Context: an optimization exercise on an open-source flow, tuned for a short achievable clock period and few clock cycles. The choices shown serve that exercise and are no tape-out recipe. Function was checked by simulation only, so behaviour that the tests miss may differ from the original. Not every run is shown, and edits may drop behaviour that the tests do not exercise.

Figure 1. Routed metal per tile (run 1).
26 x 26 tiles, from black (low) to pale yellow (high), scaled to the fullest tile. Values are wire area over tile area, all layers added.
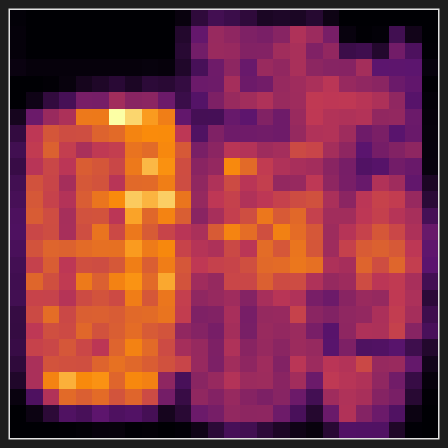
Figure 2. Final layout (run 1).
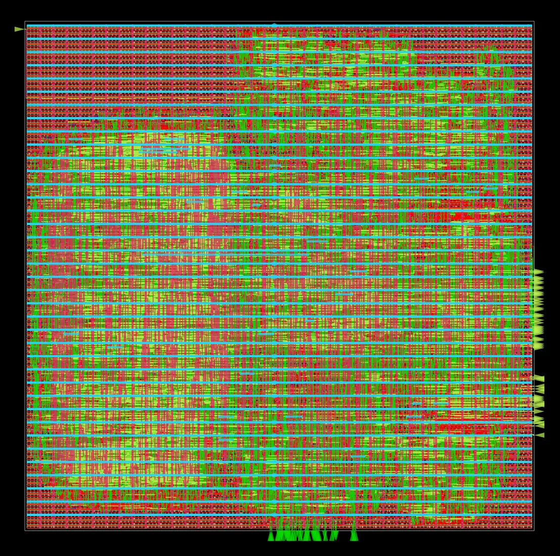
Figure 3. Flops by top-level scope (run 1).
The bar under the picture is 200 um long.
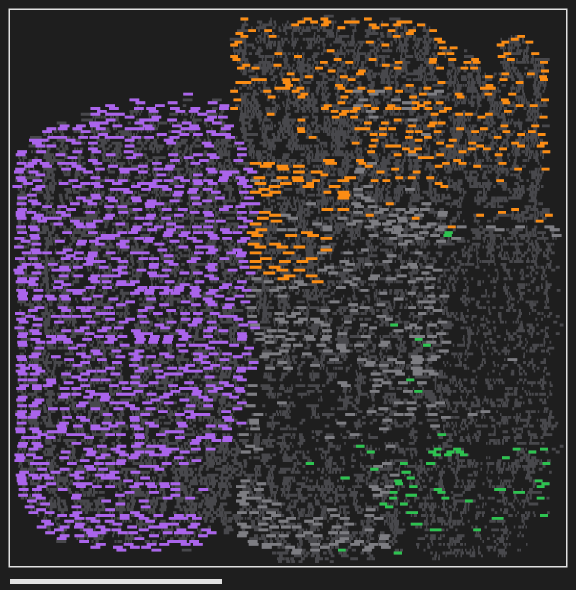
==> design/flow/design.v <==
module Registrador (
    input  wire        Clk,
    input  wire        Reset,
    input  wire        Load,
    input  wire [31:0] Entrada,
    output reg  [31:0] Saida
);
    always @(posedge Clk or posedge Reset) begin
        if (Reset)
            Saida <= 32'd0;
        else if (Load)
            Saida <= Entrada;
    end
endmodule
module Instr_Reg (
    input  wire        Clk,
    input  wire        Reset,
    input  wire        Load_ir,
    input  wire [31:0] Entrada,
    output reg  [5:0]  Instr31_26,
    output reg  [4:0]  Instr25_21,
    output reg  [4:0]  Instr20_16,
    output reg  [15:0] Instr15_0
);
    always @(posedge Clk or posedge Reset) begin
        if (Reset) begin
            Instr31_26 <= 6'd0;
            Instr25_21 <= 5'd0;
            Instr20_16 <= 5'd0;
            Instr15_0  <= 16'd0;
        end else if (Load_ir) begin
            Instr31_26 <= Entrada[31:26];
            Instr25_21 <= Entrada[25:21];
            Instr20_16 <= Entrada[20:16];
            Instr15_0  <= Entrada[15:0];
        end
    end
endmodule
module Banco_reg (
    input  wire        Clk,
    input  wire        Reset,
    input  wire        RegWrite,
    input  wire [4:0]  ReadReg1,
    input  wire [4:0]  ReadReg2,
    input  wire [4:0]  WriteReg,
    input  wire [31:0] WriteData,
    output wire [31:0] ReadData1,
    output wire [31:0] ReadData2
);
    reg [31:0] Cluster [0:31];
    integer i;
    assign ReadData1 = Cluster[ReadReg1];
    assign ReadData2 = Cluster[ReadReg2];
    always @(posedge Clk or posedge Reset) begin
        if (Reset) begin
            for (i = 0; i < 32; i = i + 1)
                Cluster[i] <= 32'd0;
        end else if (RegWrite) begin
            Cluster[WriteReg] <= WriteData;
        end
    end
endmodule
module RegDesloc (
    input  wire        Clk,
    input  wire        Reset,
    input  wire [2:0]  Shift,
    input  wire [4:0]  N,
    input  wire [31:0] Entrada,
    output wire [31:0] Saida
);
    reg [31:0] temp;
    reg [4:0]  n_shift;
    assign Saida = temp;
    always @(posedge Clk) begin
        if (Shift == 3'b001)
            n_shift <= N;
    end
    always @(posedge Clk or posedge Reset) begin
        if (Reset) begin
            temp <= 32'd0;
        end else begin
            case (Shift)
                3'b001: temp <= Entrada;
                3'b010: temp <= temp << n_shift;
                3'b011: temp <= temp >> n_shift;
                3'b100: temp <= $signed(temp) >>> n_shift;
                3'b101: temp <= (temp >> n_shift) | (temp << (6'd32 - {1'b0, n_shift}));
                3'b110: temp <= (temp << n_shift) | (temp >> (6'd32 - {1'b0, n_shift}));
                default: temp <= temp;
            endcase
        end
    end
endmodule
module ula32 (
    input  wire [31:0] A,
    input  wire [31:0] B,
    input  wire [2:0]  Seletor,
    output wire [31:0] S,
    output wire        Overflow,
    output wire        Negativo,
    output wire        z,
    output wire        Igual,
    output wire        Maior,
    output wire        Menor
);
    reg  [31:0] s_temp;
    reg  [31:0] novo_B;
    wire [31:0] soma_temp;
    wire [31:0] carry_temp;
    wire        overflow_temp;
    wire        igual_temp;
    always @(*) begin
        case (Seletor)
            3'b001:  novo_B = B;
            3'b100:  novo_B = 32'd1;
            default: novo_B = ~B;
        endcase
    end
    genvar k;
    assign soma_temp[0]  = A[0] ^ novo_B[0] ^ Seletor[1];
    assign carry_temp[0] = (Seletor[1] & (A[0] | novo_B[0])) | (A[0] & novo_B[0]);
    generate
        for (k = 1; k < 32; k = k + 1) begin : g_add
            assign soma_temp[k]  = A[k] ^ novo_B[k] ^ carry_temp[k-1];
            assign carry_temp[k] = (carry_temp[k-1] & (A[k] | novo_B[k])) | (A[k] & novo_B[k]);
        end
    endgenerate
    always @(*) begin
        case (Seletor)
            3'b000:  s_temp = A;
            3'b001:  s_temp = soma_temp;
            3'b010:  s_temp = soma_temp;
            3'b011:  s_temp = A & B;
            3'b110:  s_temp = A ^ B;
            3'b101:  s_temp = ~A;
            3'b100:  s_temp = soma_temp;
            default: s_temp = 32'd0;
        endcase
    end
    assign S             = s_temp;
    assign Negativo      = s_temp[31];
    assign z             = (s_temp == 32'd0);
    assign overflow_temp = carry_temp[31] ^ carry_temp[30];
    assign Overflow      = overflow_temp;
    assign igual_temp    = (soma_temp == 32'd0) ? ~overflow_temp : 1'b0;
    assign Igual         = igual_temp;
    assign Maior         = ((~soma_temp[31] & ~overflow_temp) | (overflow_temp & ~A[31])) & ~igual_temp;
    assign Menor         = (soma_temp[31] & ~overflow_temp) | (overflow_temp & A[31]);
endmodule
module LS_Control (input [31:0] b,
                  input [1:0] control,
                  input control2,
                  input [31:0] mdr,
                  input clock,
                  input reset,
                  output reg [31:0] out);
  always @(posedge clock)
    begin
      if(reset)
        out <= 32'b0;
      else begin
        if (control2 == 1'b1) begin
          if(control == 2'b01) begin
            out <=  {b[7:0], mdr[23:0]};  
          end    
          else if (control == 2'b10) begin
            out <= {b[15:0] , mdr[15:0]};  
          end
          else if(control == 2'b11) begin
            out <= b;  
          end
        end    
        else begin
          if(control == 2'b01) begin
            out <=  {24'b0, mdr[7:0]};
          end
          else if (control == 2'b10) begin
            out <= {16'b0, mdr[15:0]};
          end
          else if(control == 2'b11) begin
            out <= mdr;
          end
        end
      end
    end
endmodule
module mult_div (
    input wire clk,
    input wire [1:0] mult_div_control,  
    input wire reset,
    input wire [31:0] a,
    input wire [31:0] b,
    output reg [31:0] high,
    output reg [31:0] low,
    output reg div_zero
);
    reg signed [63:0] Out;
    integer counter_mult;
    reg [31:0] Q1;
    reg Qres;
    reg mult_end;
    reg [31:0] aux_a;
    reg [31:0] aux_b;
    reg [31:0] comp_b;
    reg sign_a;
    reg sign_b;
    reg div_start;
    reg div_end;
    reg [31:0] aux_result;
    reg [31:0] aux_remainder;
    reg [32:0] aux_diff;
    integer counter_div;
    always @(posedge clk)
    begin
        if (mult_div_control == 2'b00 || mult_div_control == 2'b11)
        begin
          Qres = 1'd0;
          Out = 64'd0;
          Q1 = 32'd0;
          counter_mult = 0;
          mult_end = 0;
          sign_a = 1'b0;  
          sign_b = 1'b0;  
          div_start = 1'b0;
          div_zero <= 1'b0;
          div_end = 1'b0;
          aux_result = 32'b0;
          aux_remainder = 32'b0;
          aux_diff = 33'b0;
          counter_div = 31;
          high <= 32'b0;
          low <= 32'b0;
        end
        else if (mult_div_control == 2'b01)  
        begin
            if (reset)
            begin
                Out = 64'd0;
                Q1 = 32'd0;
                Qres = 0;
                counter_mult = 0;
                mult_end = 0;
            end
            if (!mult_end) 
            begin
                case({a[counter_mult], Qres})
                    2'b01: Out[63:32] = Out[63:32] + b;
                    2'b10:
                    begin
                        Q1 = - b;
                        Out[63:32] = Out[63:32] + Q1;
                    end
                endcase
                Out = Out >>> 1;
                Qres = a[counter_mult];
                counter_mult = counter_mult + 1;
                if (counter_mult == 32)
                begin
                    if (b == 32'h8000_0000)								
                        begin
                        Out = - Out;
                    end
                    high <= Out[63:32];
                    low <= Out[31:0];
                    mult_end = 1;     
                end
            end
        end
      else if (mult_div_control == 2'b10)  
        begin
            if (reset)
            begin
                high <= 32'b0;
                low <= 32'b0;
                div_zero <= 1'b0;
                div_start = 1'b0;
                div_end = 1'b1;
                sign_a = 1'b0;
                sign_b = 1'b0;
                aux_result = 32'b0;
                aux_remainder = 32'b0;
                aux_diff = 32'b0;
                counter_div = 0;
            end
            if (!div_end)
            begin
                if (!div_start)
                begin
                    if (b == 32'b0)
                    begin
                        div_zero <= 1'b1;
                        div_end = 1'b1;
                    end
                    else
                    begin  
                        if (a[31])
                        begin
                            aux_a = (~a + 1'b1);
                            sign_a = 1'b1;
                        end
                        else
                        begin
                            aux_a = a; 
                        end
                        if (b[31])
                        begin
                            aux_b = (~b + 1'b1);
                            sign_b = 1'b1;
                        end
                        else
                        begin
                            aux_b = b; 
                        end
                    end
                    div_start = 1'b1;
                end
                if (div_start)
                begin
                    aux_remainder = aux_remainder << 1;  
                    aux_remainder[0] = aux_a[counter_div];
                    comp_b = (~aux_b + 1'b1);
                    aux_diff = aux_remainder + comp_b;  
                    if (aux_diff[32])  
                    begin
                        aux_remainder = aux_diff[31:0];
                    end
                    aux_result[counter_div] = aux_diff[32];  
                    counter_div = counter_div - 1;
                    if (counter_div == -1)
                    begin
                        if (sign_a ^ sign_b)
                        begin
                            high <= (~aux_result + 1'b1);
                        end
                        else
                        begin
                            high <= aux_result;
                        end
                        if (sign_a)
                        begin
                            low <= (~aux_remainder + 1'b1);
                        end
                        else
                        begin
                            low <= aux_remainder;
                        end
                        div_end = 1'b1;
                    end
                end
            end
        end
    end
endmodule
module mux_2to1(input wire [31:0] a,
                input wire [31:0] b,
                input wire sel,
                output reg [31:0] out
                );
  always@(*) begin
    case (sel)
      1'b0: out = a;
      1'b1: out = b;
    endcase
  end
endmodule
module mux_alusrb(input wire [31:0] reg_B,
                     input wire [31:0] instruction_15_11,
                     input wire [31:0] c,
                     input wire [1:0] sel,
                     output reg [31:0] out
                     );
  always@(*) begin
    case (sel)
      2'b00: out = reg_B; 
      2'b01: out = instruction_15_11; 
      2'b10: out = c;
      2'b11: out = 32'b100;  
    endcase
  end
endmodule
module mux_condcontrol(input wire zero,
                      input wire gt,
                      input wire [1:0] sel,
                      output reg out
                      );
  always@(*) begin
    case (sel)
      2'b00: out = ~zero;
      2'b01: out = zero;
      2'b10: out = ~gt;
      2'b11: out = gt;
    endcase
  end
endmodule
module mux_iord(input wire [31:0] PC,
                     input wire [31:0] b,
                     input wire [2:0] sel,
                     output reg [31:0] out
                     );
  always@(*) begin
    case (sel)
      3'b000: out = PC;
      3'b001: out = b;
      3'b010: out = 32'b11111101;  
      3'b011: out = 32'b11111110;  
      3'b100: out = 32'b11111111;  
      3'b101: out = 32'b0;  
      3'b110: out = 32'b0;
      3'b111: out = 32'b0;
    endcase
  end
endmodule
module mux_memtoreg(input wire [31:0] a,
                     input wire [31:0] b,
                     input wire [31:0] c,
                     input wire [31:0] d,
                     input wire [31:0] e,
                     input wire [31:0] f,
                     input wire [31:0] g,
                     input wire [2:0] sel,
                     output reg [31:0] out
                     );
  always@(*) begin
    case (sel)
      3'b000: out = a;
      3'b001: out = b;
      3'b010: out = c;
      3'b011: out = d;
      3'b100: out = e;
      3'b101: out = f;
      3'b110: out = g;
      3'b111: out = 32'd227;  
    endcase
  end
endmodule
module mux_numbershift(input wire [31:0] reg_B,
                 input wire [4:0] instruction_15_0,
                 input wire sel,
                 output reg [4:0] out
                 );
  always@(*) begin
    case (sel)
      1'b0: out = reg_B[4:0];
      1'b1: out = instruction_15_0;
    endcase
  end
endmodule
module mux_pcsource(input wire [31:0] aluResult,
                     input wire [3:0] PC_sig,
                     input wire [27:0] output_shift_left_2,
                     input wire [31:0] memData,
		                 input wire [31:0] aluOut,
                     input wire [31:0] epc,
                     input wire [2:0] sel,
                     output reg [31:0] out
                     );
  always@(*) begin
    case (sel)
      3'b000: out = aluResult;
      3'b001: out = {PC_sig, output_shift_left_2};
      3'b010: out = memData;
      3'b011: out = aluOut;
      3'b100: out = epc;
      3'b101: out = 32'b0;
      3'b110: out = 32'b0;
      3'b111: out = 32'b0;
    endcase
  end
endmodule
module mux_regdest(input wire [4:0] instruction_20_16,
                 input wire [4:0] instruction_15_11,
                 input wire [1:0] sel,
                 output reg [4:0] out
                 );
  always@(*) begin
    case (sel)
      2'b00: out = instruction_20_16;
      2'b01: out = instruction_15_11;
      2'b10: out = 5'b11101;  
      2'b11: out = 5'b11111;  
    endcase
  end
endmodule
module mux_regreadone(input wire [4:0]instrucion_25_21,
                 input wire [1:0] sel,
                 output reg [4:0] out
                 );
  always@(*) begin
    case (sel)
      2'b00: out = instrucion_25_21;
      2'b01: out = 5'b11101;  
      2'b10: out = 5'b11111;  
      2'b11: out = 5'b0;
    endcase
  end
endmodule
module shift_left_16 (
  input wire [15:0] data_in,  
  output wire [31:0] data_out  
);
  assign data_out = {data_in, 16'b0};  
endmodule
module shift_left_2 (
  input wire [31:0] data_in,  
  output wire [31:0] data_out  
);
  assign data_out = data_in << 2;  
endmodule
module shift_left_2_PC (
  input wire [25:0] data_in,  
  output wire [27:0] data_out  
);
  assign data_out = {data_in, {2{1'b0}}};  
endmodule
module sign_extend_16 (
    input wire [15:0] Data_in,
    output wire [31:0] Data_out
);
  assign Data_out = (Data_in[15]) ? {{16{1'b1}}, Data_in} : {16'b0, Data_in};
endmodule
module zero_extender_1 (
    input wire Data_in,
    output wire [31:0] Data_out
);
    assign Data_out = {31'b0, Data_in};
endmodule
module control_unit2 (
    input wire clk,
    input wire reset,
    output reg PCWrite,
    output reg PCWriteCond,
    output reg MemControl,
    output reg IRWrite,
    output reg RegWrite,
    output reg LoadA,
    output reg LoadB,
    output reg ALUSrA,
    output reg LoadALUOUT,
    output reg LoadMDR,
    output reg LoadHi,
    output reg LoadLo,
    output reg LoadEPC,
    output reg NumberShift,
    output reg InputShift,
    output reg LTout,
    output reg LSControl,
    input wire Of,
    input wire Ng,
    input wire Zr,
    input wire Eq,
    input wire Gt,
    input wire Lt,
    input wire DivZero,
    output reg [1:0] RegDST,
    output reg [1:0] ALUSrB,
    output reg [1:0] RegReadOne,
    output reg [1:0] CondControl,
    output reg [1:0] LSControlSignal,
    output reg [1:0] MultDiv,
    output reg[2:0] IordD,
    output reg[2:0] ALUOp,
    output reg[2:0] PCSource,
    output reg[2:0] MemToReg,
    output reg[2:0] ShiftControl,
    input wire [5:0] OPCode,
    input wire [5:0] Funct,
    output reg rst_out,
    input wire ext_reset
);
    reg [5:0] Counter;
    reg [5:0] State;
    parameter ST_COMMON = 6'd0;
    parameter ST_ADD = 6'd1;
    parameter ST_ADDI = 6'd2;
    parameter ST_ADDIU = 6'd3;
    parameter ST_AND = 6'd4;
    parameter ST_SUB = 6'd5;
    parameter ST_DIV = 6'd6;
    parameter ST_MULT = 6'd7;
    parameter ST_MFHI = 6'd8;
    parameter ST_MFLO = 6'd9;
    parameter ST_JR = 6'd10;
    parameter ST_RTE = 6'd11;
    parameter ST_BNE = 6'd12;
    parameter ST_BEQ = 6'd13;
    parameter ST_BLE = 6'd14;
    parameter ST_BGT = 6'd15;
    parameter ST_SLT = 6'd16;
    parameter ST_SLTI= 6'd17;
    parameter ST_LUI = 6'd18;
    parameter ST_J = 6'd19;
    parameter ST_JAL = 6'd20;
    parameter ST_SLL = 6'd21;
    parameter ST_SLLV = 6'd22;
    parameter ST_SRL = 6'd23;
    parameter ST_SRA = 6'd24;
    parameter ST_SRAV = 6'd25;
    parameter ST_SW = 6'd26;
    parameter ST_OF = 6'd27;
    parameter ST_DIVZ = 6'd28;
    parameter ST_LW = 6'd29;
    parameter ST_LH = 6'd30;
    parameter ST_LB = 6'd31;
    parameter ST_SB = 6'd34;
    parameter ST_SH = 6'd35;
    parameter ST_POP = 6'd36;
    parameter ST_PUSH = 6'd37;
    parameter ST_BREAK = 6'd32;  
    parameter ST_RESET = 6'd33;  
    parameter ST_OPN = 6'd38;
    parameter RESET = 6'b111111;
    parameter Type_R = 6'd0;
        parameter ADD = 6'h20;
        parameter SUB = 6'h22;
        parameter AND = 6'h24;
        parameter DIV = 6'h1a;
        parameter MULT = 6'h18;
        parameter JR = 6'h8;
        parameter MFHI = 6'h10;
        parameter MFLO = 6'h12;
        parameter SLL = 6'h0;
        parameter SLLV = 6'h4;
        parameter SLT = 6'h2a;
        parameter SRA = 6'h3;
        parameter SRAV = 6'h7;
        parameter SRL = 6'h2;
        parameter BREAK = 6'hd;
        parameter RTE = 6'h13;
        parameter PUSH = 6'h5;
        parameter POP = 6'h6;
    parameter ADDI = 6'h8;
    parameter ADDIU = 6'h9;
    parameter BEQ = 6'h4;
    parameter BNE = 6'h5;
    parameter BLE = 6'h6;
    parameter BGT = 6'h7;
    parameter LB = 6'h20;
    parameter LH = 6'h21;
    parameter LUI = 6'hf;
    parameter LW = 6'h23;
    parameter SB = 6'h28;
    parameter SH = 6'h29;
    parameter SLTI = 6'ha;
    parameter SW = 6'h2b;
    parameter J = 6'h2;
    parameter JAL = 6'h3;
    always @(posedge clk) begin
        if (reset == 1'b1) begin
            if (State != ST_RESET || ext_reset == 1'b1) begin
                State <= ST_RESET;
                PCWrite <= 1'b0;
                PCWriteCond <= 1'b0;
                MemControl <= 1'b0;
                IRWrite <= 1'b0;
                RegWrite <= 1'b1; 
                LoadA <= 1'b0;
                LoadB <= 1'b0;
                ALUSrA <= 1'b0;
                LoadALUOUT <= 1'b0;
                LoadMDR <= 1'b0;
                MultDiv <= 2'b00;
                LoadHi <= 1'b0;
                LoadLo <= 1'b0;
                LoadEPC <= 1'b0;
                InputShift <= 1'b0;
                NumberShift <= 1'b0;
                LTout <= 1'b0;
                LSControl <= 1'b0;
                RegDST <= 2'b10; 
                ALUSrB <= 2'b00;
                RegReadOne <= 2'b00;
                CondControl <= 2'b00;
                LSControlSignal <= 2'b00;
                IordD <= 3'b000;
                ALUOp <= 3'b000;
                PCSource <= 3'b000;
                MemToReg <= 3'b111; 
                ShiftControl <= 3'b000;
                rst_out <= 1'b1;
                Counter <= 6'd0;
            end
            else begin
                State <= ST_COMMON;
                PCWrite <= 1'b0;
                PCWriteCond <= 1'b0;
                MemControl <= 1'b0;
                IRWrite <= 1'b0;
                RegWrite <= 1'b1; 
                LoadA <= 1'b0;
                LoadB <= 1'b0;
                ALUSrA <= 1'b0;
                LoadALUOUT <= 1'b0;
                LoadMDR <= 1'b0;
                MultDiv <= 2'b00;
                LoadHi <= 1'b0;
                LoadLo <= 1'b0;
                LoadEPC <= 1'b0;
                InputShift <= 1'b0;
                NumberShift <= 1'b0;
                LTout <= 1'b0;
                LSControl <= 1'b0;
                RegDST <= 2'b10; 
                ALUSrB <= 2'b00;
                RegReadOne <= 2'b00;
                CondControl <= 2'b00;
                LSControlSignal <= 2'b00;
                IordD <= 3'b000;
                ALUOp <= 3'b000;
                PCSource <= 3'b000;
                MemToReg <= 3'b111; 
                ShiftControl <= 3'b000;
                rst_out <= 1'b0;
                Counter <= 6'd0;
            end
        end
        else begin
            case(State)
                ST_COMMON: begin
                    if (Counter == 6'd0 || Counter == 6'd1 || Counter == 6'd2) begin
                        State <= ST_COMMON;
                        PCWrite <= 1'b0;
                        PCWriteCond <= 1'b0;
                        MemControl <= 1'b0;
                        IRWrite <= 1'b0;
                        RegWrite <= 1'b0;
                        LoadA <= 1'b0;
                        LoadB <= 1'b0;
                        ALUSrA <= 1'b0;
                        LoadALUOUT <= 1'b0;
                        LoadMDR <= 1'b0;
                        MultDiv <= 2'b00;
                        LoadHi <= 1'b0;
                        LoadLo <= 1'b0;
                        LoadEPC <= 1'b0;
                        InputShift <= 1'b0;
                        NumberShift <= 1'b0;
                        LTout <= 1'b0;
                        LSControl <= 1'b0;
                        RegDST <= 2'b00;
                        ALUSrB <= 2'b11;
                        RegReadOne <= 2'b00;
                        CondControl <= 2'b00;
                        LSControlSignal <= 2'b00;
                        IordD <= 3'b000;
                        ALUOp <= 3'b001;
                        PCSource <= 3'b000;
                        MemToReg <= 3'b000;
                        ShiftControl <= 3'b000;
                        rst_out <= 1'b0;
                        Counter <= Counter + 1;
                    end
                    else if (Counter == 6'd3) begin
                        State <= ST_COMMON;
                        PCWrite <= 1'b1; 
                        PCWriteCond <= 1'b0;
                        MemControl <= 1'b0;
                        IRWrite <= 1'b1;  
                        RegWrite <= 1'b0;
                        LoadA <= 1'b0;
                        LoadB <= 1'b0;
                        ALUSrA <= 1'b0;
                        LoadALUOUT <= 1'b0; 
                        LoadMDR <= 1'b0;
                        MultDiv <= 2'b00;
                        LoadHi <= 1'b0;
                        LoadLo <= 1'b0;
                        LoadEPC <= 1'b0;
                        InputShift <= 1'b0;
                        NumberShift <= 1'b0;
                        LTout <= 1'b0;
                        LSControl <= 1'b0;
                        RegDST <= 2'b00;
                        ALUSrB <= 2'b11;  
                        RegReadOne <= 2'b00;
                        CondControl <= 2'b00;
                        LSControlSignal <= 2'b00;
                        IordD <= 3'b000;
                        ALUOp <= 3'b001;  
                        PCSource <= 3'b000;
                        MemToReg <= 3'b000;
                        ShiftControl <= 3'b000;
                        rst_out <= 1'b0;
                        Counter <= Counter + 1;
                    end
                    else if(Counter == 6'd4) begin
                        State <= ST_COMMON;
                        PCWrite <= 1'b0; 
                        PCWriteCond <= 1'b0;
                        MemControl <= 1'b0;
                        IRWrite <= 1'b0;
                        RegWrite <= 1'b0;
                        LoadA <= 1'b1;
                        LoadB <= 1'b1;
                        ALUSrA <= 1'b0;  
                        LoadALUOUT <= 1'b1;
                        LoadMDR <= 1'b0;
                        MultDiv <= 2'b00;
                        LoadHi <= 1'b0;
                        LoadLo <= 1'b0;
                        LoadEPC <= 1'b0;
                        InputShift <= 1'b0;
                        NumberShift <= 1'b0;
                        LTout <= 1'b0;
                        LSControl <= 1'b0;
                        RegDST <= 2'b00;
                        ALUSrB <= 2'b10;  
                        RegReadOne <= 2'b00;
                        CondControl <= 2'b00;
                        LSControlSignal <= 2'b00;
                        IordD <= 3'b000;
                        ALUOp <= 3'b001;  
                        PCSource <= 3'b000;
                        MemToReg <= 3'b000;
                        ShiftControl <= 3'b000;
                        rst_out <= 1'b0;
                        Counter <= Counter + 1;
                    end
                    else if(Counter == 6'd5) begin
                        case(OPCode)
                            Type_R: begin
                                case(Funct)
                                    ADD: begin
                                        State <= ST_ADD;
                                    end
                                    AND: begin
                                        State <= ST_AND;
                                    end
                                    SUB: begin
                                        State <= ST_SUB;
                                    end
                                    DIV: begin
                                        State <= ST_DIV;
                                    end
                                    MULT: begin
                                        State <= ST_MULT;
                                    end
                                    MFHI: begin
                                        State <= ST_MFHI;
                                    end
                                    MFLO: begin
                                        State <= ST_MFLO;
                                    end
                                    JR: begin
                                        State <= ST_JR;
                                    end
                                    RTE: begin
                                        State <= ST_RTE;
                                    end
                                    BREAK: begin
                                        State <= ST_BREAK;
                                    end
                                    SLL: begin
                                        State <= ST_SLL;
                                    end
                                    SLLV: begin
                                        State <= ST_SLLV;
                                    end
                                    SRL: begin
                                        State <= ST_SRL;
                                    end
                                    SRA: begin
                                        State <= ST_SRA;
                                    end
                                    SRAV: begin
                                        State <= ST_SRAV;
                                    end
                                    SLT: begin
                                        State <= ST_SLT;
                                    end
                                    PUSH: begin
                                        State <= ST_PUSH;
                                    end
                                    POP: begin
                                        State <= ST_POP;
                                    end
                                endcase
                            end
                            ADDI: begin
                                State <= ST_ADDI;
                            end
                            ADDIU: begin
                                State <= ST_ADDIU;
                            end
                            RESET: begin
                                State <= ST_RESET;
                            end
                            BNE: begin
                                State <= ST_BNE;
                            end
                            BEQ: begin
                                State <= ST_BEQ;
                            end
                            BLE: begin
                                State <= ST_BLE;
                            end
                            BGT: begin
                                State <= ST_BGT;
                            end
                            SLTI: begin
                                State <= ST_SLTI;
                            end
                            LUI: begin
                                State <= ST_LUI;
                            end
                            J: begin
                                State <= ST_J;
                            end
                            JAL: begin
                                State <= ST_JAL;
                            end
                            SW: begin
                                State <= ST_SW;
                            end
                            LW: begin
                                State <= ST_LW;
                            end
                            LB: begin
                                State <= ST_LB;
                            end
                            LH: begin
                                State <= ST_LH;
                            end
                            SB: begin
                                State <= ST_SB;
                            end
                            SH: begin
                                State <= ST_SH;
                            end
                            default:
                                State <= ST_OPN;
                        endcase
                        PCWrite <= 1'b0;   
                        PCWriteCond <= 1'b0;
                        MemControl <= 1'b0;
                        IRWrite <= 1'b0;   
                        RegWrite <= 1'b0;
                        LoadA <= 1'b0;   
                        LoadB <= 1'b0;   
                        ALUSrA <= 1'b0;
                        LoadALUOUT <= 1'b0;
                        LoadMDR <= 1'b0;
                        MultDiv <= 2'b00;
                        LoadHi <= 1'b0;
                        LoadLo <= 1'b0;
                        LoadEPC <= 1'b0;
                        InputShift <= 1'b0;
                        NumberShift <= 1'b0;
                        LTout <= 1'b0;
                        LSControl <= 1'b0;
                        RegDST <= 2'b00;
                        ALUSrB <= 2'b00;   
                        RegReadOne <= 2'b00;
                        CondControl <= 2'b00;
                        LSControlSignal <= 2'b00;
                        IordD <= 3'b000;
                        ALUOp <= 3'b000;   
                        PCSource <= 3'b000;
                        MemToReg <= 3'b000;
                        ShiftControl <= 3'b000;
                        rst_out <= 1'b0;
                        Counter <= 6'd0;
                    end
                end
                ST_ADD: begin
                    if(Counter == 6'd0) begin
                        State <= ST_ADD;
                        PCWrite <= 1'b0;   
                        PCWriteCond <= 1'b0;
                        MemControl <= 1'b0;
                        IRWrite <= 1'b0;   
                        RegWrite <= 1'b0;
                        LoadA <= 1'b0;   
                        LoadB <= 1'b0;   
                        ALUSrA <= 1'b1;
                        LoadALUOUT <= 1'b1;
                        LoadMDR <= 1'b0;
                        MultDiv <= 2'b00;
                        LoadHi <= 1'b0;
                        LoadLo <= 1'b0;
                        LoadEPC <= 1'b0;
                        InputShift <= 1'b0;
                        NumberShift <= 1'b0;
                        LTout <= 1'b0;
                        LSControl <= 1'b0;
                        RegDST <= 2'b01;   
                        ALUSrB <= 2'b00;   
                        RegReadOne <= 2'b00;
                        CondControl <= 2'b00;
                        LSControlSignal <= 2'b00;
                        IordD <= 3'b000;
                        ALUOp <= 3'b001;   
                        PCSource <= 3'b000;
                        MemToReg <= 3'b000;
                        ShiftControl <= 3'b000;
                        rst_out <= 1'b0;
                        Counter <= Counter + 1;
                    end
                    else if(Counter == 6'd1) begin
                        State <= ST_COMMON;
                        PCWrite <= 1'b0;  
                        PCWriteCond <= 1'b0;
                        MemControl <= 1'b0;
                        IRWrite <= 1'b0;   
                        RegWrite <= 1'b1;
                        LoadA <= 1'b0;   
                        LoadB <= 1'b0;   
                        ALUSrA <= 1'b1;
                        LoadALUOUT <= 1'b1;
                        LoadMDR <= 1'b0;
                        MultDiv <= 2'b00;
                        LoadHi <= 1'b0;
                        LoadLo <= 1'b0;
                        LoadEPC <= 1'b0;
                        InputShift <= 1'b0;
                        NumberShift <= 1'b0;
                        LTout <= 1'b0;
                        LSControl <= 1'b0;
                        RegDST <= 2'b01;  
                        ALUSrB <= 2'b00;   
                        RegReadOne <= 2'b00;
                        CondControl <= 2'b00;
                        LSControlSignal <= 2'b00;
                        IordD <= 3'b000;
                        ALUOp <= 3'b001;  
                        PCSource <= 3'b000;
                        MemToReg <= 3'b000;
                        ShiftControl <= 3'b000;
                        rst_out <= 1'b0;
                        Counter <= 6'd0;
                        if (Of == 1'b1) 
                        begin
                            State <= ST_OF;
                        end
                    end
                end
                ST_ADDI: begin
                    if(Counter == 6'd0) begin
                        State <= ST_ADDI;
                        PCWrite <= 1'b0;   
                        PCWriteCond <= 1'b0;
                        MemControl <= 1'b0;
                        IRWrite <= 1'b0;   
                        RegWrite <= 1'b1;
                        LoadA <= 1'b0;   
                        LoadB <= 1'b0;   
                        ALUSrA <= 1'b1;
                        LoadALUOUT <= 1'b1;
                        LoadMDR <= 1'b0;
                        MultDiv <= 2'b00;
                        LoadHi <= 1'b0;
                        LoadLo <= 1'b0;
                        LoadEPC <= 1'b0;
                        InputShift <= 1'b0;
                        NumberShift <= 1'b0;
                        LTout <= 1'b0;
                        LSControl <= 1'b0;
                        RegDST <= 2'b00;   
                        ALUSrB <= 2'b01;   
                        RegReadOne <= 2'b00;
                        CondControl <= 2'b00;
                        LSControlSignal <= 2'b00;
                        IordD <= 3'b000;
                        ALUOp <= 3'b001;   
                        PCSource <= 3'b000;
                        MemToReg <= 3'b000;
                        ShiftControl <= 3'b000;
                        rst_out <= 1'b0;
                        Counter <= Counter + 1;
                    end
                    else if(Counter == 6'd1) begin
                        State <= ST_COMMON;
                        PCWrite <= 1'b0;   
                        PCWriteCond <= 1'b0;
                        MemControl <= 1'b0;
                        IRWrite <= 1'b0;   
                        RegWrite <= 1'b1;
                        LoadA <= 1'b0;   
                        LoadB <= 1'b0;   
                        ALUSrA <= 1'b1;
                        LoadALUOUT <= 1'b1;
                        LoadMDR <= 1'b0;
                        MultDiv <= 2'b00;
                        LoadHi <= 1'b0;
                        LoadLo <= 1'b0;
                        LoadEPC <= 1'b0;
                        InputShift <= 1'b0;
                        NumberShift <= 1'b0;
                        LTout <= 1'b0;
                        LSControl <= 1'b0;
                        RegDST <= 2'b00;   
                        ALUSrB <= 2'b01;   
                        RegReadOne <= 2'b00;
                        CondControl <= 2'b00;
                        LSControlSignal <= 2'b00;
                        IordD <= 3'b000;
                        ALUOp <= 3'b001;   
                        PCSource <= 3'b000;
                        MemToReg <= 3'b000;
                        ShiftControl <= 3'b000;
                        rst_out <= 1'b0;
                        Counter <= 3'b000;
                        if (Of == 1'b1) 
                        begin
                            State <= ST_OF;
                        end
                    end
                end
                ST_OPN: begin
                    if(Counter == 6'd0) 
                    begin
                        State <= ST_OPN;
                        PCWrite <= 1'b0;
                        PCWriteCond <= 1'b0;
                        MemControl <= 1'b0;
                        IRWrite <= 1'b0;
                        RegWrite <= 1'b0;
                        LoadA <= 1'b0;
                        LoadB <= 1'b0;
                        ALUSrA <= 1'b0; 
                        LoadALUOUT <= 1'b0;
                        LoadMDR <= 1'b0;
                        MultDiv <= 2'b00;
                        LoadHi <= 1'b0;
                        LoadLo <= 1'b0;
                        LoadEPC <= 1'b1; 
                        InputShift <= 1'b0;
                        NumberShift <= 1'b0;
                        LTout <= 1'b0;
                        LSControl <= 1'b0;
                        RegDST <= 2'b00;
                        ALUSrB <= 2'b11; 
                        RegReadOne <= 2'b00;
                        CondControl <= 2'b00;
                        LSControlSignal <= 2'b00;
                        IordD <= 3'b000;
                        ALUOp <= 3'b010; 
                        PCSource <= 3'b000;
                        MemToReg <= 3'b000;
                        ShiftControl <= 3'b000;
                        rst_out <= 1'b0;
                        Counter <= Counter + 1;
                    end else if (Counter == 6'd1  || Counter == 6'd2) 
                    begin
                        State <= ST_OPN;
                        PCWrite <= 1'b0;
                        PCWriteCond <= 1'b0;
                        MemControl <= 1'b0; 
                        IRWrite <= 1'b0;
                        RegWrite <= 1'b0;
                        LoadA <= 1'b0;
                        LoadB <= 1'b0;
                        ALUSrA <= 1'b0;
                        LoadALUOUT <= 1'b0;
                        LoadMDR <= 1'b0;
                        MultDiv <= 2'b00;
                        LoadHi <= 1'b0;
                        LoadLo <= 1'b0;
                        LoadEPC <= 1'b0;
                        InputShift <= 1'b0;
                        NumberShift <= 1'b0;
                        LTout <= 1'b0;
                        LSControl <= 1'b0;
                        RegDST <= 2'b00;
                        ALUSrB <= 2'b00;
                        RegReadOne <= 2'b00;
                        CondControl <= 2'b00;
                        LSControlSignal <= 2'b00;
                        IordD <= 3'b011; 
                        ALUOp <= 3'b000;
                        PCSource <= 3'b000;
                        MemToReg <= 3'b000;
                        ShiftControl <= 3'b000;
                        rst_out <= 1'b0;
                        Counter <= Counter + 1;
                    end else if (Counter == 6'd3)
                    begin
                        State <= ST_COMMON;
                        PCWrite <= 1'b1; 
                        PCWriteCond <= 1'b0;
                        MemControl <= 1'b0;
                        IRWrite <= 1'b0;
                        RegWrite <= 1'b0;
                        LoadA <= 1'b0;
                        LoadB <= 1'b0;
                        ALUSrA <= 1'b0;
                        LoadALUOUT <= 1'b0;
                        LoadMDR <= 1'b0;
                        MultDiv <= 2'b00;
                        LoadHi <= 1'b0;
                        LoadLo <= 1'b0;
                        LoadEPC <= 1'b0;
                        InputShift <= 1'b0;
                        NumberShift <= 1'b0;
                        LTout <= 1'b0;
                        LSControl <= 1'b0;
                        RegDST <= 2'b00;
                        ALUSrB <= 2'b00;
                        RegReadOne <= 2'b00;
                        CondControl <= 2'b00;
                        LSControlSignal <= 2'b00;
                        IordD <= 3'b000;
                        ALUOp <= 3'b000;
                        PCSource <= 3'b010; 
                        MemToReg <= 3'b000;
                        ShiftControl <= 3'b000;
                        rst_out <= 1'b0;
                        Counter <= 6'd0;
                    end
                end
                ST_OF: begin
                    if(Counter == 6'd0) 
                    begin
                        State <= ST_OF;
                        PCWrite <= 1'b0;
                        PCWriteCond <= 1'b0;
                        MemControl <= 1'b0;
                        IRWrite <= 1'b0;
                        RegWrite <= 1'b0;
                        LoadA <= 1'b0;
                        LoadB <= 1'b0;
                        ALUSrA <= 1'b0; 
                        LoadALUOUT <= 1'b0;
                        LoadMDR <= 1'b0;
                        MultDiv <= 2'b00;
                        LoadHi <= 1'b0;
                        LoadLo <= 1'b0;
                        LoadEPC <= 1'b1; 
                        InputShift <= 1'b0;
                        NumberShift <= 1'b0;
                        LTout <= 1'b0;
                        LSControl <= 1'b0;
                        RegDST <= 2'b00;
                        ALUSrB <= 2'b11; 
                        RegReadOne <= 2'b00;
                        CondControl <= 2'b00;
                        LSControlSignal <= 2'b00;
                        IordD <= 3'b000;
                        ALUOp <= 3'b010; 
                        PCSource <= 3'b000;
                        MemToReg <= 3'b000;
                        ShiftControl <= 3'b000;
                        rst_out <= 1'b0;
                        Counter <= Counter + 1;
                    end else if (Counter == 6'd1  || Counter == 6'd2) 
                    begin
                        State <= ST_OF;
                        PCWrite <= 1'b0;
                        PCWriteCond <= 1'b0;
                        MemControl <= 1'b0; 
                        IRWrite <= 1'b0;
                        RegWrite <= 1'b0;
                        LoadA <= 1'b0;
                        LoadB <= 1'b0;
                        ALUSrA <= 1'b0;
                        LoadALUOUT <= 1'b0;
                        LoadMDR <= 1'b0;
                        MultDiv <= 2'b00;
                        LoadHi <= 1'b0;
                        LoadLo <= 1'b0;
                        LoadEPC <= 1'b0;
                        InputShift <= 1'b0;
                        NumberShift <= 1'b0;
                        LTout <= 1'b0;
                        LSControl <= 1'b0;
                        RegDST <= 2'b00;
                        ALUSrB <= 2'b00;
                        RegReadOne <= 2'b00;
                        CondControl <= 2'b00;
                        LSControlSignal <= 2'b00;
                        IordD <= 3'b011; 
                        ALUOp <= 3'b000;
                        PCSource <= 3'b000;
                        MemToReg <= 3'b000;
                        ShiftControl <= 3'b000;
                        rst_out <= 1'b0;
                        Counter <= Counter + 1;
                    end else if (Counter == 6'd3)
                    begin
                        State <= ST_COMMON;
                        PCWrite <= 1'b1; 
                        PCWriteCond <= 1'b0;
                        MemControl <= 1'b0;
                        IRWrite <= 1'b0;
                        RegWrite <= 1'b0;
                        LoadA <= 1'b0;
                        LoadB <= 1'b0;
                        ALUSrA <= 1'b0;
                        LoadALUOUT <= 1'b0;
                        LoadMDR <= 1'b0;
                        MultDiv <= 2'b00;
                        LoadHi <= 1'b0;
                        LoadLo <= 1'b0;
                        LoadEPC <= 1'b0;
                        InputShift <= 1'b0;
                        NumberShift <= 1'b0;
                        LTout <= 1'b0;
                        LSControl <= 1'b0;
                        RegDST <= 2'b00;
                        ALUSrB <= 2'b00;
                        RegReadOne <= 2'b00;
                        CondControl <= 2'b00;
                        LSControlSignal <= 2'b00;
                        IordD <= 3'b000;
                        ALUOp <= 3'b000;
                        PCSource <= 3'b010; 
                        MemToReg <= 3'b000;
                        ShiftControl <= 3'b000;
                        rst_out <= 1'b0;
                        Counter <= 6'd0;
                    end
                end
                ST_ADDIU: begin
                    if(Counter == 6'd0) begin
                        State <= ST_ADDIU;
                        PCWrite <= 1'b0;   
                        PCWriteCond <= 1'b0;
                        MemControl <= 1'b0;
                        IRWrite <= 1'b0;   
                        RegWrite <= 1'b1;
                        LoadA <= 1'b0;   
                        LoadB <= 1'b0;   
                        ALUSrA <= 1'b1;
                        LoadALUOUT <= 1'b1;
                        LoadMDR <= 1'b0;
                        MultDiv <= 2'b00;
                        LoadHi <= 1'b0;
                        LoadLo <= 1'b0;
                        LoadEPC <= 1'b0;
                        InputShift <= 1'b0;
                        NumberShift <= 1'b0;
                        LTout <= 1'b0;
                        LSControl <= 1'b0;
                        RegDST <= 2'b00;   
                        ALUSrB <= 2'b01;   
                        RegReadOne <= 2'b00;
                        CondControl <= 2'b00;
                        LSControlSignal <= 2'b00;
                        IordD <= 3'b000;
                        ALUOp <= 3'b001;   
                        PCSource <= 3'b000;
                        MemToReg <= 3'b000;
                        ShiftControl <= 3'b000;
                        rst_out <= 1'b0;
                        Counter <= Counter + 1;
                    end
                    else if(Counter == 6'd1) begin
                        State <= ST_COMMON;
                        PCWrite <= 1'b0;   
                        PCWriteCond <= 1'b0;
                        MemControl <= 1'b0;
                        IRWrite <= 1'b0;   
                        RegWrite <= 1'b1;
                        LoadA <= 1'b0;   
                        LoadB <= 1'b0;   
                        ALUSrA <= 1'b1;
                        LoadALUOUT <= 1'b1;
                        LoadMDR <= 1'b0;
                        MultDiv <= 2'b00;
                        LoadHi <= 1'b0;
                        LoadLo <= 1'b0;
                        LoadEPC <= 1'b0;
                        InputShift <= 1'b0;
                        NumberShift <= 1'b0;
                        LTout <= 1'b0;
                        LSControl <= 1'b0;
                        RegDST <= 2'b00;   
                        ALUSrB <= 2'b01;   
                        RegReadOne <= 2'b00;
                        CondControl <= 2'b00;
                        LSControlSignal <= 2'b00;
                        IordD <= 3'b000;
                        ALUOp <= 3'b001;   
                        PCSource <= 3'b000;
                        MemToReg <= 3'b000;
                        ShiftControl <= 3'b000;
                        rst_out <= 1'b0;
                        Counter <= 3'b000;
                    end
                end
                ST_AND: begin
                    if(Counter == 6'd0) begin
                        State <= ST_AND;
                        PCWrite <= 1'b0;   
                        PCWriteCond <= 1'b0;
                        MemControl <= 1'b0;
                        IRWrite <= 1'b0;   
                        RegWrite <= 1'b1;
                        LoadA <= 1'b0;   
                        LoadB <= 1'b0;  
                        ALUSrA <= 1'b1;
                        LoadALUOUT <= 1'b1;
                        LoadMDR <= 1'b0;
                        MultDiv <= 2'b00;
                        LoadHi <= 1'b0;
                        LoadLo <= 1'b0;
                        LoadEPC <= 1'b0;
                        InputShift <= 1'b0;
                        NumberShift <= 1'b0;
                        LTout <= 1'b0;
                        LSControl <= 1'b0;
                        RegDST <= 2'b01;  
                        ALUSrB <= 2'b00;   
                        RegReadOne <= 2'b00;
                        CondControl <= 2'b00;
                        LSControlSignal <= 2'b00;
                        IordD <= 3'b000;
                        ALUOp <= 3'b011;
                        PCSource <= 3'b000;
                        MemToReg <= 3'b000;
                        ShiftControl <= 3'b000;
                        rst_out <= 1'b0;
                        Counter <= Counter + 1;
                    end
                    else if(Counter == 6'd1) begin
                        State <= ST_COMMON;
                        PCWrite <= 1'b0;   
                        PCWriteCond <= 1'b0;
                        MemControl <= 1'b0;
                        IRWrite <= 1'b0;   
                        RegWrite <= 1'b1;
                        LoadA <= 1'b0;   
                        LoadB <= 1'b0;   
                        ALUSrA <= 1'b1;
                        LoadALUOUT <= 1'b1;
                        LoadMDR <= 1'b0;
                        MultDiv <= 2'b00;
                        LoadHi <= 1'b0;
                        LoadLo <= 1'b0;
                        LoadEPC <= 1'b0;
                        InputShift <= 1'b0;
                        NumberShift <= 1'b0;
                        LTout <= 1'b0;
                        LSControl <= 1'b0;
                        RegDST <= 2'b01;  
                        ALUSrB <= 2'b00;   
                        RegReadOne <= 2'b00;
                        CondControl <= 2'b00;
                        LSControlSignal <= 2'b00;
                        IordD <= 3'b000;
                        ALUOp <= 3'b011;
                        PCSource <= 3'b000;
                        MemToReg <= 3'b000;  
                        ShiftControl <= 3'b000;
                        rst_out <= 1'b0;
                        Counter <= 6'd0;
                    end
                end
                ST_SUB: begin
                    if(Counter == 6'd0) begin
                        State <= ST_SUB;
                        PCWrite <= 1'b0;   
                        PCWriteCond <= 1'b0;
                        MemControl <= 1'b0;
                        IRWrite <= 1'b0;   
                        RegWrite <= 1'b1;
                        LoadA <= 1'b0;   
                        LoadB <= 1'b0;   
                        ALUSrA <= 1'b1;
                        LoadALUOUT <= 1'b1;
                        LoadMDR <= 1'b0;
                        MultDiv <= 2'b00;
                        LoadHi <= 1'b0;
                        LoadLo <= 1'b0;
                        LoadEPC <= 1'b0;
                        InputShift <= 1'b0;
                        NumberShift <= 1'b0;
                        LTout <= 1'b0;
                        LSControl <= 1'b0;
                        RegDST <= 2'b01;   
                        ALUSrB <= 2'b00;
                        RegReadOne <= 2'b00;
                        CondControl <= 2'b00;
                        LSControlSignal <= 2'b00;
                        IordD <= 3'b000;
                        ALUOp <= 3'b010;
                        PCSource <= 3'b000;
                        MemToReg <= 3'b000;
                        ShiftControl <= 3'b000;  
                        rst_out <= 1'b0;
                        Counter <= Counter + 1;
                    end
                    else if(Counter == 6'd1) begin
                        State <= ST_COMMON;
                        PCWrite <= 1'b0;   
                        PCWriteCond <= 1'b0;
                        MemControl <= 1'b0;
                        IRWrite <= 1'b0;   
                        RegWrite <= 1'b1;
                        LoadA <= 1'b0;   
                        LoadB <= 1'b0;   
                        ALUSrA <= 1'b1;
                        LoadALUOUT <= 1'b1;
                        LoadMDR <= 1'b0;
                        MultDiv <= 2'b00;
                        LoadHi <= 1'b0;
                        LoadLo <= 1'b0;
                        LoadEPC <= 1'b0;
                        InputShift <= 1'b0;
                        NumberShift <= 1'b0;
                        LTout <= 1'b0;
                        LSControl <= 1'b0;
                        RegDST <= 2'b01;  
                        ALUSrB <= 2'b00;   
                        RegReadOne <= 2'b00;
                        CondControl <= 2'b00;
                        LSControlSignal <= 2'b00;
                        IordD <= 3'b000;
                        ALUOp <= 3'b010;  
                        PCSource <= 3'b000;
                        MemToReg <= 3'b000;
                        ShiftControl <= 3'b000;
                        rst_out <= 1'b0;
                        Counter <= 6'd0;
                        if (Of == 1'b1) 
                        begin
                            State <= ST_OF;
                        end
                    end
                end
                ST_DIV: begin
                    if(Counter < 6'd33) begin
                        State <= ST_DIV;
                        PCWrite <= 1'b0;  
                        PCWriteCond <= 1'b0;
                        MemControl <= 1'b0;
                        IRWrite <= 1'b0;   
                        RegWrite <= 1'b0;
                        LoadA <= 1'b0;  
                        LoadB <= 1'b0;  
                        ALUSrA <= 1'b0;
                        LoadALUOUT <= 1'b0;
                        LoadMDR <= 1'b0;
                        MultDiv <= 2'b10;
                        LoadHi <= 1'b0;
                        LoadLo <= 1'b0;
                        LoadEPC <= 1'b0;
                        InputShift <= 1'b0;
                        NumberShift <= 1'b0;
                        LTout <= 1'b0;
                        LSControl <= 1'b0;
                        RegDST <= 2'b00;   
                        ALUSrB <= 2'b00;   
                        RegReadOne <= 2'b00;
                        CondControl <= 2'b00;
                        LSControlSignal <= 2'b00;
                        IordD <= 3'b000;
                        ALUOp <= 3'b000; 
                        PCSource <= 3'b000;
                        MemToReg <= 3'b000;  
                        ShiftControl <= 3'b000;
                        rst_out <= 1'b0;
                        Counter <= Counter + 1;
                    end
                    else if(Counter == 6'd33) begin
                        State <= ST_COMMON;
                        PCWrite <= 1'b0;  
                        PCWriteCond <= 1'b0;
                        MemControl <= 1'b0;
                        IRWrite <= 1'b0;   
                        RegWrite <= 1'b0;
                        LoadA <= 1'b0;   
                        LoadB <= 1'b0;  
                        ALUSrA <= 1'b0;
                        LoadALUOUT <= 1'b0;
                        LoadMDR <= 1'b0;
                        MultDiv <= 2'b10;
                        LoadHi <= 1'b1; 
                        LoadLo <=  1'b1;
                        LoadEPC <= 1'b0;
                        InputShift <= 1'b0;
                        NumberShift <= 1'b0;
                        LTout <= 1'b0;
                        LSControl <= 1'b0;
                        RegDST <= 2'b00;   
                        ALUSrB <= 2'b00;   
                        RegReadOne <= 2'b00;
                        CondControl <= 2'b00;
                        LSControlSignal <= 2'b00;
                        IordD <= 3'b000;
                        ALUOp <= 3'b000;
                        PCSource <= 3'b000;
                        MemToReg <= 3'b000; 
                        ShiftControl <= 3'b000;  
                        rst_out <= 1'b0;
                        Counter <= 6'd0;
                        if (DivZero == 1'b1)
                        begin
                            State <= ST_DIVZ;
                        end
                    end
                end
                ST_DIVZ: begin
                    if(Counter == 6'd0) 
                    begin
                        State <= ST_DIVZ;
                        PCWrite <= 1'b0;
                        PCWriteCond <= 1'b0;
                        MemControl <= 1'b0;
                        IRWrite <= 1'b0;
                        RegWrite <= 1'b0;
                        LoadA <= 1'b0;
                        LoadB <= 1'b0;
                        ALUSrA <= 1'b0; 
                        LoadALUOUT <= 1'b0;
                        LoadMDR <= 1'b0;
                        MultDiv <= 2'b00;
                        LoadHi <= 1'b0;
                        LoadLo <= 1'b0;
                        LoadEPC <= 1'b1; 
                        InputShift <= 1'b0;
                        NumberShift <= 1'b0;
                        LTout <= 1'b0;
                        LSControl <= 1'b0;
                        RegDST <= 2'b00;
                        ALUSrB <= 2'b11; 
                        RegReadOne <= 2'b00;
                        CondControl <= 2'b00;
                        LSControlSignal <= 2'b00;
                        IordD <= 3'b000;
                        ALUOp <= 3'b010; 
                        PCSource <= 3'b000;
                        MemToReg <= 3'b000;
                        ShiftControl <= 3'b000;
                        rst_out <= 1'b0;
                        Counter <= Counter + 1;
                    end else if (Counter == 6'd1  || Counter == 6'd2) 
                    begin
                        State <= ST_DIVZ;
                        PCWrite <= 1'b0;
                        PCWriteCond <= 1'b0;
                        MemControl <= 1'b0; 
                        IRWrite <= 1'b0;
                        RegWrite <= 1'b0;
                        LoadA <= 1'b0;
                        LoadB <= 1'b0;
                        ALUSrA <= 1'b0;
                        LoadALUOUT <= 1'b0;
                        LoadMDR <= 1'b0;
                        MultDiv <= 2'b00;
                        LoadHi <= 1'b0;
                        LoadLo <= 1'b0;
                        LoadEPC <= 1'b0;
                        InputShift <= 1'b0;
                        NumberShift <= 1'b0;
                        LTout <= 1'b0;
                        LSControl <= 1'b0;
                        RegDST <= 2'b00;
                        ALUSrB <= 2'b00;
                        RegReadOne <= 2'b00;
                        CondControl <= 2'b00;
                        LSControlSignal <= 2'b00;
                        IordD <= 3'b100; 
                        ALUOp <= 3'b000;
                        PCSource <= 3'b000;
                        MemToReg <= 3'b000;
                        ShiftControl <= 3'b000;
                        rst_out <= 1'b0;
                        Counter <= Counter + 1;
                    end else if (Counter == 6'd3)
                    begin
                        State <= ST_COMMON;
                        PCWrite <= 1'b1; 
                        PCWriteCond <= 1'b0;
                        MemControl <= 1'b0;
                        IRWrite <= 1'b0;
                        RegWrite <= 1'b0;
                        LoadA <= 1'b0;
                        LoadB <= 1'b0;
                        ALUSrA <= 1'b0;
                        LoadALUOUT <= 1'b0;
                        LoadMDR <= 1'b0;
                        MultDiv <= 2'b00;
                        LoadHi <= 1'b0;
                        LoadLo <= 1'b0;
                        LoadEPC <= 1'b0;
                        InputShift <= 1'b0;
                        NumberShift <= 1'b0;
                        LTout <= 1'b0;
                        LSControl <= 1'b0;
                        RegDST <= 2'b00;
                        ALUSrB <= 2'b00;
                        RegReadOne <= 2'b00;
                        CondControl <= 2'b00;
                        LSControlSignal <= 2'b00;
                        IordD <= 3'b000;
                        ALUOp <= 3'b000;
                        PCSource <= 3'b010; 
                        MemToReg <= 3'b000;
                        ShiftControl <= 3'b000;
                        rst_out <= 1'b0;
                        Counter <= 6'd0;
                    end
                end
                ST_MULT: begin
                    if(Counter < 6'd33) begin
                        State <= ST_MULT;
                        PCWrite <= 1'b0;  
                        PCWriteCond <= 1'b0;
                        MemControl <= 1'b0;
                        IRWrite <= 1'b0;   
                        RegWrite <= 1'b0;
                        LoadA <= 1'b0;   
                        LoadB <= 1'b0;   
                        ALUSrA <= 1'b0;
                        LoadALUOUT <= 1'b0;
                        LoadMDR <= 1'b0;
                        MultDiv <= 2'b01;
                        LoadHi <= 1'b0;
                        LoadLo <= 1'b0;
                        LoadEPC <= 1'b0;
                        InputShift <= 1'b0;
                        NumberShift <= 1'b0;
                        LTout <= 1'b0;
                        LSControl <= 1'b0;
                        RegDST <= 2'b00;   
                        ALUSrB <= 2'b00;  
                        RegReadOne <= 2'b00;
                        CondControl <= 2'b00;
                        LSControlSignal <= 2'b00;
                        IordD <= 3'b000;
                        ALUOp <= 3'b000;
                        PCSource <= 3'b000;
                        MemToReg <= 3'b000;  
                        ShiftControl <= 3'b000;
                        rst_out <= 1'b0;
                        Counter <= Counter + 1;
                    end
                    else if(Counter == 6'd33) begin
                        State <= ST_COMMON;
                        PCWrite <= 1'b0;  
                        PCWriteCond <= 1'b0;
                        MemControl <= 1'b0;
                        IRWrite <= 1'b0;   
                        RegWrite <= 1'b0;
                        LoadA <= 1'b0;   
                        LoadB <= 1'b0;   
                        ALUSrA <= 1'b0;
                        LoadALUOUT <= 1'b0;
                        LoadMDR <= 1'b0;
                        MultDiv <= 2'b01;
                        LoadHi <= 1'b1; 
                        LoadLo <=  1'b1;
                        LoadEPC <= 1'b0;
                        InputShift <= 1'b0;
                        NumberShift <= 1'b0;
                        LTout <= 1'b0;
                        LSControl <= 1'b0;
                        RegDST <= 2'b00;   
                        ALUSrB <= 2'b00;   
                        RegReadOne <= 2'b00;
                        CondControl <= 2'b00;
                        LSControlSignal <= 2'b00;
                        IordD <= 3'b000;
                        ALUOp <= 3'b000;
                        PCSource <= 3'b000;
                        MemToReg <= 3'b000;   
                        ShiftControl <= 3'b000;
                        rst_out <= 1'b0;
                        Counter <= 6'd0;
                    end
                end
                ST_MFHI: begin
                    if(Counter == 6'd0) begin
                        State <= ST_MFHI;
                        PCWrite <= 1'b0; 
                        PCWriteCond <= 1'b0;
                        MemControl <= 1'b0;
                        IRWrite <= 1'b0;   
                        RegWrite <= 1'b0;
                        LoadA <= 1'b0;   
                        LoadB <= 1'b0; 
                        ALUSrA <= 1'b0;
                        LoadALUOUT <= 1'b0;
                        LoadMDR <= 1'b0;
                        MultDiv <= 2'b00;
                        LoadHi <= 1'b0;
                        LoadLo <= 1'b0;
                        LoadEPC <= 1'b0;
                        InputShift <= 1'b0;
                        NumberShift <= 1'b0;
                        LTout <= 1'b0;
                        LSControl <= 1'b0;
                        RegDST <= 2'b01;  
                        ALUSrB <= 2'b00;   
                        RegReadOne <= 2'b00;
                        CondControl <= 2'b00;
                        LSControlSignal <= 2'b00;
                        IordD <= 3'b000;
                        ALUOp <= 3'b000;
                        PCSource <= 3'b000;   
                        MemToReg <= 3'b010;
                        ShiftControl <= 3'b000;
                        rst_out <= 1'b0;
                        Counter <= Counter + 1;
                    end
                    else if(Counter == 6'd1) begin
                        State <= ST_COMMON;
                        PCWrite <= 1'b1;   
                        PCWriteCond <= 1'b0;
                        MemControl <= 1'b0;
                        IRWrite <= 1'b0;   
                        RegWrite <= 1'b1;
                        LoadA <= 1'b0;   
                        LoadB <= 1'b0;  
                        ALUSrA <= 1'b0;
                        LoadALUOUT <= 1'b0;
                        LoadMDR <= 1'b0;
                        MultDiv <= 2'b00;
                        LoadHi <= 1'b0;
                        LoadLo <=  1'b0;
                        LoadEPC <= 1'b0;
                        InputShift <= 1'b0;
                        NumberShift <= 1'b0;
                        LTout <= 1'b0;
                        LSControl <= 1'b0;
                        RegDST <= 2'b01;   
                        ALUSrB <= 2'b00;   
                        RegReadOne <= 2'b00;
                        CondControl <= 2'b00;
                        LSControlSignal <= 2'b00;
                        IordD <= 3'b000;
                        ALUOp <= 3'b000;
                        PCSource <= 3'b000;  
                        MemToReg <= 3'b010;
                        ShiftControl <= 3'b000;
                        rst_out <= 1'b0;
                        Counter <= 6'd0;
                    end
                end
                ST_MFLO: begin
                    if(Counter == 6'd0) begin
                        State <= ST_MFLO;
                        PCWrite <= 1'b0;   
                        PCWriteCond <= 1'b0;
                        MemControl <= 1'b0;
                        IRWrite <= 1'b0;   
                        RegWrite <= 1'b0;
                        LoadA <= 1'b0;   
                        LoadB <= 1'b0;   
                        ALUSrA <= 1'b0;
                        LoadALUOUT <= 1'b0;
                        LoadMDR <= 1'b0;
                        MultDiv <= 2'b00;
                        LoadHi <= 1'b0;
                        LoadLo <= 1'b0;
                        LoadEPC <= 1'b0;
                        InputShift <= 1'b0;
                        NumberShift <= 1'b0;
                        LTout <= 1'b0;
                        LSControl <= 1'b0;
                        RegDST <= 2'b01;  
                        ALUSrB <= 2'b00;  
                        RegReadOne <= 2'b00;
                        CondControl <= 2'b00;
                        LSControlSignal <= 2'b00;
                        IordD <= 3'b000;
                        ALUOp <= 3'b000;
                        PCSource <= 3'b000;  
                        MemToReg <= 3'b011;
                        ShiftControl <= 3'b000;
                        rst_out <= 1'b0;
                        Counter <= Counter + 1;
                    end
                    else if(Counter == 6'd1) begin
                        State <= ST_COMMON;
                        PCWrite <= 1'b1;   
                        PCWriteCond <= 1'b0;
                        MemControl <= 1'b0;
                        IRWrite <= 1'b0;   
                        RegWrite <= 1'b1;
                        LoadA <= 1'b0;   
                        LoadB <= 1'b0;   
                        ALUSrA <= 1'b0;
                        LoadALUOUT <= 1'b0;
                        LoadMDR <= 1'b0;
                        MultDiv <= 2'b00;
                        LoadHi <= 1'b0; 
                        LoadLo <=  1'b0; 
                        LoadEPC <= 1'b0;
                        InputShift <= 1'b0;
                        NumberShift <= 1'b0;
                        LTout <= 1'b0;
                        LSControl <= 1'b0;
                        RegDST <= 2'b01;  
                        ALUSrB <= 2'b00;   
                        RegReadOne <= 2'b00;
                        CondControl <= 2'b00;
                        LSControlSignal <= 2'b00;
                        IordD <= 3'b000;
                        ALUOp <= 3'b000;
                        PCSource <= 3'b000;  
                        MemToReg <= 3'b011;
                        ShiftControl <= 3'b000;
                        rst_out <= 1'b0;
                        Counter <= 6'd0;
                    end
                end
                ST_JR: begin
                    if(Counter == 6'd0) begin
                        State <= ST_JR; 
                        PCWrite <= 1'b1;
                        PCWriteCond <= 1'b0;
                        MemControl <= 1'b0;
                        IRWrite <= 1'b0;
                        RegWrite <= 1'b0;
                        LoadA <= 1'b0;
                        LoadB <= 1'b0;
                        ALUSrA <= 1'b1;
                        LoadALUOUT <= 1'b1;
                        LoadMDR <= 1'b0;
                        MultDiv <= 2'b00;
                        LoadHi <= 1'b0; 
                        LoadLo <=  1'b0; 
                        LoadEPC <= 1'b0;
                        InputShift <= 1'b0;
                        NumberShift <= 1'b0;
                        LTout <= 1'b0;
                        LSControl <= 1'b0;
                        RegDST <= 2'b00;
                        ALUSrB <= 2'b00;
                        RegReadOne <= 2'b00;
                        CondControl <= 2'b00;
                        LSControlSignal <= 2'b00;
                        IordD <= 3'b000;
                        ALUOp <= 3'b000;
                        PCSource <= 3'b000;
                        MemToReg <= 3'b000;
                        ShiftControl <= 3'b000;
                        rst_out <= 1'b0;
                        Counter <= Counter + 1;
                    end
                    else if(Counter == 1'd1) begin
                        State <= ST_COMMON;
                        PCWrite <= 1'b1;
                        PCWriteCond <= 1'b0;
                        MemControl <= 1'b0;
                        IRWrite <= 1'b0;
                        RegWrite <= 1'b0;
                        LoadA <= 1'b0;
                        LoadB <= 1'b0;
                        ALUSrA <= 1'b0;
                        LoadALUOUT <= 1'b1;
                        LoadMDR <= 1'b0;
                        MultDiv <= 2'b00;
                        LoadHi <= 1'b0; 
                        LoadLo <=  1'b0; 
                        LoadEPC <= 1'b0;
                        InputShift <= 1'b0;
                        NumberShift <= 1'b0;
                        LTout <= 1'b0;
                        LSControl <= 1'b0;
                        RegDST <= 2'b00;
                        ALUSrB <= 2'b00;
                        RegReadOne <= 2'b00;
                        CondControl <= 2'b00;
                        LSControlSignal <= 2'b00;
                        IordD <= 3'b000;
                        ALUOp <= 3'b000;
                        PCSource <= 3'b011;
                        MemToReg <= 3'b000;
                        ShiftControl <= 3'b000;
                        rst_out <= 1'b0;
                        Counter <= 6'd0;
                    end
                end
                ST_RTE: begin
                    if(Counter == 6'd0) begin
                        State <= ST_RTE;
                        PCWrite <= 1'b1;
                        PCWriteCond <= 1'b0;
                        MemControl <= 1'b0;
                        IRWrite <= 1'b0;
                        RegWrite <= 1'b0;
                        LoadA <= 1'b0;
                        LoadB <= 1'b0;
                        ALUSrA <= 1'b0;
                        LoadALUOUT <= 1'b0;
                        LoadMDR <= 1'b0;
                        MultDiv <= 2'b00;
                        LoadHi <= 1'b0;
                        LoadLo <= 1'b0;
                        LoadEPC <= 1'b0;
                        InputShift <= 1'b0;
                        NumberShift <= 1'b0;
                        LTout <= 1'b0;
                        LSControl <= 1'b0;
                        RegDST <= 2'b00;
                        ALUSrB <= 2'b00;
                        RegReadOne <= 2'b00;
                        CondControl <= 2'b00;
                        LSControlSignal <= 2'b00;
                        IordD <= 3'b000;
                        ALUOp <= 3'b000;
                        PCSource <= 3'b100;
                        MemToReg <= 3'b000;
                        ShiftControl <= 3'b000;
                        rst_out <= 1'b0;
                        Counter <= Counter + 1;
                    end
                    else if(Counter == 6'd1) begin
                        State <= ST_COMMON;
                        PCWrite <= 1'b1;
                        PCWriteCond <= 1'b0;
                        MemControl <= 1'b0;
                        IRWrite <= 1'b0;
                        RegWrite <= 1'b0;
                        LoadA <= 1'b0;
                        LoadB <= 1'b0;
                        ALUSrA <= 1'b0;
                        LoadALUOUT <= 1'b0;
                        LoadMDR <= 1'b0;
                        MultDiv <= 2'b00;
                        LoadHi <= 1'b0;
                        LoadLo <= 1'b0;
                        LoadEPC <= 1'b0;
                        InputShift <= 1'b0;
                        NumberShift <= 1'b0;
                        LTout <= 1'b0;
                        LSControl <= 1'b0;
                        RegDST <= 2'b00;
                        ALUSrB <= 2'b00;
                        RegReadOne <= 2'b00;
                        CondControl <= 2'b00;
                        LSControlSignal <= 2'b00;
                        IordD <= 3'b000;
                        ALUOp <= 3'b000;
                        PCSource <= 3'b100;
                        MemToReg <= 3'b000;
                        ShiftControl <= 3'b000;
                        rst_out <= 1'b0;
                        Counter <= 6'd0;
                    end
                end
                ST_BNE: begin
                    State <= ST_COMMON;
                    PCWrite <= 1'b0;
                    PCWriteCond <= 1'b1;
                    MemControl <= 1'b0;
                    IRWrite <= 1'b0;
                    RegWrite <= 1'b0;  
                    LoadA <= 1'b0;
                    LoadB <= 1'b0;
                    ALUSrA <= 1'b1;
                    LoadALUOUT <= 1'b0;
                    LoadMDR <= 1'b0;
                    MultDiv <= 2'b00;
                    LoadHi <= 1'b0; 
                    LoadLo <=  1'b0; 
                    LoadEPC <= 1'b0;
                    InputShift <= 1'b0;
                    NumberShift <= 1'b0;
                    LTout <= 1'b0;
                    LSControl <= 1'b0;
                    RegDST <= 2'b01;
                    ALUSrB <= 2'b00;
                    RegReadOne <= 2'b00;
                    CondControl <= 2'b00;
                    LSControlSignal <= 2'b00;
                    IordD <= 3'b000;
                    ALUOp <= 3'b111;
                    PCSource <= 3'b011;
                    MemToReg <= 3'b011;
                    ShiftControl <= 3'b000;
                    rst_out <= 1'b0;
                    Counter <= 6'd0;
                end
                ST_BEQ: begin
                    State <= ST_COMMON;
                    PCWrite <= 1'b0;
                    PCWriteCond <= 1'b1;
                    MemControl <= 1'b0;
                    IRWrite <= 1'b0;
                    RegWrite <= 1'b0;  
                    LoadA <= 1'b0;
                    LoadB <= 1'b0;
                    ALUSrA <= 1'b1;
                    LoadALUOUT <= 1'b0;
                    LoadMDR <= 1'b0;
                    MultDiv <= 2'b00;
                    LoadHi <= 1'b0; 
                    LoadLo <=  1'b0; 
                    LoadEPC <= 1'b0;
                    InputShift <= 1'b0;
                    NumberShift <= 1'b0;
                    LTout <= 1'b0;
                    LSControl <= 1'b0;
                    RegDST <= 2'b01;
                    ALUSrB <= 2'b00;
                    RegReadOne <= 2'b00;
                    CondControl <= 2'b01;
                    LSControlSignal <= 2'b00;
                    IordD <= 3'b000;
                    ALUOp <= 3'b111;
                    PCSource <= 3'b011;
                    MemToReg <= 3'b011;
                    ShiftControl <= 3'b000;
                    rst_out <= 1'b0;
                    Counter <= 6'd0;
                end
                ST_BLE: begin
                    State <= ST_COMMON;
                    PCWrite <= 1'b0;
                    PCWriteCond <= 1'b1;
                    MemControl <= 1'b0;
                    IRWrite <= 1'b0;
                    RegWrite <= 1'b0;  
                    LoadA <= 1'b0;
                    LoadB <= 1'b0;
                    ALUSrA <= 1'b1;
                    LoadALUOUT <= 1'b0;
                    LoadMDR <= 1'b0;
                    MultDiv <= 2'b00;
                    LoadHi <= 1'b0; 
                    LoadLo <=  1'b0; 
                    LoadEPC <= 1'b0;
                    InputShift <= 1'b0;
                    NumberShift <= 1'b0;
                    LTout <= 1'b0;
                    LSControl <= 1'b0;
                    RegDST <= 2'b01;
                    ALUSrB <= 2'b00;
                    RegReadOne <= 2'b00;
                    CondControl <= 2'b10;
                    LSControlSignal <= 2'b00;
                    IordD <= 3'b000;
                    ALUOp <= 3'b111;
                    PCSource <= 3'b011;
                    MemToReg <= 3'b011;
                    ShiftControl <= 3'b000;
                    rst_out <= 1'b0;
                    Counter <= 6'd0;
                end
                ST_BGT: begin
                    State <= ST_COMMON;
                    PCWrite <= 1'b0;
                    PCWriteCond <= 1'b1;
                    MemControl <= 1'b0;
                    IRWrite <= 1'b0;
                    RegWrite <= 1'b0;  
                    LoadA <= 1'b0;
                    LoadB <= 1'b0;
                    ALUSrA <= 1'b1;
                    LoadALUOUT <= 1'b0;
                    LoadMDR <= 1'b0;
                    MultDiv <= 2'b00;
                    LoadHi <= 1'b0; 
                    LoadLo <=  1'b0; 
                    LoadEPC <= 1'b0;
                    InputShift <= 1'b0;
                    NumberShift <= 1'b0;
                    LTout <= 1'b0;
                    LSControl <= 1'b0;
                    RegDST <= 2'b01;
                    ALUSrB <= 2'b00;
                    RegReadOne <= 2'b00;
                    CondControl <= 2'b11;
                    LSControlSignal <= 2'b00;
                    IordD <= 3'b000;
                    ALUOp <= 3'b111;
                    PCSource <= 3'b011;
                    MemToReg <= 3'b011;
                    ShiftControl <= 3'b000;
                    rst_out <= 1'b0;
                    Counter <= 6'd0;
                end
                ST_SLTI: begin
                    State <= ST_COMMON;
                    PCWrite <= 1'b0;
                    PCWriteCond <= 1'b0;
                    MemControl <= 1'b0;
                    IRWrite <= 1'b0;
                    RegWrite <= 1'b1;
                    LoadA <= 1'b0;
                    LoadB <= 1'b0;
                    ALUSrA <= 1'b1;
                    LoadALUOUT <= 1'b0;
                    LoadMDR <= 1'b0;
                    MultDiv <= 2'b00;
                    LoadHi <= 1'b0;
                    LoadLo <= 1'b0;
                    LoadEPC <= 1'b0;
                    InputShift <= 1'b0;
                    NumberShift <= 1'b0;
                    LTout <= 1'b1;
                    LSControl <= 1'b0;
                    RegDST <= 2'b00;
                    ALUSrB <= 2'b01;
                    RegReadOne <= 2'b00;
                    CondControl <= 2'b00;
                    LSControlSignal <= 2'b00;
                    IordD <= 3'b000;
                    ALUOp <= 3'b111;
                    PCSource <= 3'b000;
                    MemToReg <= 3'b000;
                    ShiftControl <= 3'b000;
                    rst_out <= 1'b0;
                    Counter <= 6'd0;
                end
                ST_LUI: begin
                    State <= ST_COMMON;
                    PCWrite <= 1'b0;
                    PCWriteCond <= 1'b0;
                    MemControl <= 1'b0;
                    IRWrite <= 1'b0;
                    RegWrite <= 1'b1;
                    LoadA <= 1'b0;
                    LoadB <= 1'b0;
                    ALUSrA <= 1'b0;
                    LoadALUOUT <= 1'b0;
                    LoadMDR <= 1'b0;
                    MultDiv <= 2'b00;
                    LoadHi <= 1'b0;
                    LoadLo <= 1'b0;
                    LoadEPC <= 1'b0;
                    InputShift <= 1'b0;
                    NumberShift <= 1'b0;
                    LTout <= 1'b0;
                    LSControl <= 1'b0;
                    RegDST <= 2'b00;
                    ALUSrB <= 2'b00;
                    RegReadOne <= 2'b00;
                    CondControl <= 2'b00;
                    LSControlSignal <= 2'b00;
                    IordD <= 3'b000;
                    ALUOp <= 3'b000;
                    PCSource <= 3'b000;
                    MemToReg <= 3'b110;
                    ShiftControl <= 3'b000;
                    rst_out <= 1'b0;
                    Counter <= 6'd0;
                end
                ST_J: begin
                    if(Counter == 6'd0) begin
                        State <= ST_J;
                        PCWrite <= 1'b1;  
                        PCWriteCond <= 1'b0;
                        MemControl <= 1'b0;
                        IRWrite <= 1'b0;
                        RegWrite <= 1'b0;
                        LoadA <= 1'b0;
                        LoadB <= 1'b0;
                        ALUSrA <= 1'b0;
                        LoadALUOUT <= 1'b0;
                        LoadMDR <= 1'b0;
                        MultDiv <= 2'b00;
                        LoadHi <= 1'b0;
                        LoadLo <= 1'b0;
                        LoadEPC <= 1'b0;
                        InputShift <= 1'b0;
                        NumberShift <= 1'b0;
                        LTout <= 1'b0;
                        LSControl <= 1'b0;
                        RegDST <= 2'b00;
                        ALUSrB <= 2'b00;
                        RegReadOne <= 2'b00;
                        CondControl <= 2'b00;
                        LSControlSignal <= 2'b00;
                        IordD <= 3'b000;
                        ALUOp <= 3'b000;
                        PCSource <= 3'b001;  
                        MemToReg <= 3'b000;
                        ShiftControl <= 3'b000;
                        rst_out <= 1'b0;
                        Counter <= Counter + 1;
                    end
                    else if(Counter == 6'd1) begin
                        State <= ST_COMMON;
                        PCWrite <= 1'b1;  
                        PCWriteCond <= 1'b0;
                        MemControl <= 1'b0;
                        IRWrite <= 1'b0;
                        RegWrite <= 1'b0;
                        LoadA <= 1'b0;
                        LoadB <= 1'b0;
                        ALUSrA <= 1'b0;
                        LoadALUOUT <= 1'b0;
                        LoadMDR <= 1'b0;
                        MultDiv <= 2'b00;
                        LoadHi <= 1'b0;
                        LoadLo <= 1'b0;
                        LoadEPC <= 1'b0;
                        InputShift <= 1'b0;
                        NumberShift <= 1'b0;
                        LTout <= 1'b0;
                        LSControl <= 1'b0;
                        RegDST <= 2'b00;
                        ALUSrB <= 2'b00;
                        RegReadOne <= 2'b00;
                        CondControl <= 2'b00;
                        LSControlSignal <= 2'b00;
                        IordD <= 3'b000;
                        ALUOp <= 3'b000;
                        PCSource <= 3'b001;  
                        MemToReg <= 3'b000;
                        ShiftControl <= 3'b000;
                        rst_out <= 1'b0;
                        Counter <= 6'd0;
                    end
                end
                ST_JAL: begin
                    if(Counter == 6'd0) begin
                        State <= ST_JAL;
                        PCWrite <= 1'b0;
                        PCWriteCond <= 1'b0;
                        MemControl <= 1'b0;
                        IRWrite <= 1'b0;
                        RegWrite <= 1'b0;
                        LoadA <= 1'b0;
                        LoadB <= 1'b0;
                        ALUSrA <= 1'b0;
                        LoadALUOUT <= 1'b1;
                        LoadMDR <= 1'b0;
                        MultDiv <= 2'b00;
                        LoadHi <= 1'b0;
                        LoadLo <= 1'b0;
                        LoadEPC <= 1'b0;
                        InputShift <= 1'b0;
                        NumberShift <= 1'b0;
                        LTout <= 1'b0;
                        LSControl <= 1'b0;
                        RegDST <= 2'b00;
                        ALUSrB <= 2'b00;
                        RegReadOne <= 2'b00;
                        CondControl <= 2'b00;
                        LSControlSignal <= 2'b00;
                        IordD <= 3'b000;
                        ALUOp <= 3'b000;
                        PCSource <= 3'b000;
                        MemToReg <= 3'b000;
                        ShiftControl <= 3'b000;
                        rst_out <= 1'b0;
                        Counter <= Counter + 1;
                    end
                    else if(Counter == 6'd1) begin
                        State <= ST_J;
                        PCWrite <= 1'b0;
                        PCWriteCond <= 1'b0;
                        MemControl <= 1'b0;
                        IRWrite <= 1'b0;
                        RegWrite <= 1'b1;
                        LoadA <= 1'b0;
                        LoadB <= 1'b0;
                        ALUSrA <= 1'b0;
                        LoadALUOUT <= 1'b0;
                        LoadMDR <= 1'b0;
                        MultDiv <= 2'b00;
                        LoadHi <= 1'b0;
                        LoadLo <= 1'b0;
                        LoadEPC <= 1'b0;
                        InputShift <= 1'b0;
                        NumberShift <= 1'b0;
                        LTout <= 1'b0;
                        LSControl <= 1'b0;
                        RegDST <= 2'b11;
                        ALUSrB <= 2'b00;
                        RegReadOne <= 2'b00;
                        CondControl <= 2'b00;
                        LSControlSignal <= 2'b00;
                        IordD <= 3'b000;
                        ALUOp <= 3'b000;
                        PCSource <= 3'b000;
                        MemToReg <= 3'b000;
                        ShiftControl <= 3'b000;
                        rst_out <= 1'b0;
                        Counter <= 6'd0;
                    end
                end
                ST_SLL: begin
                    if(Counter == 6'd0) begin
                        State <= ST_SLL;
                        PCWrite <= 1'b0;
                        PCWriteCond <= 1'b0;
                        MemControl <= 1'b0;
                        IRWrite <= 1'b0;
                        RegWrite <= 1'b0;
                        LoadA <= 1'b0;
                        LoadB <= 1'b0;
                        ALUSrA <= 1'b0;
                        LoadHi <= 1'b0;
                        LoadLo <=  1'b0;
                        LoadEPC <= 1'b0;
                        InputShift <= 1'b1;    
                        NumberShift <= 1'b1;    
                        LTout <= 1'b0;
                        LSControl <= 1'b0;
                        RegDST <= 2'b01;
                        ALUSrB <= 2'b00;
                        RegReadOne <= 2'b00;
                        CondControl <= 2'b00;
                        LSControlSignal <= 2'b00;
                        IordD <= 3'b000;
                        ALUOp <= 3'b000;
                        MemToReg <= 3'b000;
                        ShiftControl <= 3'b001;    
                        rst_out <= 1'b0;
                        Counter <= Counter + 1;
                    end
                    else if(Counter == 6'd1) begin
                        State <= ST_SLL;
                        PCWrite <= 1'b0;
                        PCWriteCond <= 1'b0;
                        MemControl <= 1'b0;
                        IRWrite <= 1'b0;
                        RegWrite <= 1'b0;
                        LoadA <= 1'b0;
                        LoadB <= 1'b0;
                        ALUSrA <= 1'b0;
                        LoadHi <= 1'b0;
                        LoadLo <=  1'b0;
                        LoadEPC <= 1'b0;
                        InputShift <= 1'b0;    
                        NumberShift <= 1'b0;    
                        LTout <= 1'b0;
                        LSControl <= 1'b0;
                        RegDST <= 2'b00;
                        ALUSrB <= 2'b00;
                        RegReadOne <= 2'b00;
                        CondControl <= 2'b00;
                        LSControlSignal <= 2'b00;
                        IordD <= 3'b000;
                        ALUOp <= 3'b000;
                        MemToReg <= 3'b000;
                        ShiftControl <= 3'b010;    
                        rst_out <= 1'b0;
                        Counter <= Counter + 1;
                    end
                    else if(Counter == 6'd2) begin
                        State <= ST_COMMON;
                        PCWrite <= 1'b0;
                        PCWriteCond <= 1'b0;
                        MemControl <= 1'b0;
                        IRWrite <= 1'b0;
                        RegWrite <= 1'b1;
                        LoadA <= 1'b0;
                        LoadB <= 1'b0;
                        ALUSrA <= 1'b0;
                        LoadHi <= 1'b0;
                        LoadLo <=  1'b0;
                        LoadEPC <= 1'b0;
                        InputShift <= 1'b0;
                        NumberShift <= 1'b0;
                        LTout <= 1'b0;
                        LSControl <= 1'b0;
                        RegDST <= 2'b01;    
                        ALUSrB <= 2'b00;
                        RegReadOne <= 2'b00;
                        CondControl <= 2'b00;
                        LSControlSignal <= 2'b00;
                        IordD <= 3'b000;
                        ALUOp <= 3'b000;
                        MemToReg <= 3'b100;    
                        ShiftControl <= 3'b000;    
                        rst_out <= 1'b0;
                        Counter <= 6'd0;    
                    end
                end
                ST_SRL: begin
                    if(Counter == 6'd0) begin
                        State <= ST_SRL;
                        PCWrite <= 1'b0;
                        PCWriteCond <= 1'b0;
                        MemControl <= 1'b0;
                        IRWrite <= 1'b0;
                        RegWrite <= 1'b0;
                        LoadA <= 1'b0;
                        LoadB <= 1'b0;
                        ALUSrA <= 1'b0;
                        LoadHi <= 1'b0;
                        LoadLo <=  1'b0;
                        LoadEPC <= 1'b0;
                        InputShift <= 1'b1;    
                        NumberShift <= 1'b1;    
                        LTout <= 1'b0;
                        LSControl <= 1'b0;
                        RegDST <= 2'b01;
                        ALUSrB <= 2'b00;
                        RegReadOne <= 2'b00;
                        CondControl <= 2'b00;
                        LSControlSignal <= 2'b00;
                        IordD <= 3'b000;
                        ALUOp <= 3'b000;
                        MemToReg <= 3'b000;
                        ShiftControl <= 3'b001;    
                        rst_out <= 1'b0;
                        Counter <= Counter + 1;
                    end
                    else if(Counter == 6'd1) begin
                        State <= ST_SRL;
                        PCWrite <= 1'b0;
                        PCWriteCond <= 1'b0;
                        MemControl <= 1'b0;
                        IRWrite <= 1'b0;
                        RegWrite <= 1'b0;
                        LoadA <= 1'b0;
                        LoadB <= 1'b0;
                        ALUSrA <= 1'b0;
                        LoadHi <= 1'b0;
                        LoadLo <=  1'b0;
                        LoadEPC <= 1'b0;
                        InputShift <= 1'b0;    
                        NumberShift <= 1'b0;    
                        LTout <= 1'b0;
                        LSControl <= 1'b0;
                        RegDST <= 2'b00;
                        ALUSrB <= 2'b00;
                        RegReadOne <= 2'b00;
                        CondControl <= 2'b00;
                        LSControlSignal <= 2'b00;
                        IordD <= 3'b000;
                        ALUOp <= 3'b000;
                        MemToReg <= 3'b000;
                        ShiftControl <= 3'b011;    
                        rst_out <= 1'b0;
                        Counter <= Counter + 1;
                    end
                    else if(Counter == 6'd2) begin
                        State <= ST_COMMON;
                        PCWrite <= 1'b0;
                        PCWriteCond <= 1'b0;
                        MemControl <= 1'b0;
                        IRWrite <= 1'b0;
                        RegWrite <= 1'b1;
                        LoadA <= 1'b0;
                        LoadB <= 1'b0;
                        ALUSrA <= 1'b0;
                        LoadHi <= 1'b0;
                        LoadLo <=  1'b0;
                        LoadEPC <= 1'b0;
                        InputShift <= 1'b0;
                        NumberShift <= 1'b0;
                        LTout <= 1'b0;
                        LSControl <= 1'b0;
                        RegDST <= 2'b01;    
                        ALUSrB <= 2'b00;
                        RegReadOne <= 2'b00;
                        CondControl <= 2'b00;
                        LSControlSignal <= 2'b00;
                        IordD <= 3'b000;
                        ALUOp <= 3'b000;
                        MemToReg <= 3'b100;    
                        ShiftControl <= 3'b000;    
                        rst_out <= 1'b0;
                        Counter <= 6'd0;    
                    end
                end
                ST_SRA: begin
                    if(Counter == 6'd0) begin
                        State <= ST_SRA;
                        PCWrite <= 1'b0;
                        PCWriteCond <= 1'b0;
                        MemControl <= 1'b0;
                        IRWrite <= 1'b0;
                        RegWrite <= 1'b0;
                        LoadA <= 1'b0;
                        LoadB <= 1'b0;
                        ALUSrA <= 1'b0;
                        LoadHi <= 1'b0;
                        LoadLo <=  1'b0;
                        LoadEPC <= 1'b0;
                        InputShift <= 1'b1;    
                        NumberShift <= 1'b1;    
                        LTout <= 1'b0;
                        LSControl <= 1'b0;
                        RegDST <= 2'b01;
                        ALUSrB <= 2'b00;
                        RegReadOne <= 2'b00;
                        CondControl <= 2'b00;
                        LSControlSignal <= 2'b00;
                        IordD <= 3'b000;
                        ALUOp <= 3'b000;
                        MemToReg <= 3'b000;
                        ShiftControl <= 3'b001;    
                        rst_out <= 1'b0;
                        Counter <= Counter + 1;
                    end
                    else if(Counter == 6'd1) begin
                        State <= ST_SRA;
                        PCWrite <= 1'b0;
                        PCWriteCond <= 1'b0;
                        MemControl <= 1'b0;
                        IRWrite <= 1'b0;
                        RegWrite <= 1'b0;
                        LoadA <= 1'b0;
                        LoadB <= 1'b0;
                        ALUSrA <= 1'b0;
                        LoadHi <= 1'b0;
                        LoadLo <=  1'b0;
                        LoadEPC <= 1'b0;
                        InputShift <= 1'b0;
                        NumberShift <= 1'b0;
                        LTout <= 1'b0;
                        LSControl <= 1'b0;
                        RegDST <= 2'b00;
                        ALUSrB <= 2'b00;
                        RegReadOne <= 2'b00;
                        CondControl <= 2'b00;
                        LSControlSignal <= 2'b00;
                        IordD <= 3'b000;
                        ALUOp <= 3'b000;
                        MemToReg <= 3'b000;
                        ShiftControl <= 3'b100;    
                        rst_out <= 1'b0;
                        Counter <= Counter + 1;
                    end
                    else if(Counter == 6'd2) begin
                        State <= ST_COMMON;
                        PCWrite <= 1'b0;
                        PCWriteCond <= 1'b0;
                        MemControl <= 1'b0;
                        IRWrite <= 1'b0;
                        RegWrite <= 1'b1;
                        LoadA <= 1'b0;
                        LoadB <= 1'b0;
                        ALUSrA <= 1'b0;
                        LoadHi <= 1'b0;
                        LoadLo <=  1'b0;
                        LoadEPC <= 1'b0;
                        InputShift <= 1'b0;
                        NumberShift <= 1'b0;
                        LTout <= 1'b0;
                        LSControl <= 1'b0;
                        RegDST <= 2'b01;    
                        ALUSrB <= 2'b00;
                        RegReadOne <= 2'b00;
                        CondControl <= 2'b00;
                        LSControlSignal <= 2'b00;
                        IordD <= 3'b000;
                        ALUOp <= 3'b000;
                        MemToReg <= 3'b100;    
                        ShiftControl <= 3'b000;    
                        rst_out <= 1'b0;
                        Counter <= 6'd0;    
                    end
                end
                ST_SLLV: begin
                    if(Counter == 6'd0) begin
                        State <= ST_SLLV;
                        PCWrite <= 1'b0;
                        PCWriteCond <= 1'b0;
                        MemControl <= 1'b0;
                        IRWrite <= 1'b0;
                        RegWrite <= 1'b0;
                        LoadA <= 1'b0;
                        LoadB <= 1'b0;
                        ALUSrA <= 1'b0;
                        LoadHi <= 1'b0;
                        LoadLo <=  1'b0;
                        LoadEPC <= 1'b0;
                        InputShift <= 1'b0;
                        NumberShift <= 1'b0;
                        LTout <= 1'b0;
                        LSControl <= 1'b0;
                        RegDST <= 2'b01;
                        ALUSrB <= 2'b00;
                        RegReadOne <= 2'b00;
                        CondControl <= 2'b00;
                        LSControlSignal <= 2'b00;
                        IordD <= 3'b000;
                        ALUOp <= 3'b000;
                        MemToReg <= 3'b000;
                        ShiftControl <= 3'b001;    
                        rst_out <= 1'b0;
                        Counter <= Counter + 1;
                    end
                    else if(Counter == 6'd1) begin
                        State <= ST_SLLV;
                        PCWrite <= 1'b0;
                        PCWriteCond <= 1'b0;
                        MemControl <= 1'b0;
                        IRWrite <= 1'b0;
                        RegWrite <= 1'b0;
                        LoadA <= 1'b0;
                        LoadB <= 1'b0;
                        ALUSrA <= 1'b0;
                        LoadHi <= 1'b0;
                        LoadLo <=  1'b0;
                        LoadEPC <= 1'b0;
                        InputShift <= 1'b0;
                        NumberShift <= 1'b0;
                        LTout <= 1'b0;
                        LSControl <= 1'b0;
                        RegDST <= 2'b00;
                        ALUSrB <= 2'b00;
                        RegReadOne <= 2'b00;
                        CondControl <= 2'b00;
                        LSControlSignal <= 2'b00;
                        IordD <= 3'b000;
                        ALUOp <= 3'b000;
                        MemToReg <= 3'b000;
                        ShiftControl <= 3'b010;    
                        rst_out <= 1'b0;
                        Counter <= Counter + 1;
                    end
                    else if(Counter == 6'd2) begin
                        State <= ST_COMMON;
                        PCWrite <= 1'b0;
                        PCWriteCond <= 1'b0;
                        MemControl <= 1'b0;
                        IRWrite <= 1'b0;
                        RegWrite <= 1'b1;
                        LoadA <= 1'b0;
                        LoadB <= 1'b0;
                        ALUSrA <= 1'b0;
                        LoadHi <= 1'b0;
                        LoadLo <=  1'b0;
                        LoadEPC <= 1'b0;
                        InputShift <= 1'b0;
                        NumberShift <= 1'b0;
                        LTout <= 1'b0;
                        LSControl <= 1'b0;
                        RegDST <= 2'b01;    
                        ALUSrB <= 2'b00;
                        RegReadOne <= 2'b00;
                        CondControl <= 2'b00;
                        LSControlSignal <= 2'b00;
                        IordD <= 3'b000;
                        ALUOp <= 3'b000;
                        MemToReg <= 3'b100;    
                        ShiftControl <= 3'b000;    
                        rst_out <= 1'b0;
                        Counter <= 6'd0;    
                    end
                end
                ST_SRAV: begin
                    if(Counter == 6'd0) begin
                        State <= ST_SRAV;
                        PCWrite <= 1'b0;
                        PCWriteCond <= 1'b0;
                        MemControl <= 1'b0;
                        IRWrite <= 1'b0;
                        RegWrite <= 1'b0;
                        LoadA <= 1'b0;
                        LoadB <= 1'b0;
                        ALUSrA <= 1'b0;
                        LoadHi <= 1'b0;
                        LoadLo <=  1'b0;
                        LoadEPC <= 1'b0;
                        InputShift <= 1'b0;
                        NumberShift <= 1'b0;
                        LTout <= 1'b0;
                        LSControl <= 1'b0;
                        RegDST <= 2'b01;
                        ALUSrB <= 2'b00;
                        RegReadOne <= 2'b00;
                        CondControl <= 2'b00;
                        LSControlSignal <= 2'b00;
                        IordD <= 3'b000;
                        ALUOp <= 3'b000;
                        MemToReg <= 3'b000;
                        ShiftControl <= 3'b001;    
                        rst_out <= 1'b0;
                        Counter <= Counter + 1;
                    end
                    else if(Counter == 6'd1) begin
                        State <= ST_SRAV;
                        PCWrite <= 1'b0;
                        PCWriteCond <= 1'b0;
                        MemControl <= 1'b0;
                        IRWrite <= 1'b0;
                        RegWrite <= 1'b0;
                        LoadA <= 1'b0;
                        LoadB <= 1'b0;
                        ALUSrA <= 1'b0;
                        LoadHi <= 1'b0;
                        LoadLo <=  1'b0;
                        LoadEPC <= 1'b0;
                        InputShift <= 1'b0;
                        NumberShift <= 1'b0;
                        LTout <= 1'b0;
                        LSControl <= 1'b0;
                        RegDST <= 2'b00;
                        ALUSrB <= 2'b00;
                        RegReadOne <= 2'b00;
                        CondControl <= 2'b00;
                        LSControlSignal <= 2'b00;
                        IordD <= 3'b000;
                        ALUOp <= 3'b000;
                        MemToReg <= 3'b000;
                        ShiftControl <= 3'b100;    
                        rst_out <= 1'b0;
                        Counter <= Counter + 1;
                    end
                    else if(Counter == 6'd2) begin
                        State <= ST_COMMON;
                        PCWrite <= 1'b0;
                        PCWriteCond <= 1'b0;
                        MemControl <= 1'b0;
                        IRWrite <= 1'b0;
                        RegWrite <= 1'b1;
                        LoadA <= 1'b0;
                        LoadB <= 1'b0;
                        ALUSrA <= 1'b0;
                        LoadHi <= 1'b0;
                        LoadLo <=  1'b0;
                        LoadEPC <= 1'b0;
                        InputShift <= 1'b0;
                        NumberShift <= 1'b0;
                        LTout <= 1'b0;
                        LSControl <= 1'b0;
                        RegDST <= 2'b01;    
                        ALUSrB <= 2'b00;
                        RegReadOne <= 2'b00;
                        CondControl <= 2'b00;
                        LSControlSignal <= 2'b00;
                        IordD <= 3'b000;
                        ALUOp <= 3'b000;
                        MemToReg <= 3'b100;    
                        ShiftControl <= 3'b000;    
                        rst_out <= 1'b0;
                        Counter <= 6'd0;    
                    end
                end
                ST_SLT: begin
                    State <= ST_COMMON;
                    PCWrite <= 1'b0;
                    PCWriteCond <= 1'b0;
                    MemControl <= 1'b0;
                    IRWrite <= 1'b0;
                    RegWrite <= 1'b1;
                    LoadA <= 1'b0;
                    LoadB <= 1'b0;
                    ALUSrA <= 1'b1;
                    LoadALUOUT <= 1'b0;
                    LoadMDR <= 1'b0;
                    MultDiv <= 2'b00;
                    LoadHi <= 1'b0;
                    LoadLo <= 1'b0;
                    LoadEPC <= 1'b0;
                    InputShift <= 1'b0;
                    NumberShift <= 1'b0;
                    LTout <= 1'b1;
                    LSControl <= 1'b0;
                    RegDST <= 2'b01;
                    ALUSrB <= 2'b00;
                    RegReadOne <= 2'b00;
                    CondControl <= 2'b00;
                    LSControlSignal <= 2'b00;
                    IordD <= 3'b000;
                    ALUOp <= 3'b111;
                    PCSource <= 3'b000;
                    MemToReg <= 3'b000;
                    ShiftControl <= 3'b000;
                    rst_out <= 1'b0;
                    Counter <= 6'd0;
                end
                 ST_SW: begin
                    if(Counter == 6'd0) begin
                        State <= ST_SW;
                        PCWrite <= 1'b0;
                        PCWriteCond <= 1'b0;
                        MemControl <= 1'b0;
                        IRWrite <= 1'b0;
                        RegWrite <= 1'b0;
                        LoadA <= 1'b0;
                        LoadB <= 1'b0;
                        ALUSrA <= 1'b1; 
                        LoadALUOUT <= 1'b1;
                        LoadMDR <= 1'b0; 
                        MultDiv <= 2'b00;
                        LoadHi <= 1'b0;
                        LoadLo <= 1'b0;
                        LoadEPC <= 1'b0;
                        InputShift <= 1'b0;
                        NumberShift <= 1'b0;
                        LTout <= 1'b0;
                        LSControl <= 1'b0;
                        RegDST <= 2'b00;
                        ALUSrB <= 2'b01; 
                        RegReadOne <= 2'b00;
                        CondControl <= 2'b00;
                        LSControlSignal <= 2'b00;
                        IordD <= 3'b000;
                        ALUOp <= 3'b001;
                        PCSource <= 3'b000;
                        MemToReg <= 3'b000;
                        ShiftControl <= 3'b000;
                        rst_out <= 1'b0;
                        Counter <= Counter + 1;
                    end
                    else if (Counter == 6'd1) begin
                        State <= ST_SW;
                        PCWrite <= 1'b0;
                        PCWriteCond <= 1'b0;
                        MemControl <= 1'b0;
                        IRWrite <= 1'b0;
                        RegWrite <= 1'b0;
                        LoadA <= 1'b0;
                        LoadB <= 1'b0;
                        ALUSrA <= 1'b0;
                        LoadALUOUT <= 1'b0;
                        LoadMDR <= 1'b0;
                        MultDiv <= 2'b00;
                        LoadHi <= 1'b0;
                        LoadLo <= 1'b0;
                        LoadEPC <= 1'b0;
                        InputShift <= 1'b0;
                        NumberShift <= 1'b0;
                        LTout <= 1'b0;
                        LSControl <= 1'b1;
                        RegDST <= 2'b00;
                        ALUSrB <= 2'b00;
                        RegReadOne <= 2'b00;
                        CondControl <= 2'b00;
                        LSControlSignal <= 2'b11;
                        IordD <= 3'b001; 
                        ALUOp <= 3'b000;
                        PCSource <= 3'b000;
                        MemToReg <= 3'b000;
                        ShiftControl <= 3'b000;
                        rst_out <= 1'b0;
                        Counter <= Counter + 1;
                    end
                    else if (Counter == 6'd2) begin
                        State <= ST_COMMON;
                        PCWrite <= 1'b0;
                        PCWriteCond <= 1'b0;
                        MemControl <= 1'b1;
                        IRWrite <= 1'b0;
                        RegWrite <= 1'b0;
                        LoadA <= 1'b0;
                        LoadB <= 1'b0;
                        ALUSrA <= 1'b0;
                        LoadALUOUT <= 1'b0;
                        LoadMDR <= 1'b0;
                        MultDiv <= 2'b00;
                        LoadHi <= 1'b0;
                        LoadLo <= 1'b0;
                        LoadEPC <= 1'b0;
                        InputShift <= 1'b0;
                        NumberShift <= 1'b0;
                        LTout <= 1'b0;
                        LSControl <= 1'b1;
                        RegDST <= 2'b00;
                        ALUSrB <= 2'b00;
                        RegReadOne <= 2'b00;
                        CondControl <= 2'b00;
                        LSControlSignal <= 2'b11;
                        IordD <= 3'b001; 
                        ALUOp <= 3'b000;
                        PCSource <= 3'b000;
                        MemToReg <= 3'b000;
                        ShiftControl <= 3'b000;
                        rst_out <= 1'b0;
                        Counter <= 0;
                    end
                end
                ST_SB: begin
                    if(Counter == 6'd0) begin
                        State <= ST_SB;
                        PCWrite <= 1'b0;
                        PCWriteCond <= 1'b0;
                        MemControl <= 1'b0;
                        IRWrite <= 1'b0;
                        RegWrite <= 1'b0;
                        LoadA <= 1'b0;
                        LoadB <= 1'b0;
                        ALUSrA <= 1'b1; 
                        LoadALUOUT <= 1'b1;
                        LoadMDR <= 1'b0; 
                        MultDiv <= 2'b00;
                        LoadHi <= 1'b0;
                        LoadLo <= 1'b0;
                        LoadEPC <= 1'b0;
                        InputShift <= 1'b0;
                        NumberShift <= 1'b0;
                        LTout <= 1'b0;
                        LSControl <= 1'b0;
                        RegDST <= 2'b00;
                        ALUSrB <= 2'b01; 
                        RegReadOne <= 2'b00;
                        CondControl <= 2'b00;
                        LSControlSignal <= 2'b00;
                        IordD <= 3'b000;
                        ALUOp <= 3'b001;
                        PCSource <= 3'b000;
                        MemToReg <= 3'b000;
                        ShiftControl <= 3'b000;
                        rst_out <= 1'b0;
                        Counter <= Counter + 1;
                    end
                    else if (Counter == 6'd1) begin
                        State <= ST_SB;
                        PCWrite <= 1'b0;
                        PCWriteCond <= 1'b0;
                        MemControl <= 1'b0;
                        IRWrite <= 1'b0;
                        RegWrite <= 1'b0;
                        LoadA <= 1'b0;
                        LoadB <= 1'b0;
                        ALUSrA <= 1'b0;
                        LoadALUOUT <= 1'b0;
                        LoadMDR <= 1'b0;
                        MultDiv <= 2'b00;
                        LoadHi <= 1'b0;
                        LoadLo <= 1'b0;
                        LoadEPC <= 1'b0;
                        InputShift <= 1'b0;
                        NumberShift <= 1'b0;
                        LTout <= 1'b0;
                        LSControl <= 1'b1;
                        RegDST <= 2'b00;
                        ALUSrB <= 2'b00;
                        RegReadOne <= 2'b00;
                        CondControl <= 2'b00;
                        LSControlSignal <= 2'b01;
                        IordD <= 3'b001; 
                        ALUOp <= 3'b000;
                        PCSource <= 3'b000;
                        MemToReg <= 3'b000;
                        ShiftControl <= 3'b000;
                        rst_out <= 1'b0;
                        Counter <= Counter + 1;
                    end
                    else if (Counter == 6'd2) begin
                        State <= ST_COMMON;
                        PCWrite <= 1'b0;
                        PCWriteCond <= 1'b0;
                        MemControl <= 1'b1;
                        IRWrite <= 1'b0;
                        RegWrite <= 1'b0;
                        LoadA <= 1'b0;
                        LoadB <= 1'b0;
                        ALUSrA <= 1'b0;
                        LoadALUOUT <= 1'b0;
                        LoadMDR <= 1'b0;
                        MultDiv <= 2'b00;
                        LoadHi <= 1'b0;
                        LoadLo <= 1'b0;
                        LoadEPC <= 1'b0;
                        InputShift <= 1'b0;
                        NumberShift <= 1'b0;
                        LTout <= 1'b0;
                        LSControl <= 1'b1;
                        RegDST <= 2'b00;
                        ALUSrB <= 2'b00;
                        RegReadOne <= 2'b00;
                        CondControl <= 2'b00;
                        LSControlSignal <= 2'b01;
                        IordD <= 3'b001; 
                        ALUOp <= 3'b000;
                        PCSource <= 3'b000;
                        MemToReg <= 3'b000;
                        ShiftControl <= 3'b000;
                        rst_out <= 1'b0;
                        Counter <= 0;
                    end
                end
                ST_SH: begin
                    if(Counter == 6'd0) begin
                        State <= ST_SH;
                        PCWrite <= 1'b0;
                        PCWriteCond <= 1'b0;
                        MemControl <= 1'b0;
                        IRWrite <= 1'b0;
                        RegWrite <= 1'b0;
                        LoadA <= 1'b0;
                        LoadB <= 1'b0;
                        ALUSrA <= 1'b1; 
                        LoadALUOUT <= 1'b1;
                        LoadMDR <= 1'b0; 
                        MultDiv <= 2'b00;
                        LoadHi <= 1'b0;
                        LoadLo <= 1'b0;
                        LoadEPC <= 1'b0;
                        InputShift <= 1'b0;
                        NumberShift <= 1'b0;
                        LTout <= 1'b0;
                        LSControl <= 1'b0;
                        RegDST <= 2'b00;
                        ALUSrB <= 2'b01; 
                        RegReadOne <= 2'b00;
                        CondControl <= 2'b00;
                        LSControlSignal <= 2'b00;
                        IordD <= 3'b000;
                        ALUOp <= 3'b001;
                        PCSource <= 3'b000;
                        MemToReg <= 3'b000;
                        ShiftControl <= 3'b000;
                        rst_out <= 1'b0;
                        Counter <= Counter + 1;
                    end
                    else if (Counter == 6'd1) begin
                        State <= ST_SH;
                        PCWrite <= 1'b0;
                        PCWriteCond <= 1'b0;
                        MemControl <= 1'b0;
                        IRWrite <= 1'b0;
                        RegWrite <= 1'b0;
                        LoadA <= 1'b0;
                        LoadB <= 1'b0;
                        ALUSrA <= 1'b0;
                        LoadALUOUT <= 1'b0;
                        LoadMDR <= 1'b0;
                        MultDiv <= 2'b00;
                        LoadHi <= 1'b0;
                        LoadLo <= 1'b0;
                        LoadEPC <= 1'b0;
                        InputShift <= 1'b0;
                        NumberShift <= 1'b0;
                        LTout <= 1'b0;
                        LSControl <= 1'b1;
                        RegDST <= 2'b00;
                        ALUSrB <= 2'b00;
                        RegReadOne <= 2'b00;
                        CondControl <= 2'b00;
                        LSControlSignal <= 2'b10;
                        IordD <= 3'b001; 
                        ALUOp <= 3'b000;
                        PCSource <= 3'b000;
                        MemToReg <= 3'b000;
                        ShiftControl <= 3'b000;
                        rst_out <= 1'b0;
                        Counter <= Counter + 1;
                    end
                    else if (Counter == 6'd2) begin
                        State <= ST_COMMON;
                        PCWrite <= 1'b0;
                        PCWriteCond <= 1'b0;
                        MemControl <= 1'b1;
                        IRWrite <= 1'b0;
                        RegWrite <= 1'b0;
                        LoadA <= 1'b0;
                        LoadB <= 1'b0;
                        ALUSrA <= 1'b0;
                        LoadALUOUT <= 1'b0;
                        LoadMDR <= 1'b0;
                        MultDiv <= 2'b00;
                        LoadHi <= 1'b0;
                        LoadLo <= 1'b0;
                        LoadEPC <= 1'b0;
                        InputShift <= 1'b0;
                        NumberShift <= 1'b0;
                        LTout <= 1'b0;
                        LSControl <= 1'b1;
                        RegDST <= 2'b00;
                        ALUSrB <= 2'b00;
                        RegReadOne <= 2'b00;
                        CondControl <= 2'b00;
                        LSControlSignal <= 2'b10;
                        IordD <= 3'b001; 
                        ALUOp <= 3'b000;
                        PCSource <= 3'b000;
                        MemToReg <= 3'b000;
                        ShiftControl <= 3'b000;
                        rst_out <= 1'b0;
                        Counter <= 0;
                    end
                end
                ST_LW: begin
                    if (Counter == 6'd0) begin
                        State <= ST_LW; 
                        PCWrite <= 1'b0;
                        PCWriteCond <= 1'b0;
                        MemControl <= 1'b0;
                        IRWrite <= 1'b0;
                        RegWrite <= 1'b0;
                        LoadA <= 1'b0;
                        LoadB <= 1'b0;
                        ALUSrA <= 1'b1;
                        LoadALUOUT <= 1'b1;
                        LoadMDR <= 1'b0;
                        MultDiv <= 2'b00;
                        LoadHi <= 1'b0;
                        LoadLo <= 1'b0;
                        LoadEPC <= 1'b0;
                        InputShift <= 1'b0;
                        NumberShift <= 1'b0;
                        LTout <= 1'b0;
                        LSControl <= 1'b0;
                        RegDST <= 2'b00;
                        ALUSrB <= 2'b01;
                        RegReadOne <= 2'b00;
                        CondControl <= 2'b00;
                        LSControlSignal <= 2'b00;
                        IordD <= 3'b000;
                        ALUOp <= 3'b001;
                        PCSource <= 3'b000;
                        MemToReg <= 3'b000;
                        ShiftControl <= 3'b000;
                        rst_out <= 1'b0;
                        Counter <= Counter + 1;
                    end
                    else if (Counter == 6'd1 || Counter == 6'd2 || Counter == 6'd3) begin
                        State <= ST_LW; 
                        PCWrite <= 1'b0;
                        PCWriteCond <= 1'b0;
                        MemControl <= 1'b0;  
                        IRWrite <= 1'b0;
                        RegWrite <= 1'b0;
                        LoadA <= 1'b0;
                        LoadB <= 1'b0;
                        ALUSrA <= 1'b0;
                        LoadALUOUT <= 1'b0;
                        LoadMDR <= 1'b1;
                        MultDiv <= 2'b00;
                        LoadHi <= 1'b0;
                        LoadLo <= 1'b0;
                        LoadEPC <= 1'b0;
                        InputShift <= 1'b0;
                        NumberShift <= 1'b0;
                        LTout <= 1'b0;
                        LSControl <= 1'b0;
                        RegDST <= 2'b00;
                        ALUSrB <= 2'b00;
                        RegReadOne <= 2'b00;
                        CondControl <= 2'b00;
                        LSControlSignal <= 2'b11;
                        IordD <= 3'b001;
                        ALUOp <= 3'b000;
                        PCSource <= 3'b000;
                        MemToReg <= 3'b101;
                        ShiftControl <= 3'b000;
                        rst_out <= 1'b0;
                        Counter <= Counter + 1;
                    end
                    else if (Counter == 6'd4) begin
                        State <= ST_LW; 
                        PCWrite <= 1'b0;
                        PCWriteCond <= 1'b0;
                        MemControl <= 1'b0;
                        IRWrite <= 1'b0;
                        RegWrite <= 1'b1;
                        LoadA <= 1'b0;
                        LoadB <= 1'b0;
                        ALUSrA <= 1'b0;
                        LoadALUOUT <= 1'b0;
                        LoadMDR <= 1'b0;
                        MultDiv <= 2'b00;
                        LoadHi <= 1'b0;
                        LoadLo <= 1'b0;
                        LoadEPC <= 1'b0;
                        InputShift <= 1'b0;
                        NumberShift <= 1'b0;
                        LTout <= 1'b0;
                        LSControl <= 1'b0;
                        RegDST <= 2'b00;
                        ALUSrB <= 2'b00;
                        RegReadOne <= 2'b00;
                        CondControl <= 2'b00;
                        LSControlSignal <= 2'b11;
                        IordD <= 3'b001;
                        ALUOp <= 3'b000;
                        PCSource <= 3'b000;
                        MemToReg <= 3'b101;
                        ShiftControl <= 3'b000;
                        rst_out <= 1'b0;
                        Counter <= Counter + 1;
                    end
                    else if (Counter == 6'd5) begin
                        State <= ST_COMMON; 
                        PCWrite <= 1'b0;
                        PCWriteCond <= 1'b0;
                        MemControl <= 1'b0;
                        IRWrite <= 1'b0;
                        RegWrite <= 1'b1;
                        LoadA <= 1'b0;
                        LoadB <= 1'b0;
                        ALUSrA <= 1'b0;
                        LoadALUOUT <= 1'b0;
                        LoadMDR <= 1'b0;
                        MultDiv <= 2'b00;
                        LoadHi <= 1'b0;
                        LoadLo <= 1'b0;
                        LoadEPC <= 1'b0;
                        InputShift <= 1'b0;
                        NumberShift <= 1'b0;
                        LTout <= 1'b0;
                        LSControl <= 1'b0;
                        RegDST <= 2'b00;
                        ALUSrB <= 2'b00;
                        RegReadOne <= 2'b00;
                        CondControl <= 2'b00;
                        LSControlSignal <= 2'b11;
                        IordD <= 3'b001;
                        ALUOp <= 3'b000;
                        PCSource <= 3'b000;
                        MemToReg <= 3'b101;
                        ShiftControl <= 3'b000;
                        rst_out <= 1'b0;
                        Counter <= 6'd0;
                    end
                end
                ST_LB: begin
                    if (Counter == 6'd0) begin
                        State <= ST_LB; 
                        PCWrite <= 1'b0;
                        PCWriteCond <= 1'b0;
                        MemControl <= 1'b0;
                        IRWrite <= 1'b0;
                        RegWrite <= 1'b0;
                        LoadA <= 1'b0;
                        LoadB <= 1'b0;
                        ALUSrA <= 1'b1;
                        LoadALUOUT <= 1'b1;
                        LoadMDR <= 1'b0;
                        MultDiv <= 2'b00;
                        LoadHi <= 1'b0;
                        LoadLo <= 1'b0;
                        LoadEPC <= 1'b0;
                        InputShift <= 1'b0;
                        NumberShift <= 1'b0;
                        LTout <= 1'b0;
                        LSControl <= 1'b0;
                        RegDST <= 2'b00;
                        ALUSrB <= 2'b01;
                        RegReadOne <= 2'b00;
                        CondControl <= 2'b00;
                        LSControlSignal <= 2'b00;
                        IordD <= 3'b000;
                        ALUOp <= 3'b001;
                        PCSource <= 3'b000;
                        MemToReg <= 3'b000;
                        ShiftControl <= 3'b000;
                        rst_out <= 1'b0;
                        Counter <= Counter + 1;
                    end
                    else if (Counter == 6'd1 || Counter == 6'd2 || Counter == 6'd3) begin
                        State <= ST_LB; 
                        PCWrite <= 1'b0;
                        PCWriteCond <= 1'b0;
                        MemControl <= 1'b0;  
                        IRWrite <= 1'b0;
                        RegWrite <= 1'b0;
                        LoadA <= 1'b0;
                        LoadB <= 1'b0;
                        ALUSrA <= 1'b0;
                        LoadALUOUT <= 1'b0;
                        LoadMDR <= 1'b1;
                        MultDiv <= 2'b00;
                        LoadHi <= 1'b0;
                        LoadLo <= 1'b0;
                        LoadEPC <= 1'b0;
                        InputShift <= 1'b0;
                        NumberShift <= 1'b0;
                        LTout <= 1'b0;
                        LSControl <= 1'b0;
                        RegDST <= 2'b00;
                        ALUSrB <= 2'b00;
                        RegReadOne <= 2'b00;
                        CondControl <= 2'b00;
                        LSControlSignal <= 2'b01;
                        IordD <= 3'b001;
                        ALUOp <= 3'b000;
                        PCSource <= 3'b000;
                        MemToReg <= 3'b101;
                        ShiftControl <= 3'b000;
                        rst_out <= 1'b0;
                        Counter <= Counter + 1;
                    end
                    else if (Counter == 6'd4) begin
                        State <= ST_LB; 
                        PCWrite <= 1'b0;
                        PCWriteCond <= 1'b0;
                        MemControl <= 1'b0;
                        IRWrite <= 1'b0;
                        RegWrite <= 1'b1;
                        LoadA <= 1'b0;
                        LoadB <= 1'b0;
                        ALUSrA <= 1'b0;
                        LoadALUOUT <= 1'b0;
                        LoadMDR <= 1'b0;
                        MultDiv <= 2'b00;
                        LoadHi <= 1'b0;
                        LoadLo <= 1'b0;
                        LoadEPC <= 1'b0;
                        InputShift <= 1'b0;
                        NumberShift <= 1'b0;
                        LTout <= 1'b0;
                        LSControl <= 1'b0;
                        RegDST <= 2'b00;
                        ALUSrB <= 2'b00;
                        RegReadOne <= 2'b00;
                        CondControl <= 2'b00;
                        LSControlSignal <= 2'b01;
                        IordD <= 3'b001;
                        ALUOp <= 3'b000;
                        PCSource <= 3'b000;
                        MemToReg <= 3'b101;
                        ShiftControl <= 3'b000;
                        rst_out <= 1'b0;
                        Counter <= Counter + 1;
                    end
                    else if (Counter == 6'd5) begin
                        State <= ST_COMMON; 
                        PCWrite <= 1'b0;
                        PCWriteCond <= 1'b0;
                        MemControl <= 1'b0;
                        IRWrite <= 1'b0;
                        RegWrite <= 1'b1;
                        LoadA <= 1'b0;
                        LoadB <= 1'b0;
                        ALUSrA <= 1'b0;
                        LoadALUOUT <= 1'b0;
                        LoadMDR <= 1'b0;
                        MultDiv <= 2'b00;
                        LoadHi <= 1'b0;
                        LoadLo <= 1'b0;
                        LoadEPC <= 1'b0;
                        InputShift <= 1'b0;
                        NumberShift <= 1'b0;
                        LTout <= 1'b0;
                        LSControl <= 1'b0;
                        RegDST <= 2'b00;
                        ALUSrB <= 2'b00;
                        RegReadOne <= 2'b00;
                        CondControl <= 2'b00;
                        LSControlSignal <= 2'b01;
                        IordD <= 3'b001;
                        ALUOp <= 3'b000;
                        PCSource <= 3'b000;
                        MemToReg <= 3'b101;
                        ShiftControl <= 3'b000;
                        rst_out <= 1'b0;
                        Counter <= 6'd0;
                    end
                end
                ST_LH: begin
                    if (Counter == 6'd0) begin
                        State <= ST_LH; 
                        PCWrite <= 1'b0;
                        PCWriteCond <= 1'b0;
                        MemControl <= 1'b0;
                        IRWrite <= 1'b0;
                        RegWrite <= 1'b0;
                        LoadA <= 1'b0;
                        LoadB <= 1'b0;
                        ALUSrA <= 1'b1;
                        LoadALUOUT <= 1'b1;
                        LoadMDR <= 1'b0;
                        MultDiv <= 2'b00;
                        LoadHi <= 1'b0;
                        LoadLo <= 1'b0;
                        LoadEPC <= 1'b0;
                        InputShift <= 1'b0;
                        NumberShift <= 1'b0;
                        LTout <= 1'b0;
                        LSControl <= 1'b0;
                        RegDST <= 2'b00;
                        ALUSrB <= 2'b01;
                        RegReadOne <= 2'b00;
                        CondControl <= 2'b00;
                        LSControlSignal <= 2'b00;
                        IordD <= 3'b000;
                        ALUOp <= 3'b001;
                        PCSource <= 3'b000;
                        MemToReg <= 3'b000;
                        ShiftControl <= 3'b000;
                        rst_out <= 1'b0;
                        Counter <= Counter + 1;
                    end
                    else if (Counter == 6'd1 || Counter == 6'd2 || Counter == 6'd3) begin
                        State <= ST_LH; 
                        PCWrite <= 1'b0;
                        PCWriteCond <= 1'b0;
                        MemControl <= 1'b0;  
                        IRWrite <= 1'b0;
                        RegWrite <= 1'b0;
                        LoadA <= 1'b0;
                        LoadB <= 1'b0;
                        ALUSrA <= 1'b0;
                        LoadALUOUT <= 1'b0;
                        LoadMDR <= 1'b1;
                        MultDiv <= 2'b00;
                        LoadHi <= 1'b0;
                        LoadLo <= 1'b0;
                        LoadEPC <= 1'b0;
                        InputShift <= 1'b0;
                        NumberShift <= 1'b0;
                        LTout <= 1'b0;
                        LSControl <= 1'b0;
                        RegDST <= 2'b00;
                        ALUSrB <= 2'b00;
                        RegReadOne <= 2'b00;
                        CondControl <= 2'b00;
                        LSControlSignal <= 2'b10;
                        IordD <= 3'b001;
                        ALUOp <= 3'b000;
                        PCSource <= 3'b000;
                        MemToReg <= 3'b101;
                        ShiftControl <= 3'b000;
                        rst_out <= 1'b0;
                        Counter <= Counter + 1;
                    end
                    else if (Counter == 6'd4) begin
                        State <= ST_LH; 
                        PCWrite <= 1'b0;
                        PCWriteCond <= 1'b0;
                        MemControl <= 1'b0;
                        IRWrite <= 1'b0;
                        RegWrite <= 1'b1;
                        LoadA <= 1'b0;
                        LoadB <= 1'b0;
                        ALUSrA <= 1'b0;
                        LoadALUOUT <= 1'b0;
                        LoadMDR <= 1'b0;
                        MultDiv <= 2'b00;
                        LoadHi <= 1'b0;
                        LoadLo <= 1'b0;
                        LoadEPC <= 1'b0;
                        InputShift <= 1'b0;
                        NumberShift <= 1'b0;
                        LTout <= 1'b0;
                        LSControl <= 1'b0;
                        RegDST <= 2'b00;
                        ALUSrB <= 2'b00;
                        RegReadOne <= 2'b00;
                        CondControl <= 2'b00;
                        LSControlSignal <= 2'b10;
                        IordD <= 3'b001;
                        ALUOp <= 3'b000;
                        PCSource <= 3'b000;
                        MemToReg <= 3'b101;
                        ShiftControl <= 3'b000;
                        rst_out <= 1'b0;
                        Counter <= Counter + 1;
                    end
                    else if (Counter == 6'd5) begin
                        State <= ST_COMMON; 
                        PCWrite <= 1'b0;
                        PCWriteCond <= 1'b0;
                        MemControl <= 1'b0;
                        IRWrite <= 1'b0;
                        RegWrite <= 1'b1;
                        LoadA <= 1'b0;
                        LoadB <= 1'b0;
                        ALUSrA <= 1'b0;
                        LoadALUOUT <= 1'b0;
                        LoadMDR <= 1'b0;
                        MultDiv <= 2'b00;
                        LoadHi <= 1'b0;
                        LoadLo <= 1'b0;
                        LoadEPC <= 1'b0;
                        InputShift <= 1'b0;
                        NumberShift <= 1'b0;
                        LTout <= 1'b0;
                        LSControl <= 1'b0;
                        RegDST <= 2'b00;
                        ALUSrB <= 2'b00;
                        RegReadOne <= 2'b00;
                        CondControl <= 2'b00;
                        LSControlSignal <= 2'b10;
                        IordD <= 3'b001;
                        ALUOp <= 3'b000;
                        PCSource <= 3'b000;
                        MemToReg <= 3'b101;
                        ShiftControl <= 3'b000;
                        rst_out <= 1'b0;
                        Counter <= 6'd0;
                    end
                end
                ST_BREAK: begin
                    State <= ST_BREAK;
                    PCWrite <= 1'b1;
                    PCWriteCond <= 1'b0;
                    MemControl <= 1'b0;
                    IRWrite <= 1'b0;
                    RegWrite <= 1'b0;
                    LoadA <= 1'b0;
                    LoadB <= 1'b0;
                    ALUSrA <= 1'b0;
                    LoadALUOUT <= 1'b0;
                    LoadMDR <= 1'b0;
                    MultDiv <= 2'b00;
                    LoadHi <= 1'b0; 
                    LoadLo <=  1'b0; 
                    LoadEPC <= 1'b0;
                    InputShift <= 1'b0;
                    NumberShift <= 1'b0;
                    LTout <= 1'b0;
                    LSControl <= 1'b0;
                    RegDST <= 2'b00;
                    ALUSrB <= 2'b00;
                    RegReadOne <= 2'b00;
                    CondControl <= 2'b00;
                    LSControlSignal <= 2'b00;
                    IordD <= 3'b000;
                    ALUOp <= 3'b000;
                    PCSource <= 3'b000;
                    MemToReg <= 3'b000;
                    ShiftControl <= 3'b000;
                    rst_out <= 1'b0;
                    Counter <= 6'd0;
                end
                ST_POP: begin
                    if (Counter == 6'd0 || Counter == 6'd1) begin
                        State <= ST_POP; 
                        PCWrite <= 1'b0;
                        PCWriteCond <= 1'b0;
                        MemControl <= 1'b0;
                        IRWrite <= 1'b0;
                        RegWrite <= 1'b0;
                        LoadA <= 1'b1; 
                        LoadB <= 1'b0;
                        ALUSrA <= 1'b1; 
                        LoadALUOUT <= 1'b1; 
                        LoadMDR <= 1'b0;
                        MultDiv <= 2'b00;
                        LoadHi <= 1'b0;
                        LoadLo <= 1'b0;
                        LoadEPC <= 1'b0;
                        InputShift <= 1'b0;
                        NumberShift <= 1'b0;
                        LTout <= 1'b0;
                        LSControl <= 1'b0;
                        RegDST <= 2'b00;
                        ALUSrB <= 2'b00;
                        RegReadOne <= 2'b01; 
                        CondControl <= 2'b00;
                        LSControlSignal <= 2'b00;
                        IordD <= 3'b000;
                        ALUOp <= 3'b000; 
                        PCSource <= 3'b000;
                        MemToReg <= 3'b000;
                        ShiftControl <= 3'b000;
                        rst_out <= 1'b0;
                        Counter <= Counter + 1;
                    end
                    else if (Counter == 6'd2 || Counter == 6'd3 || Counter == 6'd4) begin
                        State <= ST_POP; 
                        PCWrite <= 1'b0;
                        PCWriteCond <= 1'b0;
                        MemControl <= 1'b0;  
                        IRWrite <= 1'b0;
                        RegWrite <= 1'b0;
                        LoadA <= 1'b0;
                        LoadB <= 1'b0;
                        ALUSrA <= 1'b0;
                        LoadALUOUT <= 1'b0;
                        LoadMDR <= 1'b1;
                        MultDiv <= 2'b00;
                        LoadHi <= 1'b0;
                        LoadLo <= 1'b0;
                        LoadEPC <= 1'b0;
                        InputShift <= 1'b0;
                        NumberShift <= 1'b0;
                        LTout <= 1'b0;
                        LSControl <= 1'b0;
                        RegDST <= 2'b00;
                        ALUSrB <= 2'b00;
                        RegReadOne <= 2'b00;
                        CondControl <= 2'b00;
                        LSControlSignal <= 2'b00;
                        IordD <= 3'b001;
                        ALUOp <= 3'b000;
                        PCSource <= 3'b000;
                        MemToReg <= 3'b101;
                        ShiftControl <= 3'b000;
                        rst_out <= 1'b0;
                        Counter <= Counter + 1;
                    end
                    else if (Counter == 6'd5) begin
                        State <= ST_POP; 
                        PCWrite <= 1'b0;
                        PCWriteCond <= 1'b0;
                        MemControl <= 1'b0;
                        IRWrite <= 1'b0;
                        RegWrite <= 1'b1; 
                        LoadA <= 1'b0;
                        LoadB <= 1'b0;
                        ALUSrA <= 1'b0;
                        LoadALUOUT <= 1'b0;
                        LoadMDR <= 1'b0;
                        MultDiv <= 2'b00;
                        LoadHi <= 1'b0;
                        LoadLo <= 1'b0;
                        LoadEPC <= 1'b0;
                        InputShift <= 1'b0;
                        NumberShift <= 1'b0;
                        LTout <= 1'b0;
                        LSControl <= 1'b0;
                        RegDST <= 2'b00; 
                        ALUSrB <= 2'b00;
                        RegReadOne <= 2'b00;
                        CondControl <= 2'b00;
                        LSControlSignal <= 2'b00;
                        IordD <= 3'b000;
                        ALUOp <= 3'b000;
                        PCSource <= 3'b000;
                        MemToReg <= 3'b001; 
                        ShiftControl <= 3'b000;
                        rst_out <= 1'b0;
                        Counter <= Counter + 1;
                    end
                    else if(Counter == 6'd6 || Counter == 6'd7) begin
                        State <= ST_POP;
                        PCWrite <= 1'b0;
                        PCWriteCond <= 1'b0;
                        MemControl <= 1'b0;
                        IRWrite <= 1'b0;
                        RegWrite <= 1'b0;
                        LoadA <= 1'b1; 
                        LoadB <= 1'b0;
                        ALUSrA <= 1'b1; 
                        LoadALUOUT <= 1'b1; 
                        LoadMDR <= 1'b0;
                        MultDiv <= 2'b00;
                        LoadHi <= 1'b0;
                        LoadLo <= 1'b0;
                        LoadEPC <= 1'b0;
                        InputShift <= 1'b0;
                        NumberShift <= 1'b0;
                        LTout <= 1'b0;
                        LSControl <= 1'b0;
                        RegDST <= 2'b00;
                        ALUSrB <= 2'b11; 
                        RegReadOne <= 2'b01; 
                        CondControl <= 2'b00;
                        LSControlSignal <= 2'b00;
                        IordD <= 3'b000;
                        ALUOp <= 3'b001; 
                        PCSource <= 3'b000;
                        MemToReg <= 3'b000;
                        ShiftControl <= 3'b000;
                        rst_out <= 1'b0;
                        Counter <= Counter + 1; 
                    end
                    else if(Counter == 6'd8) begin
                        State <= ST_COMMON;
                        PCWrite <= 1'b0;
                        PCWriteCond <= 1'b0;
                        MemControl <= 1'b0;
                        IRWrite <= 1'b0;
                        RegWrite <= 1'b1; 
                        LoadA <= 1'b0;
                        LoadB <= 1'b0;
                        ALUSrA <= 1'b0;
                        LoadALUOUT <= 1'b0;
                        LoadMDR <= 1'b0;
                        MultDiv <= 2'b00;
                        LoadHi <= 1'b0;
                        LoadLo <= 1'b0;
                        LoadEPC <= 1'b0;
                        InputShift <= 1'b0;
                        NumberShift <= 1'b0;
                        LTout <= 1'b0; 
                        LSControl <= 1'b0;
                        RegDST <= 2'b10; 
                        ALUSrB <= 2'b00;
                        RegReadOne <= 2'b00;
                        CondControl <= 2'b00;
                        LSControlSignal <= 2'b00;
                        IordD <= 3'b000;
                        ALUOp <= 3'b000;
                        PCSource <= 3'b000;
                        MemToReg <= 3'b000; 
                        ShiftControl <= 3'b000;
                        rst_out <= 1'b0;
                        Counter <= 6'd0;
                    end
                end
                ST_PUSH: begin
                    if (Counter == 6'd0 || Counter == 6'd1) begin
                        State <= ST_PUSH; 
                        PCWrite <= 1'b0;
                        PCWriteCond <= 1'b0;
                        MemControl <= 1'b0;
                        IRWrite <= 1'b0;
                        RegWrite <= 1'b0;
                        LoadA <= 1'b1; 
                        LoadB <= 1'b0;
                        ALUSrA <= 1'b1; 
                        LoadALUOUT <= 1'b1; 
                        LoadMDR <= 1'b0;
                        MultDiv <= 2'b00;
                        LoadHi <= 1'b0;
                        LoadLo <= 1'b0;
                        LoadEPC <= 1'b0;
                        InputShift <= 1'b0;
                        NumberShift <= 1'b0;
                        LTout <= 1'b0;
                        LSControl <= 1'b0;
                        RegDST <= 2'b00;
                        ALUSrB <= 2'b11; 
                        RegReadOne <= 2'b01; 
                        CondControl <= 2'b00;
                        LSControlSignal <= 2'b00;
                        IordD <= 3'b000;
                        ALUOp <= 3'b010; 
                        PCSource <= 3'b000;
                        MemToReg <= 3'b000;
                        ShiftControl <= 3'b000;
                        rst_out <= 1'b0;
                        Counter <= Counter + 1;
                    end
                    else if(Counter == 6'd2) begin
                        State <= ST_PUSH; 
                        PCWrite <= 1'b0;
                        PCWriteCond <= 1'b0;
                        MemControl <= 1'b0;
                        IRWrite <= 1'b0;
                        RegWrite <= 1'b1; 
                        LoadA <= 1'b0;
                        LoadB <= 1'b0;
                        ALUSrA <= 1'b0;
                        LoadALUOUT <= 1'b0;
                        LoadMDR <= 1'b0;
                        MultDiv <= 2'b00;
                        LoadHi <= 1'b0;
                        LoadLo <= 1'b0;
                        LoadEPC <= 1'b0;
                        InputShift <= 1'b0;
                        NumberShift <= 1'b0;
                        LTout <= 1'b0; 
                        LSControl <= 1'b0;
                        RegDST <= 2'b10; 
                        ALUSrB <= 2'b00;
                        RegReadOne <= 2'b00;
                        CondControl <= 2'b00;
                        LSControlSignal <= 2'b00;
                        IordD <= 3'b000;
                        ALUOp <= 3'b000; 
                        PCSource <= 3'b000;
                        MemToReg <= 3'b000; 
                        ShiftControl <= 3'b000;
                        rst_out <= 1'b0;
                        Counter <= Counter + 1;
                    end
                    else if(Counter == 6'd3) begin
                        State <= ST_PUSH; 
                        PCWrite <= 1'b0;
                        PCWriteCond <= 1'b0;
                        MemControl <= 1'b0;
                        IRWrite <= 1'b0;
                        RegWrite <= 1'b0; 
                        LoadA <= 1'b1;
                        LoadB <= 1'b0;
                        ALUSrA <= 1'b1; 
                        LoadALUOUT <= 1'b1; 
                        LoadMDR <= 1'b0;
                        MultDiv <= 2'b00;
                        LoadHi <= 1'b0;
                        LoadLo <= 1'b0;
                        LoadEPC <= 1'b0;
                        InputShift <= 1'b0;
                        NumberShift <= 1'b0;
                        LTout <= 1'b0; 
                        LSControl <= 1'b0;
                        RegDST <= 2'b00; 
                        ALUSrB <= 2'b00;
                        RegReadOne <= 2'b01; 
                        CondControl <= 2'b00;
                        LSControlSignal <= 2'b00;
                        IordD <= 3'b000;
                        ALUOp <= 3'b000; 
                        PCSource <= 3'b000;
                        MemToReg <= 3'b000; 
                        ShiftControl <= 3'b000;
                        rst_out <= 1'b0;
                        Counter <= Counter + 1;
                    end
                    else if(Counter == 6'd4 || Counter == 6'd5) begin
                        State <= ST_SW;
                        PCWrite <= 1'b0;
                        PCWriteCond <= 1'b0;
                        MemControl <= 1'b0;
                        IRWrite <= 1'b0;
                        RegWrite <= 1'b0;
                        LoadA <= 1'b1; 
                        LoadB <= 1'b0;
                        ALUSrA <= 1'b1; 
                        LoadALUOUT <= 1'b1; 
                        LoadMDR <= 1'b0;
                        MultDiv <= 2'b00;
                        LoadHi <= 1'b0;
                        LoadLo <= 1'b0;
                        LoadEPC <= 1'b0;
                        InputShift <= 1'b0;
                        NumberShift <= 1'b0;
                        LTout <= 1'b0;
                        LSControl <= 1'b0;
                        RegDST <= 2'b00;
                        ALUSrB <= 2'b01; 
                        RegReadOne <= 2'b01; 
                        CondControl <= 2'b00;
                        LSControlSignal <= 2'b00;
                        IordD <= 3'b000;
                        ALUOp <= 3'b000; 
                        PCSource <= 3'b000;
                        MemToReg <= 3'b000;
                        ShiftControl <= 3'b000;
                        rst_out <= 1'b0;
                        Counter <= 6'd1;
                    end
                end
                ST_RESET: begin
                    if (Counter == 6'd0) begin
                        State <= ST_RESET; 
                        PCWrite <= 1'b0;
                        PCWriteCond <= 1'b0;
                        MemControl <= 1'b0;
                        IRWrite <= 1'b0;
                        RegWrite <= 1'b1; 
                        LoadA <= 1'b0;
                        LoadB <= 1'b0;
                        ALUSrA <= 1'b0;
                        LoadALUOUT <= 1'b0;
                        LoadMDR <= 1'b0;
                        MultDiv <= 2'b00;
                        LoadHi <= 1'b0;
                        LoadLo <= 1'b0;
                        LoadEPC <= 1'b0;
                        InputShift <= 1'b0;
                        NumberShift <= 1'b0;
                        LTout <= 1'b0;
                        LSControl <= 1'b0;
                        RegDST <= 2'b10; 
                        ALUSrB <= 2'b00;
                        RegReadOne <= 2'b00;
                        CondControl <= 2'b00;
                        LSControlSignal <= 2'b00;
                        IordD <= 3'b000;
                        ALUOp <= 3'b000;
                        PCSource <= 3'b000;
                        MemToReg <= 3'b111; 
                        ShiftControl <= 3'b000;
                        rst_out <= 1'b1;
                        Counter <= 6'd0;
                    end
                end
            endcase
        end
    end
endmodule
module cpu (
    input wire clk,
    input wire reset,
    output wire [31:0] mem_addr,
    output wire        mem_wr,
    output wire [31:0] mem_wdata,
    input  wire [31:0] mem_rdata
);
    wire PCWrite;
    wire PCWriteCond;
    wire CondControlOutput;
    wire MemControl;
    wire IRWrite;
    wire RegWrite;
    wire LoadA;
    wire LoadB;
    wire ALUSrA;
    wire LoadALUOUT;
    wire LoadMDR;
    wire LoadHi;
    wire LoadLo;
    wire LoadEPC;
    wire NumberShift;
    wire InputShift;
    wire LTout;
    wire LSControl;
    wire Of;
    wire Ng;
    wire Zr;
    wire Eq;
    wire Gt;
    wire Lt;
    wire DivZero;
    wire [1:0] RegDST;
    wire [1:0] ALUSrB;
    wire [1:0] RegReadOne;
    wire [1:0] CondControl;
    wire [1:0] LSControlSignal;
    wire [1:0] MultDiv;
    wire [2:0] IordD;
    wire [2:0] ALUOp;
    wire [2:0] PCSource;
    wire [2:0] MemToReg;
    wire [2:0] ShiftControl;
    wire [5:0] OPCode;
    wire [4:0] RS;
    wire [4:0] RT;
    wire [15:0] Immediate;
    wire [25:0] OFFSET = {RS, RT, Immediate};
    wire [27:0] OFFSET_SHIFT;
    wire [31:0] ALUOUT_Out;
    wire [31:0] PC_Out;
    wire [31:0] IordD_Out;
    wire [31:0] DataMemOut;
    wire [31:0] WriteData;
    wire [31:0] Data1Out;
    wire [31:0] Data2Out;
    wire [31:0] A_Out;
    wire [31:0] B_Out;
    wire [31:0] MuxA_Out;
    wire [31:0] ImmediateSign;
    wire [31:0] ImmediateSignShift;
    wire [31:0] MuxB_Out;
    wire [31:0] PC_in;
    wire [31:0] MDR_Out;
    wire [31:0] ALU_result;
    wire [31:0] HighIn;
    wire [31:0] LowIn;
    wire [31:0] Hi_Out;
    wire [31:0] Lo_Out;
    wire [31:0] EPC_Out;
    wire [31:0] ImmediateLui;
    wire [31:0] MuxInputShift_Out;
    wire [31:0] RegisterShift_Out;
    wire [31:0] Lt_extended;
    wire [31:0] LTout_Out;
    wire [31:0] LSControl_Out;
    wire [4:0] ReadR1Out;
    wire [4:0] MuxRDSTOut;
    wire [4:0] MuxNumberShift_Out;
    wire rst_out;
    wire sys_reset = reset | rst_out;
    wire LoadPC = ((PCWriteCond && CondControlOutput) || PCWrite);
    Registrador A(
        clk,
        sys_reset,
        LoadA,
        Data1Out,
        A_Out
    );
    Registrador B(
        clk,
        sys_reset,
        LoadB,
        Data2Out,
        B_Out
    );
    Registrador Hi(
        clk,
        sys_reset,
        LoadHi,
        HighIn,
        Hi_Out
    );
    Registrador Lo(
        clk,
        sys_reset,
        LoadLo,
        LowIn,
        Lo_Out
    );
    Registrador PC(
        clk,
        sys_reset,
        LoadPC,
        PC_in,
        PC_Out
    );
    Registrador MDR(
        clk,
        sys_reset,
        LoadMDR,
        DataMemOut,
        MDR_Out
    );
    Registrador ALUOUT(
        clk,
        sys_reset,
        LoadALUOUT,
        ALU_result,
        ALUOUT_Out
    );
    Registrador EPC(
        clk,
        sys_reset,
        LoadEPC,
        ALU_result,
        EPC_Out
    );
    mux_iord mux_Iord(
        PC_Out,
        LTout_Out,
        IordD,
        IordD_Out
    );
    mux_2to1 mux_LTout (
        ALUOUT_Out,
        Lt_extended,
        LTout,
        LTout_Out
    );
    mux_regreadone MuxRR1(
        RS,
        RegReadOne,
        ReadR1Out
    );
    mux_regdest MuxRDST(
        RT,
        Immediate[15:11],
        RegDST,
        MuxRDSTOut
    );
    mux_2to1 MuxA(
        PC_Out,
        A_Out,
        ALUSrA,
        MuxA_Out
    );
    mux_alusrb MuxB(
        B_Out,
        ImmediateSign,
        ImmediateSignShift,
        ALUSrB,
        MuxB_Out
    );
    mult_div DivMult(
        clk,
        MultDiv,
        sys_reset,
        A_Out,
        B_Out,
        HighIn,
        LowIn,
        DivZero
    );
    mux_memtoreg MuxMTR(
        LTout_Out,
        MDR_Out,
        Hi_Out,
        Lo_Out,
        RegisterShift_Out,
        LSControl_Out,
        ImmediateLui,
        MemToReg,
        WriteData
    );
    mux_pcsource MuxPCSource(
        ALU_result,
        PC_Out[31:28],
        OFFSET_SHIFT,
        DataMemOut,
        ALUOUT_Out,
        EPC_Out,
        PCSource,
        PC_in
    );
    mux_2to1 MuxInputShift(
        A_Out,
        B_Out,        
        InputShift,
        MuxInputShift_Out
    );
    mux_condcontrol MuxCondControl(
        Eq,
        Gt,
        CondControl,
        CondControlOutput
    );
    mux_numbershift MuxNumberShift(
        B_Out,
        Immediate[10:6],
        NumberShift,
        MuxNumberShift_Out
    );
    sign_extend_16 sign16(
        Immediate,
        ImmediateSign
    );
    shift_left_2 shift2(
        ImmediateSign,
        ImmediateSignShift
    );
    shift_left_16 shift16(
        Immediate,
        ImmediateLui
    );
    shift_left_2_PC ShiftLeft2PC(
        OFFSET,
        OFFSET_SHIFT
    );
    zero_extender_1 zeroExtender1(
        Lt,
        Lt_extended
    );
    LS_Control LSControlBlock (
        B_Out,
        LSControlSignal,
        LSControl,
        MDR_Out,
        clk,
        sys_reset,
        LSControl_Out
    );
    ula32 ALU(
        MuxA_Out,
        MuxB_Out,
        ALUOp,
        ALU_result,
        Of,
        Ng,
        Zr,
        Eq,
        Gt,
        Lt
    );
    control_unit2 Controle(
        clk,
        sys_reset,
        PCWrite,
        PCWriteCond,
        MemControl,
        IRWrite,
        RegWrite,
        LoadA,
        LoadB,
        ALUSrA,
        LoadALUOUT,
        LoadMDR,
        LoadHi,
        LoadLo,
        LoadEPC,
        NumberShift,
        InputShift,
        LTout,
        LSControl,
        Of,
        Ng,
        Zr,
        Eq,
        Gt,
        Lt,
        DivZero,
        RegDST,
        ALUSrB,
        RegReadOne,
        CondControl,
        LSControlSignal,
        MultDiv,
        IordD,
        ALUOp,
        PCSource,
        MemToReg,
        ShiftControl,
        OPCode,
        Immediate[5:0],
        rst_out,
        reset
    );
    RegDesloc RegisterShift(
        clk,
        sys_reset,
        ShiftControl,
        MuxNumberShift_Out,
        MuxInputShift_Out,
        RegisterShift_Out
    );
    assign mem_addr  = IordD_Out;
    assign mem_wr    = MemControl;
    assign mem_wdata = LSControl_Out;
    assign DataMemOut = mem_rdata;
    Instr_Reg Inst_(
        clk,
        sys_reset,
        IRWrite,
        DataMemOut,
        OPCode,
        RS,
        RT,
        Immediate
    );
    Banco_reg Banco(
        clk,
        sys_reset,
        RegWrite,
        ReadR1Out,
        RT,
        MuxRDSTOut,
        WriteData,
        Data1Out,
        Data2Out
    );
endmodule
==> design/flow/run.sh <==
#!/bin/bash
# synth_recipe.tcl (not shown) runs the flow's synth.tcl, then flattens the netlist and writes it again
# the make line also repeats each setting of config.mk as NAME=value (left out here)
make -C /OpenROAD-flow-scripts/flow DESIGN_CONFIG=/design/flow/config.mk WORK_HOME=/design/flow/orfs CLKGATE_MAP_FILE= SYNTH_SCRIPT=/design/flow/synth_recipe.tcl finish
==> design/flow/config.mk <==
export PLATFORM = sky130hd
export DESIGN_NAME = cpu
export DESIGN_NICKNAME = cpu
export VERILOG_FILES = /design/flow/design.v
export SDC_FILE = /design/flow/constraint.sdc
export NUM_CORES = 4
export LEC_CHECK = 0
export CAP_MARGIN = 20
export CORE_MARGIN = 2
export CORE_UTILIZATION = 40
export SLEW_MARGIN = 20
==> design/flow/constraint.sdc <==
create_clock -name core_clock -period 21.0 [get_ports {clk}]
set_input_delay 4.2000 -clock core_clock [delete_from_list [all_inputs] [get_ports {clk}]]
set_output_delay 4.2000 -clock core_clock [all_outputs]
set_load 0.01 [all_outputs]
==> summary.md, run 1 <==
| Metric | Value |
|---|---|
| Layout overhead on the synthesized area | `11.1%` |
| Clock latency on the worst-skew pair | `950 ps` |
| Most common flop cell mapped by yosys | `sky130_fd_sc_hd__dfrtp_1` |
| Cells taking the most area after synthesis | `sky130_fd_sc_hd__dfrtp_1, sky130_fd_sc_hd__o21ai_0, sky130_fd_sc_hd__nand2_1` |
| Share of the synthesized netlist area taken by xor and xnor gates | `0.0250` |
| Via-per-instance ratio | `6.96` |
| Gates resized, CTS repair | `0` |
| Fin worst setup slack | `2320 ps` |
| Final max-slew violation count | `0` |
| Clk Tree Root Cell | `sky130_fd_sc_hd__clkbuf_16` |
| Number of setup buffers added after CTS | `0` |
| Flip-flop and latch area | `0.0428 mm^2` |
| Initial antenna violation count | `61` |
| Number of primary I/O pins | `99` |
| Vias in the first global route | `105000` |
| Worst Setup End Kind | `output pin` |
| Crit share post-route | `0.890` |
| Minimum setup slack after placement | `3500 ps` |
| Simple-gate share of the synthesized area | `0.172` |
| Critical path's most frequent cell | `sky130_fd_sc_hd__fa_1` |
| Critical path type | `flop to output pin` |
| Wire length after detailed routing | `582 mm` |
| Pre-antenna DRT Iters | `9` |
| Initial cell density of the core | `0.403` |
| Transition time at the pin with the least slew margin | `around 1400 ps` |
| Max Fanout on Critical Path | `55` |
| Antenna Nets Post-Route | `0` |
| Initial DRC Count | `18500` |
| Quantity of I/O buffers inserted on ports | `98` |
| Area of the multi-input gates | `0.0610 mm^2` |
| Crit path capture | `mem_addr[0]` |
| End of the worst register-to-register path | `PC.Saida[29]` |
| Flops & latches, synth | `1763` |
| Result of the run | `no timing/DRC/antenna violations` |
| Total of max-cap violations | `0` |
| Kind of start point of the critical path | `flop` |
| Post-detail-place hpwl | `about 380 mm` |
| Part of the Yosys area used for sequential elements | `0.396` |
| Most frequent cells in the layout | `sky130_fd_sc_hd__nand2_1, sky130_fd_sc_hd__o21ai_0, sky130_fd_sc_hd__dfrtp_1` |
| Die width | `524 um` |
| Die height | `524 um` |
| HP Class | `flop to flop` |
Testbench counts for the RTL of run 1, summed over its fixed seeds: cycles 835,493.
Back to the opening pictures, Figure 1:
nearly empty tiles: 11%
emptiest ninth of the die: top left
tiles over half the peak: 33%
fullest tile: 1.0
mean over tiles: 0.39

Back to the opening pictures, Figure 2:
number of rows in the core area: 190
Finished Cell Area: 0.120 mm^2

Back to the opening pictures, Figure 3:
| colour | scope | flops |
|---|---|---|
| purple | Banco | 1024 |
| green | Controle | 57 |
| orange | DivMult | 325 |
not coloured: 357
final core area utilization: 0.448
count of placed standard cells in the final layout, fillers left out: 16400
floorplan die area: 0.275 mm^2

[run 1: stage by stage]
step                area [um^2]  hold slack, ps
finish                   120000             449
global placement         113000             428
CTS                      120000             450
floorplan                108000             417
global route             120000             489
detailed placement       113000             439
[run 1: layer usage]
layer / wire length, um / share of wire / global-route usage / up-vias
met5: 572 / 0.00098 / 0.00520 / -
met3: 80600 / 0.14 / 0.152 / 2728
met4: 53600 / 0.092 / 0.297 / 54
met2: 236000 / 0.40 / 0.581 / 9220
met1: 212000 / 0.36 / 0.509 / 54800
li1: - / - / - / 47200
[run 1: final cells by class]
type | instances | share of cell area
Antenna cell | 42 | 0.000874
Clock buffer | 283 | 0.0479
Clock inverter | 92 | 0.0113
Inverter | 267 | 0.00840
Multi-Input combinational cell | 9937 | 0.507
Sequential cell | 1763 | 0.356
Tap cell | 3552 | 0.0370
Timing Repair Buffer | 441 | 0.0311
[run 1: how the worst min path moves through the flow]
stage                                  start                        to  slack [ps]  cells past startpoint
floorplan           DivMult.aux_remainder[0]  DivMult.aux_remainder[0]         420                      2
global placement    DivMult.aux_remainder[5]  DivMult.aux_remainder[5]         430                      2
detailed placement  DivMult.aux_remainder[4]  DivMult.aux_remainder[4]         440                      2
CTS                 DivMult.aux_remainder[4]  DivMult.aux_remainder[4]         450                      2
global route           DivMult.aux_result[5]     DivMult.aux_result[5]         490                      2
finish              DivMult.aux_remainder[4]  DivMult.aux_remainder[4]         450                      2
[run 1: worst max-delay path, delay by kind of cell (launching register included)]
| family | cells | cell delay, ps |
|---|---|---|
| AND/OR/NAND/NOR | 2 | 240 |
| AO/OA/AOI/OAI | 3 | 860 |
| flip-flops | 1 | 330 |
| multiplexers | 2 | 430 |
| adder cells (fa/ha/maj) | 32 | 10260 |
| buffers and inverters | 7 | 1430 |
[run 1: cells in the mapped netlist (30+ instances only)]
| library cell | count |
|---|---|
| sky130_fd_sc_hd__nand2b_1 | 74 |
| sky130_fd_sc_hd__clkbuf_1 | 1058 |
| sky130_fd_sc_hd__ha_1 | 116 |
| sky130_fd_sc_hd__mux2i_1 | 241 |
| sky130_fd_sc_hd__o31ai_1 | 57 |
| sky130_fd_sc_hd__nand2_1 | 2109 |
| sky130_fd_sc_hd__nor3_1 | 191 |
| sky130_fd_sc_hd__nor2b_1 | 75 |
| sky130_fd_sc_hd__nor2_1 | 1005 |
| sky130_fd_sc_hd__o221ai_1 | 98 |
| sky130_fd_sc_hd__dfrtp_1 | 1344 |
| sky130_fd_sc_hd__xor2_1 | 76 |
| sky130_fd_sc_hd__or3_1 | 63 |
| sky130_fd_sc_hd__a21o_1 | 76 |
| sky130_fd_sc_hd__o211ai_1 | 107 |
| sky130_fd_sc_hd__o21ai_0 | 1760 |
| sky130_fd_sc_hd__nor4_1 | 63 |
| sky130_fd_sc_hd__and3_1 | 30 |
| sky130_fd_sc_hd__or2_2 | 37 |
| sky130_fd_sc_hd__a221oi_1 | 549 |
| sky130_fd_sc_hd__a22oi_1 | 266 |
| sky130_fd_sc_hd__a211oi_1 | 140 |
| sky130_fd_sc_hd__a21oi_1 | 715 |
| sky130_fd_sc_hd__fa_1 | 35 |
| sky130_fd_sc_hd__o22ai_1 | 79 |
| sky130_fd_sc_hd__buf_1 | 93 |
| sky130_fd_sc_hd__a2111oi_0 | 38 |
| sky130_fd_sc_hd__a22o_1 | 461 |
| sky130_fd_sc_hd__nand3_1 | 180 |
| sky130_fd_sc_hd__a31oi_1 | 93 |
| sky130_fd_sc_hd__o21a_1 | 36 |
| sky130_fd_sc_hd__mux2_2 | 220 |
| sky130_fd_sc_hd__inv_1 | 254 |
| sky130_fd_sc_hd__xnor2_1 | 233 |
| sky130_fd_sc_hd__dfxtp_1 | 343 |
| sky130_fd_sc_hd__nand4_1 | 182 |
| sky130_fd_sc_hd__edfxtp_1 | 76 |
| sky130_fd_sc_hd__or4_1 | 37 |
| sky130_fd_sc_hd__and2_1 | 99 |
## Run 2: files that changed since run 1, shown whole
==> design/flow/design.v <==
module cpu (
    input  wire        clk,
    input  wire        reset,
    output wire [31:0] mem_addr,
    output wire        mem_wr,
    output wire [31:0] mem_wdata,
    input  wire [31:0] mem_rdata
);
    reg  [31:0] maddr;
    reg         mwr;
    reg  [31:0] mwdata;
    assign mem_addr  = maddr;
    assign mem_wr    = mwr;
    assign mem_wdata = mwdata;
    reg fv0, fv1, fv2;    
    reg ld0, ld1, ld2;    
    reg vc0, vc1, vc2;    
    reg [31:0] fa;        
    reg [31:0] q0, q1, q2, q3, q4;
    reg [2:0]  qn;
    reg [31:0] xpc;       
    reg [31:0] HI, LO, EPC, MDR;
    reg        halted;
    reg        vwait;     
    reg        ph;        
    reg        pend;
    reg [4:0]  pdst;
    reg [1:0]  ptyp;      
    reg        wbv;       
    wire [1023:0] rflat;
    wire        we1;
    wire [4:0]  wa1;
    wire [31:0] wd1;
    wire        we2 = wbv;
    wire [4:0]  wa2 = pdst;
    wire [31:0] wd2 = (ptyp == 2'd1) ? {24'd0, MDR[7:0]} :
                      (ptyp == 2'd2) ? {16'd0, MDR[15:0]} : MDR;
    genvar g;
    generate
        for (g = 0; g < 32; g = g + 1) begin : RF
            reg [31:0] r;
            always @(posedge clk or posedge reset) begin
                if (reset)
                    r <= (g == 29) ? 32'd227 : 32'd0;
                else if (we1 && wa1 == g)
                    r <= wd1;
                else if (we2 && wa2 == g)
                    r <= wd2;
            end
            assign rflat[g*32 +: 32] = r;
        end
    endgenerate
    wire        irv = (qn != 3'd0);
    wire [31:0] ir  = q0;
    wire [5:0]  op  = ir[31:26];
    wire [4:0]  rs  = ir[25:21];
    wire [4:0]  rt  = ir[20:16];
    wire [4:0]  rd  = ir[15:11];
    wire [4:0]  sh  = ir[10:6];
    wire [5:0]  fn  = ir[5:0];
    wire [15:0] imm = ir[15:0];
    wire [31:0] imms = {{16{imm[15]}}, imm};
    wire isR    = (op == 6'h00);
    wire iADD   = isR && fn == 6'h20;
    wire iSUB   = isR && fn == 6'h22;
    wire iAND   = isR && fn == 6'h24;
    wire iSLT   = isR && fn == 6'h2a;
    wire iSLL   = isR && fn == 6'h00;
    wire iSRL   = isR && fn == 6'h02;
    wire iSRA   = isR && fn == 6'h03;
    wire iSLLV  = isR && fn == 6'h04;
    wire iSRAV  = isR && fn == 6'h07;
    wire iMULT  = isR && fn == 6'h18;
    wire iDIV   = isR && fn == 6'h1a;
    wire iMFHI  = isR && fn == 6'h10;
    wire iMFLO  = isR && fn == 6'h12;
    wire iJR    = isR && fn == 6'h08;
    wire iRTE   = isR && fn == 6'h13;
    wire iBRK   = isR && fn == 6'h0d;
    wire iPUSH  = isR && fn == 6'h05;
    wire iPOP   = isR && fn == 6'h06;
    wire iADDI  = (op == 6'h08);
    wire iADDIU = (op == 6'h09);
    wire iSLTI  = (op == 6'h0a);
    wire iLUI   = (op == 6'h0f);
    wire iBEQ   = (op == 6'h04);
    wire iBNE   = (op == 6'h05);
    wire iBLE   = (op == 6'h06);
    wire iBGT   = (op == 6'h07);
    wire iJ     = (op == 6'h02);
    wire iJAL   = (op == 6'h03);
    wire iLW    = (op == 6'h23);
    wire iLH    = (op == 6'h21);
    wire iLB    = (op == 6'h20);
    wire iSW    = (op == 6'h2b);
    wire iSH    = (op == 6'h29);
    wire iSB    = (op == 6'h28);
    wire iSRST  = (op == 6'h3f);    
    wire iBAD   = !(isR || iADDI || iADDIU || iSLTI || iLUI || iBEQ || iBNE || iBLE ||
                    iBGT || iJ || iJAL || iLW || iLH || iLB || iSW || iSH || iSB || iSRST);
    wire iLOAD  = iLW || iLH || iLB;
    wire iSTORE = iSW || iSH || iSB;
    wire iBR    = iBEQ || iBNE || iBLE || iBGT;
    wire pop29  = iPOP && (rt == 5'd29);
    wire [31:0] A   = rflat[rs*32 +: 32];
    wire [31:0] B   = rflat[rt*32 +: 32];
    wire [31:0] R29 = rflat[29*32 +: 32];
    wire        useimm = iADDI || iADDIU || iSLTI || iLOAD || iSTORE;
    wire [31:0] opb    = useimm ? imms : B;
    wire [31:0] sum    = A + opb;
    wire [31:0] dif    = A - B;
    wire        ovf_add = (A[31] == opb[31]) && (sum[31] != A[31]);
    wire        ovf_sub = (A[31] != B[31]) && (dif[31] != A[31]);
    wire        lt     = $signed(A) < $signed(opb);
    wire        eq     = (A == B);
    wire        gt     = $signed(A) > $signed(B);
    wire        shv    = iSLLV || iSRAV;
    wire [31:0] shin   = shv ? A : B;
    wire [4:0]  shamt  = shv ? B[4:0] : sh;
    wire [31:0] shl    = shin << shamt;
    wire [32:0] shr_in = {(iSRA || iSRAV) & shin[31], shin};
    wire [32:0] shr33  = $signed(shr_in) >>> shamt;
    wire [31:0] shr    = shr33[31:0];
    wire [31:0] pc4    = xpc + 32'd4;
    wire [31:0] brtgt  = pc4 + {imms[29:0], 2'b00};
    wire [31:0] jtgt   = {pc4[31:28], ir[25:0], 2'b00};
    wire [31:0] r29m4  = R29 - 32'd4;
    wire [31:0] r29p4  = R29 + 32'd4;
    wire brtaken = (iBEQ && eq) || (iBNE && !eq) || (iBLE && !gt) || (iBGT && gt);
    reg md_busy;
    wire uses_rs = iADD || iSUB || iAND || iSLT || iSLLV || iSRAV || iMULT || iDIV || iJR ||
                   iADDI || iADDIU || iSLTI || iBR || iLOAD || iSTORE;
    wire uses_rt = iADD || iSUB || iAND || iSLT || iSLL || iSRL || iSRA || iSLLV || iSRAV ||
                   iMULT || iDIV || iBR || iSTORE || iPUSH;
    wire memop   = iLOAD || iSTORE || iPUSH || (iPOP && !ph);
    reg  [4:0]  wdst;
    reg         wen;
    always @(*) begin
        wen = 1'b0; wdst = rd;
        if (iADD || iSUB || iAND || iSLT || iSLL || iSRL || iSRA || iSLLV || iSRAV ||
            iMFHI || iMFLO) begin
            wen = 1'b1; wdst = rd;
        end else if (iADDI || iADDIU || iSLTI || iLUI) begin
            wen = 1'b1; wdst = rt;
        end else if (iJAL) begin
            wen = 1'b1; wdst = 5'd31;
        end else if (iPUSH || (iPOP && !pop29) || (pop29 && ph)) begin
            wen = 1'b1; wdst = 5'd29;
        end
    end
    wire haz_ld = pend && ((uses_rs && rs == pdst) || (uses_rt && rt == pdst) ||
                           (wen && wdst == pdst) || ((iPUSH || iPOP) && pdst == 5'd29) || memop);
    wire haz_md = md_busy && (iMULT || iDIV || iMFHI || iMFLO);
    wire go = irv && !halted && !haz_ld && !haz_md;
    wire exc_ovf = (iADD && ovf_add) || (iADDI && ovf_add) || (iSUB && ovf_sub);
    wire exc_dz  = iDIV && (B == 32'd0);
    wire exc     = go && (exc_ovf || exc_dz || iBAD);
    wire redir   = go && (brtaken || iJ || iJAL || iJR || iRTE);
    reg  [31:0] tgt;
    always @(*) begin
        if (iJ || iJAL)      tgt = jtgt;
        else if (iJR)        tgt = A;
        else if (iRTE)       tgt = EPC;
        else                 tgt = brtgt;
    end
    wire flush   = redir || exc;
    wire xbus    = go && memop;                  
    wire xload   = go && (iLOAD || (iPOP && !ph));
    wire xstore  = go && (iSTORE || iPUSH);
    wire consume = go && !(pop29 && !ph) && !iBRK;
    reg  [31:0] res;
    always @(*) begin
        res = sum;
        if (iSUB)                res = dif;
        else if (iAND)           res = A & B;
        else if (iSLT || iSLTI)  res = {31'd0, lt};
        else if (iLUI)           res = {imm, 16'd0};
        else if (iSLL || iSLLV)  res = shl;
        else if (iSRL || iSRA || iSRAV) res = shr;
        else if (iMFHI)          res = HI;
        else if (iMFLO)          res = LO;
        else if (iJAL)           res = pc4;
        else if (iPUSH)          res = r29m4;
        else if (iPOP)           res = r29p4;
    end
    assign we1 = go && wen;
    assign wa1 = wdst;
    assign wd1 = res;
    wire [31:0] daddr = iPUSH ? r29m4 : iPOP ? R29 : sum;
    wire [31:0] sdata = iSB ? {B[7:0], MDR[23:0]} : iSH ? {B[15:0], MDR[15:0]} : B;
    wire [3:0] qfill    = {1'b0, qn} + {3'b000, fv0} + {3'b000, fv1} + {3'b000, fv2};
    wire       credit   = (qfill <= 4'd4);
    wire       fissue   = !vwait && !halted && credit && !xbus && !flush && !vc2;
    wire [31:0] fa4     = fa + 32'd4;
    always @(posedge clk or posedge reset) begin
        if (reset) begin
            maddr <= 32'd0; mwr <= 1'b0; mwdata <= 32'd0;
            fa <= 32'd0;
            fv0 <= 1'b1; fv1 <= 1'b0; fv2 <= 1'b0;
            ld0 <= 1'b0; ld1 <= 1'b0; ld2 <= 1'b0;
            vc0 <= 1'b0; vc1 <= 1'b0; vc2 <= 1'b0;
        end else begin
            mwr <= xstore;
            if (xstore) mwdata <= sdata;
            ld0 <= xload; ld1 <= ld0; ld2 <= ld1;
            vc0 <= exc;   vc1 <= vc0; vc2 <= vc1;
            fv1 <= fv0 && !flush;
            fv2 <= fv1 && !flush;
            if (vc2) begin
                maddr <= mem_rdata; fa <= mem_rdata; fv0 <= 1'b1;
            end else if (exc) begin
                maddr <= exc_dz ? 32'd255 : 32'd254; fv0 <= 1'b0;
            end else if (redir) begin
                maddr <= tgt; fa <= tgt; fv0 <= 1'b1;
            end else if (xbus) begin
                maddr <= daddr; fv0 <= 1'b0;
            end else if (fissue) begin
                maddr <= fa4; fa <= fa4; fv0 <= 1'b1;
            end else begin
                fv0 <= 1'b0;
            end
        end
    end
    wire arr = fv2 && !flush;
    wire [2:0] qpos = qn - {2'b00, consume};
    always @(posedge clk or posedge reset) begin
        if (reset) begin
            qn <= 3'd0;
            q0 <= 32'd0; q1 <= 32'd0; q2 <= 32'd0; q3 <= 32'd0; q4 <= 32'd0;
        end else if (flush) begin
            qn <= 3'd0;
        end else begin
            if (consume) begin
                q0 <= q1; q1 <= q2; q2 <= q3; q3 <= q4;
            end
            if (arr) begin
                case (qpos)
                    3'd0: q0 <= mem_rdata;
                    3'd1: q1 <= mem_rdata;
                    3'd2: q2 <= mem_rdata;
                    3'd3: q3 <= mem_rdata;
                    default: q4 <= mem_rdata;
                endcase
            end
            qn <= qpos + {2'b00, arr};
        end
    end
    always @(posedge clk or posedge reset) begin
        if (reset) begin
            xpc <= 32'd0; EPC <= 32'd0; MDR <= 32'd0;
            halted <= 1'b0; vwait <= 1'b0; ph <= 1'b0;
            pend <= 1'b0; pdst <= 5'd0; ptyp <= 2'd0; wbv <= 1'b0;
        end else begin
            if (vc2) begin
                xpc <= mem_rdata; vwait <= 1'b0;
            end else if (exc) begin
                vwait <= 1'b1;
            end else if (consume) begin
                xpc <= redir ? tgt : pc4;
            end
            if (exc) EPC <= xpc;
            if (go && iBRK) halted <= 1'b1;
            if (go && pop29) ph <= !ph;
            if (ld2) MDR <= mem_rdata;
            wbv <= ld2;
            if (xload) begin
                pend <= 1'b1; pdst <= rt;
                ptyp <= iLB ? 2'd1 : iLH ? 2'd2 : 2'd0;
            end else if (wbv) begin
                pend <= 1'b0;
            end
        end
    end
    reg        md_div, md_prep, md_fix;
    reg [4:0]  md_cnt;
    reg signed [37:0] mH;
    reg [31:0] mL, mA, mB;
    reg [31:0] dQ, dR, dD;
    reg        dnq, dnr;
    wire signed [4:0]  mdig = (md_cnt[2:0] == 3'd7) ? {mA[3], mA[3:0]} : {1'b0, mA[3:0]};
    wire signed [37:0] mT   = mH + mdig * $signed(mB);
    wire signed [37:0] mHn  = mT >>> 4;
    wire [31:0]        mLn  = {mT[3:0], mL[31:4]};
    function [63:0] dstep;
        input [63:0] rq;
        input [31:0] d;
        reg [32:0] t;
        reg [31:0] r, q;
        begin
            r = rq[63:32]; q = rq[31:0];
            t = {r, q[31]} - {1'b0, d};
            if (!t[32]) begin r = t[31:0]; q = {q[30:0], 1'b1}; end
            else begin r = {r[30:0], q[31]}; q = {q[30:0], 1'b0}; end
            dstep = {r, q};
        end
    endfunction
    wire [63:0] dst1 = dstep({dR, dQ}, dD);
    wire [63:0] dst2 = dstep(dst1, dD);
    wire md_start = go && (iMULT || (iDIV && !exc_dz));
    always @(posedge clk or posedge reset) begin
        if (reset) begin
            md_busy <= 1'b0; md_div <= 1'b0; md_prep <= 1'b0; md_fix <= 1'b0;
            md_cnt <= 5'd0;
            mH <= 38'd0; mL <= 32'd0; mA <= 32'd0; mB <= 32'd0;
            dQ <= 32'd0; dR <= 32'd0; dD <= 32'd0; dnq <= 1'b0; dnr <= 1'b0;
            HI <= 32'd0; LO <= 32'd0;
        end else begin
            if (go && exc_dz) begin
                HI <= 32'd0; LO <= 32'd0;
            end
            if (md_start) begin
                md_busy <= 1'b1; md_div <= iDIV; md_prep <= iDIV; md_fix <= 1'b0;
                md_cnt <= 5'd0;
                mH <= 38'd0; mA <= A; mB <= B;
                dQ <= A; dD <= B; dR <= 32'd0;
                dnq <= A[31] ^ B[31]; dnr <= A[31];
            end else if (md_busy) begin
                if (!md_div) begin
                    mH <= mHn; mL <= mLn; mA <= {4'd0, mA[31:4]};
                    md_cnt <= md_cnt + 5'd1;
                    if (md_cnt[2:0] == 3'd7) begin
                        HI <= mHn[31:0]; LO <= mLn;
                        md_busy <= 1'b0;
                    end
                end else if (md_prep) begin
                    md_prep <= 1'b0;
                    if (dQ[31]) dQ <= -dQ;
                    if (dD[31]) dD <= -dD;
                end else if (!md_fix) begin
                    dR <= dst2[63:32]; dQ <= dst2[31:0];
                    md_cnt <= md_cnt + 5'd1;
                    if (md_cnt[3:0] == 4'd15) md_fix <= 1'b1;
                end else begin
                    HI <= dnq ? -dQ : dQ;
                    LO <= dnr ? -dR : dR;
                    md_busy <= 1'b0; md_fix <= 1'b0;
                end
            end
        end
    end
endmodule
==> design/flow/config.mk <==
export PLATFORM = sky130hd
export DESIGN_NAME = cpu
export DESIGN_NICKNAME = cpu
export VERILOG_FILES = /design/flow/design.v
export SDC_FILE = /design/flow/constraint.sdc
export NUM_CORES = 4
export LEC_CHECK = 0
export ABC_CLOCK_PERIOD_IN_PS = 4000
export CAP_MARGIN = 50
export CORE_MARGIN = 2
export CORE_UTILIZATION = 40
export SLEW_MARGIN = 50
Figure 4. Final layout (run 2).
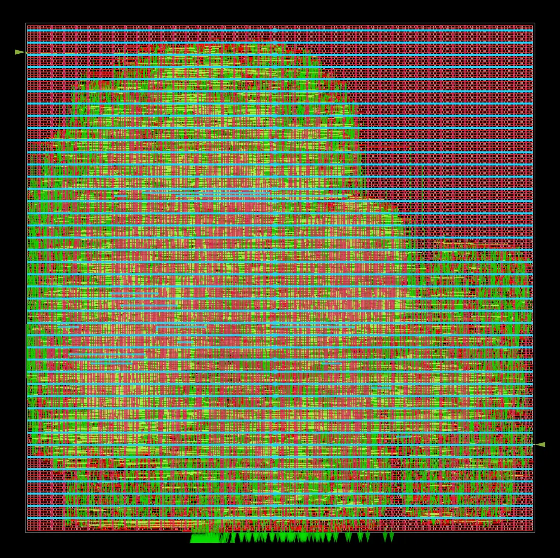
die height: 569 um
number of rows in the core area: 207
count of placed standard cells in the final layout, fillers left out: 18500

==> run 2 against run 1 <==
Effect of this change: critical path type is now flop to flop; register-to-register slack better by 5200 ps; count of clock-buffer cells in the layout grew 8; first-iteration DRC count is 10% higher; area after synthesis rose by 18%.
==> summary.md, run 2 <==
| Metric | Value |
|---|---|
| Area of placed instances | `0.134 mm^2 (+19%)` |
| Critical path type | `flop to flop` |
| Most common flop cell mapped by yosys | `sky130_fd_sc_hd__dfrtp_1` |
| Antenna Nets Post-Route | `0 (unchanged)` |
| Flops & latches, synth | `1697 (-3.7%)` |
| Crit share post-route | `0.483 (-0.407)` |
| Number of primary I/O pins | `99 (unchanged)` |
| Vias in the first global route | `116000 (+11%)` |
| Clock latency on the worst-skew pair | `990 ps (+40 ps)` |
| Layout overhead on the synthesized area | `11.1% (about the same)` |
| Result of the run | `no timing/DRC/antenna violations` |
| Buf/Inv on CP | `8 (+1)` |
| Pre-antenna DRT Iters | `10 (+1)` |
| Cell types with the highest counts after synthesis | `sky130_fd_sc_hd__nor2_1, sky130_fd_sc_hd__dfrtp_1, sky130_fd_sc_hd__a21oi_1` |
| Post-detail-place hpwl | `445 mm (+17%)` |
| Worst Setup End Kind | `flop` |
| Critical path's most frequent cell | `sky130_fd_sc_hd__buf_4` |
| Transition time at the pin with the least slew margin | `899 ps (-545 ps)` |
| Clk Tree Root Cell | `sky130_fd_sc_hd__clkbuf_16` |
| Delay-heaviest family, CP | `buffers and inverters` |
| Gates resized, CTS repair | `0 (unchanged)` |
| Initial cell density of the core | `0.402 (-0.00133)` |
| Final max-slew violation count | `0 (unchanged)` |
| Initial antenna violation count | `47 (-23%)` |
| HP Class | `flop to flop` |
| Routed wire length per instance | `35.5 um` |
| Most frequent cells in the layout | `sky130_fd_sc_hd__dfrtp_1, sky130_fd_sc_hd__nor2_1, sky130_fd_sc_hd__a21oi_1` |
| Quantity of I/O buffers inserted on ports | `98 (unchanged)` |
| Initial DRC Count | `20400 (+10%)` |
| Library cell with the highest instance count after synthesis | `sky130_fd_sc_hd__nor2_1` |
| Part of the Yosys area used for sequential elements | `0.333 (-0.0625)` |
| Kind of start point of the critical path | `flop` |
| Die width | `569 um (+8.5%)` |
| Cells taking the most area after synthesis | `sky130_fd_sc_hd__dfrtp_1, sky130_fd_sc_hd__mux2i_1, sky130_fd_sc_hd__a21oi_1` |
| First-pass GRT wire length | `915 mm` |
Testbench counts for the RTL of run 2, summed over its fixed seeds: cycles 144,377.
Figure 5. Sequential cells grouped by signal name (run 2).
The bar under the picture is 200 um long.
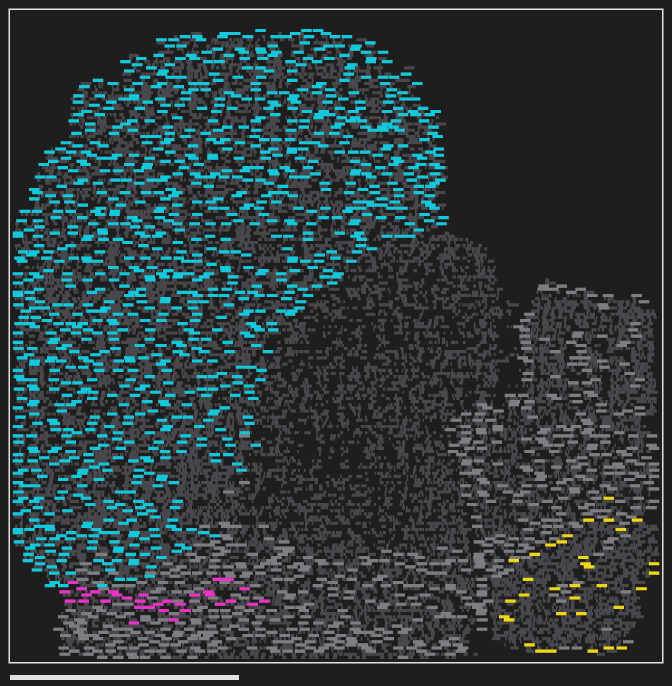
| colour | signal | flops |
|---|---|---|
| yellow | mH | 34 |
| magenta | q1 | 32 |
| cyan | RF.r | 1024 |
final core area utilization: 0.446
Seq area share: 0.300

-- run 2: cell types whose count changed in the layout (fill, tap and decap cells not counted), sizes merged, moves of 193 or more --
cell    change
o21ai     -893
a221oi    -512
a211oi    +545
dfrtp     +347
nand2     -784
mux2i     +534
a21oi     +790
nor2      +740
dfxtp     -343
mux4      +281
a22o      -413
ha        +193
-- run 2: per-stage QoR --
stage	setup WS (ps)	cells	utilization	hold slack [ps]
2_1_floorplan	-6720	14700	-	331
3_3_place_gp	10600	18000	0.416	336
3_5_place_dp	11220	18100	0.422	339
4_1_cts	11230	18500	0.444	353
5_1_grt	10600	18500	0.446	356
6_report	10870	18500	0.446	351
-- run 2: path summary, 6_finish.rpt --
| path | startpoint | endpoint | slack, ps | cells after the start |
|---|---|---|---|---|
| min in group asynchronous | reset | mH[36] | 3640 | 2 |
| min reg2reg | ld0 | ld1 | 350 | 0 |
| max in group asynchronous | reset | RF[1].r[10] | 13610 | 10 |
| max reg2reg | q0[23] | q3[29] | 10870 | 25 |
| min | ld0 | ld1 | 350 | 0 |
| max | q0[23] | q3[29] | 10870 | 25 |
-- run 2: cells by family (layout without fill, tap and decap cells) --
family | after synthesis | count (layout) | share of synthesized area
AO/OA/AOI/OAI | 4734 | 4734 | 0.237
XOR/XNOR | 358 | 358 | 0.0246
adder cells (fa/ha/maj) | 450 | 450 | 0.0525
buffers and inverters | 1793 | 1381 | 0.0615
flip-flops | 1697 | 1697 | 0.333
multiplexers | 1420 | 1420 | 0.145
other | 0 | 30 | 0
AND/OR/NAND/NOR | 4262 | 4262 | 0.146
-- run 2: final cells by class --
type	instances	area [um^2]	share of cell area
Antenna cell	30	75.1	0.000530
Clock buffer	291	5900	0.0417
Clock inverter	84	1120	0.00789
Inverter	381	1440	0.0102
Multi-Input combinational cell	11200	79200	0.559
Sequential cell	1697	42500	0.300
Tap cell	4180	5230	0.0369
Timing Repair Buffer	625	6160	0.0435
-- run 2: routing by layer --
metal  vias to the layer above  share of wire  global-route usage
li1                      52500              -                   -
met1                     61900           0.36               0.488
met2                      9815           0.40               0.541
met3                      2800           0.14               0.153
met4                        28           0.10               0.317
met5                         -         0.0013             0.00654
==> run 3, diff against run 2 <==
==> design/flow/config.mk (replaced) <==
export PLATFORM = sky130hd
export DESIGN_NAME = cpu
export DESIGN_NICKNAME = cpu
export VERILOG_FILES = /design/flow/design.v
export SDC_FILE = /design/flow/constraint.sdc
export NUM_CORES = 4
export LEC_CHECK = 0
export CAP_MARGIN = 20
export CORE_MARGIN = 2
export CORE_UTILIZATION = 40
export SLEW_MARGIN = 20
==> run 3 against run 2 <==
Effect of this change: still clean; die area unchanged; final area down 1.6%; worst hold slack got worse by 6.1 ps; sequential share of layout area increased by 0.46 points; non-clock buffer count decreased by 75; synthesized cell count stayed put; first-iteration DRC count up 3.9%; global-route usage decreased by 0.094 points; count of clock-buffer cells in the layout is 6 lower; fmax down 7.6%; core utilization fell by 0.69 points.
==> summary.md, run 3 <==
| Metric | Value |
|---|---|
| Result of the run | `no timing/DRC/antenna violations` |
| Beginning of the critical path | `q0[23]` |
| Transition time at the pin with the least slew margin | `1370 ps (+476 ps)` |
| Library cell with the highest instance count after synthesis | `sky130_fd_sc_hd__nor2_1` |
| Gates resized, CTS repair | `0 (unchanged)` |
| Antenna Nets Post-Route | `0 (unchanged)` |
| Initial antenna violation count | `51 (+8.5%)` |
| Crit share post-route | `0.522 (+0.0397)` |
| Post-detail-place hpwl | `438 mm (-1.4%)` |
| Startpoint of the worst register-to-register path | `q0[23]` |
| Layout overhead on the synthesized area | `9.39%` |
| End of the worst register-to-register path | `fa[6]` |
| Initial DRC Count | `21200 (+3.9%)` |
| Kind of start point of the critical path | `flop` |
| Vias in the first global route | `116000 (-0.33%)` |
| Logic depth of the worst register-to-register path | `22 (-12%)` |
| Die width | `569 um (unchanged)` |
| Hold-fix buffers at CTS | `0` |
| First-pass GRT wire length | `913 mm (-0.23%)` |
| HP Class | `flop to flop` |
| Crit-path max cell delay | `between 1000 and 1500 ps` |
| Most frequent cells in the layout | `sky130_fd_sc_hd__nor2_1, sky130_fd_sc_hd__dfrtp_1, sky130_fd_sc_hd__a21oi_1` |
| Area of placed instances | `0.132 mm^2 (-1.3%)` |
| Part of the Yosys area used for sequential elements | `0.333 (unchanged)` |
| Quantity of I/O buffers inserted on ports | `98 (unchanged)` |
| Number of rows in the core area | `207 (unchanged)` |
| Critical Path Stages | `22 (-12%)` |
| Worst Setup End Kind | `flop` |
| Cell types with the highest counts after synthesis | `sky130_fd_sc_hd__nor2_1, sky130_fd_sc_hd__dfrtp_1, sky130_fd_sc_hd__a21oi_1` |
| Delay-heaviest family, CP | `simple AND/OR/NAND/NOR gates` |
| Clk Tree Root Cell | `sky130_fd_sc_hd__clkbuf_16` |
| Buf/Inv on CP | `6 (-2)` |
| Most common flop cell mapped by yosys | `sky130_fd_sc_hd__dfrtp_1` |
| Die height | `569 um (unchanged)` |
| Critical path's most frequent cell | `sky130_fd_sc_hd__buf_4` |
| Cells taking the most area after synthesis | `sky130_fd_sc_hd__dfrtp_1, sky130_fd_sc_hd__mux2i_1, sky130_fd_sc_hd__a21oi_1` |
| Final max-slew violation count | `0 (unchanged)` |
| Number of primary I/O pins | `99 (unchanged)` |
| Via-per-instance ratio | `6.87` |
| Clock latency on the worst-skew pair | `1070 ps (+80 ps)` |
| Routed wire length per instance | `35.6 um (+0.29%)` |
| R2R setup slack | `10030 ps (-830 ps)` |
| Critical path type | `flop to flop` |
| Crit path capture | `fa[6]` |
-- run 3: cell counts after synthesis --
No cell type changed its count.
-- run 3: worst min-delay path by stage --
stage | slack (ps) | cells after the start | end | startpoint
final | 350 | 0 | ld1 | ld0
after global routing | 360 | 0 | ld1 | ld0
after CTS | 350 | 0 | ld1 | ld0
after detailed placement | 330 | 0 | ld1 | ld0
after global placement | 340 | 0 | vc1 | vc0
after floorplan | 330 | 0 | ld1 | ld0
-- run 3: final cells by class --
class | instances | area, um^2
Sequential cell | 1697 | 42500
Multi-Input combinational cell | 11200 | 78600
Antenna cell | 44 | 110
Tap cell | 4180 | 5230
Clock buffer | 285 | 5850
Fill cell | 31200 | 178000
Clock inverter | 87 | 1200
Inverter | 381 | 1440
Timing Repair Buffer | 550 | 4610
-- run 3: layer usage --
layer  share of wire  track usage  wire [um]
met4           0.098        0.312      64500
met1            0.36        0.488     238000
met5         0.00044      0.00193        287
met3            0.14        0.154      93800
met2            0.40        0.540     261000
-- run 3: metrics by stage --
step	utilization	std cells	hold WS, ps	worst slack (ps)
after CTS	0.439	18400	347	10440
after global routing	0.439	18400	360	9700
final	0.439	18400	345	10030
after global placement	0.416	18000	336	10600
after detailed placement	0.416	18000	335	10450
after floorplan	-	14700	331	-6720
-- run 3: cells by family after synthesis --
group           share of synthesized area
flops                               0.333
simple gates                        0.146
fa+ha+maj                          0.0525
buf+inv                            0.0615
compound gates                      0.237
xor+xnor                           0.0246
mux                                 0.145
Figure 6. M1 wires (run 3).
Cells faint in the background.
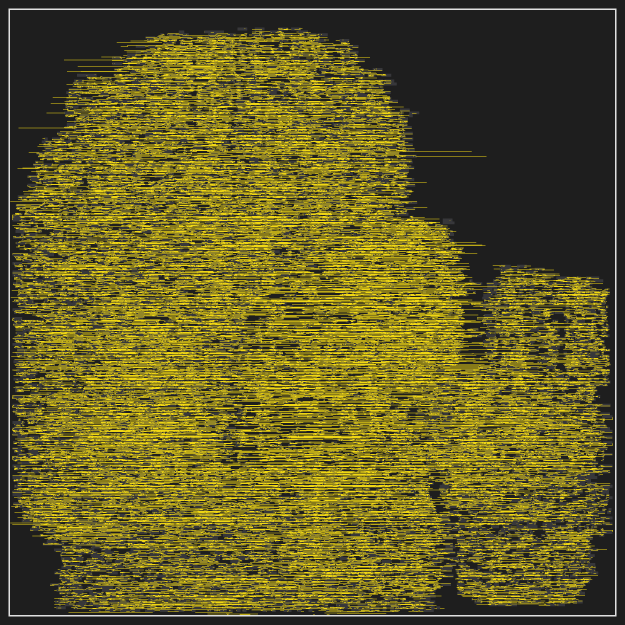
main direction: horizontal
wire length on this layer: 238 mm
longest straight run: 123 um

Figure 7. Routed metal per tile (run 3).
28 x 28 tiles, from black (low) to pale yellow (high), scaled to the fullest tile. Values are wire area over tile area, all layers added.
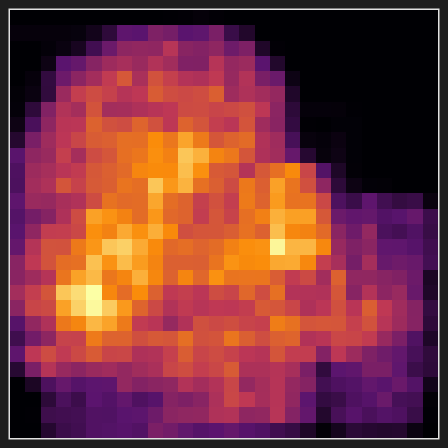
fullest tile: 1.0
mean over tiles: 0.38
densest ninth of the die: middle
tiles over half the peak: 37%
nearly empty tiles: 19%
emptiest ninth of the die: top right

Figure 8. Congestion heat map (run 3).
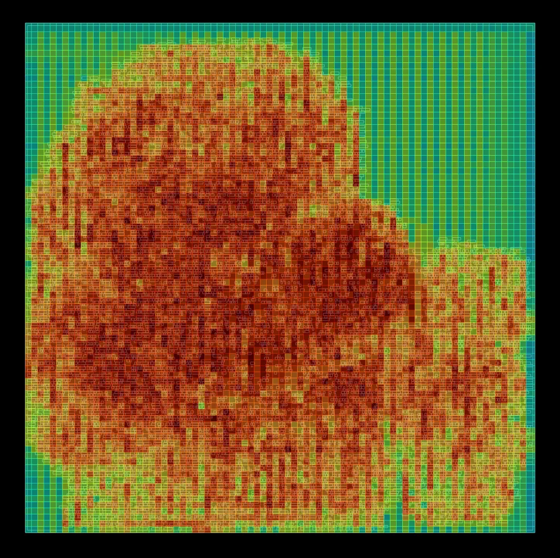

==> run 4: a larger rewrite; changed files in full <==
removed: design/flow/run.sh
==> design/flow/design.v <==
module cpu (
    input  wire        clk,
    input  wire        reset,
    output wire [31:0] mem_addr,
    output wire        mem_wr,
    output wire [31:0] mem_wdata,
    input  wire [31:0] mem_rdata
);
    reg rr;
    always @(posedge clk) rr <= reset;
    reg  [31:0] maddr;
    reg         mwr;
    reg  [31:0] mwdata;
    assign mem_addr  = maddr;
    assign mem_wr    = mwr;
    assign mem_wdata = mwdata;
    reg fv0, fv1, fv2;    
    reg ld0, ld1, ld2;    
    reg vc0, vc1, vc2;    
    reg [31:0] fa;        
    reg [31:0] fpa1, fpa2;    
    reg [31:0] q0, q1, q2, q3, q4;
    reg        t0, t1, t2, t3, t4;    
    reg [2:0]  qn;
    reg [31:0] xpc;       
    reg [31:0] HI, LO, EPC, MDR;
    reg        hneg, lneg;    
    reg        halted;
    reg        vwait;     
    reg        xq;        
    reg        xqdz;      
    reg [31:0] lpc;       
    reg        ph;        
    reg        pend;
    reg [4:0]  pdst;
    reg [1:0]  ptyp;      
    wire [1023:0] rflat;
    wire        we1;
    wire [4:0]  wa1;
    wire [31:0] wd1;
    wire        we2 = ld2;
    wire [4:0]  wa2 = pdst;
    wire [31:0] wd2 = (ptyp == 2'd1) ? {24'd0, mem_rdata[7:0]} :
                      (ptyp == 2'd2) ? {16'd0, mem_rdata[15:0]} : mem_rdata;
    genvar g;
    generate
        for (g = 0; g < 32; g = g + 1) begin : RF
            reg [31:0] r;
            always @(posedge clk) begin
                if (rr)
                    r <= (g == 29) ? 32'd227 : 32'd0;
                else if (we1 && wa1 == g)
                    r <= wd1;
                else if (we2 && wa2 == g)
                    r <= wd2;
            end
            assign rflat[g*32 +: 32] = r;
        end
    endgenerate
    wire        irv = (qn != 3'd0);
    wire [31:0] ir  = q0;
    wire [5:0]  op  = ir[31:26];
    wire [4:0]  rs  = ir[25:21];
    wire [4:0]  rt  = ir[20:16];
    wire [4:0]  rd  = ir[15:11];
    wire [4:0]  sh  = ir[10:6];
    wire [5:0]  fn  = ir[5:0];
    wire [15:0] imm = ir[15:0];
    wire [31:0] imms = {{16{imm[15]}}, imm};
    wire isR    = (op == 6'h00);
    wire iADD   = isR && fn == 6'h20;
    wire iSUB   = isR && fn == 6'h22;
    wire iAND   = isR && fn == 6'h24;
    wire iSLT   = isR && fn == 6'h2a;
    wire iSLL   = isR && fn == 6'h00;
    wire iSRL   = isR && fn == 6'h02;
    wire iSRA   = isR && fn == 6'h03;
    wire iSLLV  = isR && fn == 6'h04;
    wire iSRAV  = isR && fn == 6'h07;
    wire iMULT  = isR && fn == 6'h18;
    wire iDIV   = isR && fn == 6'h1a;
    wire iMFHI  = isR && fn == 6'h10;
    wire iMFLO  = isR && fn == 6'h12;
    wire iJR    = isR && fn == 6'h08;
    wire iRTE   = isR && fn == 6'h13;
    wire iBRK   = isR && fn == 6'h0d;
    wire iPUSH  = isR && fn == 6'h05;
    wire iPOP   = isR && fn == 6'h06;
    wire iADDI  = (op == 6'h08);
    wire iADDIU = (op == 6'h09);
    wire iSLTI  = (op == 6'h0a);
    wire iLUI   = (op == 6'h0f);
    wire iBEQ   = (op == 6'h04);
    wire iBNE   = (op == 6'h05);
    wire iBLE   = (op == 6'h06);
    wire iBGT   = (op == 6'h07);
    wire iJ     = (op == 6'h02);
    wire iJAL   = (op == 6'h03);
    wire iLW    = (op == 6'h23);
    wire iLH    = (op == 6'h21);
    wire iLB    = (op == 6'h20);
    wire iSW    = (op == 6'h2b);
    wire iSH    = (op == 6'h29);
    wire iSB    = (op == 6'h28);
    wire iSRST  = (op == 6'h3f);    
    wire iBAD   = !(isR || iADDI || iADDIU || iSLTI || iLUI || iBEQ || iBNE || iBLE ||
                    iBGT || iJ || iJAL || iLW || iLH || iLB || iSW || iSH || iSB || iSRST);
    wire iLOAD  = iLW || iLH || iLB;
    wire iSTORE = iSW || iSH || iSB;
    wire iBR    = iBEQ || iBNE || iBLE || iBGT;
    wire pop29  = iPOP && (rt == 5'd29);
    wire [31:0] A   = rflat[rs*32 +: 32];
    wire [31:0] B   = rflat[rt*32 +: 32];
    wire [31:0] R29 = rflat[29*32 +: 32];
    wire        useimm = iADDI || iADDIU || iSLTI || iLOAD || iSTORE;
    wire [31:0] opb    = useimm ? imms : B;
    wire [31:0] sum    = A + opb;
    wire [31:0] dif    = A - B;
    wire        ovf_add = (A[31] == opb[31]) && (sum[31] != A[31]);
    wire        ovf_sub = (A[31] != B[31]) && (dif[31] != A[31]);
    wire        lt     = $signed(A) < $signed(opb);
    wire        eq     = (A == B);
    wire        gt     = $signed(A) > $signed(B);
    wire        shv    = iSLLV || iSRAV;
    wire [31:0] shin   = shv ? A : B;
    wire [4:0]  shamt  = shv ? B[4:0] : sh;
    wire [31:0] shl    = shin << shamt;
    wire [32:0] shr_in = {(iSRA || iSRAV) & shin[31], shin};
    wire [32:0] shr33  = $signed(shr_in) >>> shamt;
    wire [31:0] shr    = shr33[31:0];
    wire [31:0] pc4    = xpc + 32'd4;
    wire [31:0] brtgt  = pc4 + {imms[29:0], 2'b00};
    wire [31:0] jtgt   = {pc4[31:28], ir[25:0], 2'b00};
    wire [31:0] r29m4  = R29 - 32'd4;
    wire [31:0] r29p4  = R29 + 32'd4;
    wire brtaken = (iBEQ && eq) || (iBNE && !eq) || (iBLE && !gt) || (iBGT && gt);
    reg md_busy;
    wire uses_rs = iADD || iSUB || iAND || iSLT || iSLLV || iSRAV || iMULT || iDIV || iJR ||
                   iADDI || iADDIU || iSLTI || iBR || iLOAD || iSTORE;
    wire uses_rt = iADD || iSUB || iAND || iSLT || iSLL || iSRL || iSRA || iSLLV || iSRAV ||
                   iMULT || iDIV || iBR || iSTORE || iPUSH;
    wire memop   = iLOAD || iSTORE || iPUSH || (iPOP && !ph);
    reg  [4:0]  wdst;
    reg         wen;
    always @(*) begin
        wen = 1'b0; wdst = rd;
        if (iADD || iSUB || iAND || iSLT || iSLL || iSRL || iSRA || iSLLV || iSRAV ||
            iMFHI || iMFLO) begin
            wen = 1'b1; wdst = rd;
        end else if (iADDI || iADDIU || iSLTI || iLUI) begin
            wen = 1'b1; wdst = rt;
        end else if (iJAL) begin
            wen = 1'b1; wdst = 5'd31;
        end else if (iPUSH || (iPOP && !pop29) || (pop29 && ph)) begin
            wen = 1'b1; wdst = 5'd29;
        end
    end
    wire haz_ld = pend && ((uses_rs && rs == pdst) || (uses_rt && rt == pdst) ||
                           (wen && wdst == pdst) || ((iPUSH || iPOP) && pdst == 5'd29) || memop);
    wire haz_md = md_busy && (iMULT || iDIV || iMFHI || iMFLO);
    wire go = irv && !halted && !haz_ld && !haz_md && !xq;
    wire exc_ovf = (iADD && ovf_add) || (iADDI && ovf_add) || (iSUB && ovf_sub);
    wire exc_dz  = iDIV && (B == 32'd0);
    wire exc     = go && iBAD;           
    wire excv    = exc || xq;            
    wire jump    = brtaken || iJ || iJAL || iJR || iRTE;
    wire redir   = go && (brtaken || ((iJ || iJAL) && !t0) || iJR || iRTE);
    reg  [31:0] tgt;
    always @(*) begin
        if (iJ || iJAL)      tgt = jtgt;
        else if (iJR)        tgt = A;
        else if (iRTE)       tgt = EPC;
        else                 tgt = brtgt;
    end
    wire flush   = redir || excv;
    wire xbus    = go && memop;                  
    wire xload   = go && (iLOAD || (iPOP && !ph));
    wire xstore  = go && (iSTORE || iPUSH);
    wire consume = go && !(pop29 && !ph) && !iBRK;
    reg  [31:0] res;
    always @(*) begin
        res = sum;
        if (iSUB)                res = dif;
        else if (iAND)           res = A & B;
        else if (iSLT || iSLTI)  res = {31'd0, lt};
        else if (iLUI)           res = {imm, 16'd0};
        else if (iSLL || iSLLV)  res = shl;
        else if (iSRL || iSRA || iSRAV) res = shr;
        else if (iMFHI)          res = hneg ? -HI : HI;
        else if (iMFLO)          res = lneg ? -LO : LO;
        else if (iJAL)           res = pc4;
        else if (iPUSH)          res = r29m4;
        else if (iPOP)           res = r29p4;
    end
    assign we1 = go && wen;
    assign wa1 = wdst;
    assign wd1 = res;
    wire [31:0] daddr = iPUSH ? r29m4 : iPOP ? R29 : sum;
    wire [31:0] sdata = iSB ? {B[7:0], MDR[23:0]} : iSH ? {B[15:0], MDR[15:0]} : B;
    wire [3:0] qfill    = {1'b0, qn} + {3'b000, fv0} + {3'b000, fv1} + {3'b000, fv2};
    wire       credit   = (qfill <= 4'd4);
    wire       fissue   = !vwait && !halted && credit && !xbus && !flush && !vc2;
    wire [31:0] fa4     = fa + 32'd4;
    wire [31:0] apc4    = fpa2 + 32'd4;
    wire        jpre    = fv2 && (mem_rdata[31:27] == 5'b00001);
    wire [31:0] jpt     = {apc4[31:28], mem_rdata[25:0], 2'b00};
    wire        jtake   = jpre && !flush && !xbus && (qn <= 3'd3);
    always @(posedge clk) begin
        if (rr) begin
            maddr <= 32'd0; mwr <= 1'b0; mwdata <= 32'd0;
            fa <= 32'd0;
            fv0 <= 1'b1; fv1 <= 1'b0; fv2 <= 1'b0;
            fpa1 <= 32'd0; fpa2 <= 32'd0;
            ld0 <= 1'b0; ld1 <= 1'b0; ld2 <= 1'b0;
            vc0 <= 1'b0; vc1 <= 1'b0; vc2 <= 1'b0;
        end else begin
            mwr <= xstore;
            if (xstore) mwdata <= sdata;
            ld0 <= xload; ld1 <= ld0; ld2 <= ld1;
            vc0 <= excv;  vc1 <= vc0; vc2 <= vc1;
            fv1 <= fv0 && !flush && !jtake;
            fv2 <= fv1 && !flush && !jtake;
            fpa1 <= maddr; fpa2 <= fpa1;
            if (vc2) begin
                maddr <= mem_rdata; fa <= mem_rdata; fv0 <= 1'b1;
            end else if (excv) begin
                maddr <= (xq && xqdz) ? 32'd255 : 32'd254; fv0 <= 1'b0;
            end else if (redir) begin
                maddr <= tgt; fa <= tgt; fv0 <= 1'b1;
            end else if (xbus) begin
                maddr <= daddr; fv0 <= 1'b0;
            end else if (jtake) begin
                maddr <= jpt; fa <= jpt; fv0 <= 1'b1;
            end else if (fissue) begin
                maddr <= fa4; fa <= fa4; fv0 <= 1'b1;
            end else begin
                fv0 <= 1'b0;
            end
        end
    end
    wire arr = fv2 && !flush;
    wire [2:0] qpos = qn - {2'b00, consume};
    always @(posedge clk) begin
        if (rr) begin
            qn <= 3'd0;
            q0 <= 32'd0; q1 <= 32'd0; q2 <= 32'd0; q3 <= 32'd0; q4 <= 32'd0;
            t0 <= 1'b0; t1 <= 1'b0; t2 <= 1'b0; t3 <= 1'b0; t4 <= 1'b0;
        end else if (flush) begin
            qn <= 3'd0;
        end else begin
            if (consume) begin
                q0 <= q1; q1 <= q2; q2 <= q3; q3 <= q4;
                t0 <= t1; t1 <= t2; t2 <= t3; t3 <= t4;
            end
            if (arr) begin
                case (qpos)
                    3'd0: begin q0 <= mem_rdata; t0 <= jtake; end
                    3'd1: begin q1 <= mem_rdata; t1 <= jtake; end
                    3'd2: begin q2 <= mem_rdata; t2 <= jtake; end
                    3'd3: begin q3 <= mem_rdata; t3 <= jtake; end
                    default: begin q4 <= mem_rdata; t4 <= jtake; end
                endcase
            end
            qn <= qpos + {2'b00, arr};
        end
    end
    always @(posedge clk) begin
        if (rr) begin
            xpc <= 32'd0; EPC <= 32'd0; MDR <= 32'd0;
            halted <= 1'b0; vwait <= 1'b0; ph <= 1'b0;
            xq <= 1'b0; xqdz <= 1'b0; lpc <= 32'd0;
            pend <= 1'b0; pdst <= 5'd0; ptyp <= 2'd0;
        end else begin
            if (vc2) begin
                xpc <= mem_rdata; vwait <= 1'b0;
            end else if (excv) begin
                vwait <= 1'b1;
            end else if (consume) begin
                xpc <= jump ? tgt : pc4;
            end
            if (exc) EPC <= xpc;
            else if (xq) EPC <= lpc;
            if (go) lpc <= xpc;
            xq <= go && (exc_ovf || exc_dz);
            xqdz <= exc_dz;
            if (go && iBRK) halted <= 1'b1;
            if (go && pop29) ph <= !ph;
            if (ld2) MDR <= mem_rdata;
            if (xload) begin
                pend <= 1'b1; pdst <= rt;
                ptyp <= iLB ? 2'd1 : iLH ? 2'd2 : 2'd0;
            end else if (ld2) begin
                pend <= 1'b0;
            end
        end
    end
    reg        md_div, md_prep;
    reg [4:0]  md_cnt;
    reg signed [37:0] mH;
    reg [31:0] mL, mA, mB;
    reg [31:0] dQ, dR, dD;
    reg        dnq, dnr;
    wire signed [4:0]  mdig = (md_cnt[2:0] == 3'd7) ? {mA[3], mA[3:0]} : {1'b0, mA[3:0]};
    wire signed [37:0] mT   = mH + mdig * $signed(mB);
    wire signed [37:0] mHn  = mT >>> 4;
    wire [31:0]        mLn  = {mT[3:0], mL[31:4]};
    function [63:0] dstep;
        input [63:0] rq;
        input [31:0] d;
        reg [32:0] t;
        reg [31:0] r, q;
        begin
            r = rq[63:32]; q = rq[31:0];
            t = {r, q[31]} - {1'b0, d};
            if (!t[32]) begin r = t[31:0]; q = {q[30:0], 1'b1}; end
            else begin r = {r[30:0], q[31]}; q = {q[30:0], 1'b0}; end
            dstep = {r, q};
        end
    endfunction
    wire [63:0] dst1 = dstep({dR, dQ}, dD);
    wire [63:0] dst2 = dstep(dst1, dD);
    function [5:0] clz32;
        input [31:0] x;
        integer i;
        reg found;
        begin
            clz32 = 6'd32; found = 1'b0;
            for (i = 31; i >= 0; i = i - 1)
                if (!found && x[i]) begin
                    clz32 = 31 - i; found = 1'b1;
                end
        end
    endfunction
    wire [31:0] pa   = dQ[31] ? -dQ : dQ;
    wire [31:0] pb   = dD[31] ? -dD : dD;
    wire [5:0]  pca  = clz32(pa);
    wire [5:0]  pcb  = clz32(pb);
    wire [6:0]  pt   = 7'd1 + {1'b0, pcb} - {1'b0, pca};      
    wire [5:0]  pn   = pt[6] ? 6'd0 : pt[5:0];
    wire [5:0]  pn2  = (pn + 6'd1) & 6'b111110;
    wire [31:0] pR   = pa >> pn2;
    wire [31:0] pQ   = pa << (6'd32 - pn2);
    wire md_start = go && (iMULT || iDIV);
    always @(posedge clk) begin
        if (rr) begin
            md_busy <= 1'b0; md_div <= 1'b0; md_prep <= 1'b0;
            md_cnt <= 5'd0;
            mH <= 38'd0; mL <= 32'd0; mA <= 32'd0; mB <= 32'd0;
            dQ <= 32'd0; dR <= 32'd0; dD <= 32'd0; dnq <= 1'b0; dnr <= 1'b0;
            HI <= 32'd0; LO <= 32'd0; hneg <= 1'b0; lneg <= 1'b0;
        end else begin
            if (md_start) begin
                md_busy <= 1'b1; md_div <= iDIV; md_prep <= iDIV;
                md_cnt <= 5'd0;
                mH <= 38'd0; mA <= A; mB <= B;
                dQ <= A; dD <= B; dR <= 32'd0;
                dnq <= A[31] ^ B[31]; dnr <= A[31];
            end else if (md_busy) begin
                if (!md_div) begin
                    mH <= mHn; mL <= mLn; mA <= {4'd0, mA[31:4]};
                    md_cnt <= md_cnt + 5'd1;
                    if (md_cnt[2:0] == 3'd7) begin
                        HI <= mHn[31:0]; LO <= mLn; hneg <= 1'b0; lneg <= 1'b0;
                        md_busy <= 1'b0;
                    end
                end else if (md_prep) begin
                    md_prep <= 1'b0;
                    dQ <= pQ; dR <= pR; dD <= pb;
                    md_cnt <= pn2[5:1];
                    if (pn2 == 6'd0) begin
                        HI <= 32'd0; LO <= pa; hneg <= dnq; lneg <= dnr;
                        md_busy <= 1'b0;
                    end
                end else begin
                    dR <= dst2[63:32]; dQ <= dst2[31:0];
                    md_cnt <= md_cnt - 5'd1;
                    if (md_cnt == 5'd1) begin
                        HI <= dst2[31:0]; LO <= dst2[63:32]; hneg <= dnq; lneg <= dnr;
                        md_busy <= 1'b0;
                    end
                end
            end
            if (xq && xqdz) begin
                md_busy <= 1'b0;
                HI <= 32'd0; LO <= 32'd0; hneg <= 1'b0; lneg <= 1'b0;
            end
        end
    end
endmodule
==> design/flow/flow/run.sh <==
#!/bin/bash
set -euo pipefail
bash standard.sh SETUP_SLACK_MARGIN=14 finish > standard_make.log 2>&1
==> design/flow/standard.sh <==
#!/bin/bash
# synth_recipe.tcl (not shown) runs the flow's synth.tcl, then flattens the netlist and writes it again
# the make line also repeats each setting of config.mk as NAME=value (left out here)
make -C /OpenROAD-flow-scripts/flow DESIGN_CONFIG=/design/flow/config.mk WORK_HOME=/design/flow/orfs CLKGATE_MAP_FILE= SYNTH_SCRIPT=/design/flow/synth_recipe.tcl "${@:-finish}"
==> design/flow/config.mk <==
export PLATFORM = sky130hd
export DESIGN_NAME = cpu
export DESIGN_NICKNAME = cpu
export VERILOG_FILES = /design/flow/design.v
export SDC_FILE = /design/flow/constraint.sdc
export NUM_CORES = 4
export LEC_CHECK = 0
export ABC_CLOCK_PERIOD_IN_PS = 5000
export CAP_MARGIN = 40
export CORE_MARGIN = 2
export CORE_UTILIZATION = 40
export SLEW_MARGIN = 40
Figure 9. Congestion heat map (run 4).
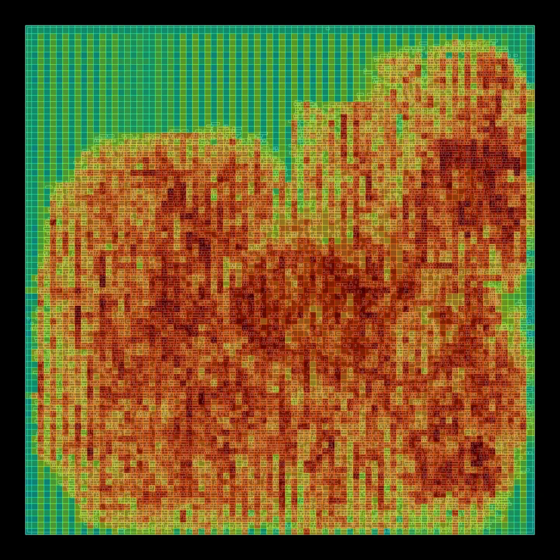
met3 usage: 0.118
global routing met2 resource utilization: 0.546
Overall Global Routing Usage: 0.389
met1 Use GR: 0.510

Figure 10. Routed metal per tile (run 4).
28 x 28 tiles, from black (low) to pale yellow (high), scaled to the fullest tile. Values are wire area over tile area, all layers added.
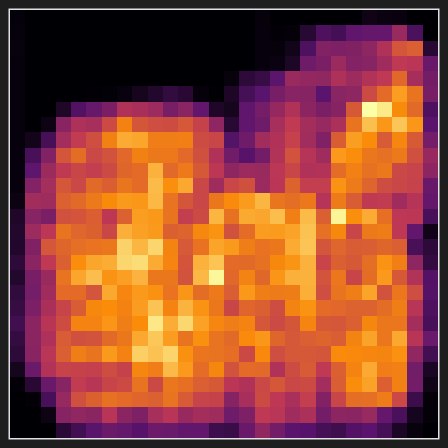
emptiest ninth of the die: top left
fullest tile: 0.82
nearly empty tiles: 16%
densest ninth of the die: middle

==> run 4 against run 3 <==
Effect of this change: non-clock buffer count up 308; critical path depth up 6; setup slack better by 3300 ps; die area down 0.25%; global-route usage down 0.38 points; worst hold slack better by 70 ps; flip-flop and latch count up 93; routed wire length up 0.97%.
==> summary.md, run 4 <==
| Metric | Value |
|---|---|
| Beginning of the critical path | `dQ[6]` |
| Cell count after placement | `19000 (+5.2%)` |
| Kind of start point of the critical path | `flop` |
| Cells taking the most area after synthesis | `sky130_fd_sc_hd__dfxtp_1, sky130_fd_sc_hd__a211oi_1, sky130_fd_sc_hd__mux4_2` |
| Hold-fix buffers at CTS | `0 (unchanged)` |
| Die height | `568 um (-0.13%)` |
| First-pass GRT wire length | `923 mm (+1.1%)` |
| Final max-slew violation count | `0 (unchanged)` |
| Crit-path max cell delay | `640 ps (-420 ps)` |
| Routed wire length per instance | `33.8 um (-5.2%)` |
| Clock latency on the worst-skew pair | `970 ps (-100 ps)` |
| Number of rows in the core area | `207 (unchanged)` |
| Result of the run | `no timing/DRC/antenna violations` |
| Part of the Yosys area used for sequential elements | `0.282 (-0.0513)` |
| HP Class | `flop to flop` |
| Worst Setup End Kind | `flop` |
| Via-per-instance ratio | `6.87 (about the same)` |
| Post-detail-place hpwl | `441 mm (+0.73%)` |
| Count of placed standard cells in the final layout, fillers left out | `19600 (+6.5%)` |
Testbench counts for the RTL of run 4, summed over its fixed seeds: cycles 131,731.
run 4: cell types whose count changed after synthesis, sizes merged, moves of 182 or more:
| cell | delta |
|---|---|
| a211oi | +456 |
| nand3 | +260 |
| a21oi | -759 |
| nor2 | -182 |
| o21ai | +387 |
| dfrtp | -1691 |
| nand2 | +332 |
| dfxtp | +1790 |
| mux2i | -194 |
run 4: per-layer routing:
metal  GRT usage  wire length (um)  up-vias
met1       0.510            253000    65200
met4       0.264             55000       42
li1            -                 -    57400
met5     0.00238               350        -
met2       0.546            264000    10100
met3       0.118             90700     2346
run 4: cells by family after synthesis:
group	count (synthesis)	synth area share
buffers and inverters	1966	0.0685
XOR/XNOR	395	0.0272
adder cells (fa/ha/maj)	467	0.0543
multiplexers	1190	0.128
AND/OR/NAND/NOR	4922	0.174
flip-flops	1790	0.282
AO/OA/AOI/OAI	5049	0.266
run 4: worst paths after layout:
| kind | endpoint | slack [ps] | cells after the start |
|---|---|---|---|
| setup / recovery | dQ[26] | 13380 | 28 |
| hold / removal | fpa2[4] | 410 | 1 |
| setup reg to reg | dQ[26] | 13380 | 28 |
| hold reg to reg | fpa2[4] | 410 | 1 |
run 4: timing repair:
action | CTS | global route
cloned | 35 | 17
hold endpoints to repair | 0 | 0
gates resized for setup | 468 | 402
endpoints found under the setup margin | 1427 | 1058
buffers inserted | 108 | 100
pin swaps | 80 | 145
run 4: critical path: cells and delay by family, from the launching register on:
| kind | cells | cell delay (ps) |
|---|---|---|
| flops | 1 | 350 |
| fa+ha+maj | 3 | 970 |
| compound gates | 6 | 1820 |
| xor+xnor | 2 | 640 |
| buf+inv | 5 | 770 |
| simple gates | 12 | 2970 |
run 4: cell type report:
class	count	area, um^2
antenna	22	55.1
clock buffer	302	6180
clock inverter	74	1180
fill	31000	172000
inverter	381	1470
multi-input combinational	12000	86800
sequential	1790	35900
tap	4180	5230
timing repair buffer	858	8830
run 4: through the flow:
stage                     hold WS [ps]  setup WS, ps  instance area, um^2
after floorplan                    414         13600               128000
after global placement             415         11180               131000
after detailed placement           420         11400               131000
after CTS                          427         13540               143000
after global routing               436         13240               146000
final                              415         13380               146000
--- run 5 (changed files replaced; the others as in run 4) ---
==> design/flow/design.v <==
module cpu (
    input  wire        clk,
    input  wire        reset,
    output wire [31:0] mem_addr,
    output wire        mem_wr,
    output wire [31:0] mem_wdata,
    input  wire [31:0] mem_rdata
);
    reg rr;
    always @(posedge clk) rr <= reset;
    reg  [31:0] maddr;
    reg         mwr;
    reg  [31:0] mwdata;
    assign mem_addr  = maddr;
    assign mem_wr    = mwr;
    assign mem_wdata = mwdata;
    reg fv0, fv1, fv2;    
    reg ld0, ld1, ld2;    
    reg vc0, vc1, vc2;    
    reg [31:0] fa;        
    reg [31:0] fpa1, fpa2;    
    reg        pt0, pt1, pt2;     
    reg        predn;             
    reg        btb_v;
    reg [31:0] btb_pc, btb_tgt;
    reg [31:0] q0, q1, q2, q3, q4;
    reg        t0, t1, t2, t3, t4;    
    reg        p0, p1, p2, p3, p4;    
    reg [31:0] sa0, sa1, sa2, sa3, sa4;
    reg [31:0] sb0, sb1, sb2, sb3, sb4;
    reg [2:0]  qn;
    reg [31:0] xpc;       
    reg [31:0] HI, LO, EPC, MDR;
    reg        hneg, lneg;    
    reg        halted;
    reg        vwait;     
    reg        xq;        
    reg        xqdz;      
    reg [31:0] lpc;       
    reg        ph;        
    reg [4:0]  ld0d, ld1d, ld2d;
    reg [1:0]  ld0t, ld1t, ld2t;
    wire [1023:0] rflat;
    wire        we1;
    wire [4:0]  wa1;
    wire [31:0] wd1;
    wire        we2 = ld2;
    wire [4:0]  wa2 = ld2d;
    wire [31:0] wd2 = (ld2t == 2'd1) ? {24'd0, mem_rdata[7:0]} :
                      (ld2t == 2'd2) ? {16'd0, mem_rdata[15:0]} : mem_rdata;
    genvar g;
    generate
        for (g = 0; g < 32; g = g + 1) begin : RF
            reg [31:0] r;
            always @(posedge clk) begin
                if (rr)
                    r <= (g == 29) ? 32'd227 : 32'd0;
                else if (we1 && wa1 == g)
                    r <= wd1;
                else if (we2 && wa2 == g)
                    r <= wd2;
            end
            assign rflat[g*32 +: 32] = r;
        end
    endgenerate
    wire        irv = (qn != 3'd0);
    wire [31:0] ir  = q0;
    wire [5:0]  op  = ir[31:26];
    wire [4:0]  rs  = ir[25:21];
    wire [4:0]  rt  = ir[20:16];
    wire [4:0]  rd  = ir[15:11];
    wire [4:0]  sh  = ir[10:6];
    wire [5:0]  fn  = ir[5:0];
    wire [15:0] imm = ir[15:0];
    wire [31:0] imms = {{16{imm[15]}}, imm};
    wire isR    = (op == 6'h00);
    wire iADD   = isR && fn == 6'h20;
    wire iSUB   = isR && fn == 6'h22;
    wire iAND   = isR && fn == 6'h24;
    wire iSLT   = isR && fn == 6'h2a;
    wire iSLL   = isR && fn == 6'h00;
    wire iSRL   = isR && fn == 6'h02;
    wire iSRA   = isR && fn == 6'h03;
    wire iSLLV  = isR && fn == 6'h04;
    wire iSRAV  = isR && fn == 6'h07;
    wire iMULT  = isR && fn == 6'h18;
    wire iDIV   = isR && fn == 6'h1a;
    wire iMFHI  = isR && fn == 6'h10;
    wire iMFLO  = isR && fn == 6'h12;
    wire iJR    = isR && fn == 6'h08;
    wire iRTE   = isR && fn == 6'h13;
    wire iBRK   = isR && fn == 6'h0d;
    wire iPUSH  = isR && fn == 6'h05;
    wire iPOP   = isR && fn == 6'h06;
    wire iADDI  = (op == 6'h08);
    wire iADDIU = (op == 6'h09);
    wire iSLTI  = (op == 6'h0a);
    wire iLUI   = (op == 6'h0f);
    wire iBEQ   = (op == 6'h04);
    wire iBNE   = (op == 6'h05);
    wire iBLE   = (op == 6'h06);
    wire iBGT   = (op == 6'h07);
    wire iJ     = (op == 6'h02);
    wire iJAL   = (op == 6'h03);
    wire iLW    = (op == 6'h23);
    wire iLH    = (op == 6'h21);
    wire iLB    = (op == 6'h20);
    wire iSW    = (op == 6'h2b);
    wire iSH    = (op == 6'h29);
    wire iSB    = (op == 6'h28);
    wire iSRST  = (op == 6'h3f);    
    wire iBAD   = !(isR || iADDI || iADDIU || iSLTI || iLUI || iBEQ || iBNE || iBLE ||
                    iBGT || iJ || iJAL || iLW || iLH || iLB || iSW || iSH || iSB || iSRST);
    wire iLOAD  = iLW || iLH || iLB;
    wire iSTORE = iSW || iSH || iSB;
    wire iBR    = iBEQ || iBNE || iBLE || iBGT;
    wire pop29  = iPOP && (rt == 5'd29);
    function [31:0] ohsel;
        input [1023:0] f;
        input [31:0]   oh;
        integer i;
        begin
            ohsel = 32'd0;
            for (i = 0; i < 32; i = i + 1)
                ohsel = ohsel | (f[i*32 +: 32] & {32{oh[i]}});
        end
    endfunction
    wire [31:0] A   = rflat[rs*32 +: 32];
    wire [31:0] B   = rflat[rt*32 +: 32];
    wire [31:0] R29 = rflat[29*32 +: 32];
    wire        useimm = iADDI || iADDIU || iSLTI || iLOAD || iSTORE;
    wire [31:0] opb    = useimm ? imms : B;
    wire [31:0] sum    = A + opb;
    wire [31:0] dif    = A - B;
    wire        ovf_add = (A[31] == opb[31]) && (sum[31] != A[31]);
    wire        ovf_sub = (A[31] != B[31]) && (dif[31] != A[31]);
    wire        lt     = $signed(A) < $signed(opb);
    wire        eq     = (A == B);
    wire        gt     = $signed(A) > $signed(B);
    wire        shv    = iSLLV || iSRAV;
    wire [31:0] shin   = shv ? A : B;
    wire [4:0]  shamt  = shv ? B[4:0] : sh;
    wire [31:0] shl    = shin << shamt;
    wire [32:0] shr_in = {(iSRA || iSRAV) & shin[31], shin};
    wire [32:0] shr33  = $signed(shr_in) >>> shamt;
    wire [31:0] shr    = shr33[31:0];
    wire [31:0] pc4    = xpc + 32'd4;
    wire [31:0] brtgt  = pc4 + {imms[29:0], 2'b00};
    wire [31:0] jtgt   = {pc4[31:28], ir[25:0], 2'b00};
    wire [31:0] r29m4  = R29 - 32'd4;
    wire [31:0] r29p4  = R29 + 32'd4;
    wire brtaken = (iBEQ && eq) || (iBNE && !eq) || (iBLE && !gt) || (iBGT && gt);
    reg md_busy;
    wire uses_rs = iADD || iSUB || iAND || iSLT || iSLLV || iSRAV || iMULT || iDIV || iJR ||
                   iADDI || iADDIU || iSLTI || iBR || iLOAD || iSTORE;
    wire uses_rt = iADD || iSUB || iAND || iSLT || iSLL || iSRL || iSRA || iSLLV || iSRAV ||
                   iMULT || iDIV || iBR || iSTORE || iPUSH;
    wire memop   = iLOAD || iSTORE || iPUSH || (iPOP && !ph);
    reg  [4:0]  wdst;
    reg         wen;
    always @(*) begin
        wen = 1'b0; wdst = rd;
        if (iADD || iSUB || iAND || iSLT || iSLL || iSRL || iSRA || iSLLV || iSRAV ||
            iMFHI || iMFLO) begin
            wen = 1'b1; wdst = rd;
        end else if (iADDI || iADDIU || iSLTI || iLUI) begin
            wen = 1'b1; wdst = rt;
        end else if (iJAL) begin
            wen = 1'b1; wdst = 5'd31;
        end else if (iPUSH || (iPOP && !pop29) || (pop29 && ph)) begin
            wen = 1'b1; wdst = 5'd29;
        end
    end
    wire hz0 = (uses_rs && rs == ld0d) || (uses_rt && rt == ld0d) || (wen && wdst == ld0d) ||
               ((iPUSH || iPOP) && ld0d == 5'd29);
    wire hz1 = (uses_rs && rs == ld1d) || (uses_rt && rt == ld1d) || (wen && wdst == ld1d) ||
               ((iPUSH || iPOP) && ld1d == 5'd29);
    wire hz2 = (uses_rs && rs == ld2d) || (uses_rt && rt == ld2d) || (wen && wdst == ld2d) ||
               ((iPUSH || iPOP) && ld2d == 5'd29);
    wire haz_ld = (ld0 && hz0) || (ld1 && hz1) || (ld2 && hz2) ||
                  ((ld0 || ld1 || ld2) && (iSB || iSH));
    wire haz_md = md_busy && (iMULT || iDIV || iMFHI || iMFLO);
    wire go0 = irv && !halted && !haz_ld && !haz_md && !xq;
    wire bad_pred = p0 && !iBR;
    wire go  = go0 && !bad_pred;
    wire exc_ovf = (iADD && ovf_add) || (iADDI && ovf_add) || (iSUB && ovf_sub);
    wire exc_dz  = iDIV && (B == 32'd0);
    wire exc     = go && iBAD;           
    wire excv    = exc || xq;            
    wire jump    = brtaken || iJ || iJAL || iJR || iRTE;
    wire redir   = go0 && (p0 ? !(iBR && brtaken)
                              : (brtaken || ((iJ || iJAL) && !t0) || iJR || iRTE));
    reg  [31:0] tgt;
    always @(*) begin
        if (iJ || iJAL)      tgt = jtgt;
        else if (iJR)        tgt = A;
        else if (iRTE)       tgt = EPC;
        else                 tgt = brtgt;
    end
    wire [31:0] rtgt = bad_pred ? xpc : jump ? tgt : pc4;
    wire flush   = redir || excv;
    wire xbus    = go && memop;                  
    wire xload   = go && (iLOAD || (iPOP && !ph));
    wire xstore  = go && (iSTORE || iPUSH);
    wire consume = go && !(pop29 && !ph) && !iBRK;
    wire        rsum = !(iSUB || iAND || iSLT || iSLTI || iLUI || iSLL || iSLLV || iSRL ||
                         iSRA || iSRAV || iMFHI || iMFLO || iJAL || iPUSH || iPOP);
    wire [31:0] res  = ({32{rsum}}                   & sum) |
                       ({32{iSUB}}                   & dif) |
                       ({32{iAND}}                   & (A & B)) |
                       ({32{iSLT || iSLTI}}          & {31'd0, lt}) |
                       ({32{iLUI}}                   & {imm, 16'd0}) |
                       ({32{iSLL || iSLLV}}          & shl) |
                       ({32{iSRL || iSRA || iSRAV}}  & shr) |
                       ({32{iMFHI}}                  & (hneg ? -HI : HI)) |
                       ({32{iMFLO}}                  & (lneg ? -LO : LO)) |
                       ({32{iJAL}}                   & pc4) |
                       ({32{iPUSH}}                  & r29m4) |
                       ({32{iPOP}}                   & r29p4);
    assign we1 = go && wen;
    assign wa1 = wdst;
    assign wd1 = res;
    wire [31:0] daddr = iPUSH ? r29m4 : iPOP ? R29 : sum;
    wire [31:0] sdata = iSB ? {B[7:0], MDR[23:0]} : iSH ? {B[15:0], MDR[15:0]} : B;
    wire [3:0] qfill    = {1'b0, qn} + {3'b000, fv0} + {3'b000, fv1} + {3'b000, fv2};
    wire       credit   = (qfill <= 4'd4);
    wire       fissue   = !vwait && !halted && credit && !xbus && !flush && !vc2;
    wire [31:0] fa4     = fa + 32'd4;
    wire        bhit    = btb_v && (fa4 == btb_pc);
    wire [31:0] fnext   = predn ? btb_tgt : fa4;
    wire [31:0] apc4    = fpa2 + 32'd4;
    wire        jpre    = fv2 && (mem_rdata[31:27] == 5'b00001);
    wire [31:0] jpt     = {apc4[31:28], mem_rdata[25:0], 2'b00};
    wire        jtake   = jpre && !flush && !xbus && (qn <= 3'd3);
    always @(posedge clk) begin
        if (rr) begin
            maddr <= 32'd0; mwr <= 1'b0; mwdata <= 32'd0;
            fa <= 32'd0;
            fv0 <= 1'b1; fv1 <= 1'b0; fv2 <= 1'b0;
            fpa1 <= 32'd0; fpa2 <= 32'd0;
            pt0 <= 1'b0; pt1 <= 1'b0; pt2 <= 1'b0; predn <= 1'b0;
            btb_v <= 1'b0; btb_pc <= 32'd0; btb_tgt <= 32'd0;
            ld0 <= 1'b0; ld1 <= 1'b0; ld2 <= 1'b0;
            ld0d <= 5'd0; ld1d <= 5'd0; ld2d <= 5'd0;
            ld0t <= 2'd0; ld1t <= 2'd0; ld2t <= 2'd0;
            vc0 <= 1'b0; vc1 <= 1'b0; vc2 <= 1'b0;
        end else begin
            mwr <= xstore;
            if (xstore) mwdata <= sdata;
            ld0 <= xload; ld1 <= ld0; ld2 <= ld1;
            ld0d <= rt; ld1d <= ld0d; ld2d <= ld1d;
            ld0t <= iLB ? 2'd1 : iLH ? 2'd2 : 2'd0; ld1t <= ld0t; ld2t <= ld1t;
            vc0 <= excv;  vc1 <= vc0; vc2 <= vc1;
            fv1 <= fv0 && !flush && !jtake;
            fv2 <= fv1 && !flush && !jtake;
            fpa1 <= maddr; fpa2 <= fpa1;
            pt1 <= pt0; pt2 <= pt1;
            pt0 <= 1'b0;
            if (redir) begin
                maddr <= rtgt; fa <= rtgt; fv0 <= 1'b1; predn <= 1'b0;
            end else if (vc2) begin
                maddr <= mem_rdata; fa <= mem_rdata; fv0 <= 1'b1; predn <= 1'b0;
            end else if (excv) begin
                maddr <= (xq && xqdz) ? 32'd255 : 32'd254; fv0 <= 1'b0; predn <= 1'b0;
            end else if (xbus) begin
                maddr <= daddr; fv0 <= 1'b0;
            end else if (jtake) begin
                maddr <= jpt; fa <= jpt; fv0 <= 1'b1; predn <= 1'b0;
            end else if (fissue) begin
                maddr <= fnext; fa <= fnext; fv0 <= 1'b1;
                pt0 <= !predn && bhit; predn <= !predn && bhit;
            end else begin
                fv0 <= 1'b0;
            end
            if (go && iBR && brtaken && !p0) begin
                btb_v <= 1'b1; btb_pc <= xpc; btb_tgt <= brtgt;
            end
        end
    end
    wire arr = fv2 && !flush;
    wire [31:0] ars = 32'd1 << mem_rdata[25:21];
    wire [31:0] art = 32'd1 << mem_rdata[20:16];
    localparam QW = 32 + 32 + 1 + 1 + 32;
    wire [QW-1:0] qin = {art, ars, pt2, jtake, mem_rdata};
    wire [QW-1:0] e0 = {sb0, sa0, p0, t0, q0};
    wire [QW-1:0] e1 = {sb1, sa1, p1, t1, q1};
    wire [QW-1:0] e2 = {sb2, sa2, p2, t2, q2};
    wire [QW-1:0] e3 = {sb3, sa3, p3, t3, q3};
    wire [QW-1:0] e4 = {sb4, sa4, p4, t4, q4};
    wire [QW-1:0] n0 = consume ? ((fv2 && qn == 3'd1) ? qin : e1) : ((fv2 && qn == 3'd0) ? qin : e0);
    wire [QW-1:0] n1 = consume ? ((fv2 && qn == 3'd2) ? qin : e2) : ((fv2 && qn == 3'd1) ? qin : e1);
    wire [QW-1:0] n2 = consume ? ((fv2 && qn == 3'd3) ? qin : e3) : ((fv2 && qn == 3'd2) ? qin : e2);
    wire [QW-1:0] n3 = consume ? ((fv2 && qn == 3'd4) ? qin : e4) : ((fv2 && qn == 3'd3) ? qin : e3);
    wire [QW-1:0] n4 = consume ? ((fv2 && qn == 3'd5) ? qin : e4) : ((fv2 && qn >= 3'd4) ? qin : e4);
    always @(posedge clk) begin
        if (rr) begin
            qn <= 3'd0;
            q0 <= 32'd0; q1 <= 32'd0; q2 <= 32'd0; q3 <= 32'd0; q4 <= 32'd0;
            t0 <= 1'b0; t1 <= 1'b0; t2 <= 1'b0; t3 <= 1'b0; t4 <= 1'b0;
            p0 <= 1'b0; p1 <= 1'b0; p2 <= 1'b0; p3 <= 1'b0; p4 <= 1'b0;
            sa0 <= 32'd1; sa1 <= 32'd1; sa2 <= 32'd1; sa3 <= 32'd1; sa4 <= 32'd1;
            sb0 <= 32'd1; sb1 <= 32'd1; sb2 <= 32'd1; sb3 <= 32'd1; sb4 <= 32'd1;
        end else begin
            {sb0, sa0, p0, t0, q0} <= n0;
            {sb1, sa1, p1, t1, q1} <= n1;
            {sb2, sa2, p2, t2, q2} <= n2;
            {sb3, sa3, p3, t3, q3} <= n3;
            {sb4, sa4, p4, t4, q4} <= n4;
            qn <= flush ? 3'd0 : qn - {2'b00, consume} + {2'b00, arr};
        end
    end
    always @(posedge clk) begin
        if (rr) begin
            xpc <= 32'd0; EPC <= 32'd0; MDR <= 32'd0;
            halted <= 1'b0; vwait <= 1'b0; ph <= 1'b0;
            xq <= 1'b0; xqdz <= 1'b0; lpc <= 32'd0;
        end else begin
            if (vc2) begin
                xpc <= mem_rdata; vwait <= 1'b0;
            end else if (excv) begin
                vwait <= 1'b1;
            end else if (consume) begin
                xpc <= jump ? tgt : pc4;
            end
            if (exc) EPC <= xpc;
            else if (xq) EPC <= lpc;
            if (go) lpc <= xpc;
            xq <= go && (exc_ovf || exc_dz);
            xqdz <= exc_dz;
            if (go && iBRK) halted <= 1'b1;
            if (go && pop29) ph <= !ph;
            if (ld2) MDR <= mem_rdata;
        end
    end
    reg        md_div, md_prep, md_prep2, md_prep3, mlast;
    reg [5:0]  pn2r;
    reg [4:0]  md_cnt;
    reg signed [41:0] mH;
    reg [31:0] mL, mA, mB;
    reg [31:0] dQ, dR, dD;
    reg [33:0] dD3;           
    reg        dnq, dnr;
    reg  signed [40:0] mP;        
    reg                mfin;      
    wire signed [8:0]  mdig = mlast ? {mA[7], mA[7:0]} : {1'b0, mA[7:0]};
    wire signed [40:0] mPn  = mdig * $signed(mB);
    wire signed [41:0] mT   = mH + mP;
    wire signed [41:0] mHn  = mT >>> 8;
    wire [31:0]        mLn  = {mT[7:0], mL[31:8]};
    wire [33:0] dx  = {dR, dQ[31:30]};
    wire [34:0] dt1 = {1'b0, dx} - {3'b000, dD};
    wire [34:0] dt2 = {1'b0, dx} - {2'b00, dD, 1'b0};
    wire [34:0] dt3 = {1'b0, dx} - {1'b0, dD3};
    reg  [31:0] dRn;
    reg  [1:0]  dqd;
    always @(*) begin
        if (!dt3[34])      begin dRn = dt3[31:0]; dqd = 2'd3; end
        else if (!dt2[34]) begin dRn = dt2[31:0]; dqd = 2'd2; end
        else if (!dt1[34]) begin dRn = dt1[31:0]; dqd = 2'd1; end
        else               begin dRn = dx[31:0];  dqd = 2'd0; end
    end
    wire [31:0] dQn = {dQ[29:0], dqd};
    function [5:0] clz32;
        input [31:0] x;
        integer i;
        reg found;
        begin
            clz32 = 6'd32; found = 1'b0;
            for (i = 31; i >= 0; i = i - 1)
                if (!found && x[i]) begin
                    clz32 = 31 - i; found = 1'b1;
                end
        end
    endfunction
    wire [31:0] pa0  = dQ[31] ? -dQ : dQ;
    wire [31:0] pb0  = dD[31] ? -dD : dD;
    wire [31:0] pa   = dQ;
    wire [31:0] pb   = dD;
    wire [5:0]  pca  = clz32(pa);
    wire [5:0]  pcb  = clz32(pb);
    wire [6:0]  pt   = 7'd1 + {1'b0, pcb} - {1'b0, pca};      
    wire [5:0]  pn   = pt[6] ? 6'd0 : pt[5:0];
    wire [5:0]  pn2  = (pn + 6'd1) & 6'b111110;
    wire [31:0] pR   = pa >> pn2r;
    wire [31:0] pQ   = pa << (6'd32 - pn2r);
    wire md_start = go && (iMULT || iDIV);
    always @(posedge clk) begin
        if (rr) begin
            md_busy <= 1'b0; md_div <= 1'b0; md_prep <= 1'b0; md_prep2 <= 1'b0; md_prep3 <= 1'b0;
            pn2r <= 6'd0;
            md_cnt <= 5'd0; mlast <= 1'b0; mfin <= 1'b0; mP <= 41'd0;
            mH <= 42'd0; mL <= 32'd0; mA <= 32'd0; mB <= 32'd0;
            dQ <= 32'd0; dR <= 32'd0; dD <= 32'd0; dD3 <= 34'd0; dnq <= 1'b0; dnr <= 1'b0;
            HI <= 32'd0; LO <= 32'd0; hneg <= 1'b0; lneg <= 1'b0;
        end else begin
            if (md_start) begin
                md_busy <= 1'b1; md_div <= iDIV; md_prep <= iDIV; md_prep2 <= 1'b0; md_prep3 <= 1'b0;
                md_cnt <= 5'd0; mlast <= 1'b0; mfin <= 1'b0;
                mH <= 42'd0; mA <= A; mB <= B;
                dQ <= A; dD <= B; dR <= 32'd0;
                dnq <= A[31] ^ B[31]; dnr <= A[31];
            end else if (md_busy) begin
                if (!md_div) begin
                    mP <= mPn; mA <= {8'd0, mA[31:8]};
                    if (md_cnt != 5'd0) begin
                        mH <= mHn; mL <= mLn;
                    end
                    md_cnt <= md_cnt + 5'd1;
                    mlast <= (md_cnt[2:0] == 3'd2);
                    mfin <= (md_cnt[2:0] == 3'd3);
                    if (mfin) begin
                        HI <= mHn[31:0]; LO <= mLn; hneg <= 1'b0; lneg <= 1'b0;
                        md_busy <= 1'b0;
                    end
                end else if (md_prep) begin
                    md_prep <= 1'b0; md_prep2 <= 1'b1;
                    dQ <= pa0; dD <= pb0;
                end else if (md_prep2) begin
                    md_prep2 <= 1'b0; md_prep3 <= 1'b1;
                    pn2r <= pn2;
                    dD3 <= {2'b00, pb} + {1'b0, pb, 1'b0};
                end else if (md_prep3) begin
                    md_prep3 <= 1'b0;
                    dQ <= pQ; dR <= pR;
                    md_cnt <= pn2r[5:1];
                end else if (md_cnt == 5'd0) begin
                    HI <= dQ; LO <= dR; hneg <= dnq; lneg <= dnr;
                    md_busy <= 1'b0;
                end else begin
                    dR <= dRn; dQ <= dQn;
                    md_cnt <= md_cnt - 5'd1;
                    if (md_cnt == 5'd1) begin
                        HI <= dQn; LO <= dRn; hneg <= dnq; lneg <= dnr;
                        md_busy <= 1'b0;
                    end
                end
            end
            if (xq && xqdz) begin
                md_busy <= 1'b0;
                HI <= 32'd0; LO <= 32'd0; hneg <= 1'b0; lneg <= 1'b0;
            end
        end
    end
endmodule
==> run 5 against run 4 <==
Effect of this change: critical path depth down 2; global-route usage up 2.6 points; first-iteration DRC count up 21%; die area up 9.8%; flip-flop and latch count up 165; area after synthesis up 9.9%.
==> summary.md, run 5 <==
| Metric | Value |
|---|---|
| Overall Global Routing Usage | `0.416 (+0.0265)` |
| First-pass GRT wire length | `1070 mm (+16%)` |
| Transition time at the pin with the least slew margin | `1030 ps` |
| Die height | `595 um (+4.8%)` |
| Via-per-instance ratio | `7.13 (+3.7%)` |
| Logic depth of the worst register-to-register path | `26 (-7.1%)` |
| Hold-fix buffers at CTS | `0 (unchanged)` |
| Most frequent cells in the layout | `sky130_fd_sc_hd__dfxtp_1, sky130_fd_sc_hd__nand2_1, sky130_fd_sc_hd__nor2_1` |
| Arrival @ worst endpoint | `8070 ps` |
| Biggest area consumer among synthesized cells | `sky130_fd_sc_hd__dfxtp_1` |
| Buffers from clock root to sink, at most | `4` |
| Syn_area_per_cell | `about 8 um^2` |
| Number of nets in the layout | `~17000` |
| Startpoint of the worst register-to-register path | `q0[16]` |
| Clock edge transition at the registers on the reported setup and hold paths | `70 ps` |
| Final setup fails | `0` |
| Post-Route Hold Slack | `354 ps (-60.6 ps)` |
| Post-detail-place hpwl | `535 mm (+21%)` |
| Layout overhead on the synthesized area | `12.7%` |
| Vias in the first global route | `135000` |
| Fin worst setup slack | `13760 ps (+387 ps)` |
| HP Class | `flop to flop` |
| Residual DRC | `0` |
| Max Fanout on Critical Path | `23` |
| Final max-slew violation count | `0 (unchanged)` |
| Minimum setup slack after placement | `11390 ps (-9.90 ps)` |
| Number of rows in the core area | `217 (+4.8%)` |
| Result of the run | `no timing/DRC/antenna violations` |
| CTS tree | `built` |
| Max H-tree Level | `4` |
| Beginning of the critical path | `q0[16]` |
| Routed wire length per instance | `36.5 um (+8.0%)` |
| Kind of start point of the critical path | `flop` |
| Depth of the worst hold-timing path | `1 (unchanged)` |
| End of the worst register-to-register path | `maddr[19]` |
| Cells taking the most area after synthesis | `sky130_fd_sc_hd__dfxtp_1, sky130_fd_sc_hd__mux4_2, sky130_fd_sc_hd__a22oi_1` |
| Nets in the synthesized netlist | `17900` |
| Max reg flops | `~1000` |
| Number of primary I/O pins | `99` |
| R2R setup slack | `13760 ps (+390 ps)` |
| Worst Setup End Kind | `flop` |
| Clock latency on the worst-skew pair | `1060 ps (+90 ps)` |
| Part of the Yosys area used for sequential elements | `0.280 (-0.00178)` |
| Async S/R FF share, synth | `0` |
| Crit path capture | `maddr[19]` |
| Most flop-heavy register | `RF.r` |
| Most common library cell in the layout ignoring fill and taps | `sky130_fd_sc_hd__dfxtp_1` |
| Flops & latches, synth | `approximately 2000` |
| Initial cell density of the core | `0.401` |
Testbench counts for the RTL of run 5, summed over its fixed seeds: cycles 127,388.
==> run 5: layout make-up <==
| type | count | area [um^2] |
|---|---|---|
| Tap cell | 4599 | 5750 |
| Timing Repair Buffer | 864 | 8860 |
| Fill cell | 34300 | 191000 |
| Inverter | 536 | 2050 |
| Sequential cell | 1955 | 39200 |
| Multi-Input combinational cell | 12900 | 93700 |
| Clock inverter | 96 | 1300 |
| Antenna cell | 87 | 218 |
| Clock buffer | 316 | 6530 |
==> run 5: logic make-up after synthesis <==
family | after synthesis | share of synthesized area
compound gates | 5774 | 0.281
simple gates | 4869 | 0.159
buf+inv | 2253 | 0.0660
flops | 1955 | 0.280
mux | 1093 | 0.107
fa+ha+maj | 717 | 0.0772
xor+xnor | 466 | 0.0292
==> run 5: repair_timing <==
item                                     CTS  global route
setup buffers                             52            52
cloned                                    16             9
endpoints found under the hold margin      0             0
resized for setup                        209           122
pin swaps                                 17            23
endpoints found under the setup margin  1196           363
==> run 5: layer usage <==
layer  GRT usage  vias up  routed length [um]
li1            -    62500                   -
met3       0.179     2957              124000
met1       0.549    73700              300000
met2       0.547    13100              295000
met5     0.00906        -                1260
met4       0.260       68               59600
==> run 5: worst max-delay path, cell delays in order (launching register included) <==
cell and delay [ps]:
sky130_fd_sc_hd__dfxtp_4 440, sky130_fd_sc_hd__buf_12 180, sky130_fd_sc_hd__buf_4 140, sky130_fd_sc_hd__clkbuf_16 180, sky130_fd_sc_hd__mux4_2 570, sky130_fd_sc_hd__a22o_1 250, sky130_fd_sc_hd__a211o_1 370, sky130_fd_sc_hd__and2_1 470
sky130_fd_sc_hd__inv_1 230, sky130_fd_sc_hd__ha_1 300, sky130_fd_sc_hd__o21ai_0 230, sky130_fd_sc_hd__a21oi_2 70, sky130_fd_sc_hd__a311oi_2 230, sky130_fd_sc_hd__buf_4 180, sky130_fd_sc_hd__o41ai_4 60, sky130_fd_sc_hd__buf_4 180
sky130_fd_sc_hd__a211oi_4 330, sky130_fd_sc_hd__o211ai_1 270, sky130_fd_sc_hd__buf_4 210, sky130_fd_sc_hd__buf_4 130, sky130_fd_sc_hd__and3_1 160, sky130_fd_sc_hd__buf_4 250, sky130_fd_sc_hd__nand2_1 170, sky130_fd_sc_hd__o21ai_0 310
sky130_fd_sc_hd__o21ai_0 610, sky130_fd_sc_hd__a21oi_1 190, sky130_fd_sc_hd__a311oi_1 280
==> run 5: stage by stage <==
step | instance area (um^2) | cells
floorplan | 140000 | 17100
global placement | 145000 | 20700
detailed placement | 146000 | 20700
CTS | 156000 | 21200
global route | 157000 | 21300
finish | 158000 | 21400
==> run 5: worst min-delay path by stage <==
| stage | from | end |
|---|---|---|
| 6_report | vc0 | vc1 |
| 4_1_cts | vc0 | vc1 |
| 3_5_place_dp | fpa1[25] | fpa2[25] |
| 2_1_floorplan | fpa1[10] | fpa2[10] |
| 5_1_grt | vc0 | vc1 |
| 3_3_place_gp | fpa1[31] | fpa2[31] |
Figure 11. Congestion heat map (run 5).
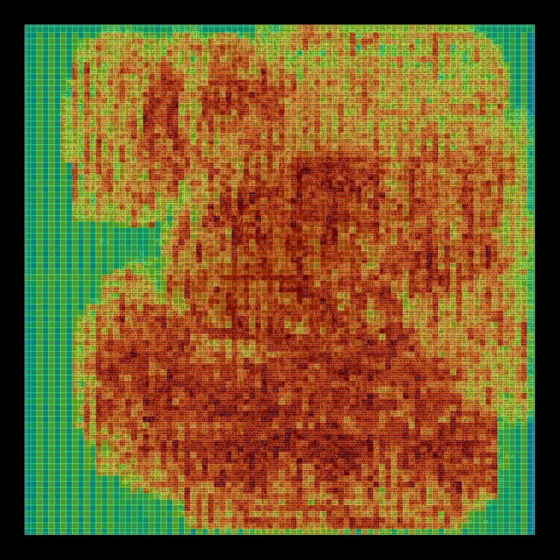
met3 usage: 0.179
final core area utilization: 0.452

Figure 12. Routed metal per tile (run 5).
30 x 30 tiles, from black (low) to pale yellow (high), scaled to the fullest tile. Values are wire area over tile area, all layers added.
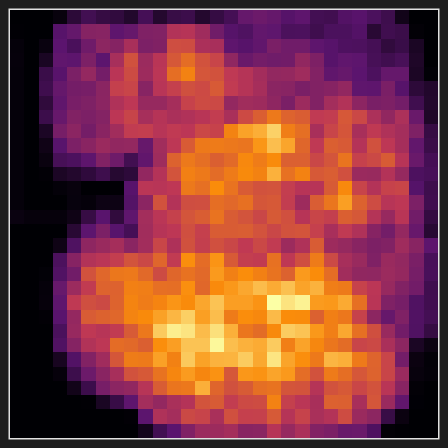
fullest tile: 1.0
nearly empty tiles: 14%
mean over tiles: 0.41


==> screenshots <==
Sequential cells grouped by signal name.
The bar under the picture is 200 um long.
Plate I
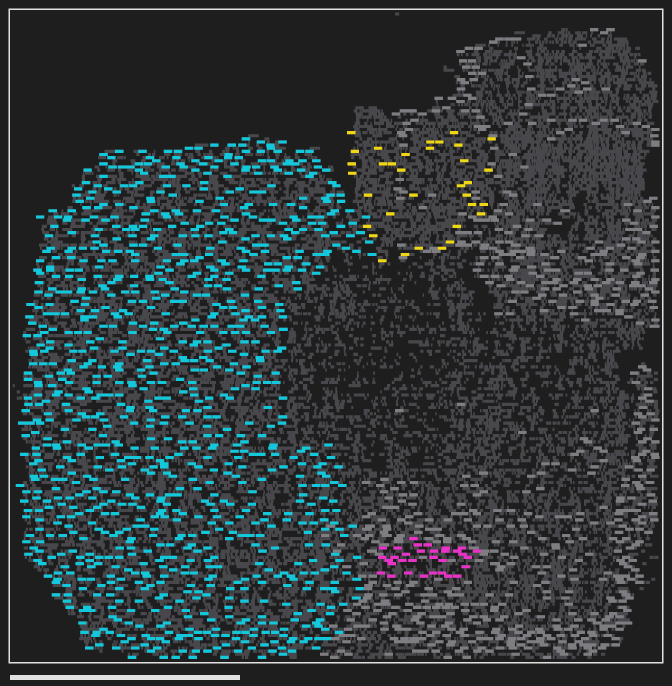
Plate II
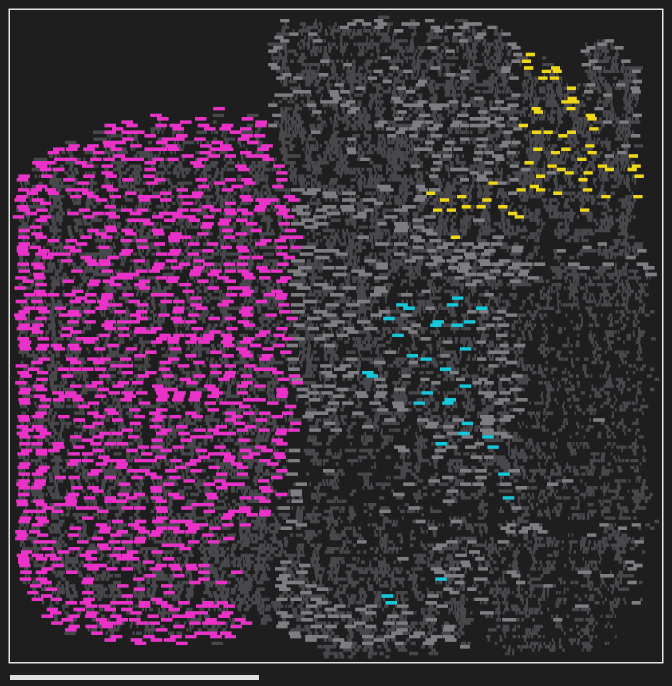
Plate III
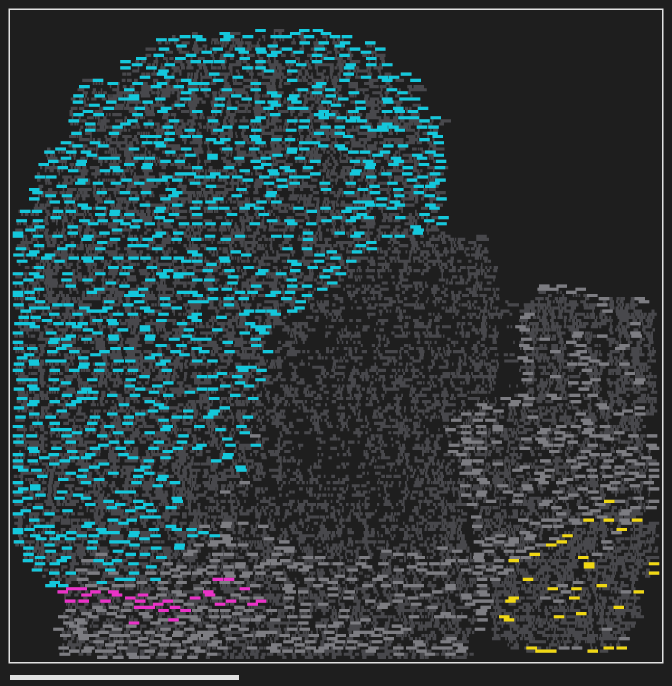
Plate IV
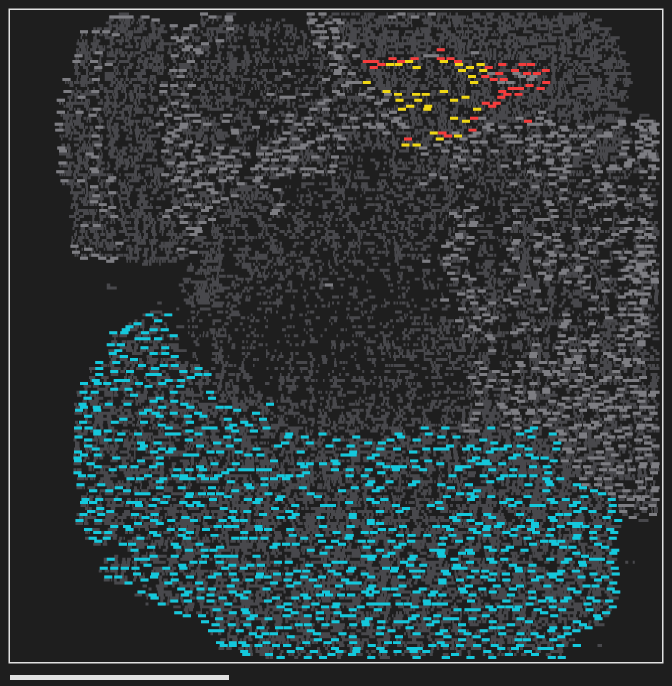
- smallest die: Plate II
Run 3 is Plate III.
Run 5 is Plate IV.
Run 4 is Plate I.
Run 1 is Plate II.


## Gallery

Final layout.
(a)
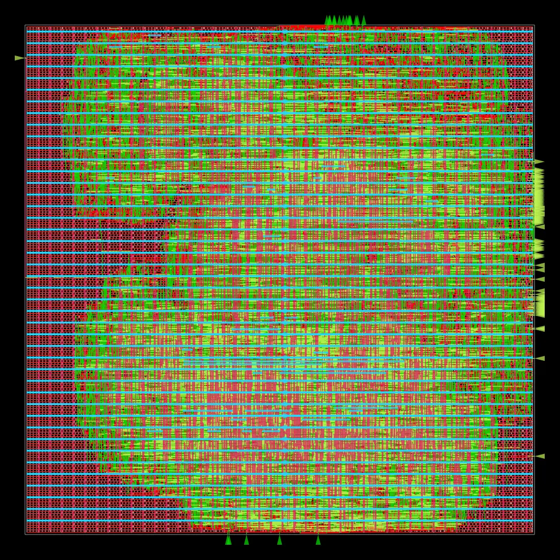
(b)
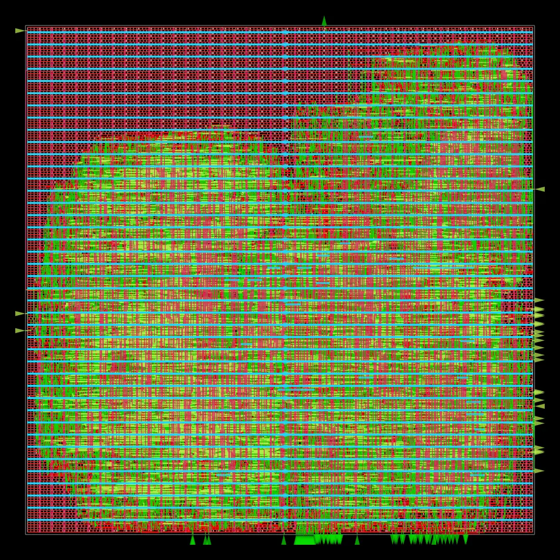
(c)
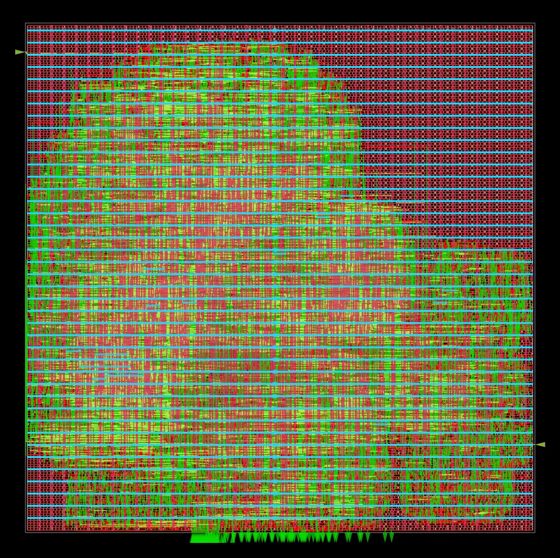
run 3: (c)
run 4: (b)
run 5: (a)
Of these, most wire: (a)

[port drivers added, routing unchanged]
The flow's constraints put no driver on any port. The routed layouts listed below were extracted and timed again, unchanged, in two steps. Step 1 assumes that a clkbuf_16 drives the clock port and a buf_2 every other input. Step 2 moves the port delays by t, midway between the first and last clock arrival at a register: inputs arrive t later, outputs are due t later. That takes back most of the time a late clock gives input paths. Slacks: ideal ports / drivers / drivers and shift; pairs: ideal ports / drivers.
| run | t, ns | slack for setup (ns) | worst register clock-pin slew, ns | worst data-port slew with drivers (ns) | pins driven straight from the clock port |
|---|---|---|---|---|---|
| run 1 | 0.966 | 2.318 / 2.227 / 3.193 | 0.09 / 0.09 | 0.17 | 1 |
| run 2 | 1.047 | 10.865 / 10.865 / 10.865 | 0.07 / 0.07 | 0.04 | 1 |
| run 3 | 1.079 | 10.031 / 10.031 / 10.031 | 0.07 / 0.07 | 0.04 | 1 |
| run 4 | 1.027 | 13.376 / 13.376 / 13.172 | 0.08 / 0.08 | 0.07 | 1 |
| run 5 | 1.077 | 13.763 / 13.763 / 13.044 | 0.09 / 0.09 | 0.07 | 1 |
After both steps every run listed still meets setup and hold. The setup slack of run 5, which loses most, moves by 0.000 ns with the drivers and by -0.719 ns with both steps.
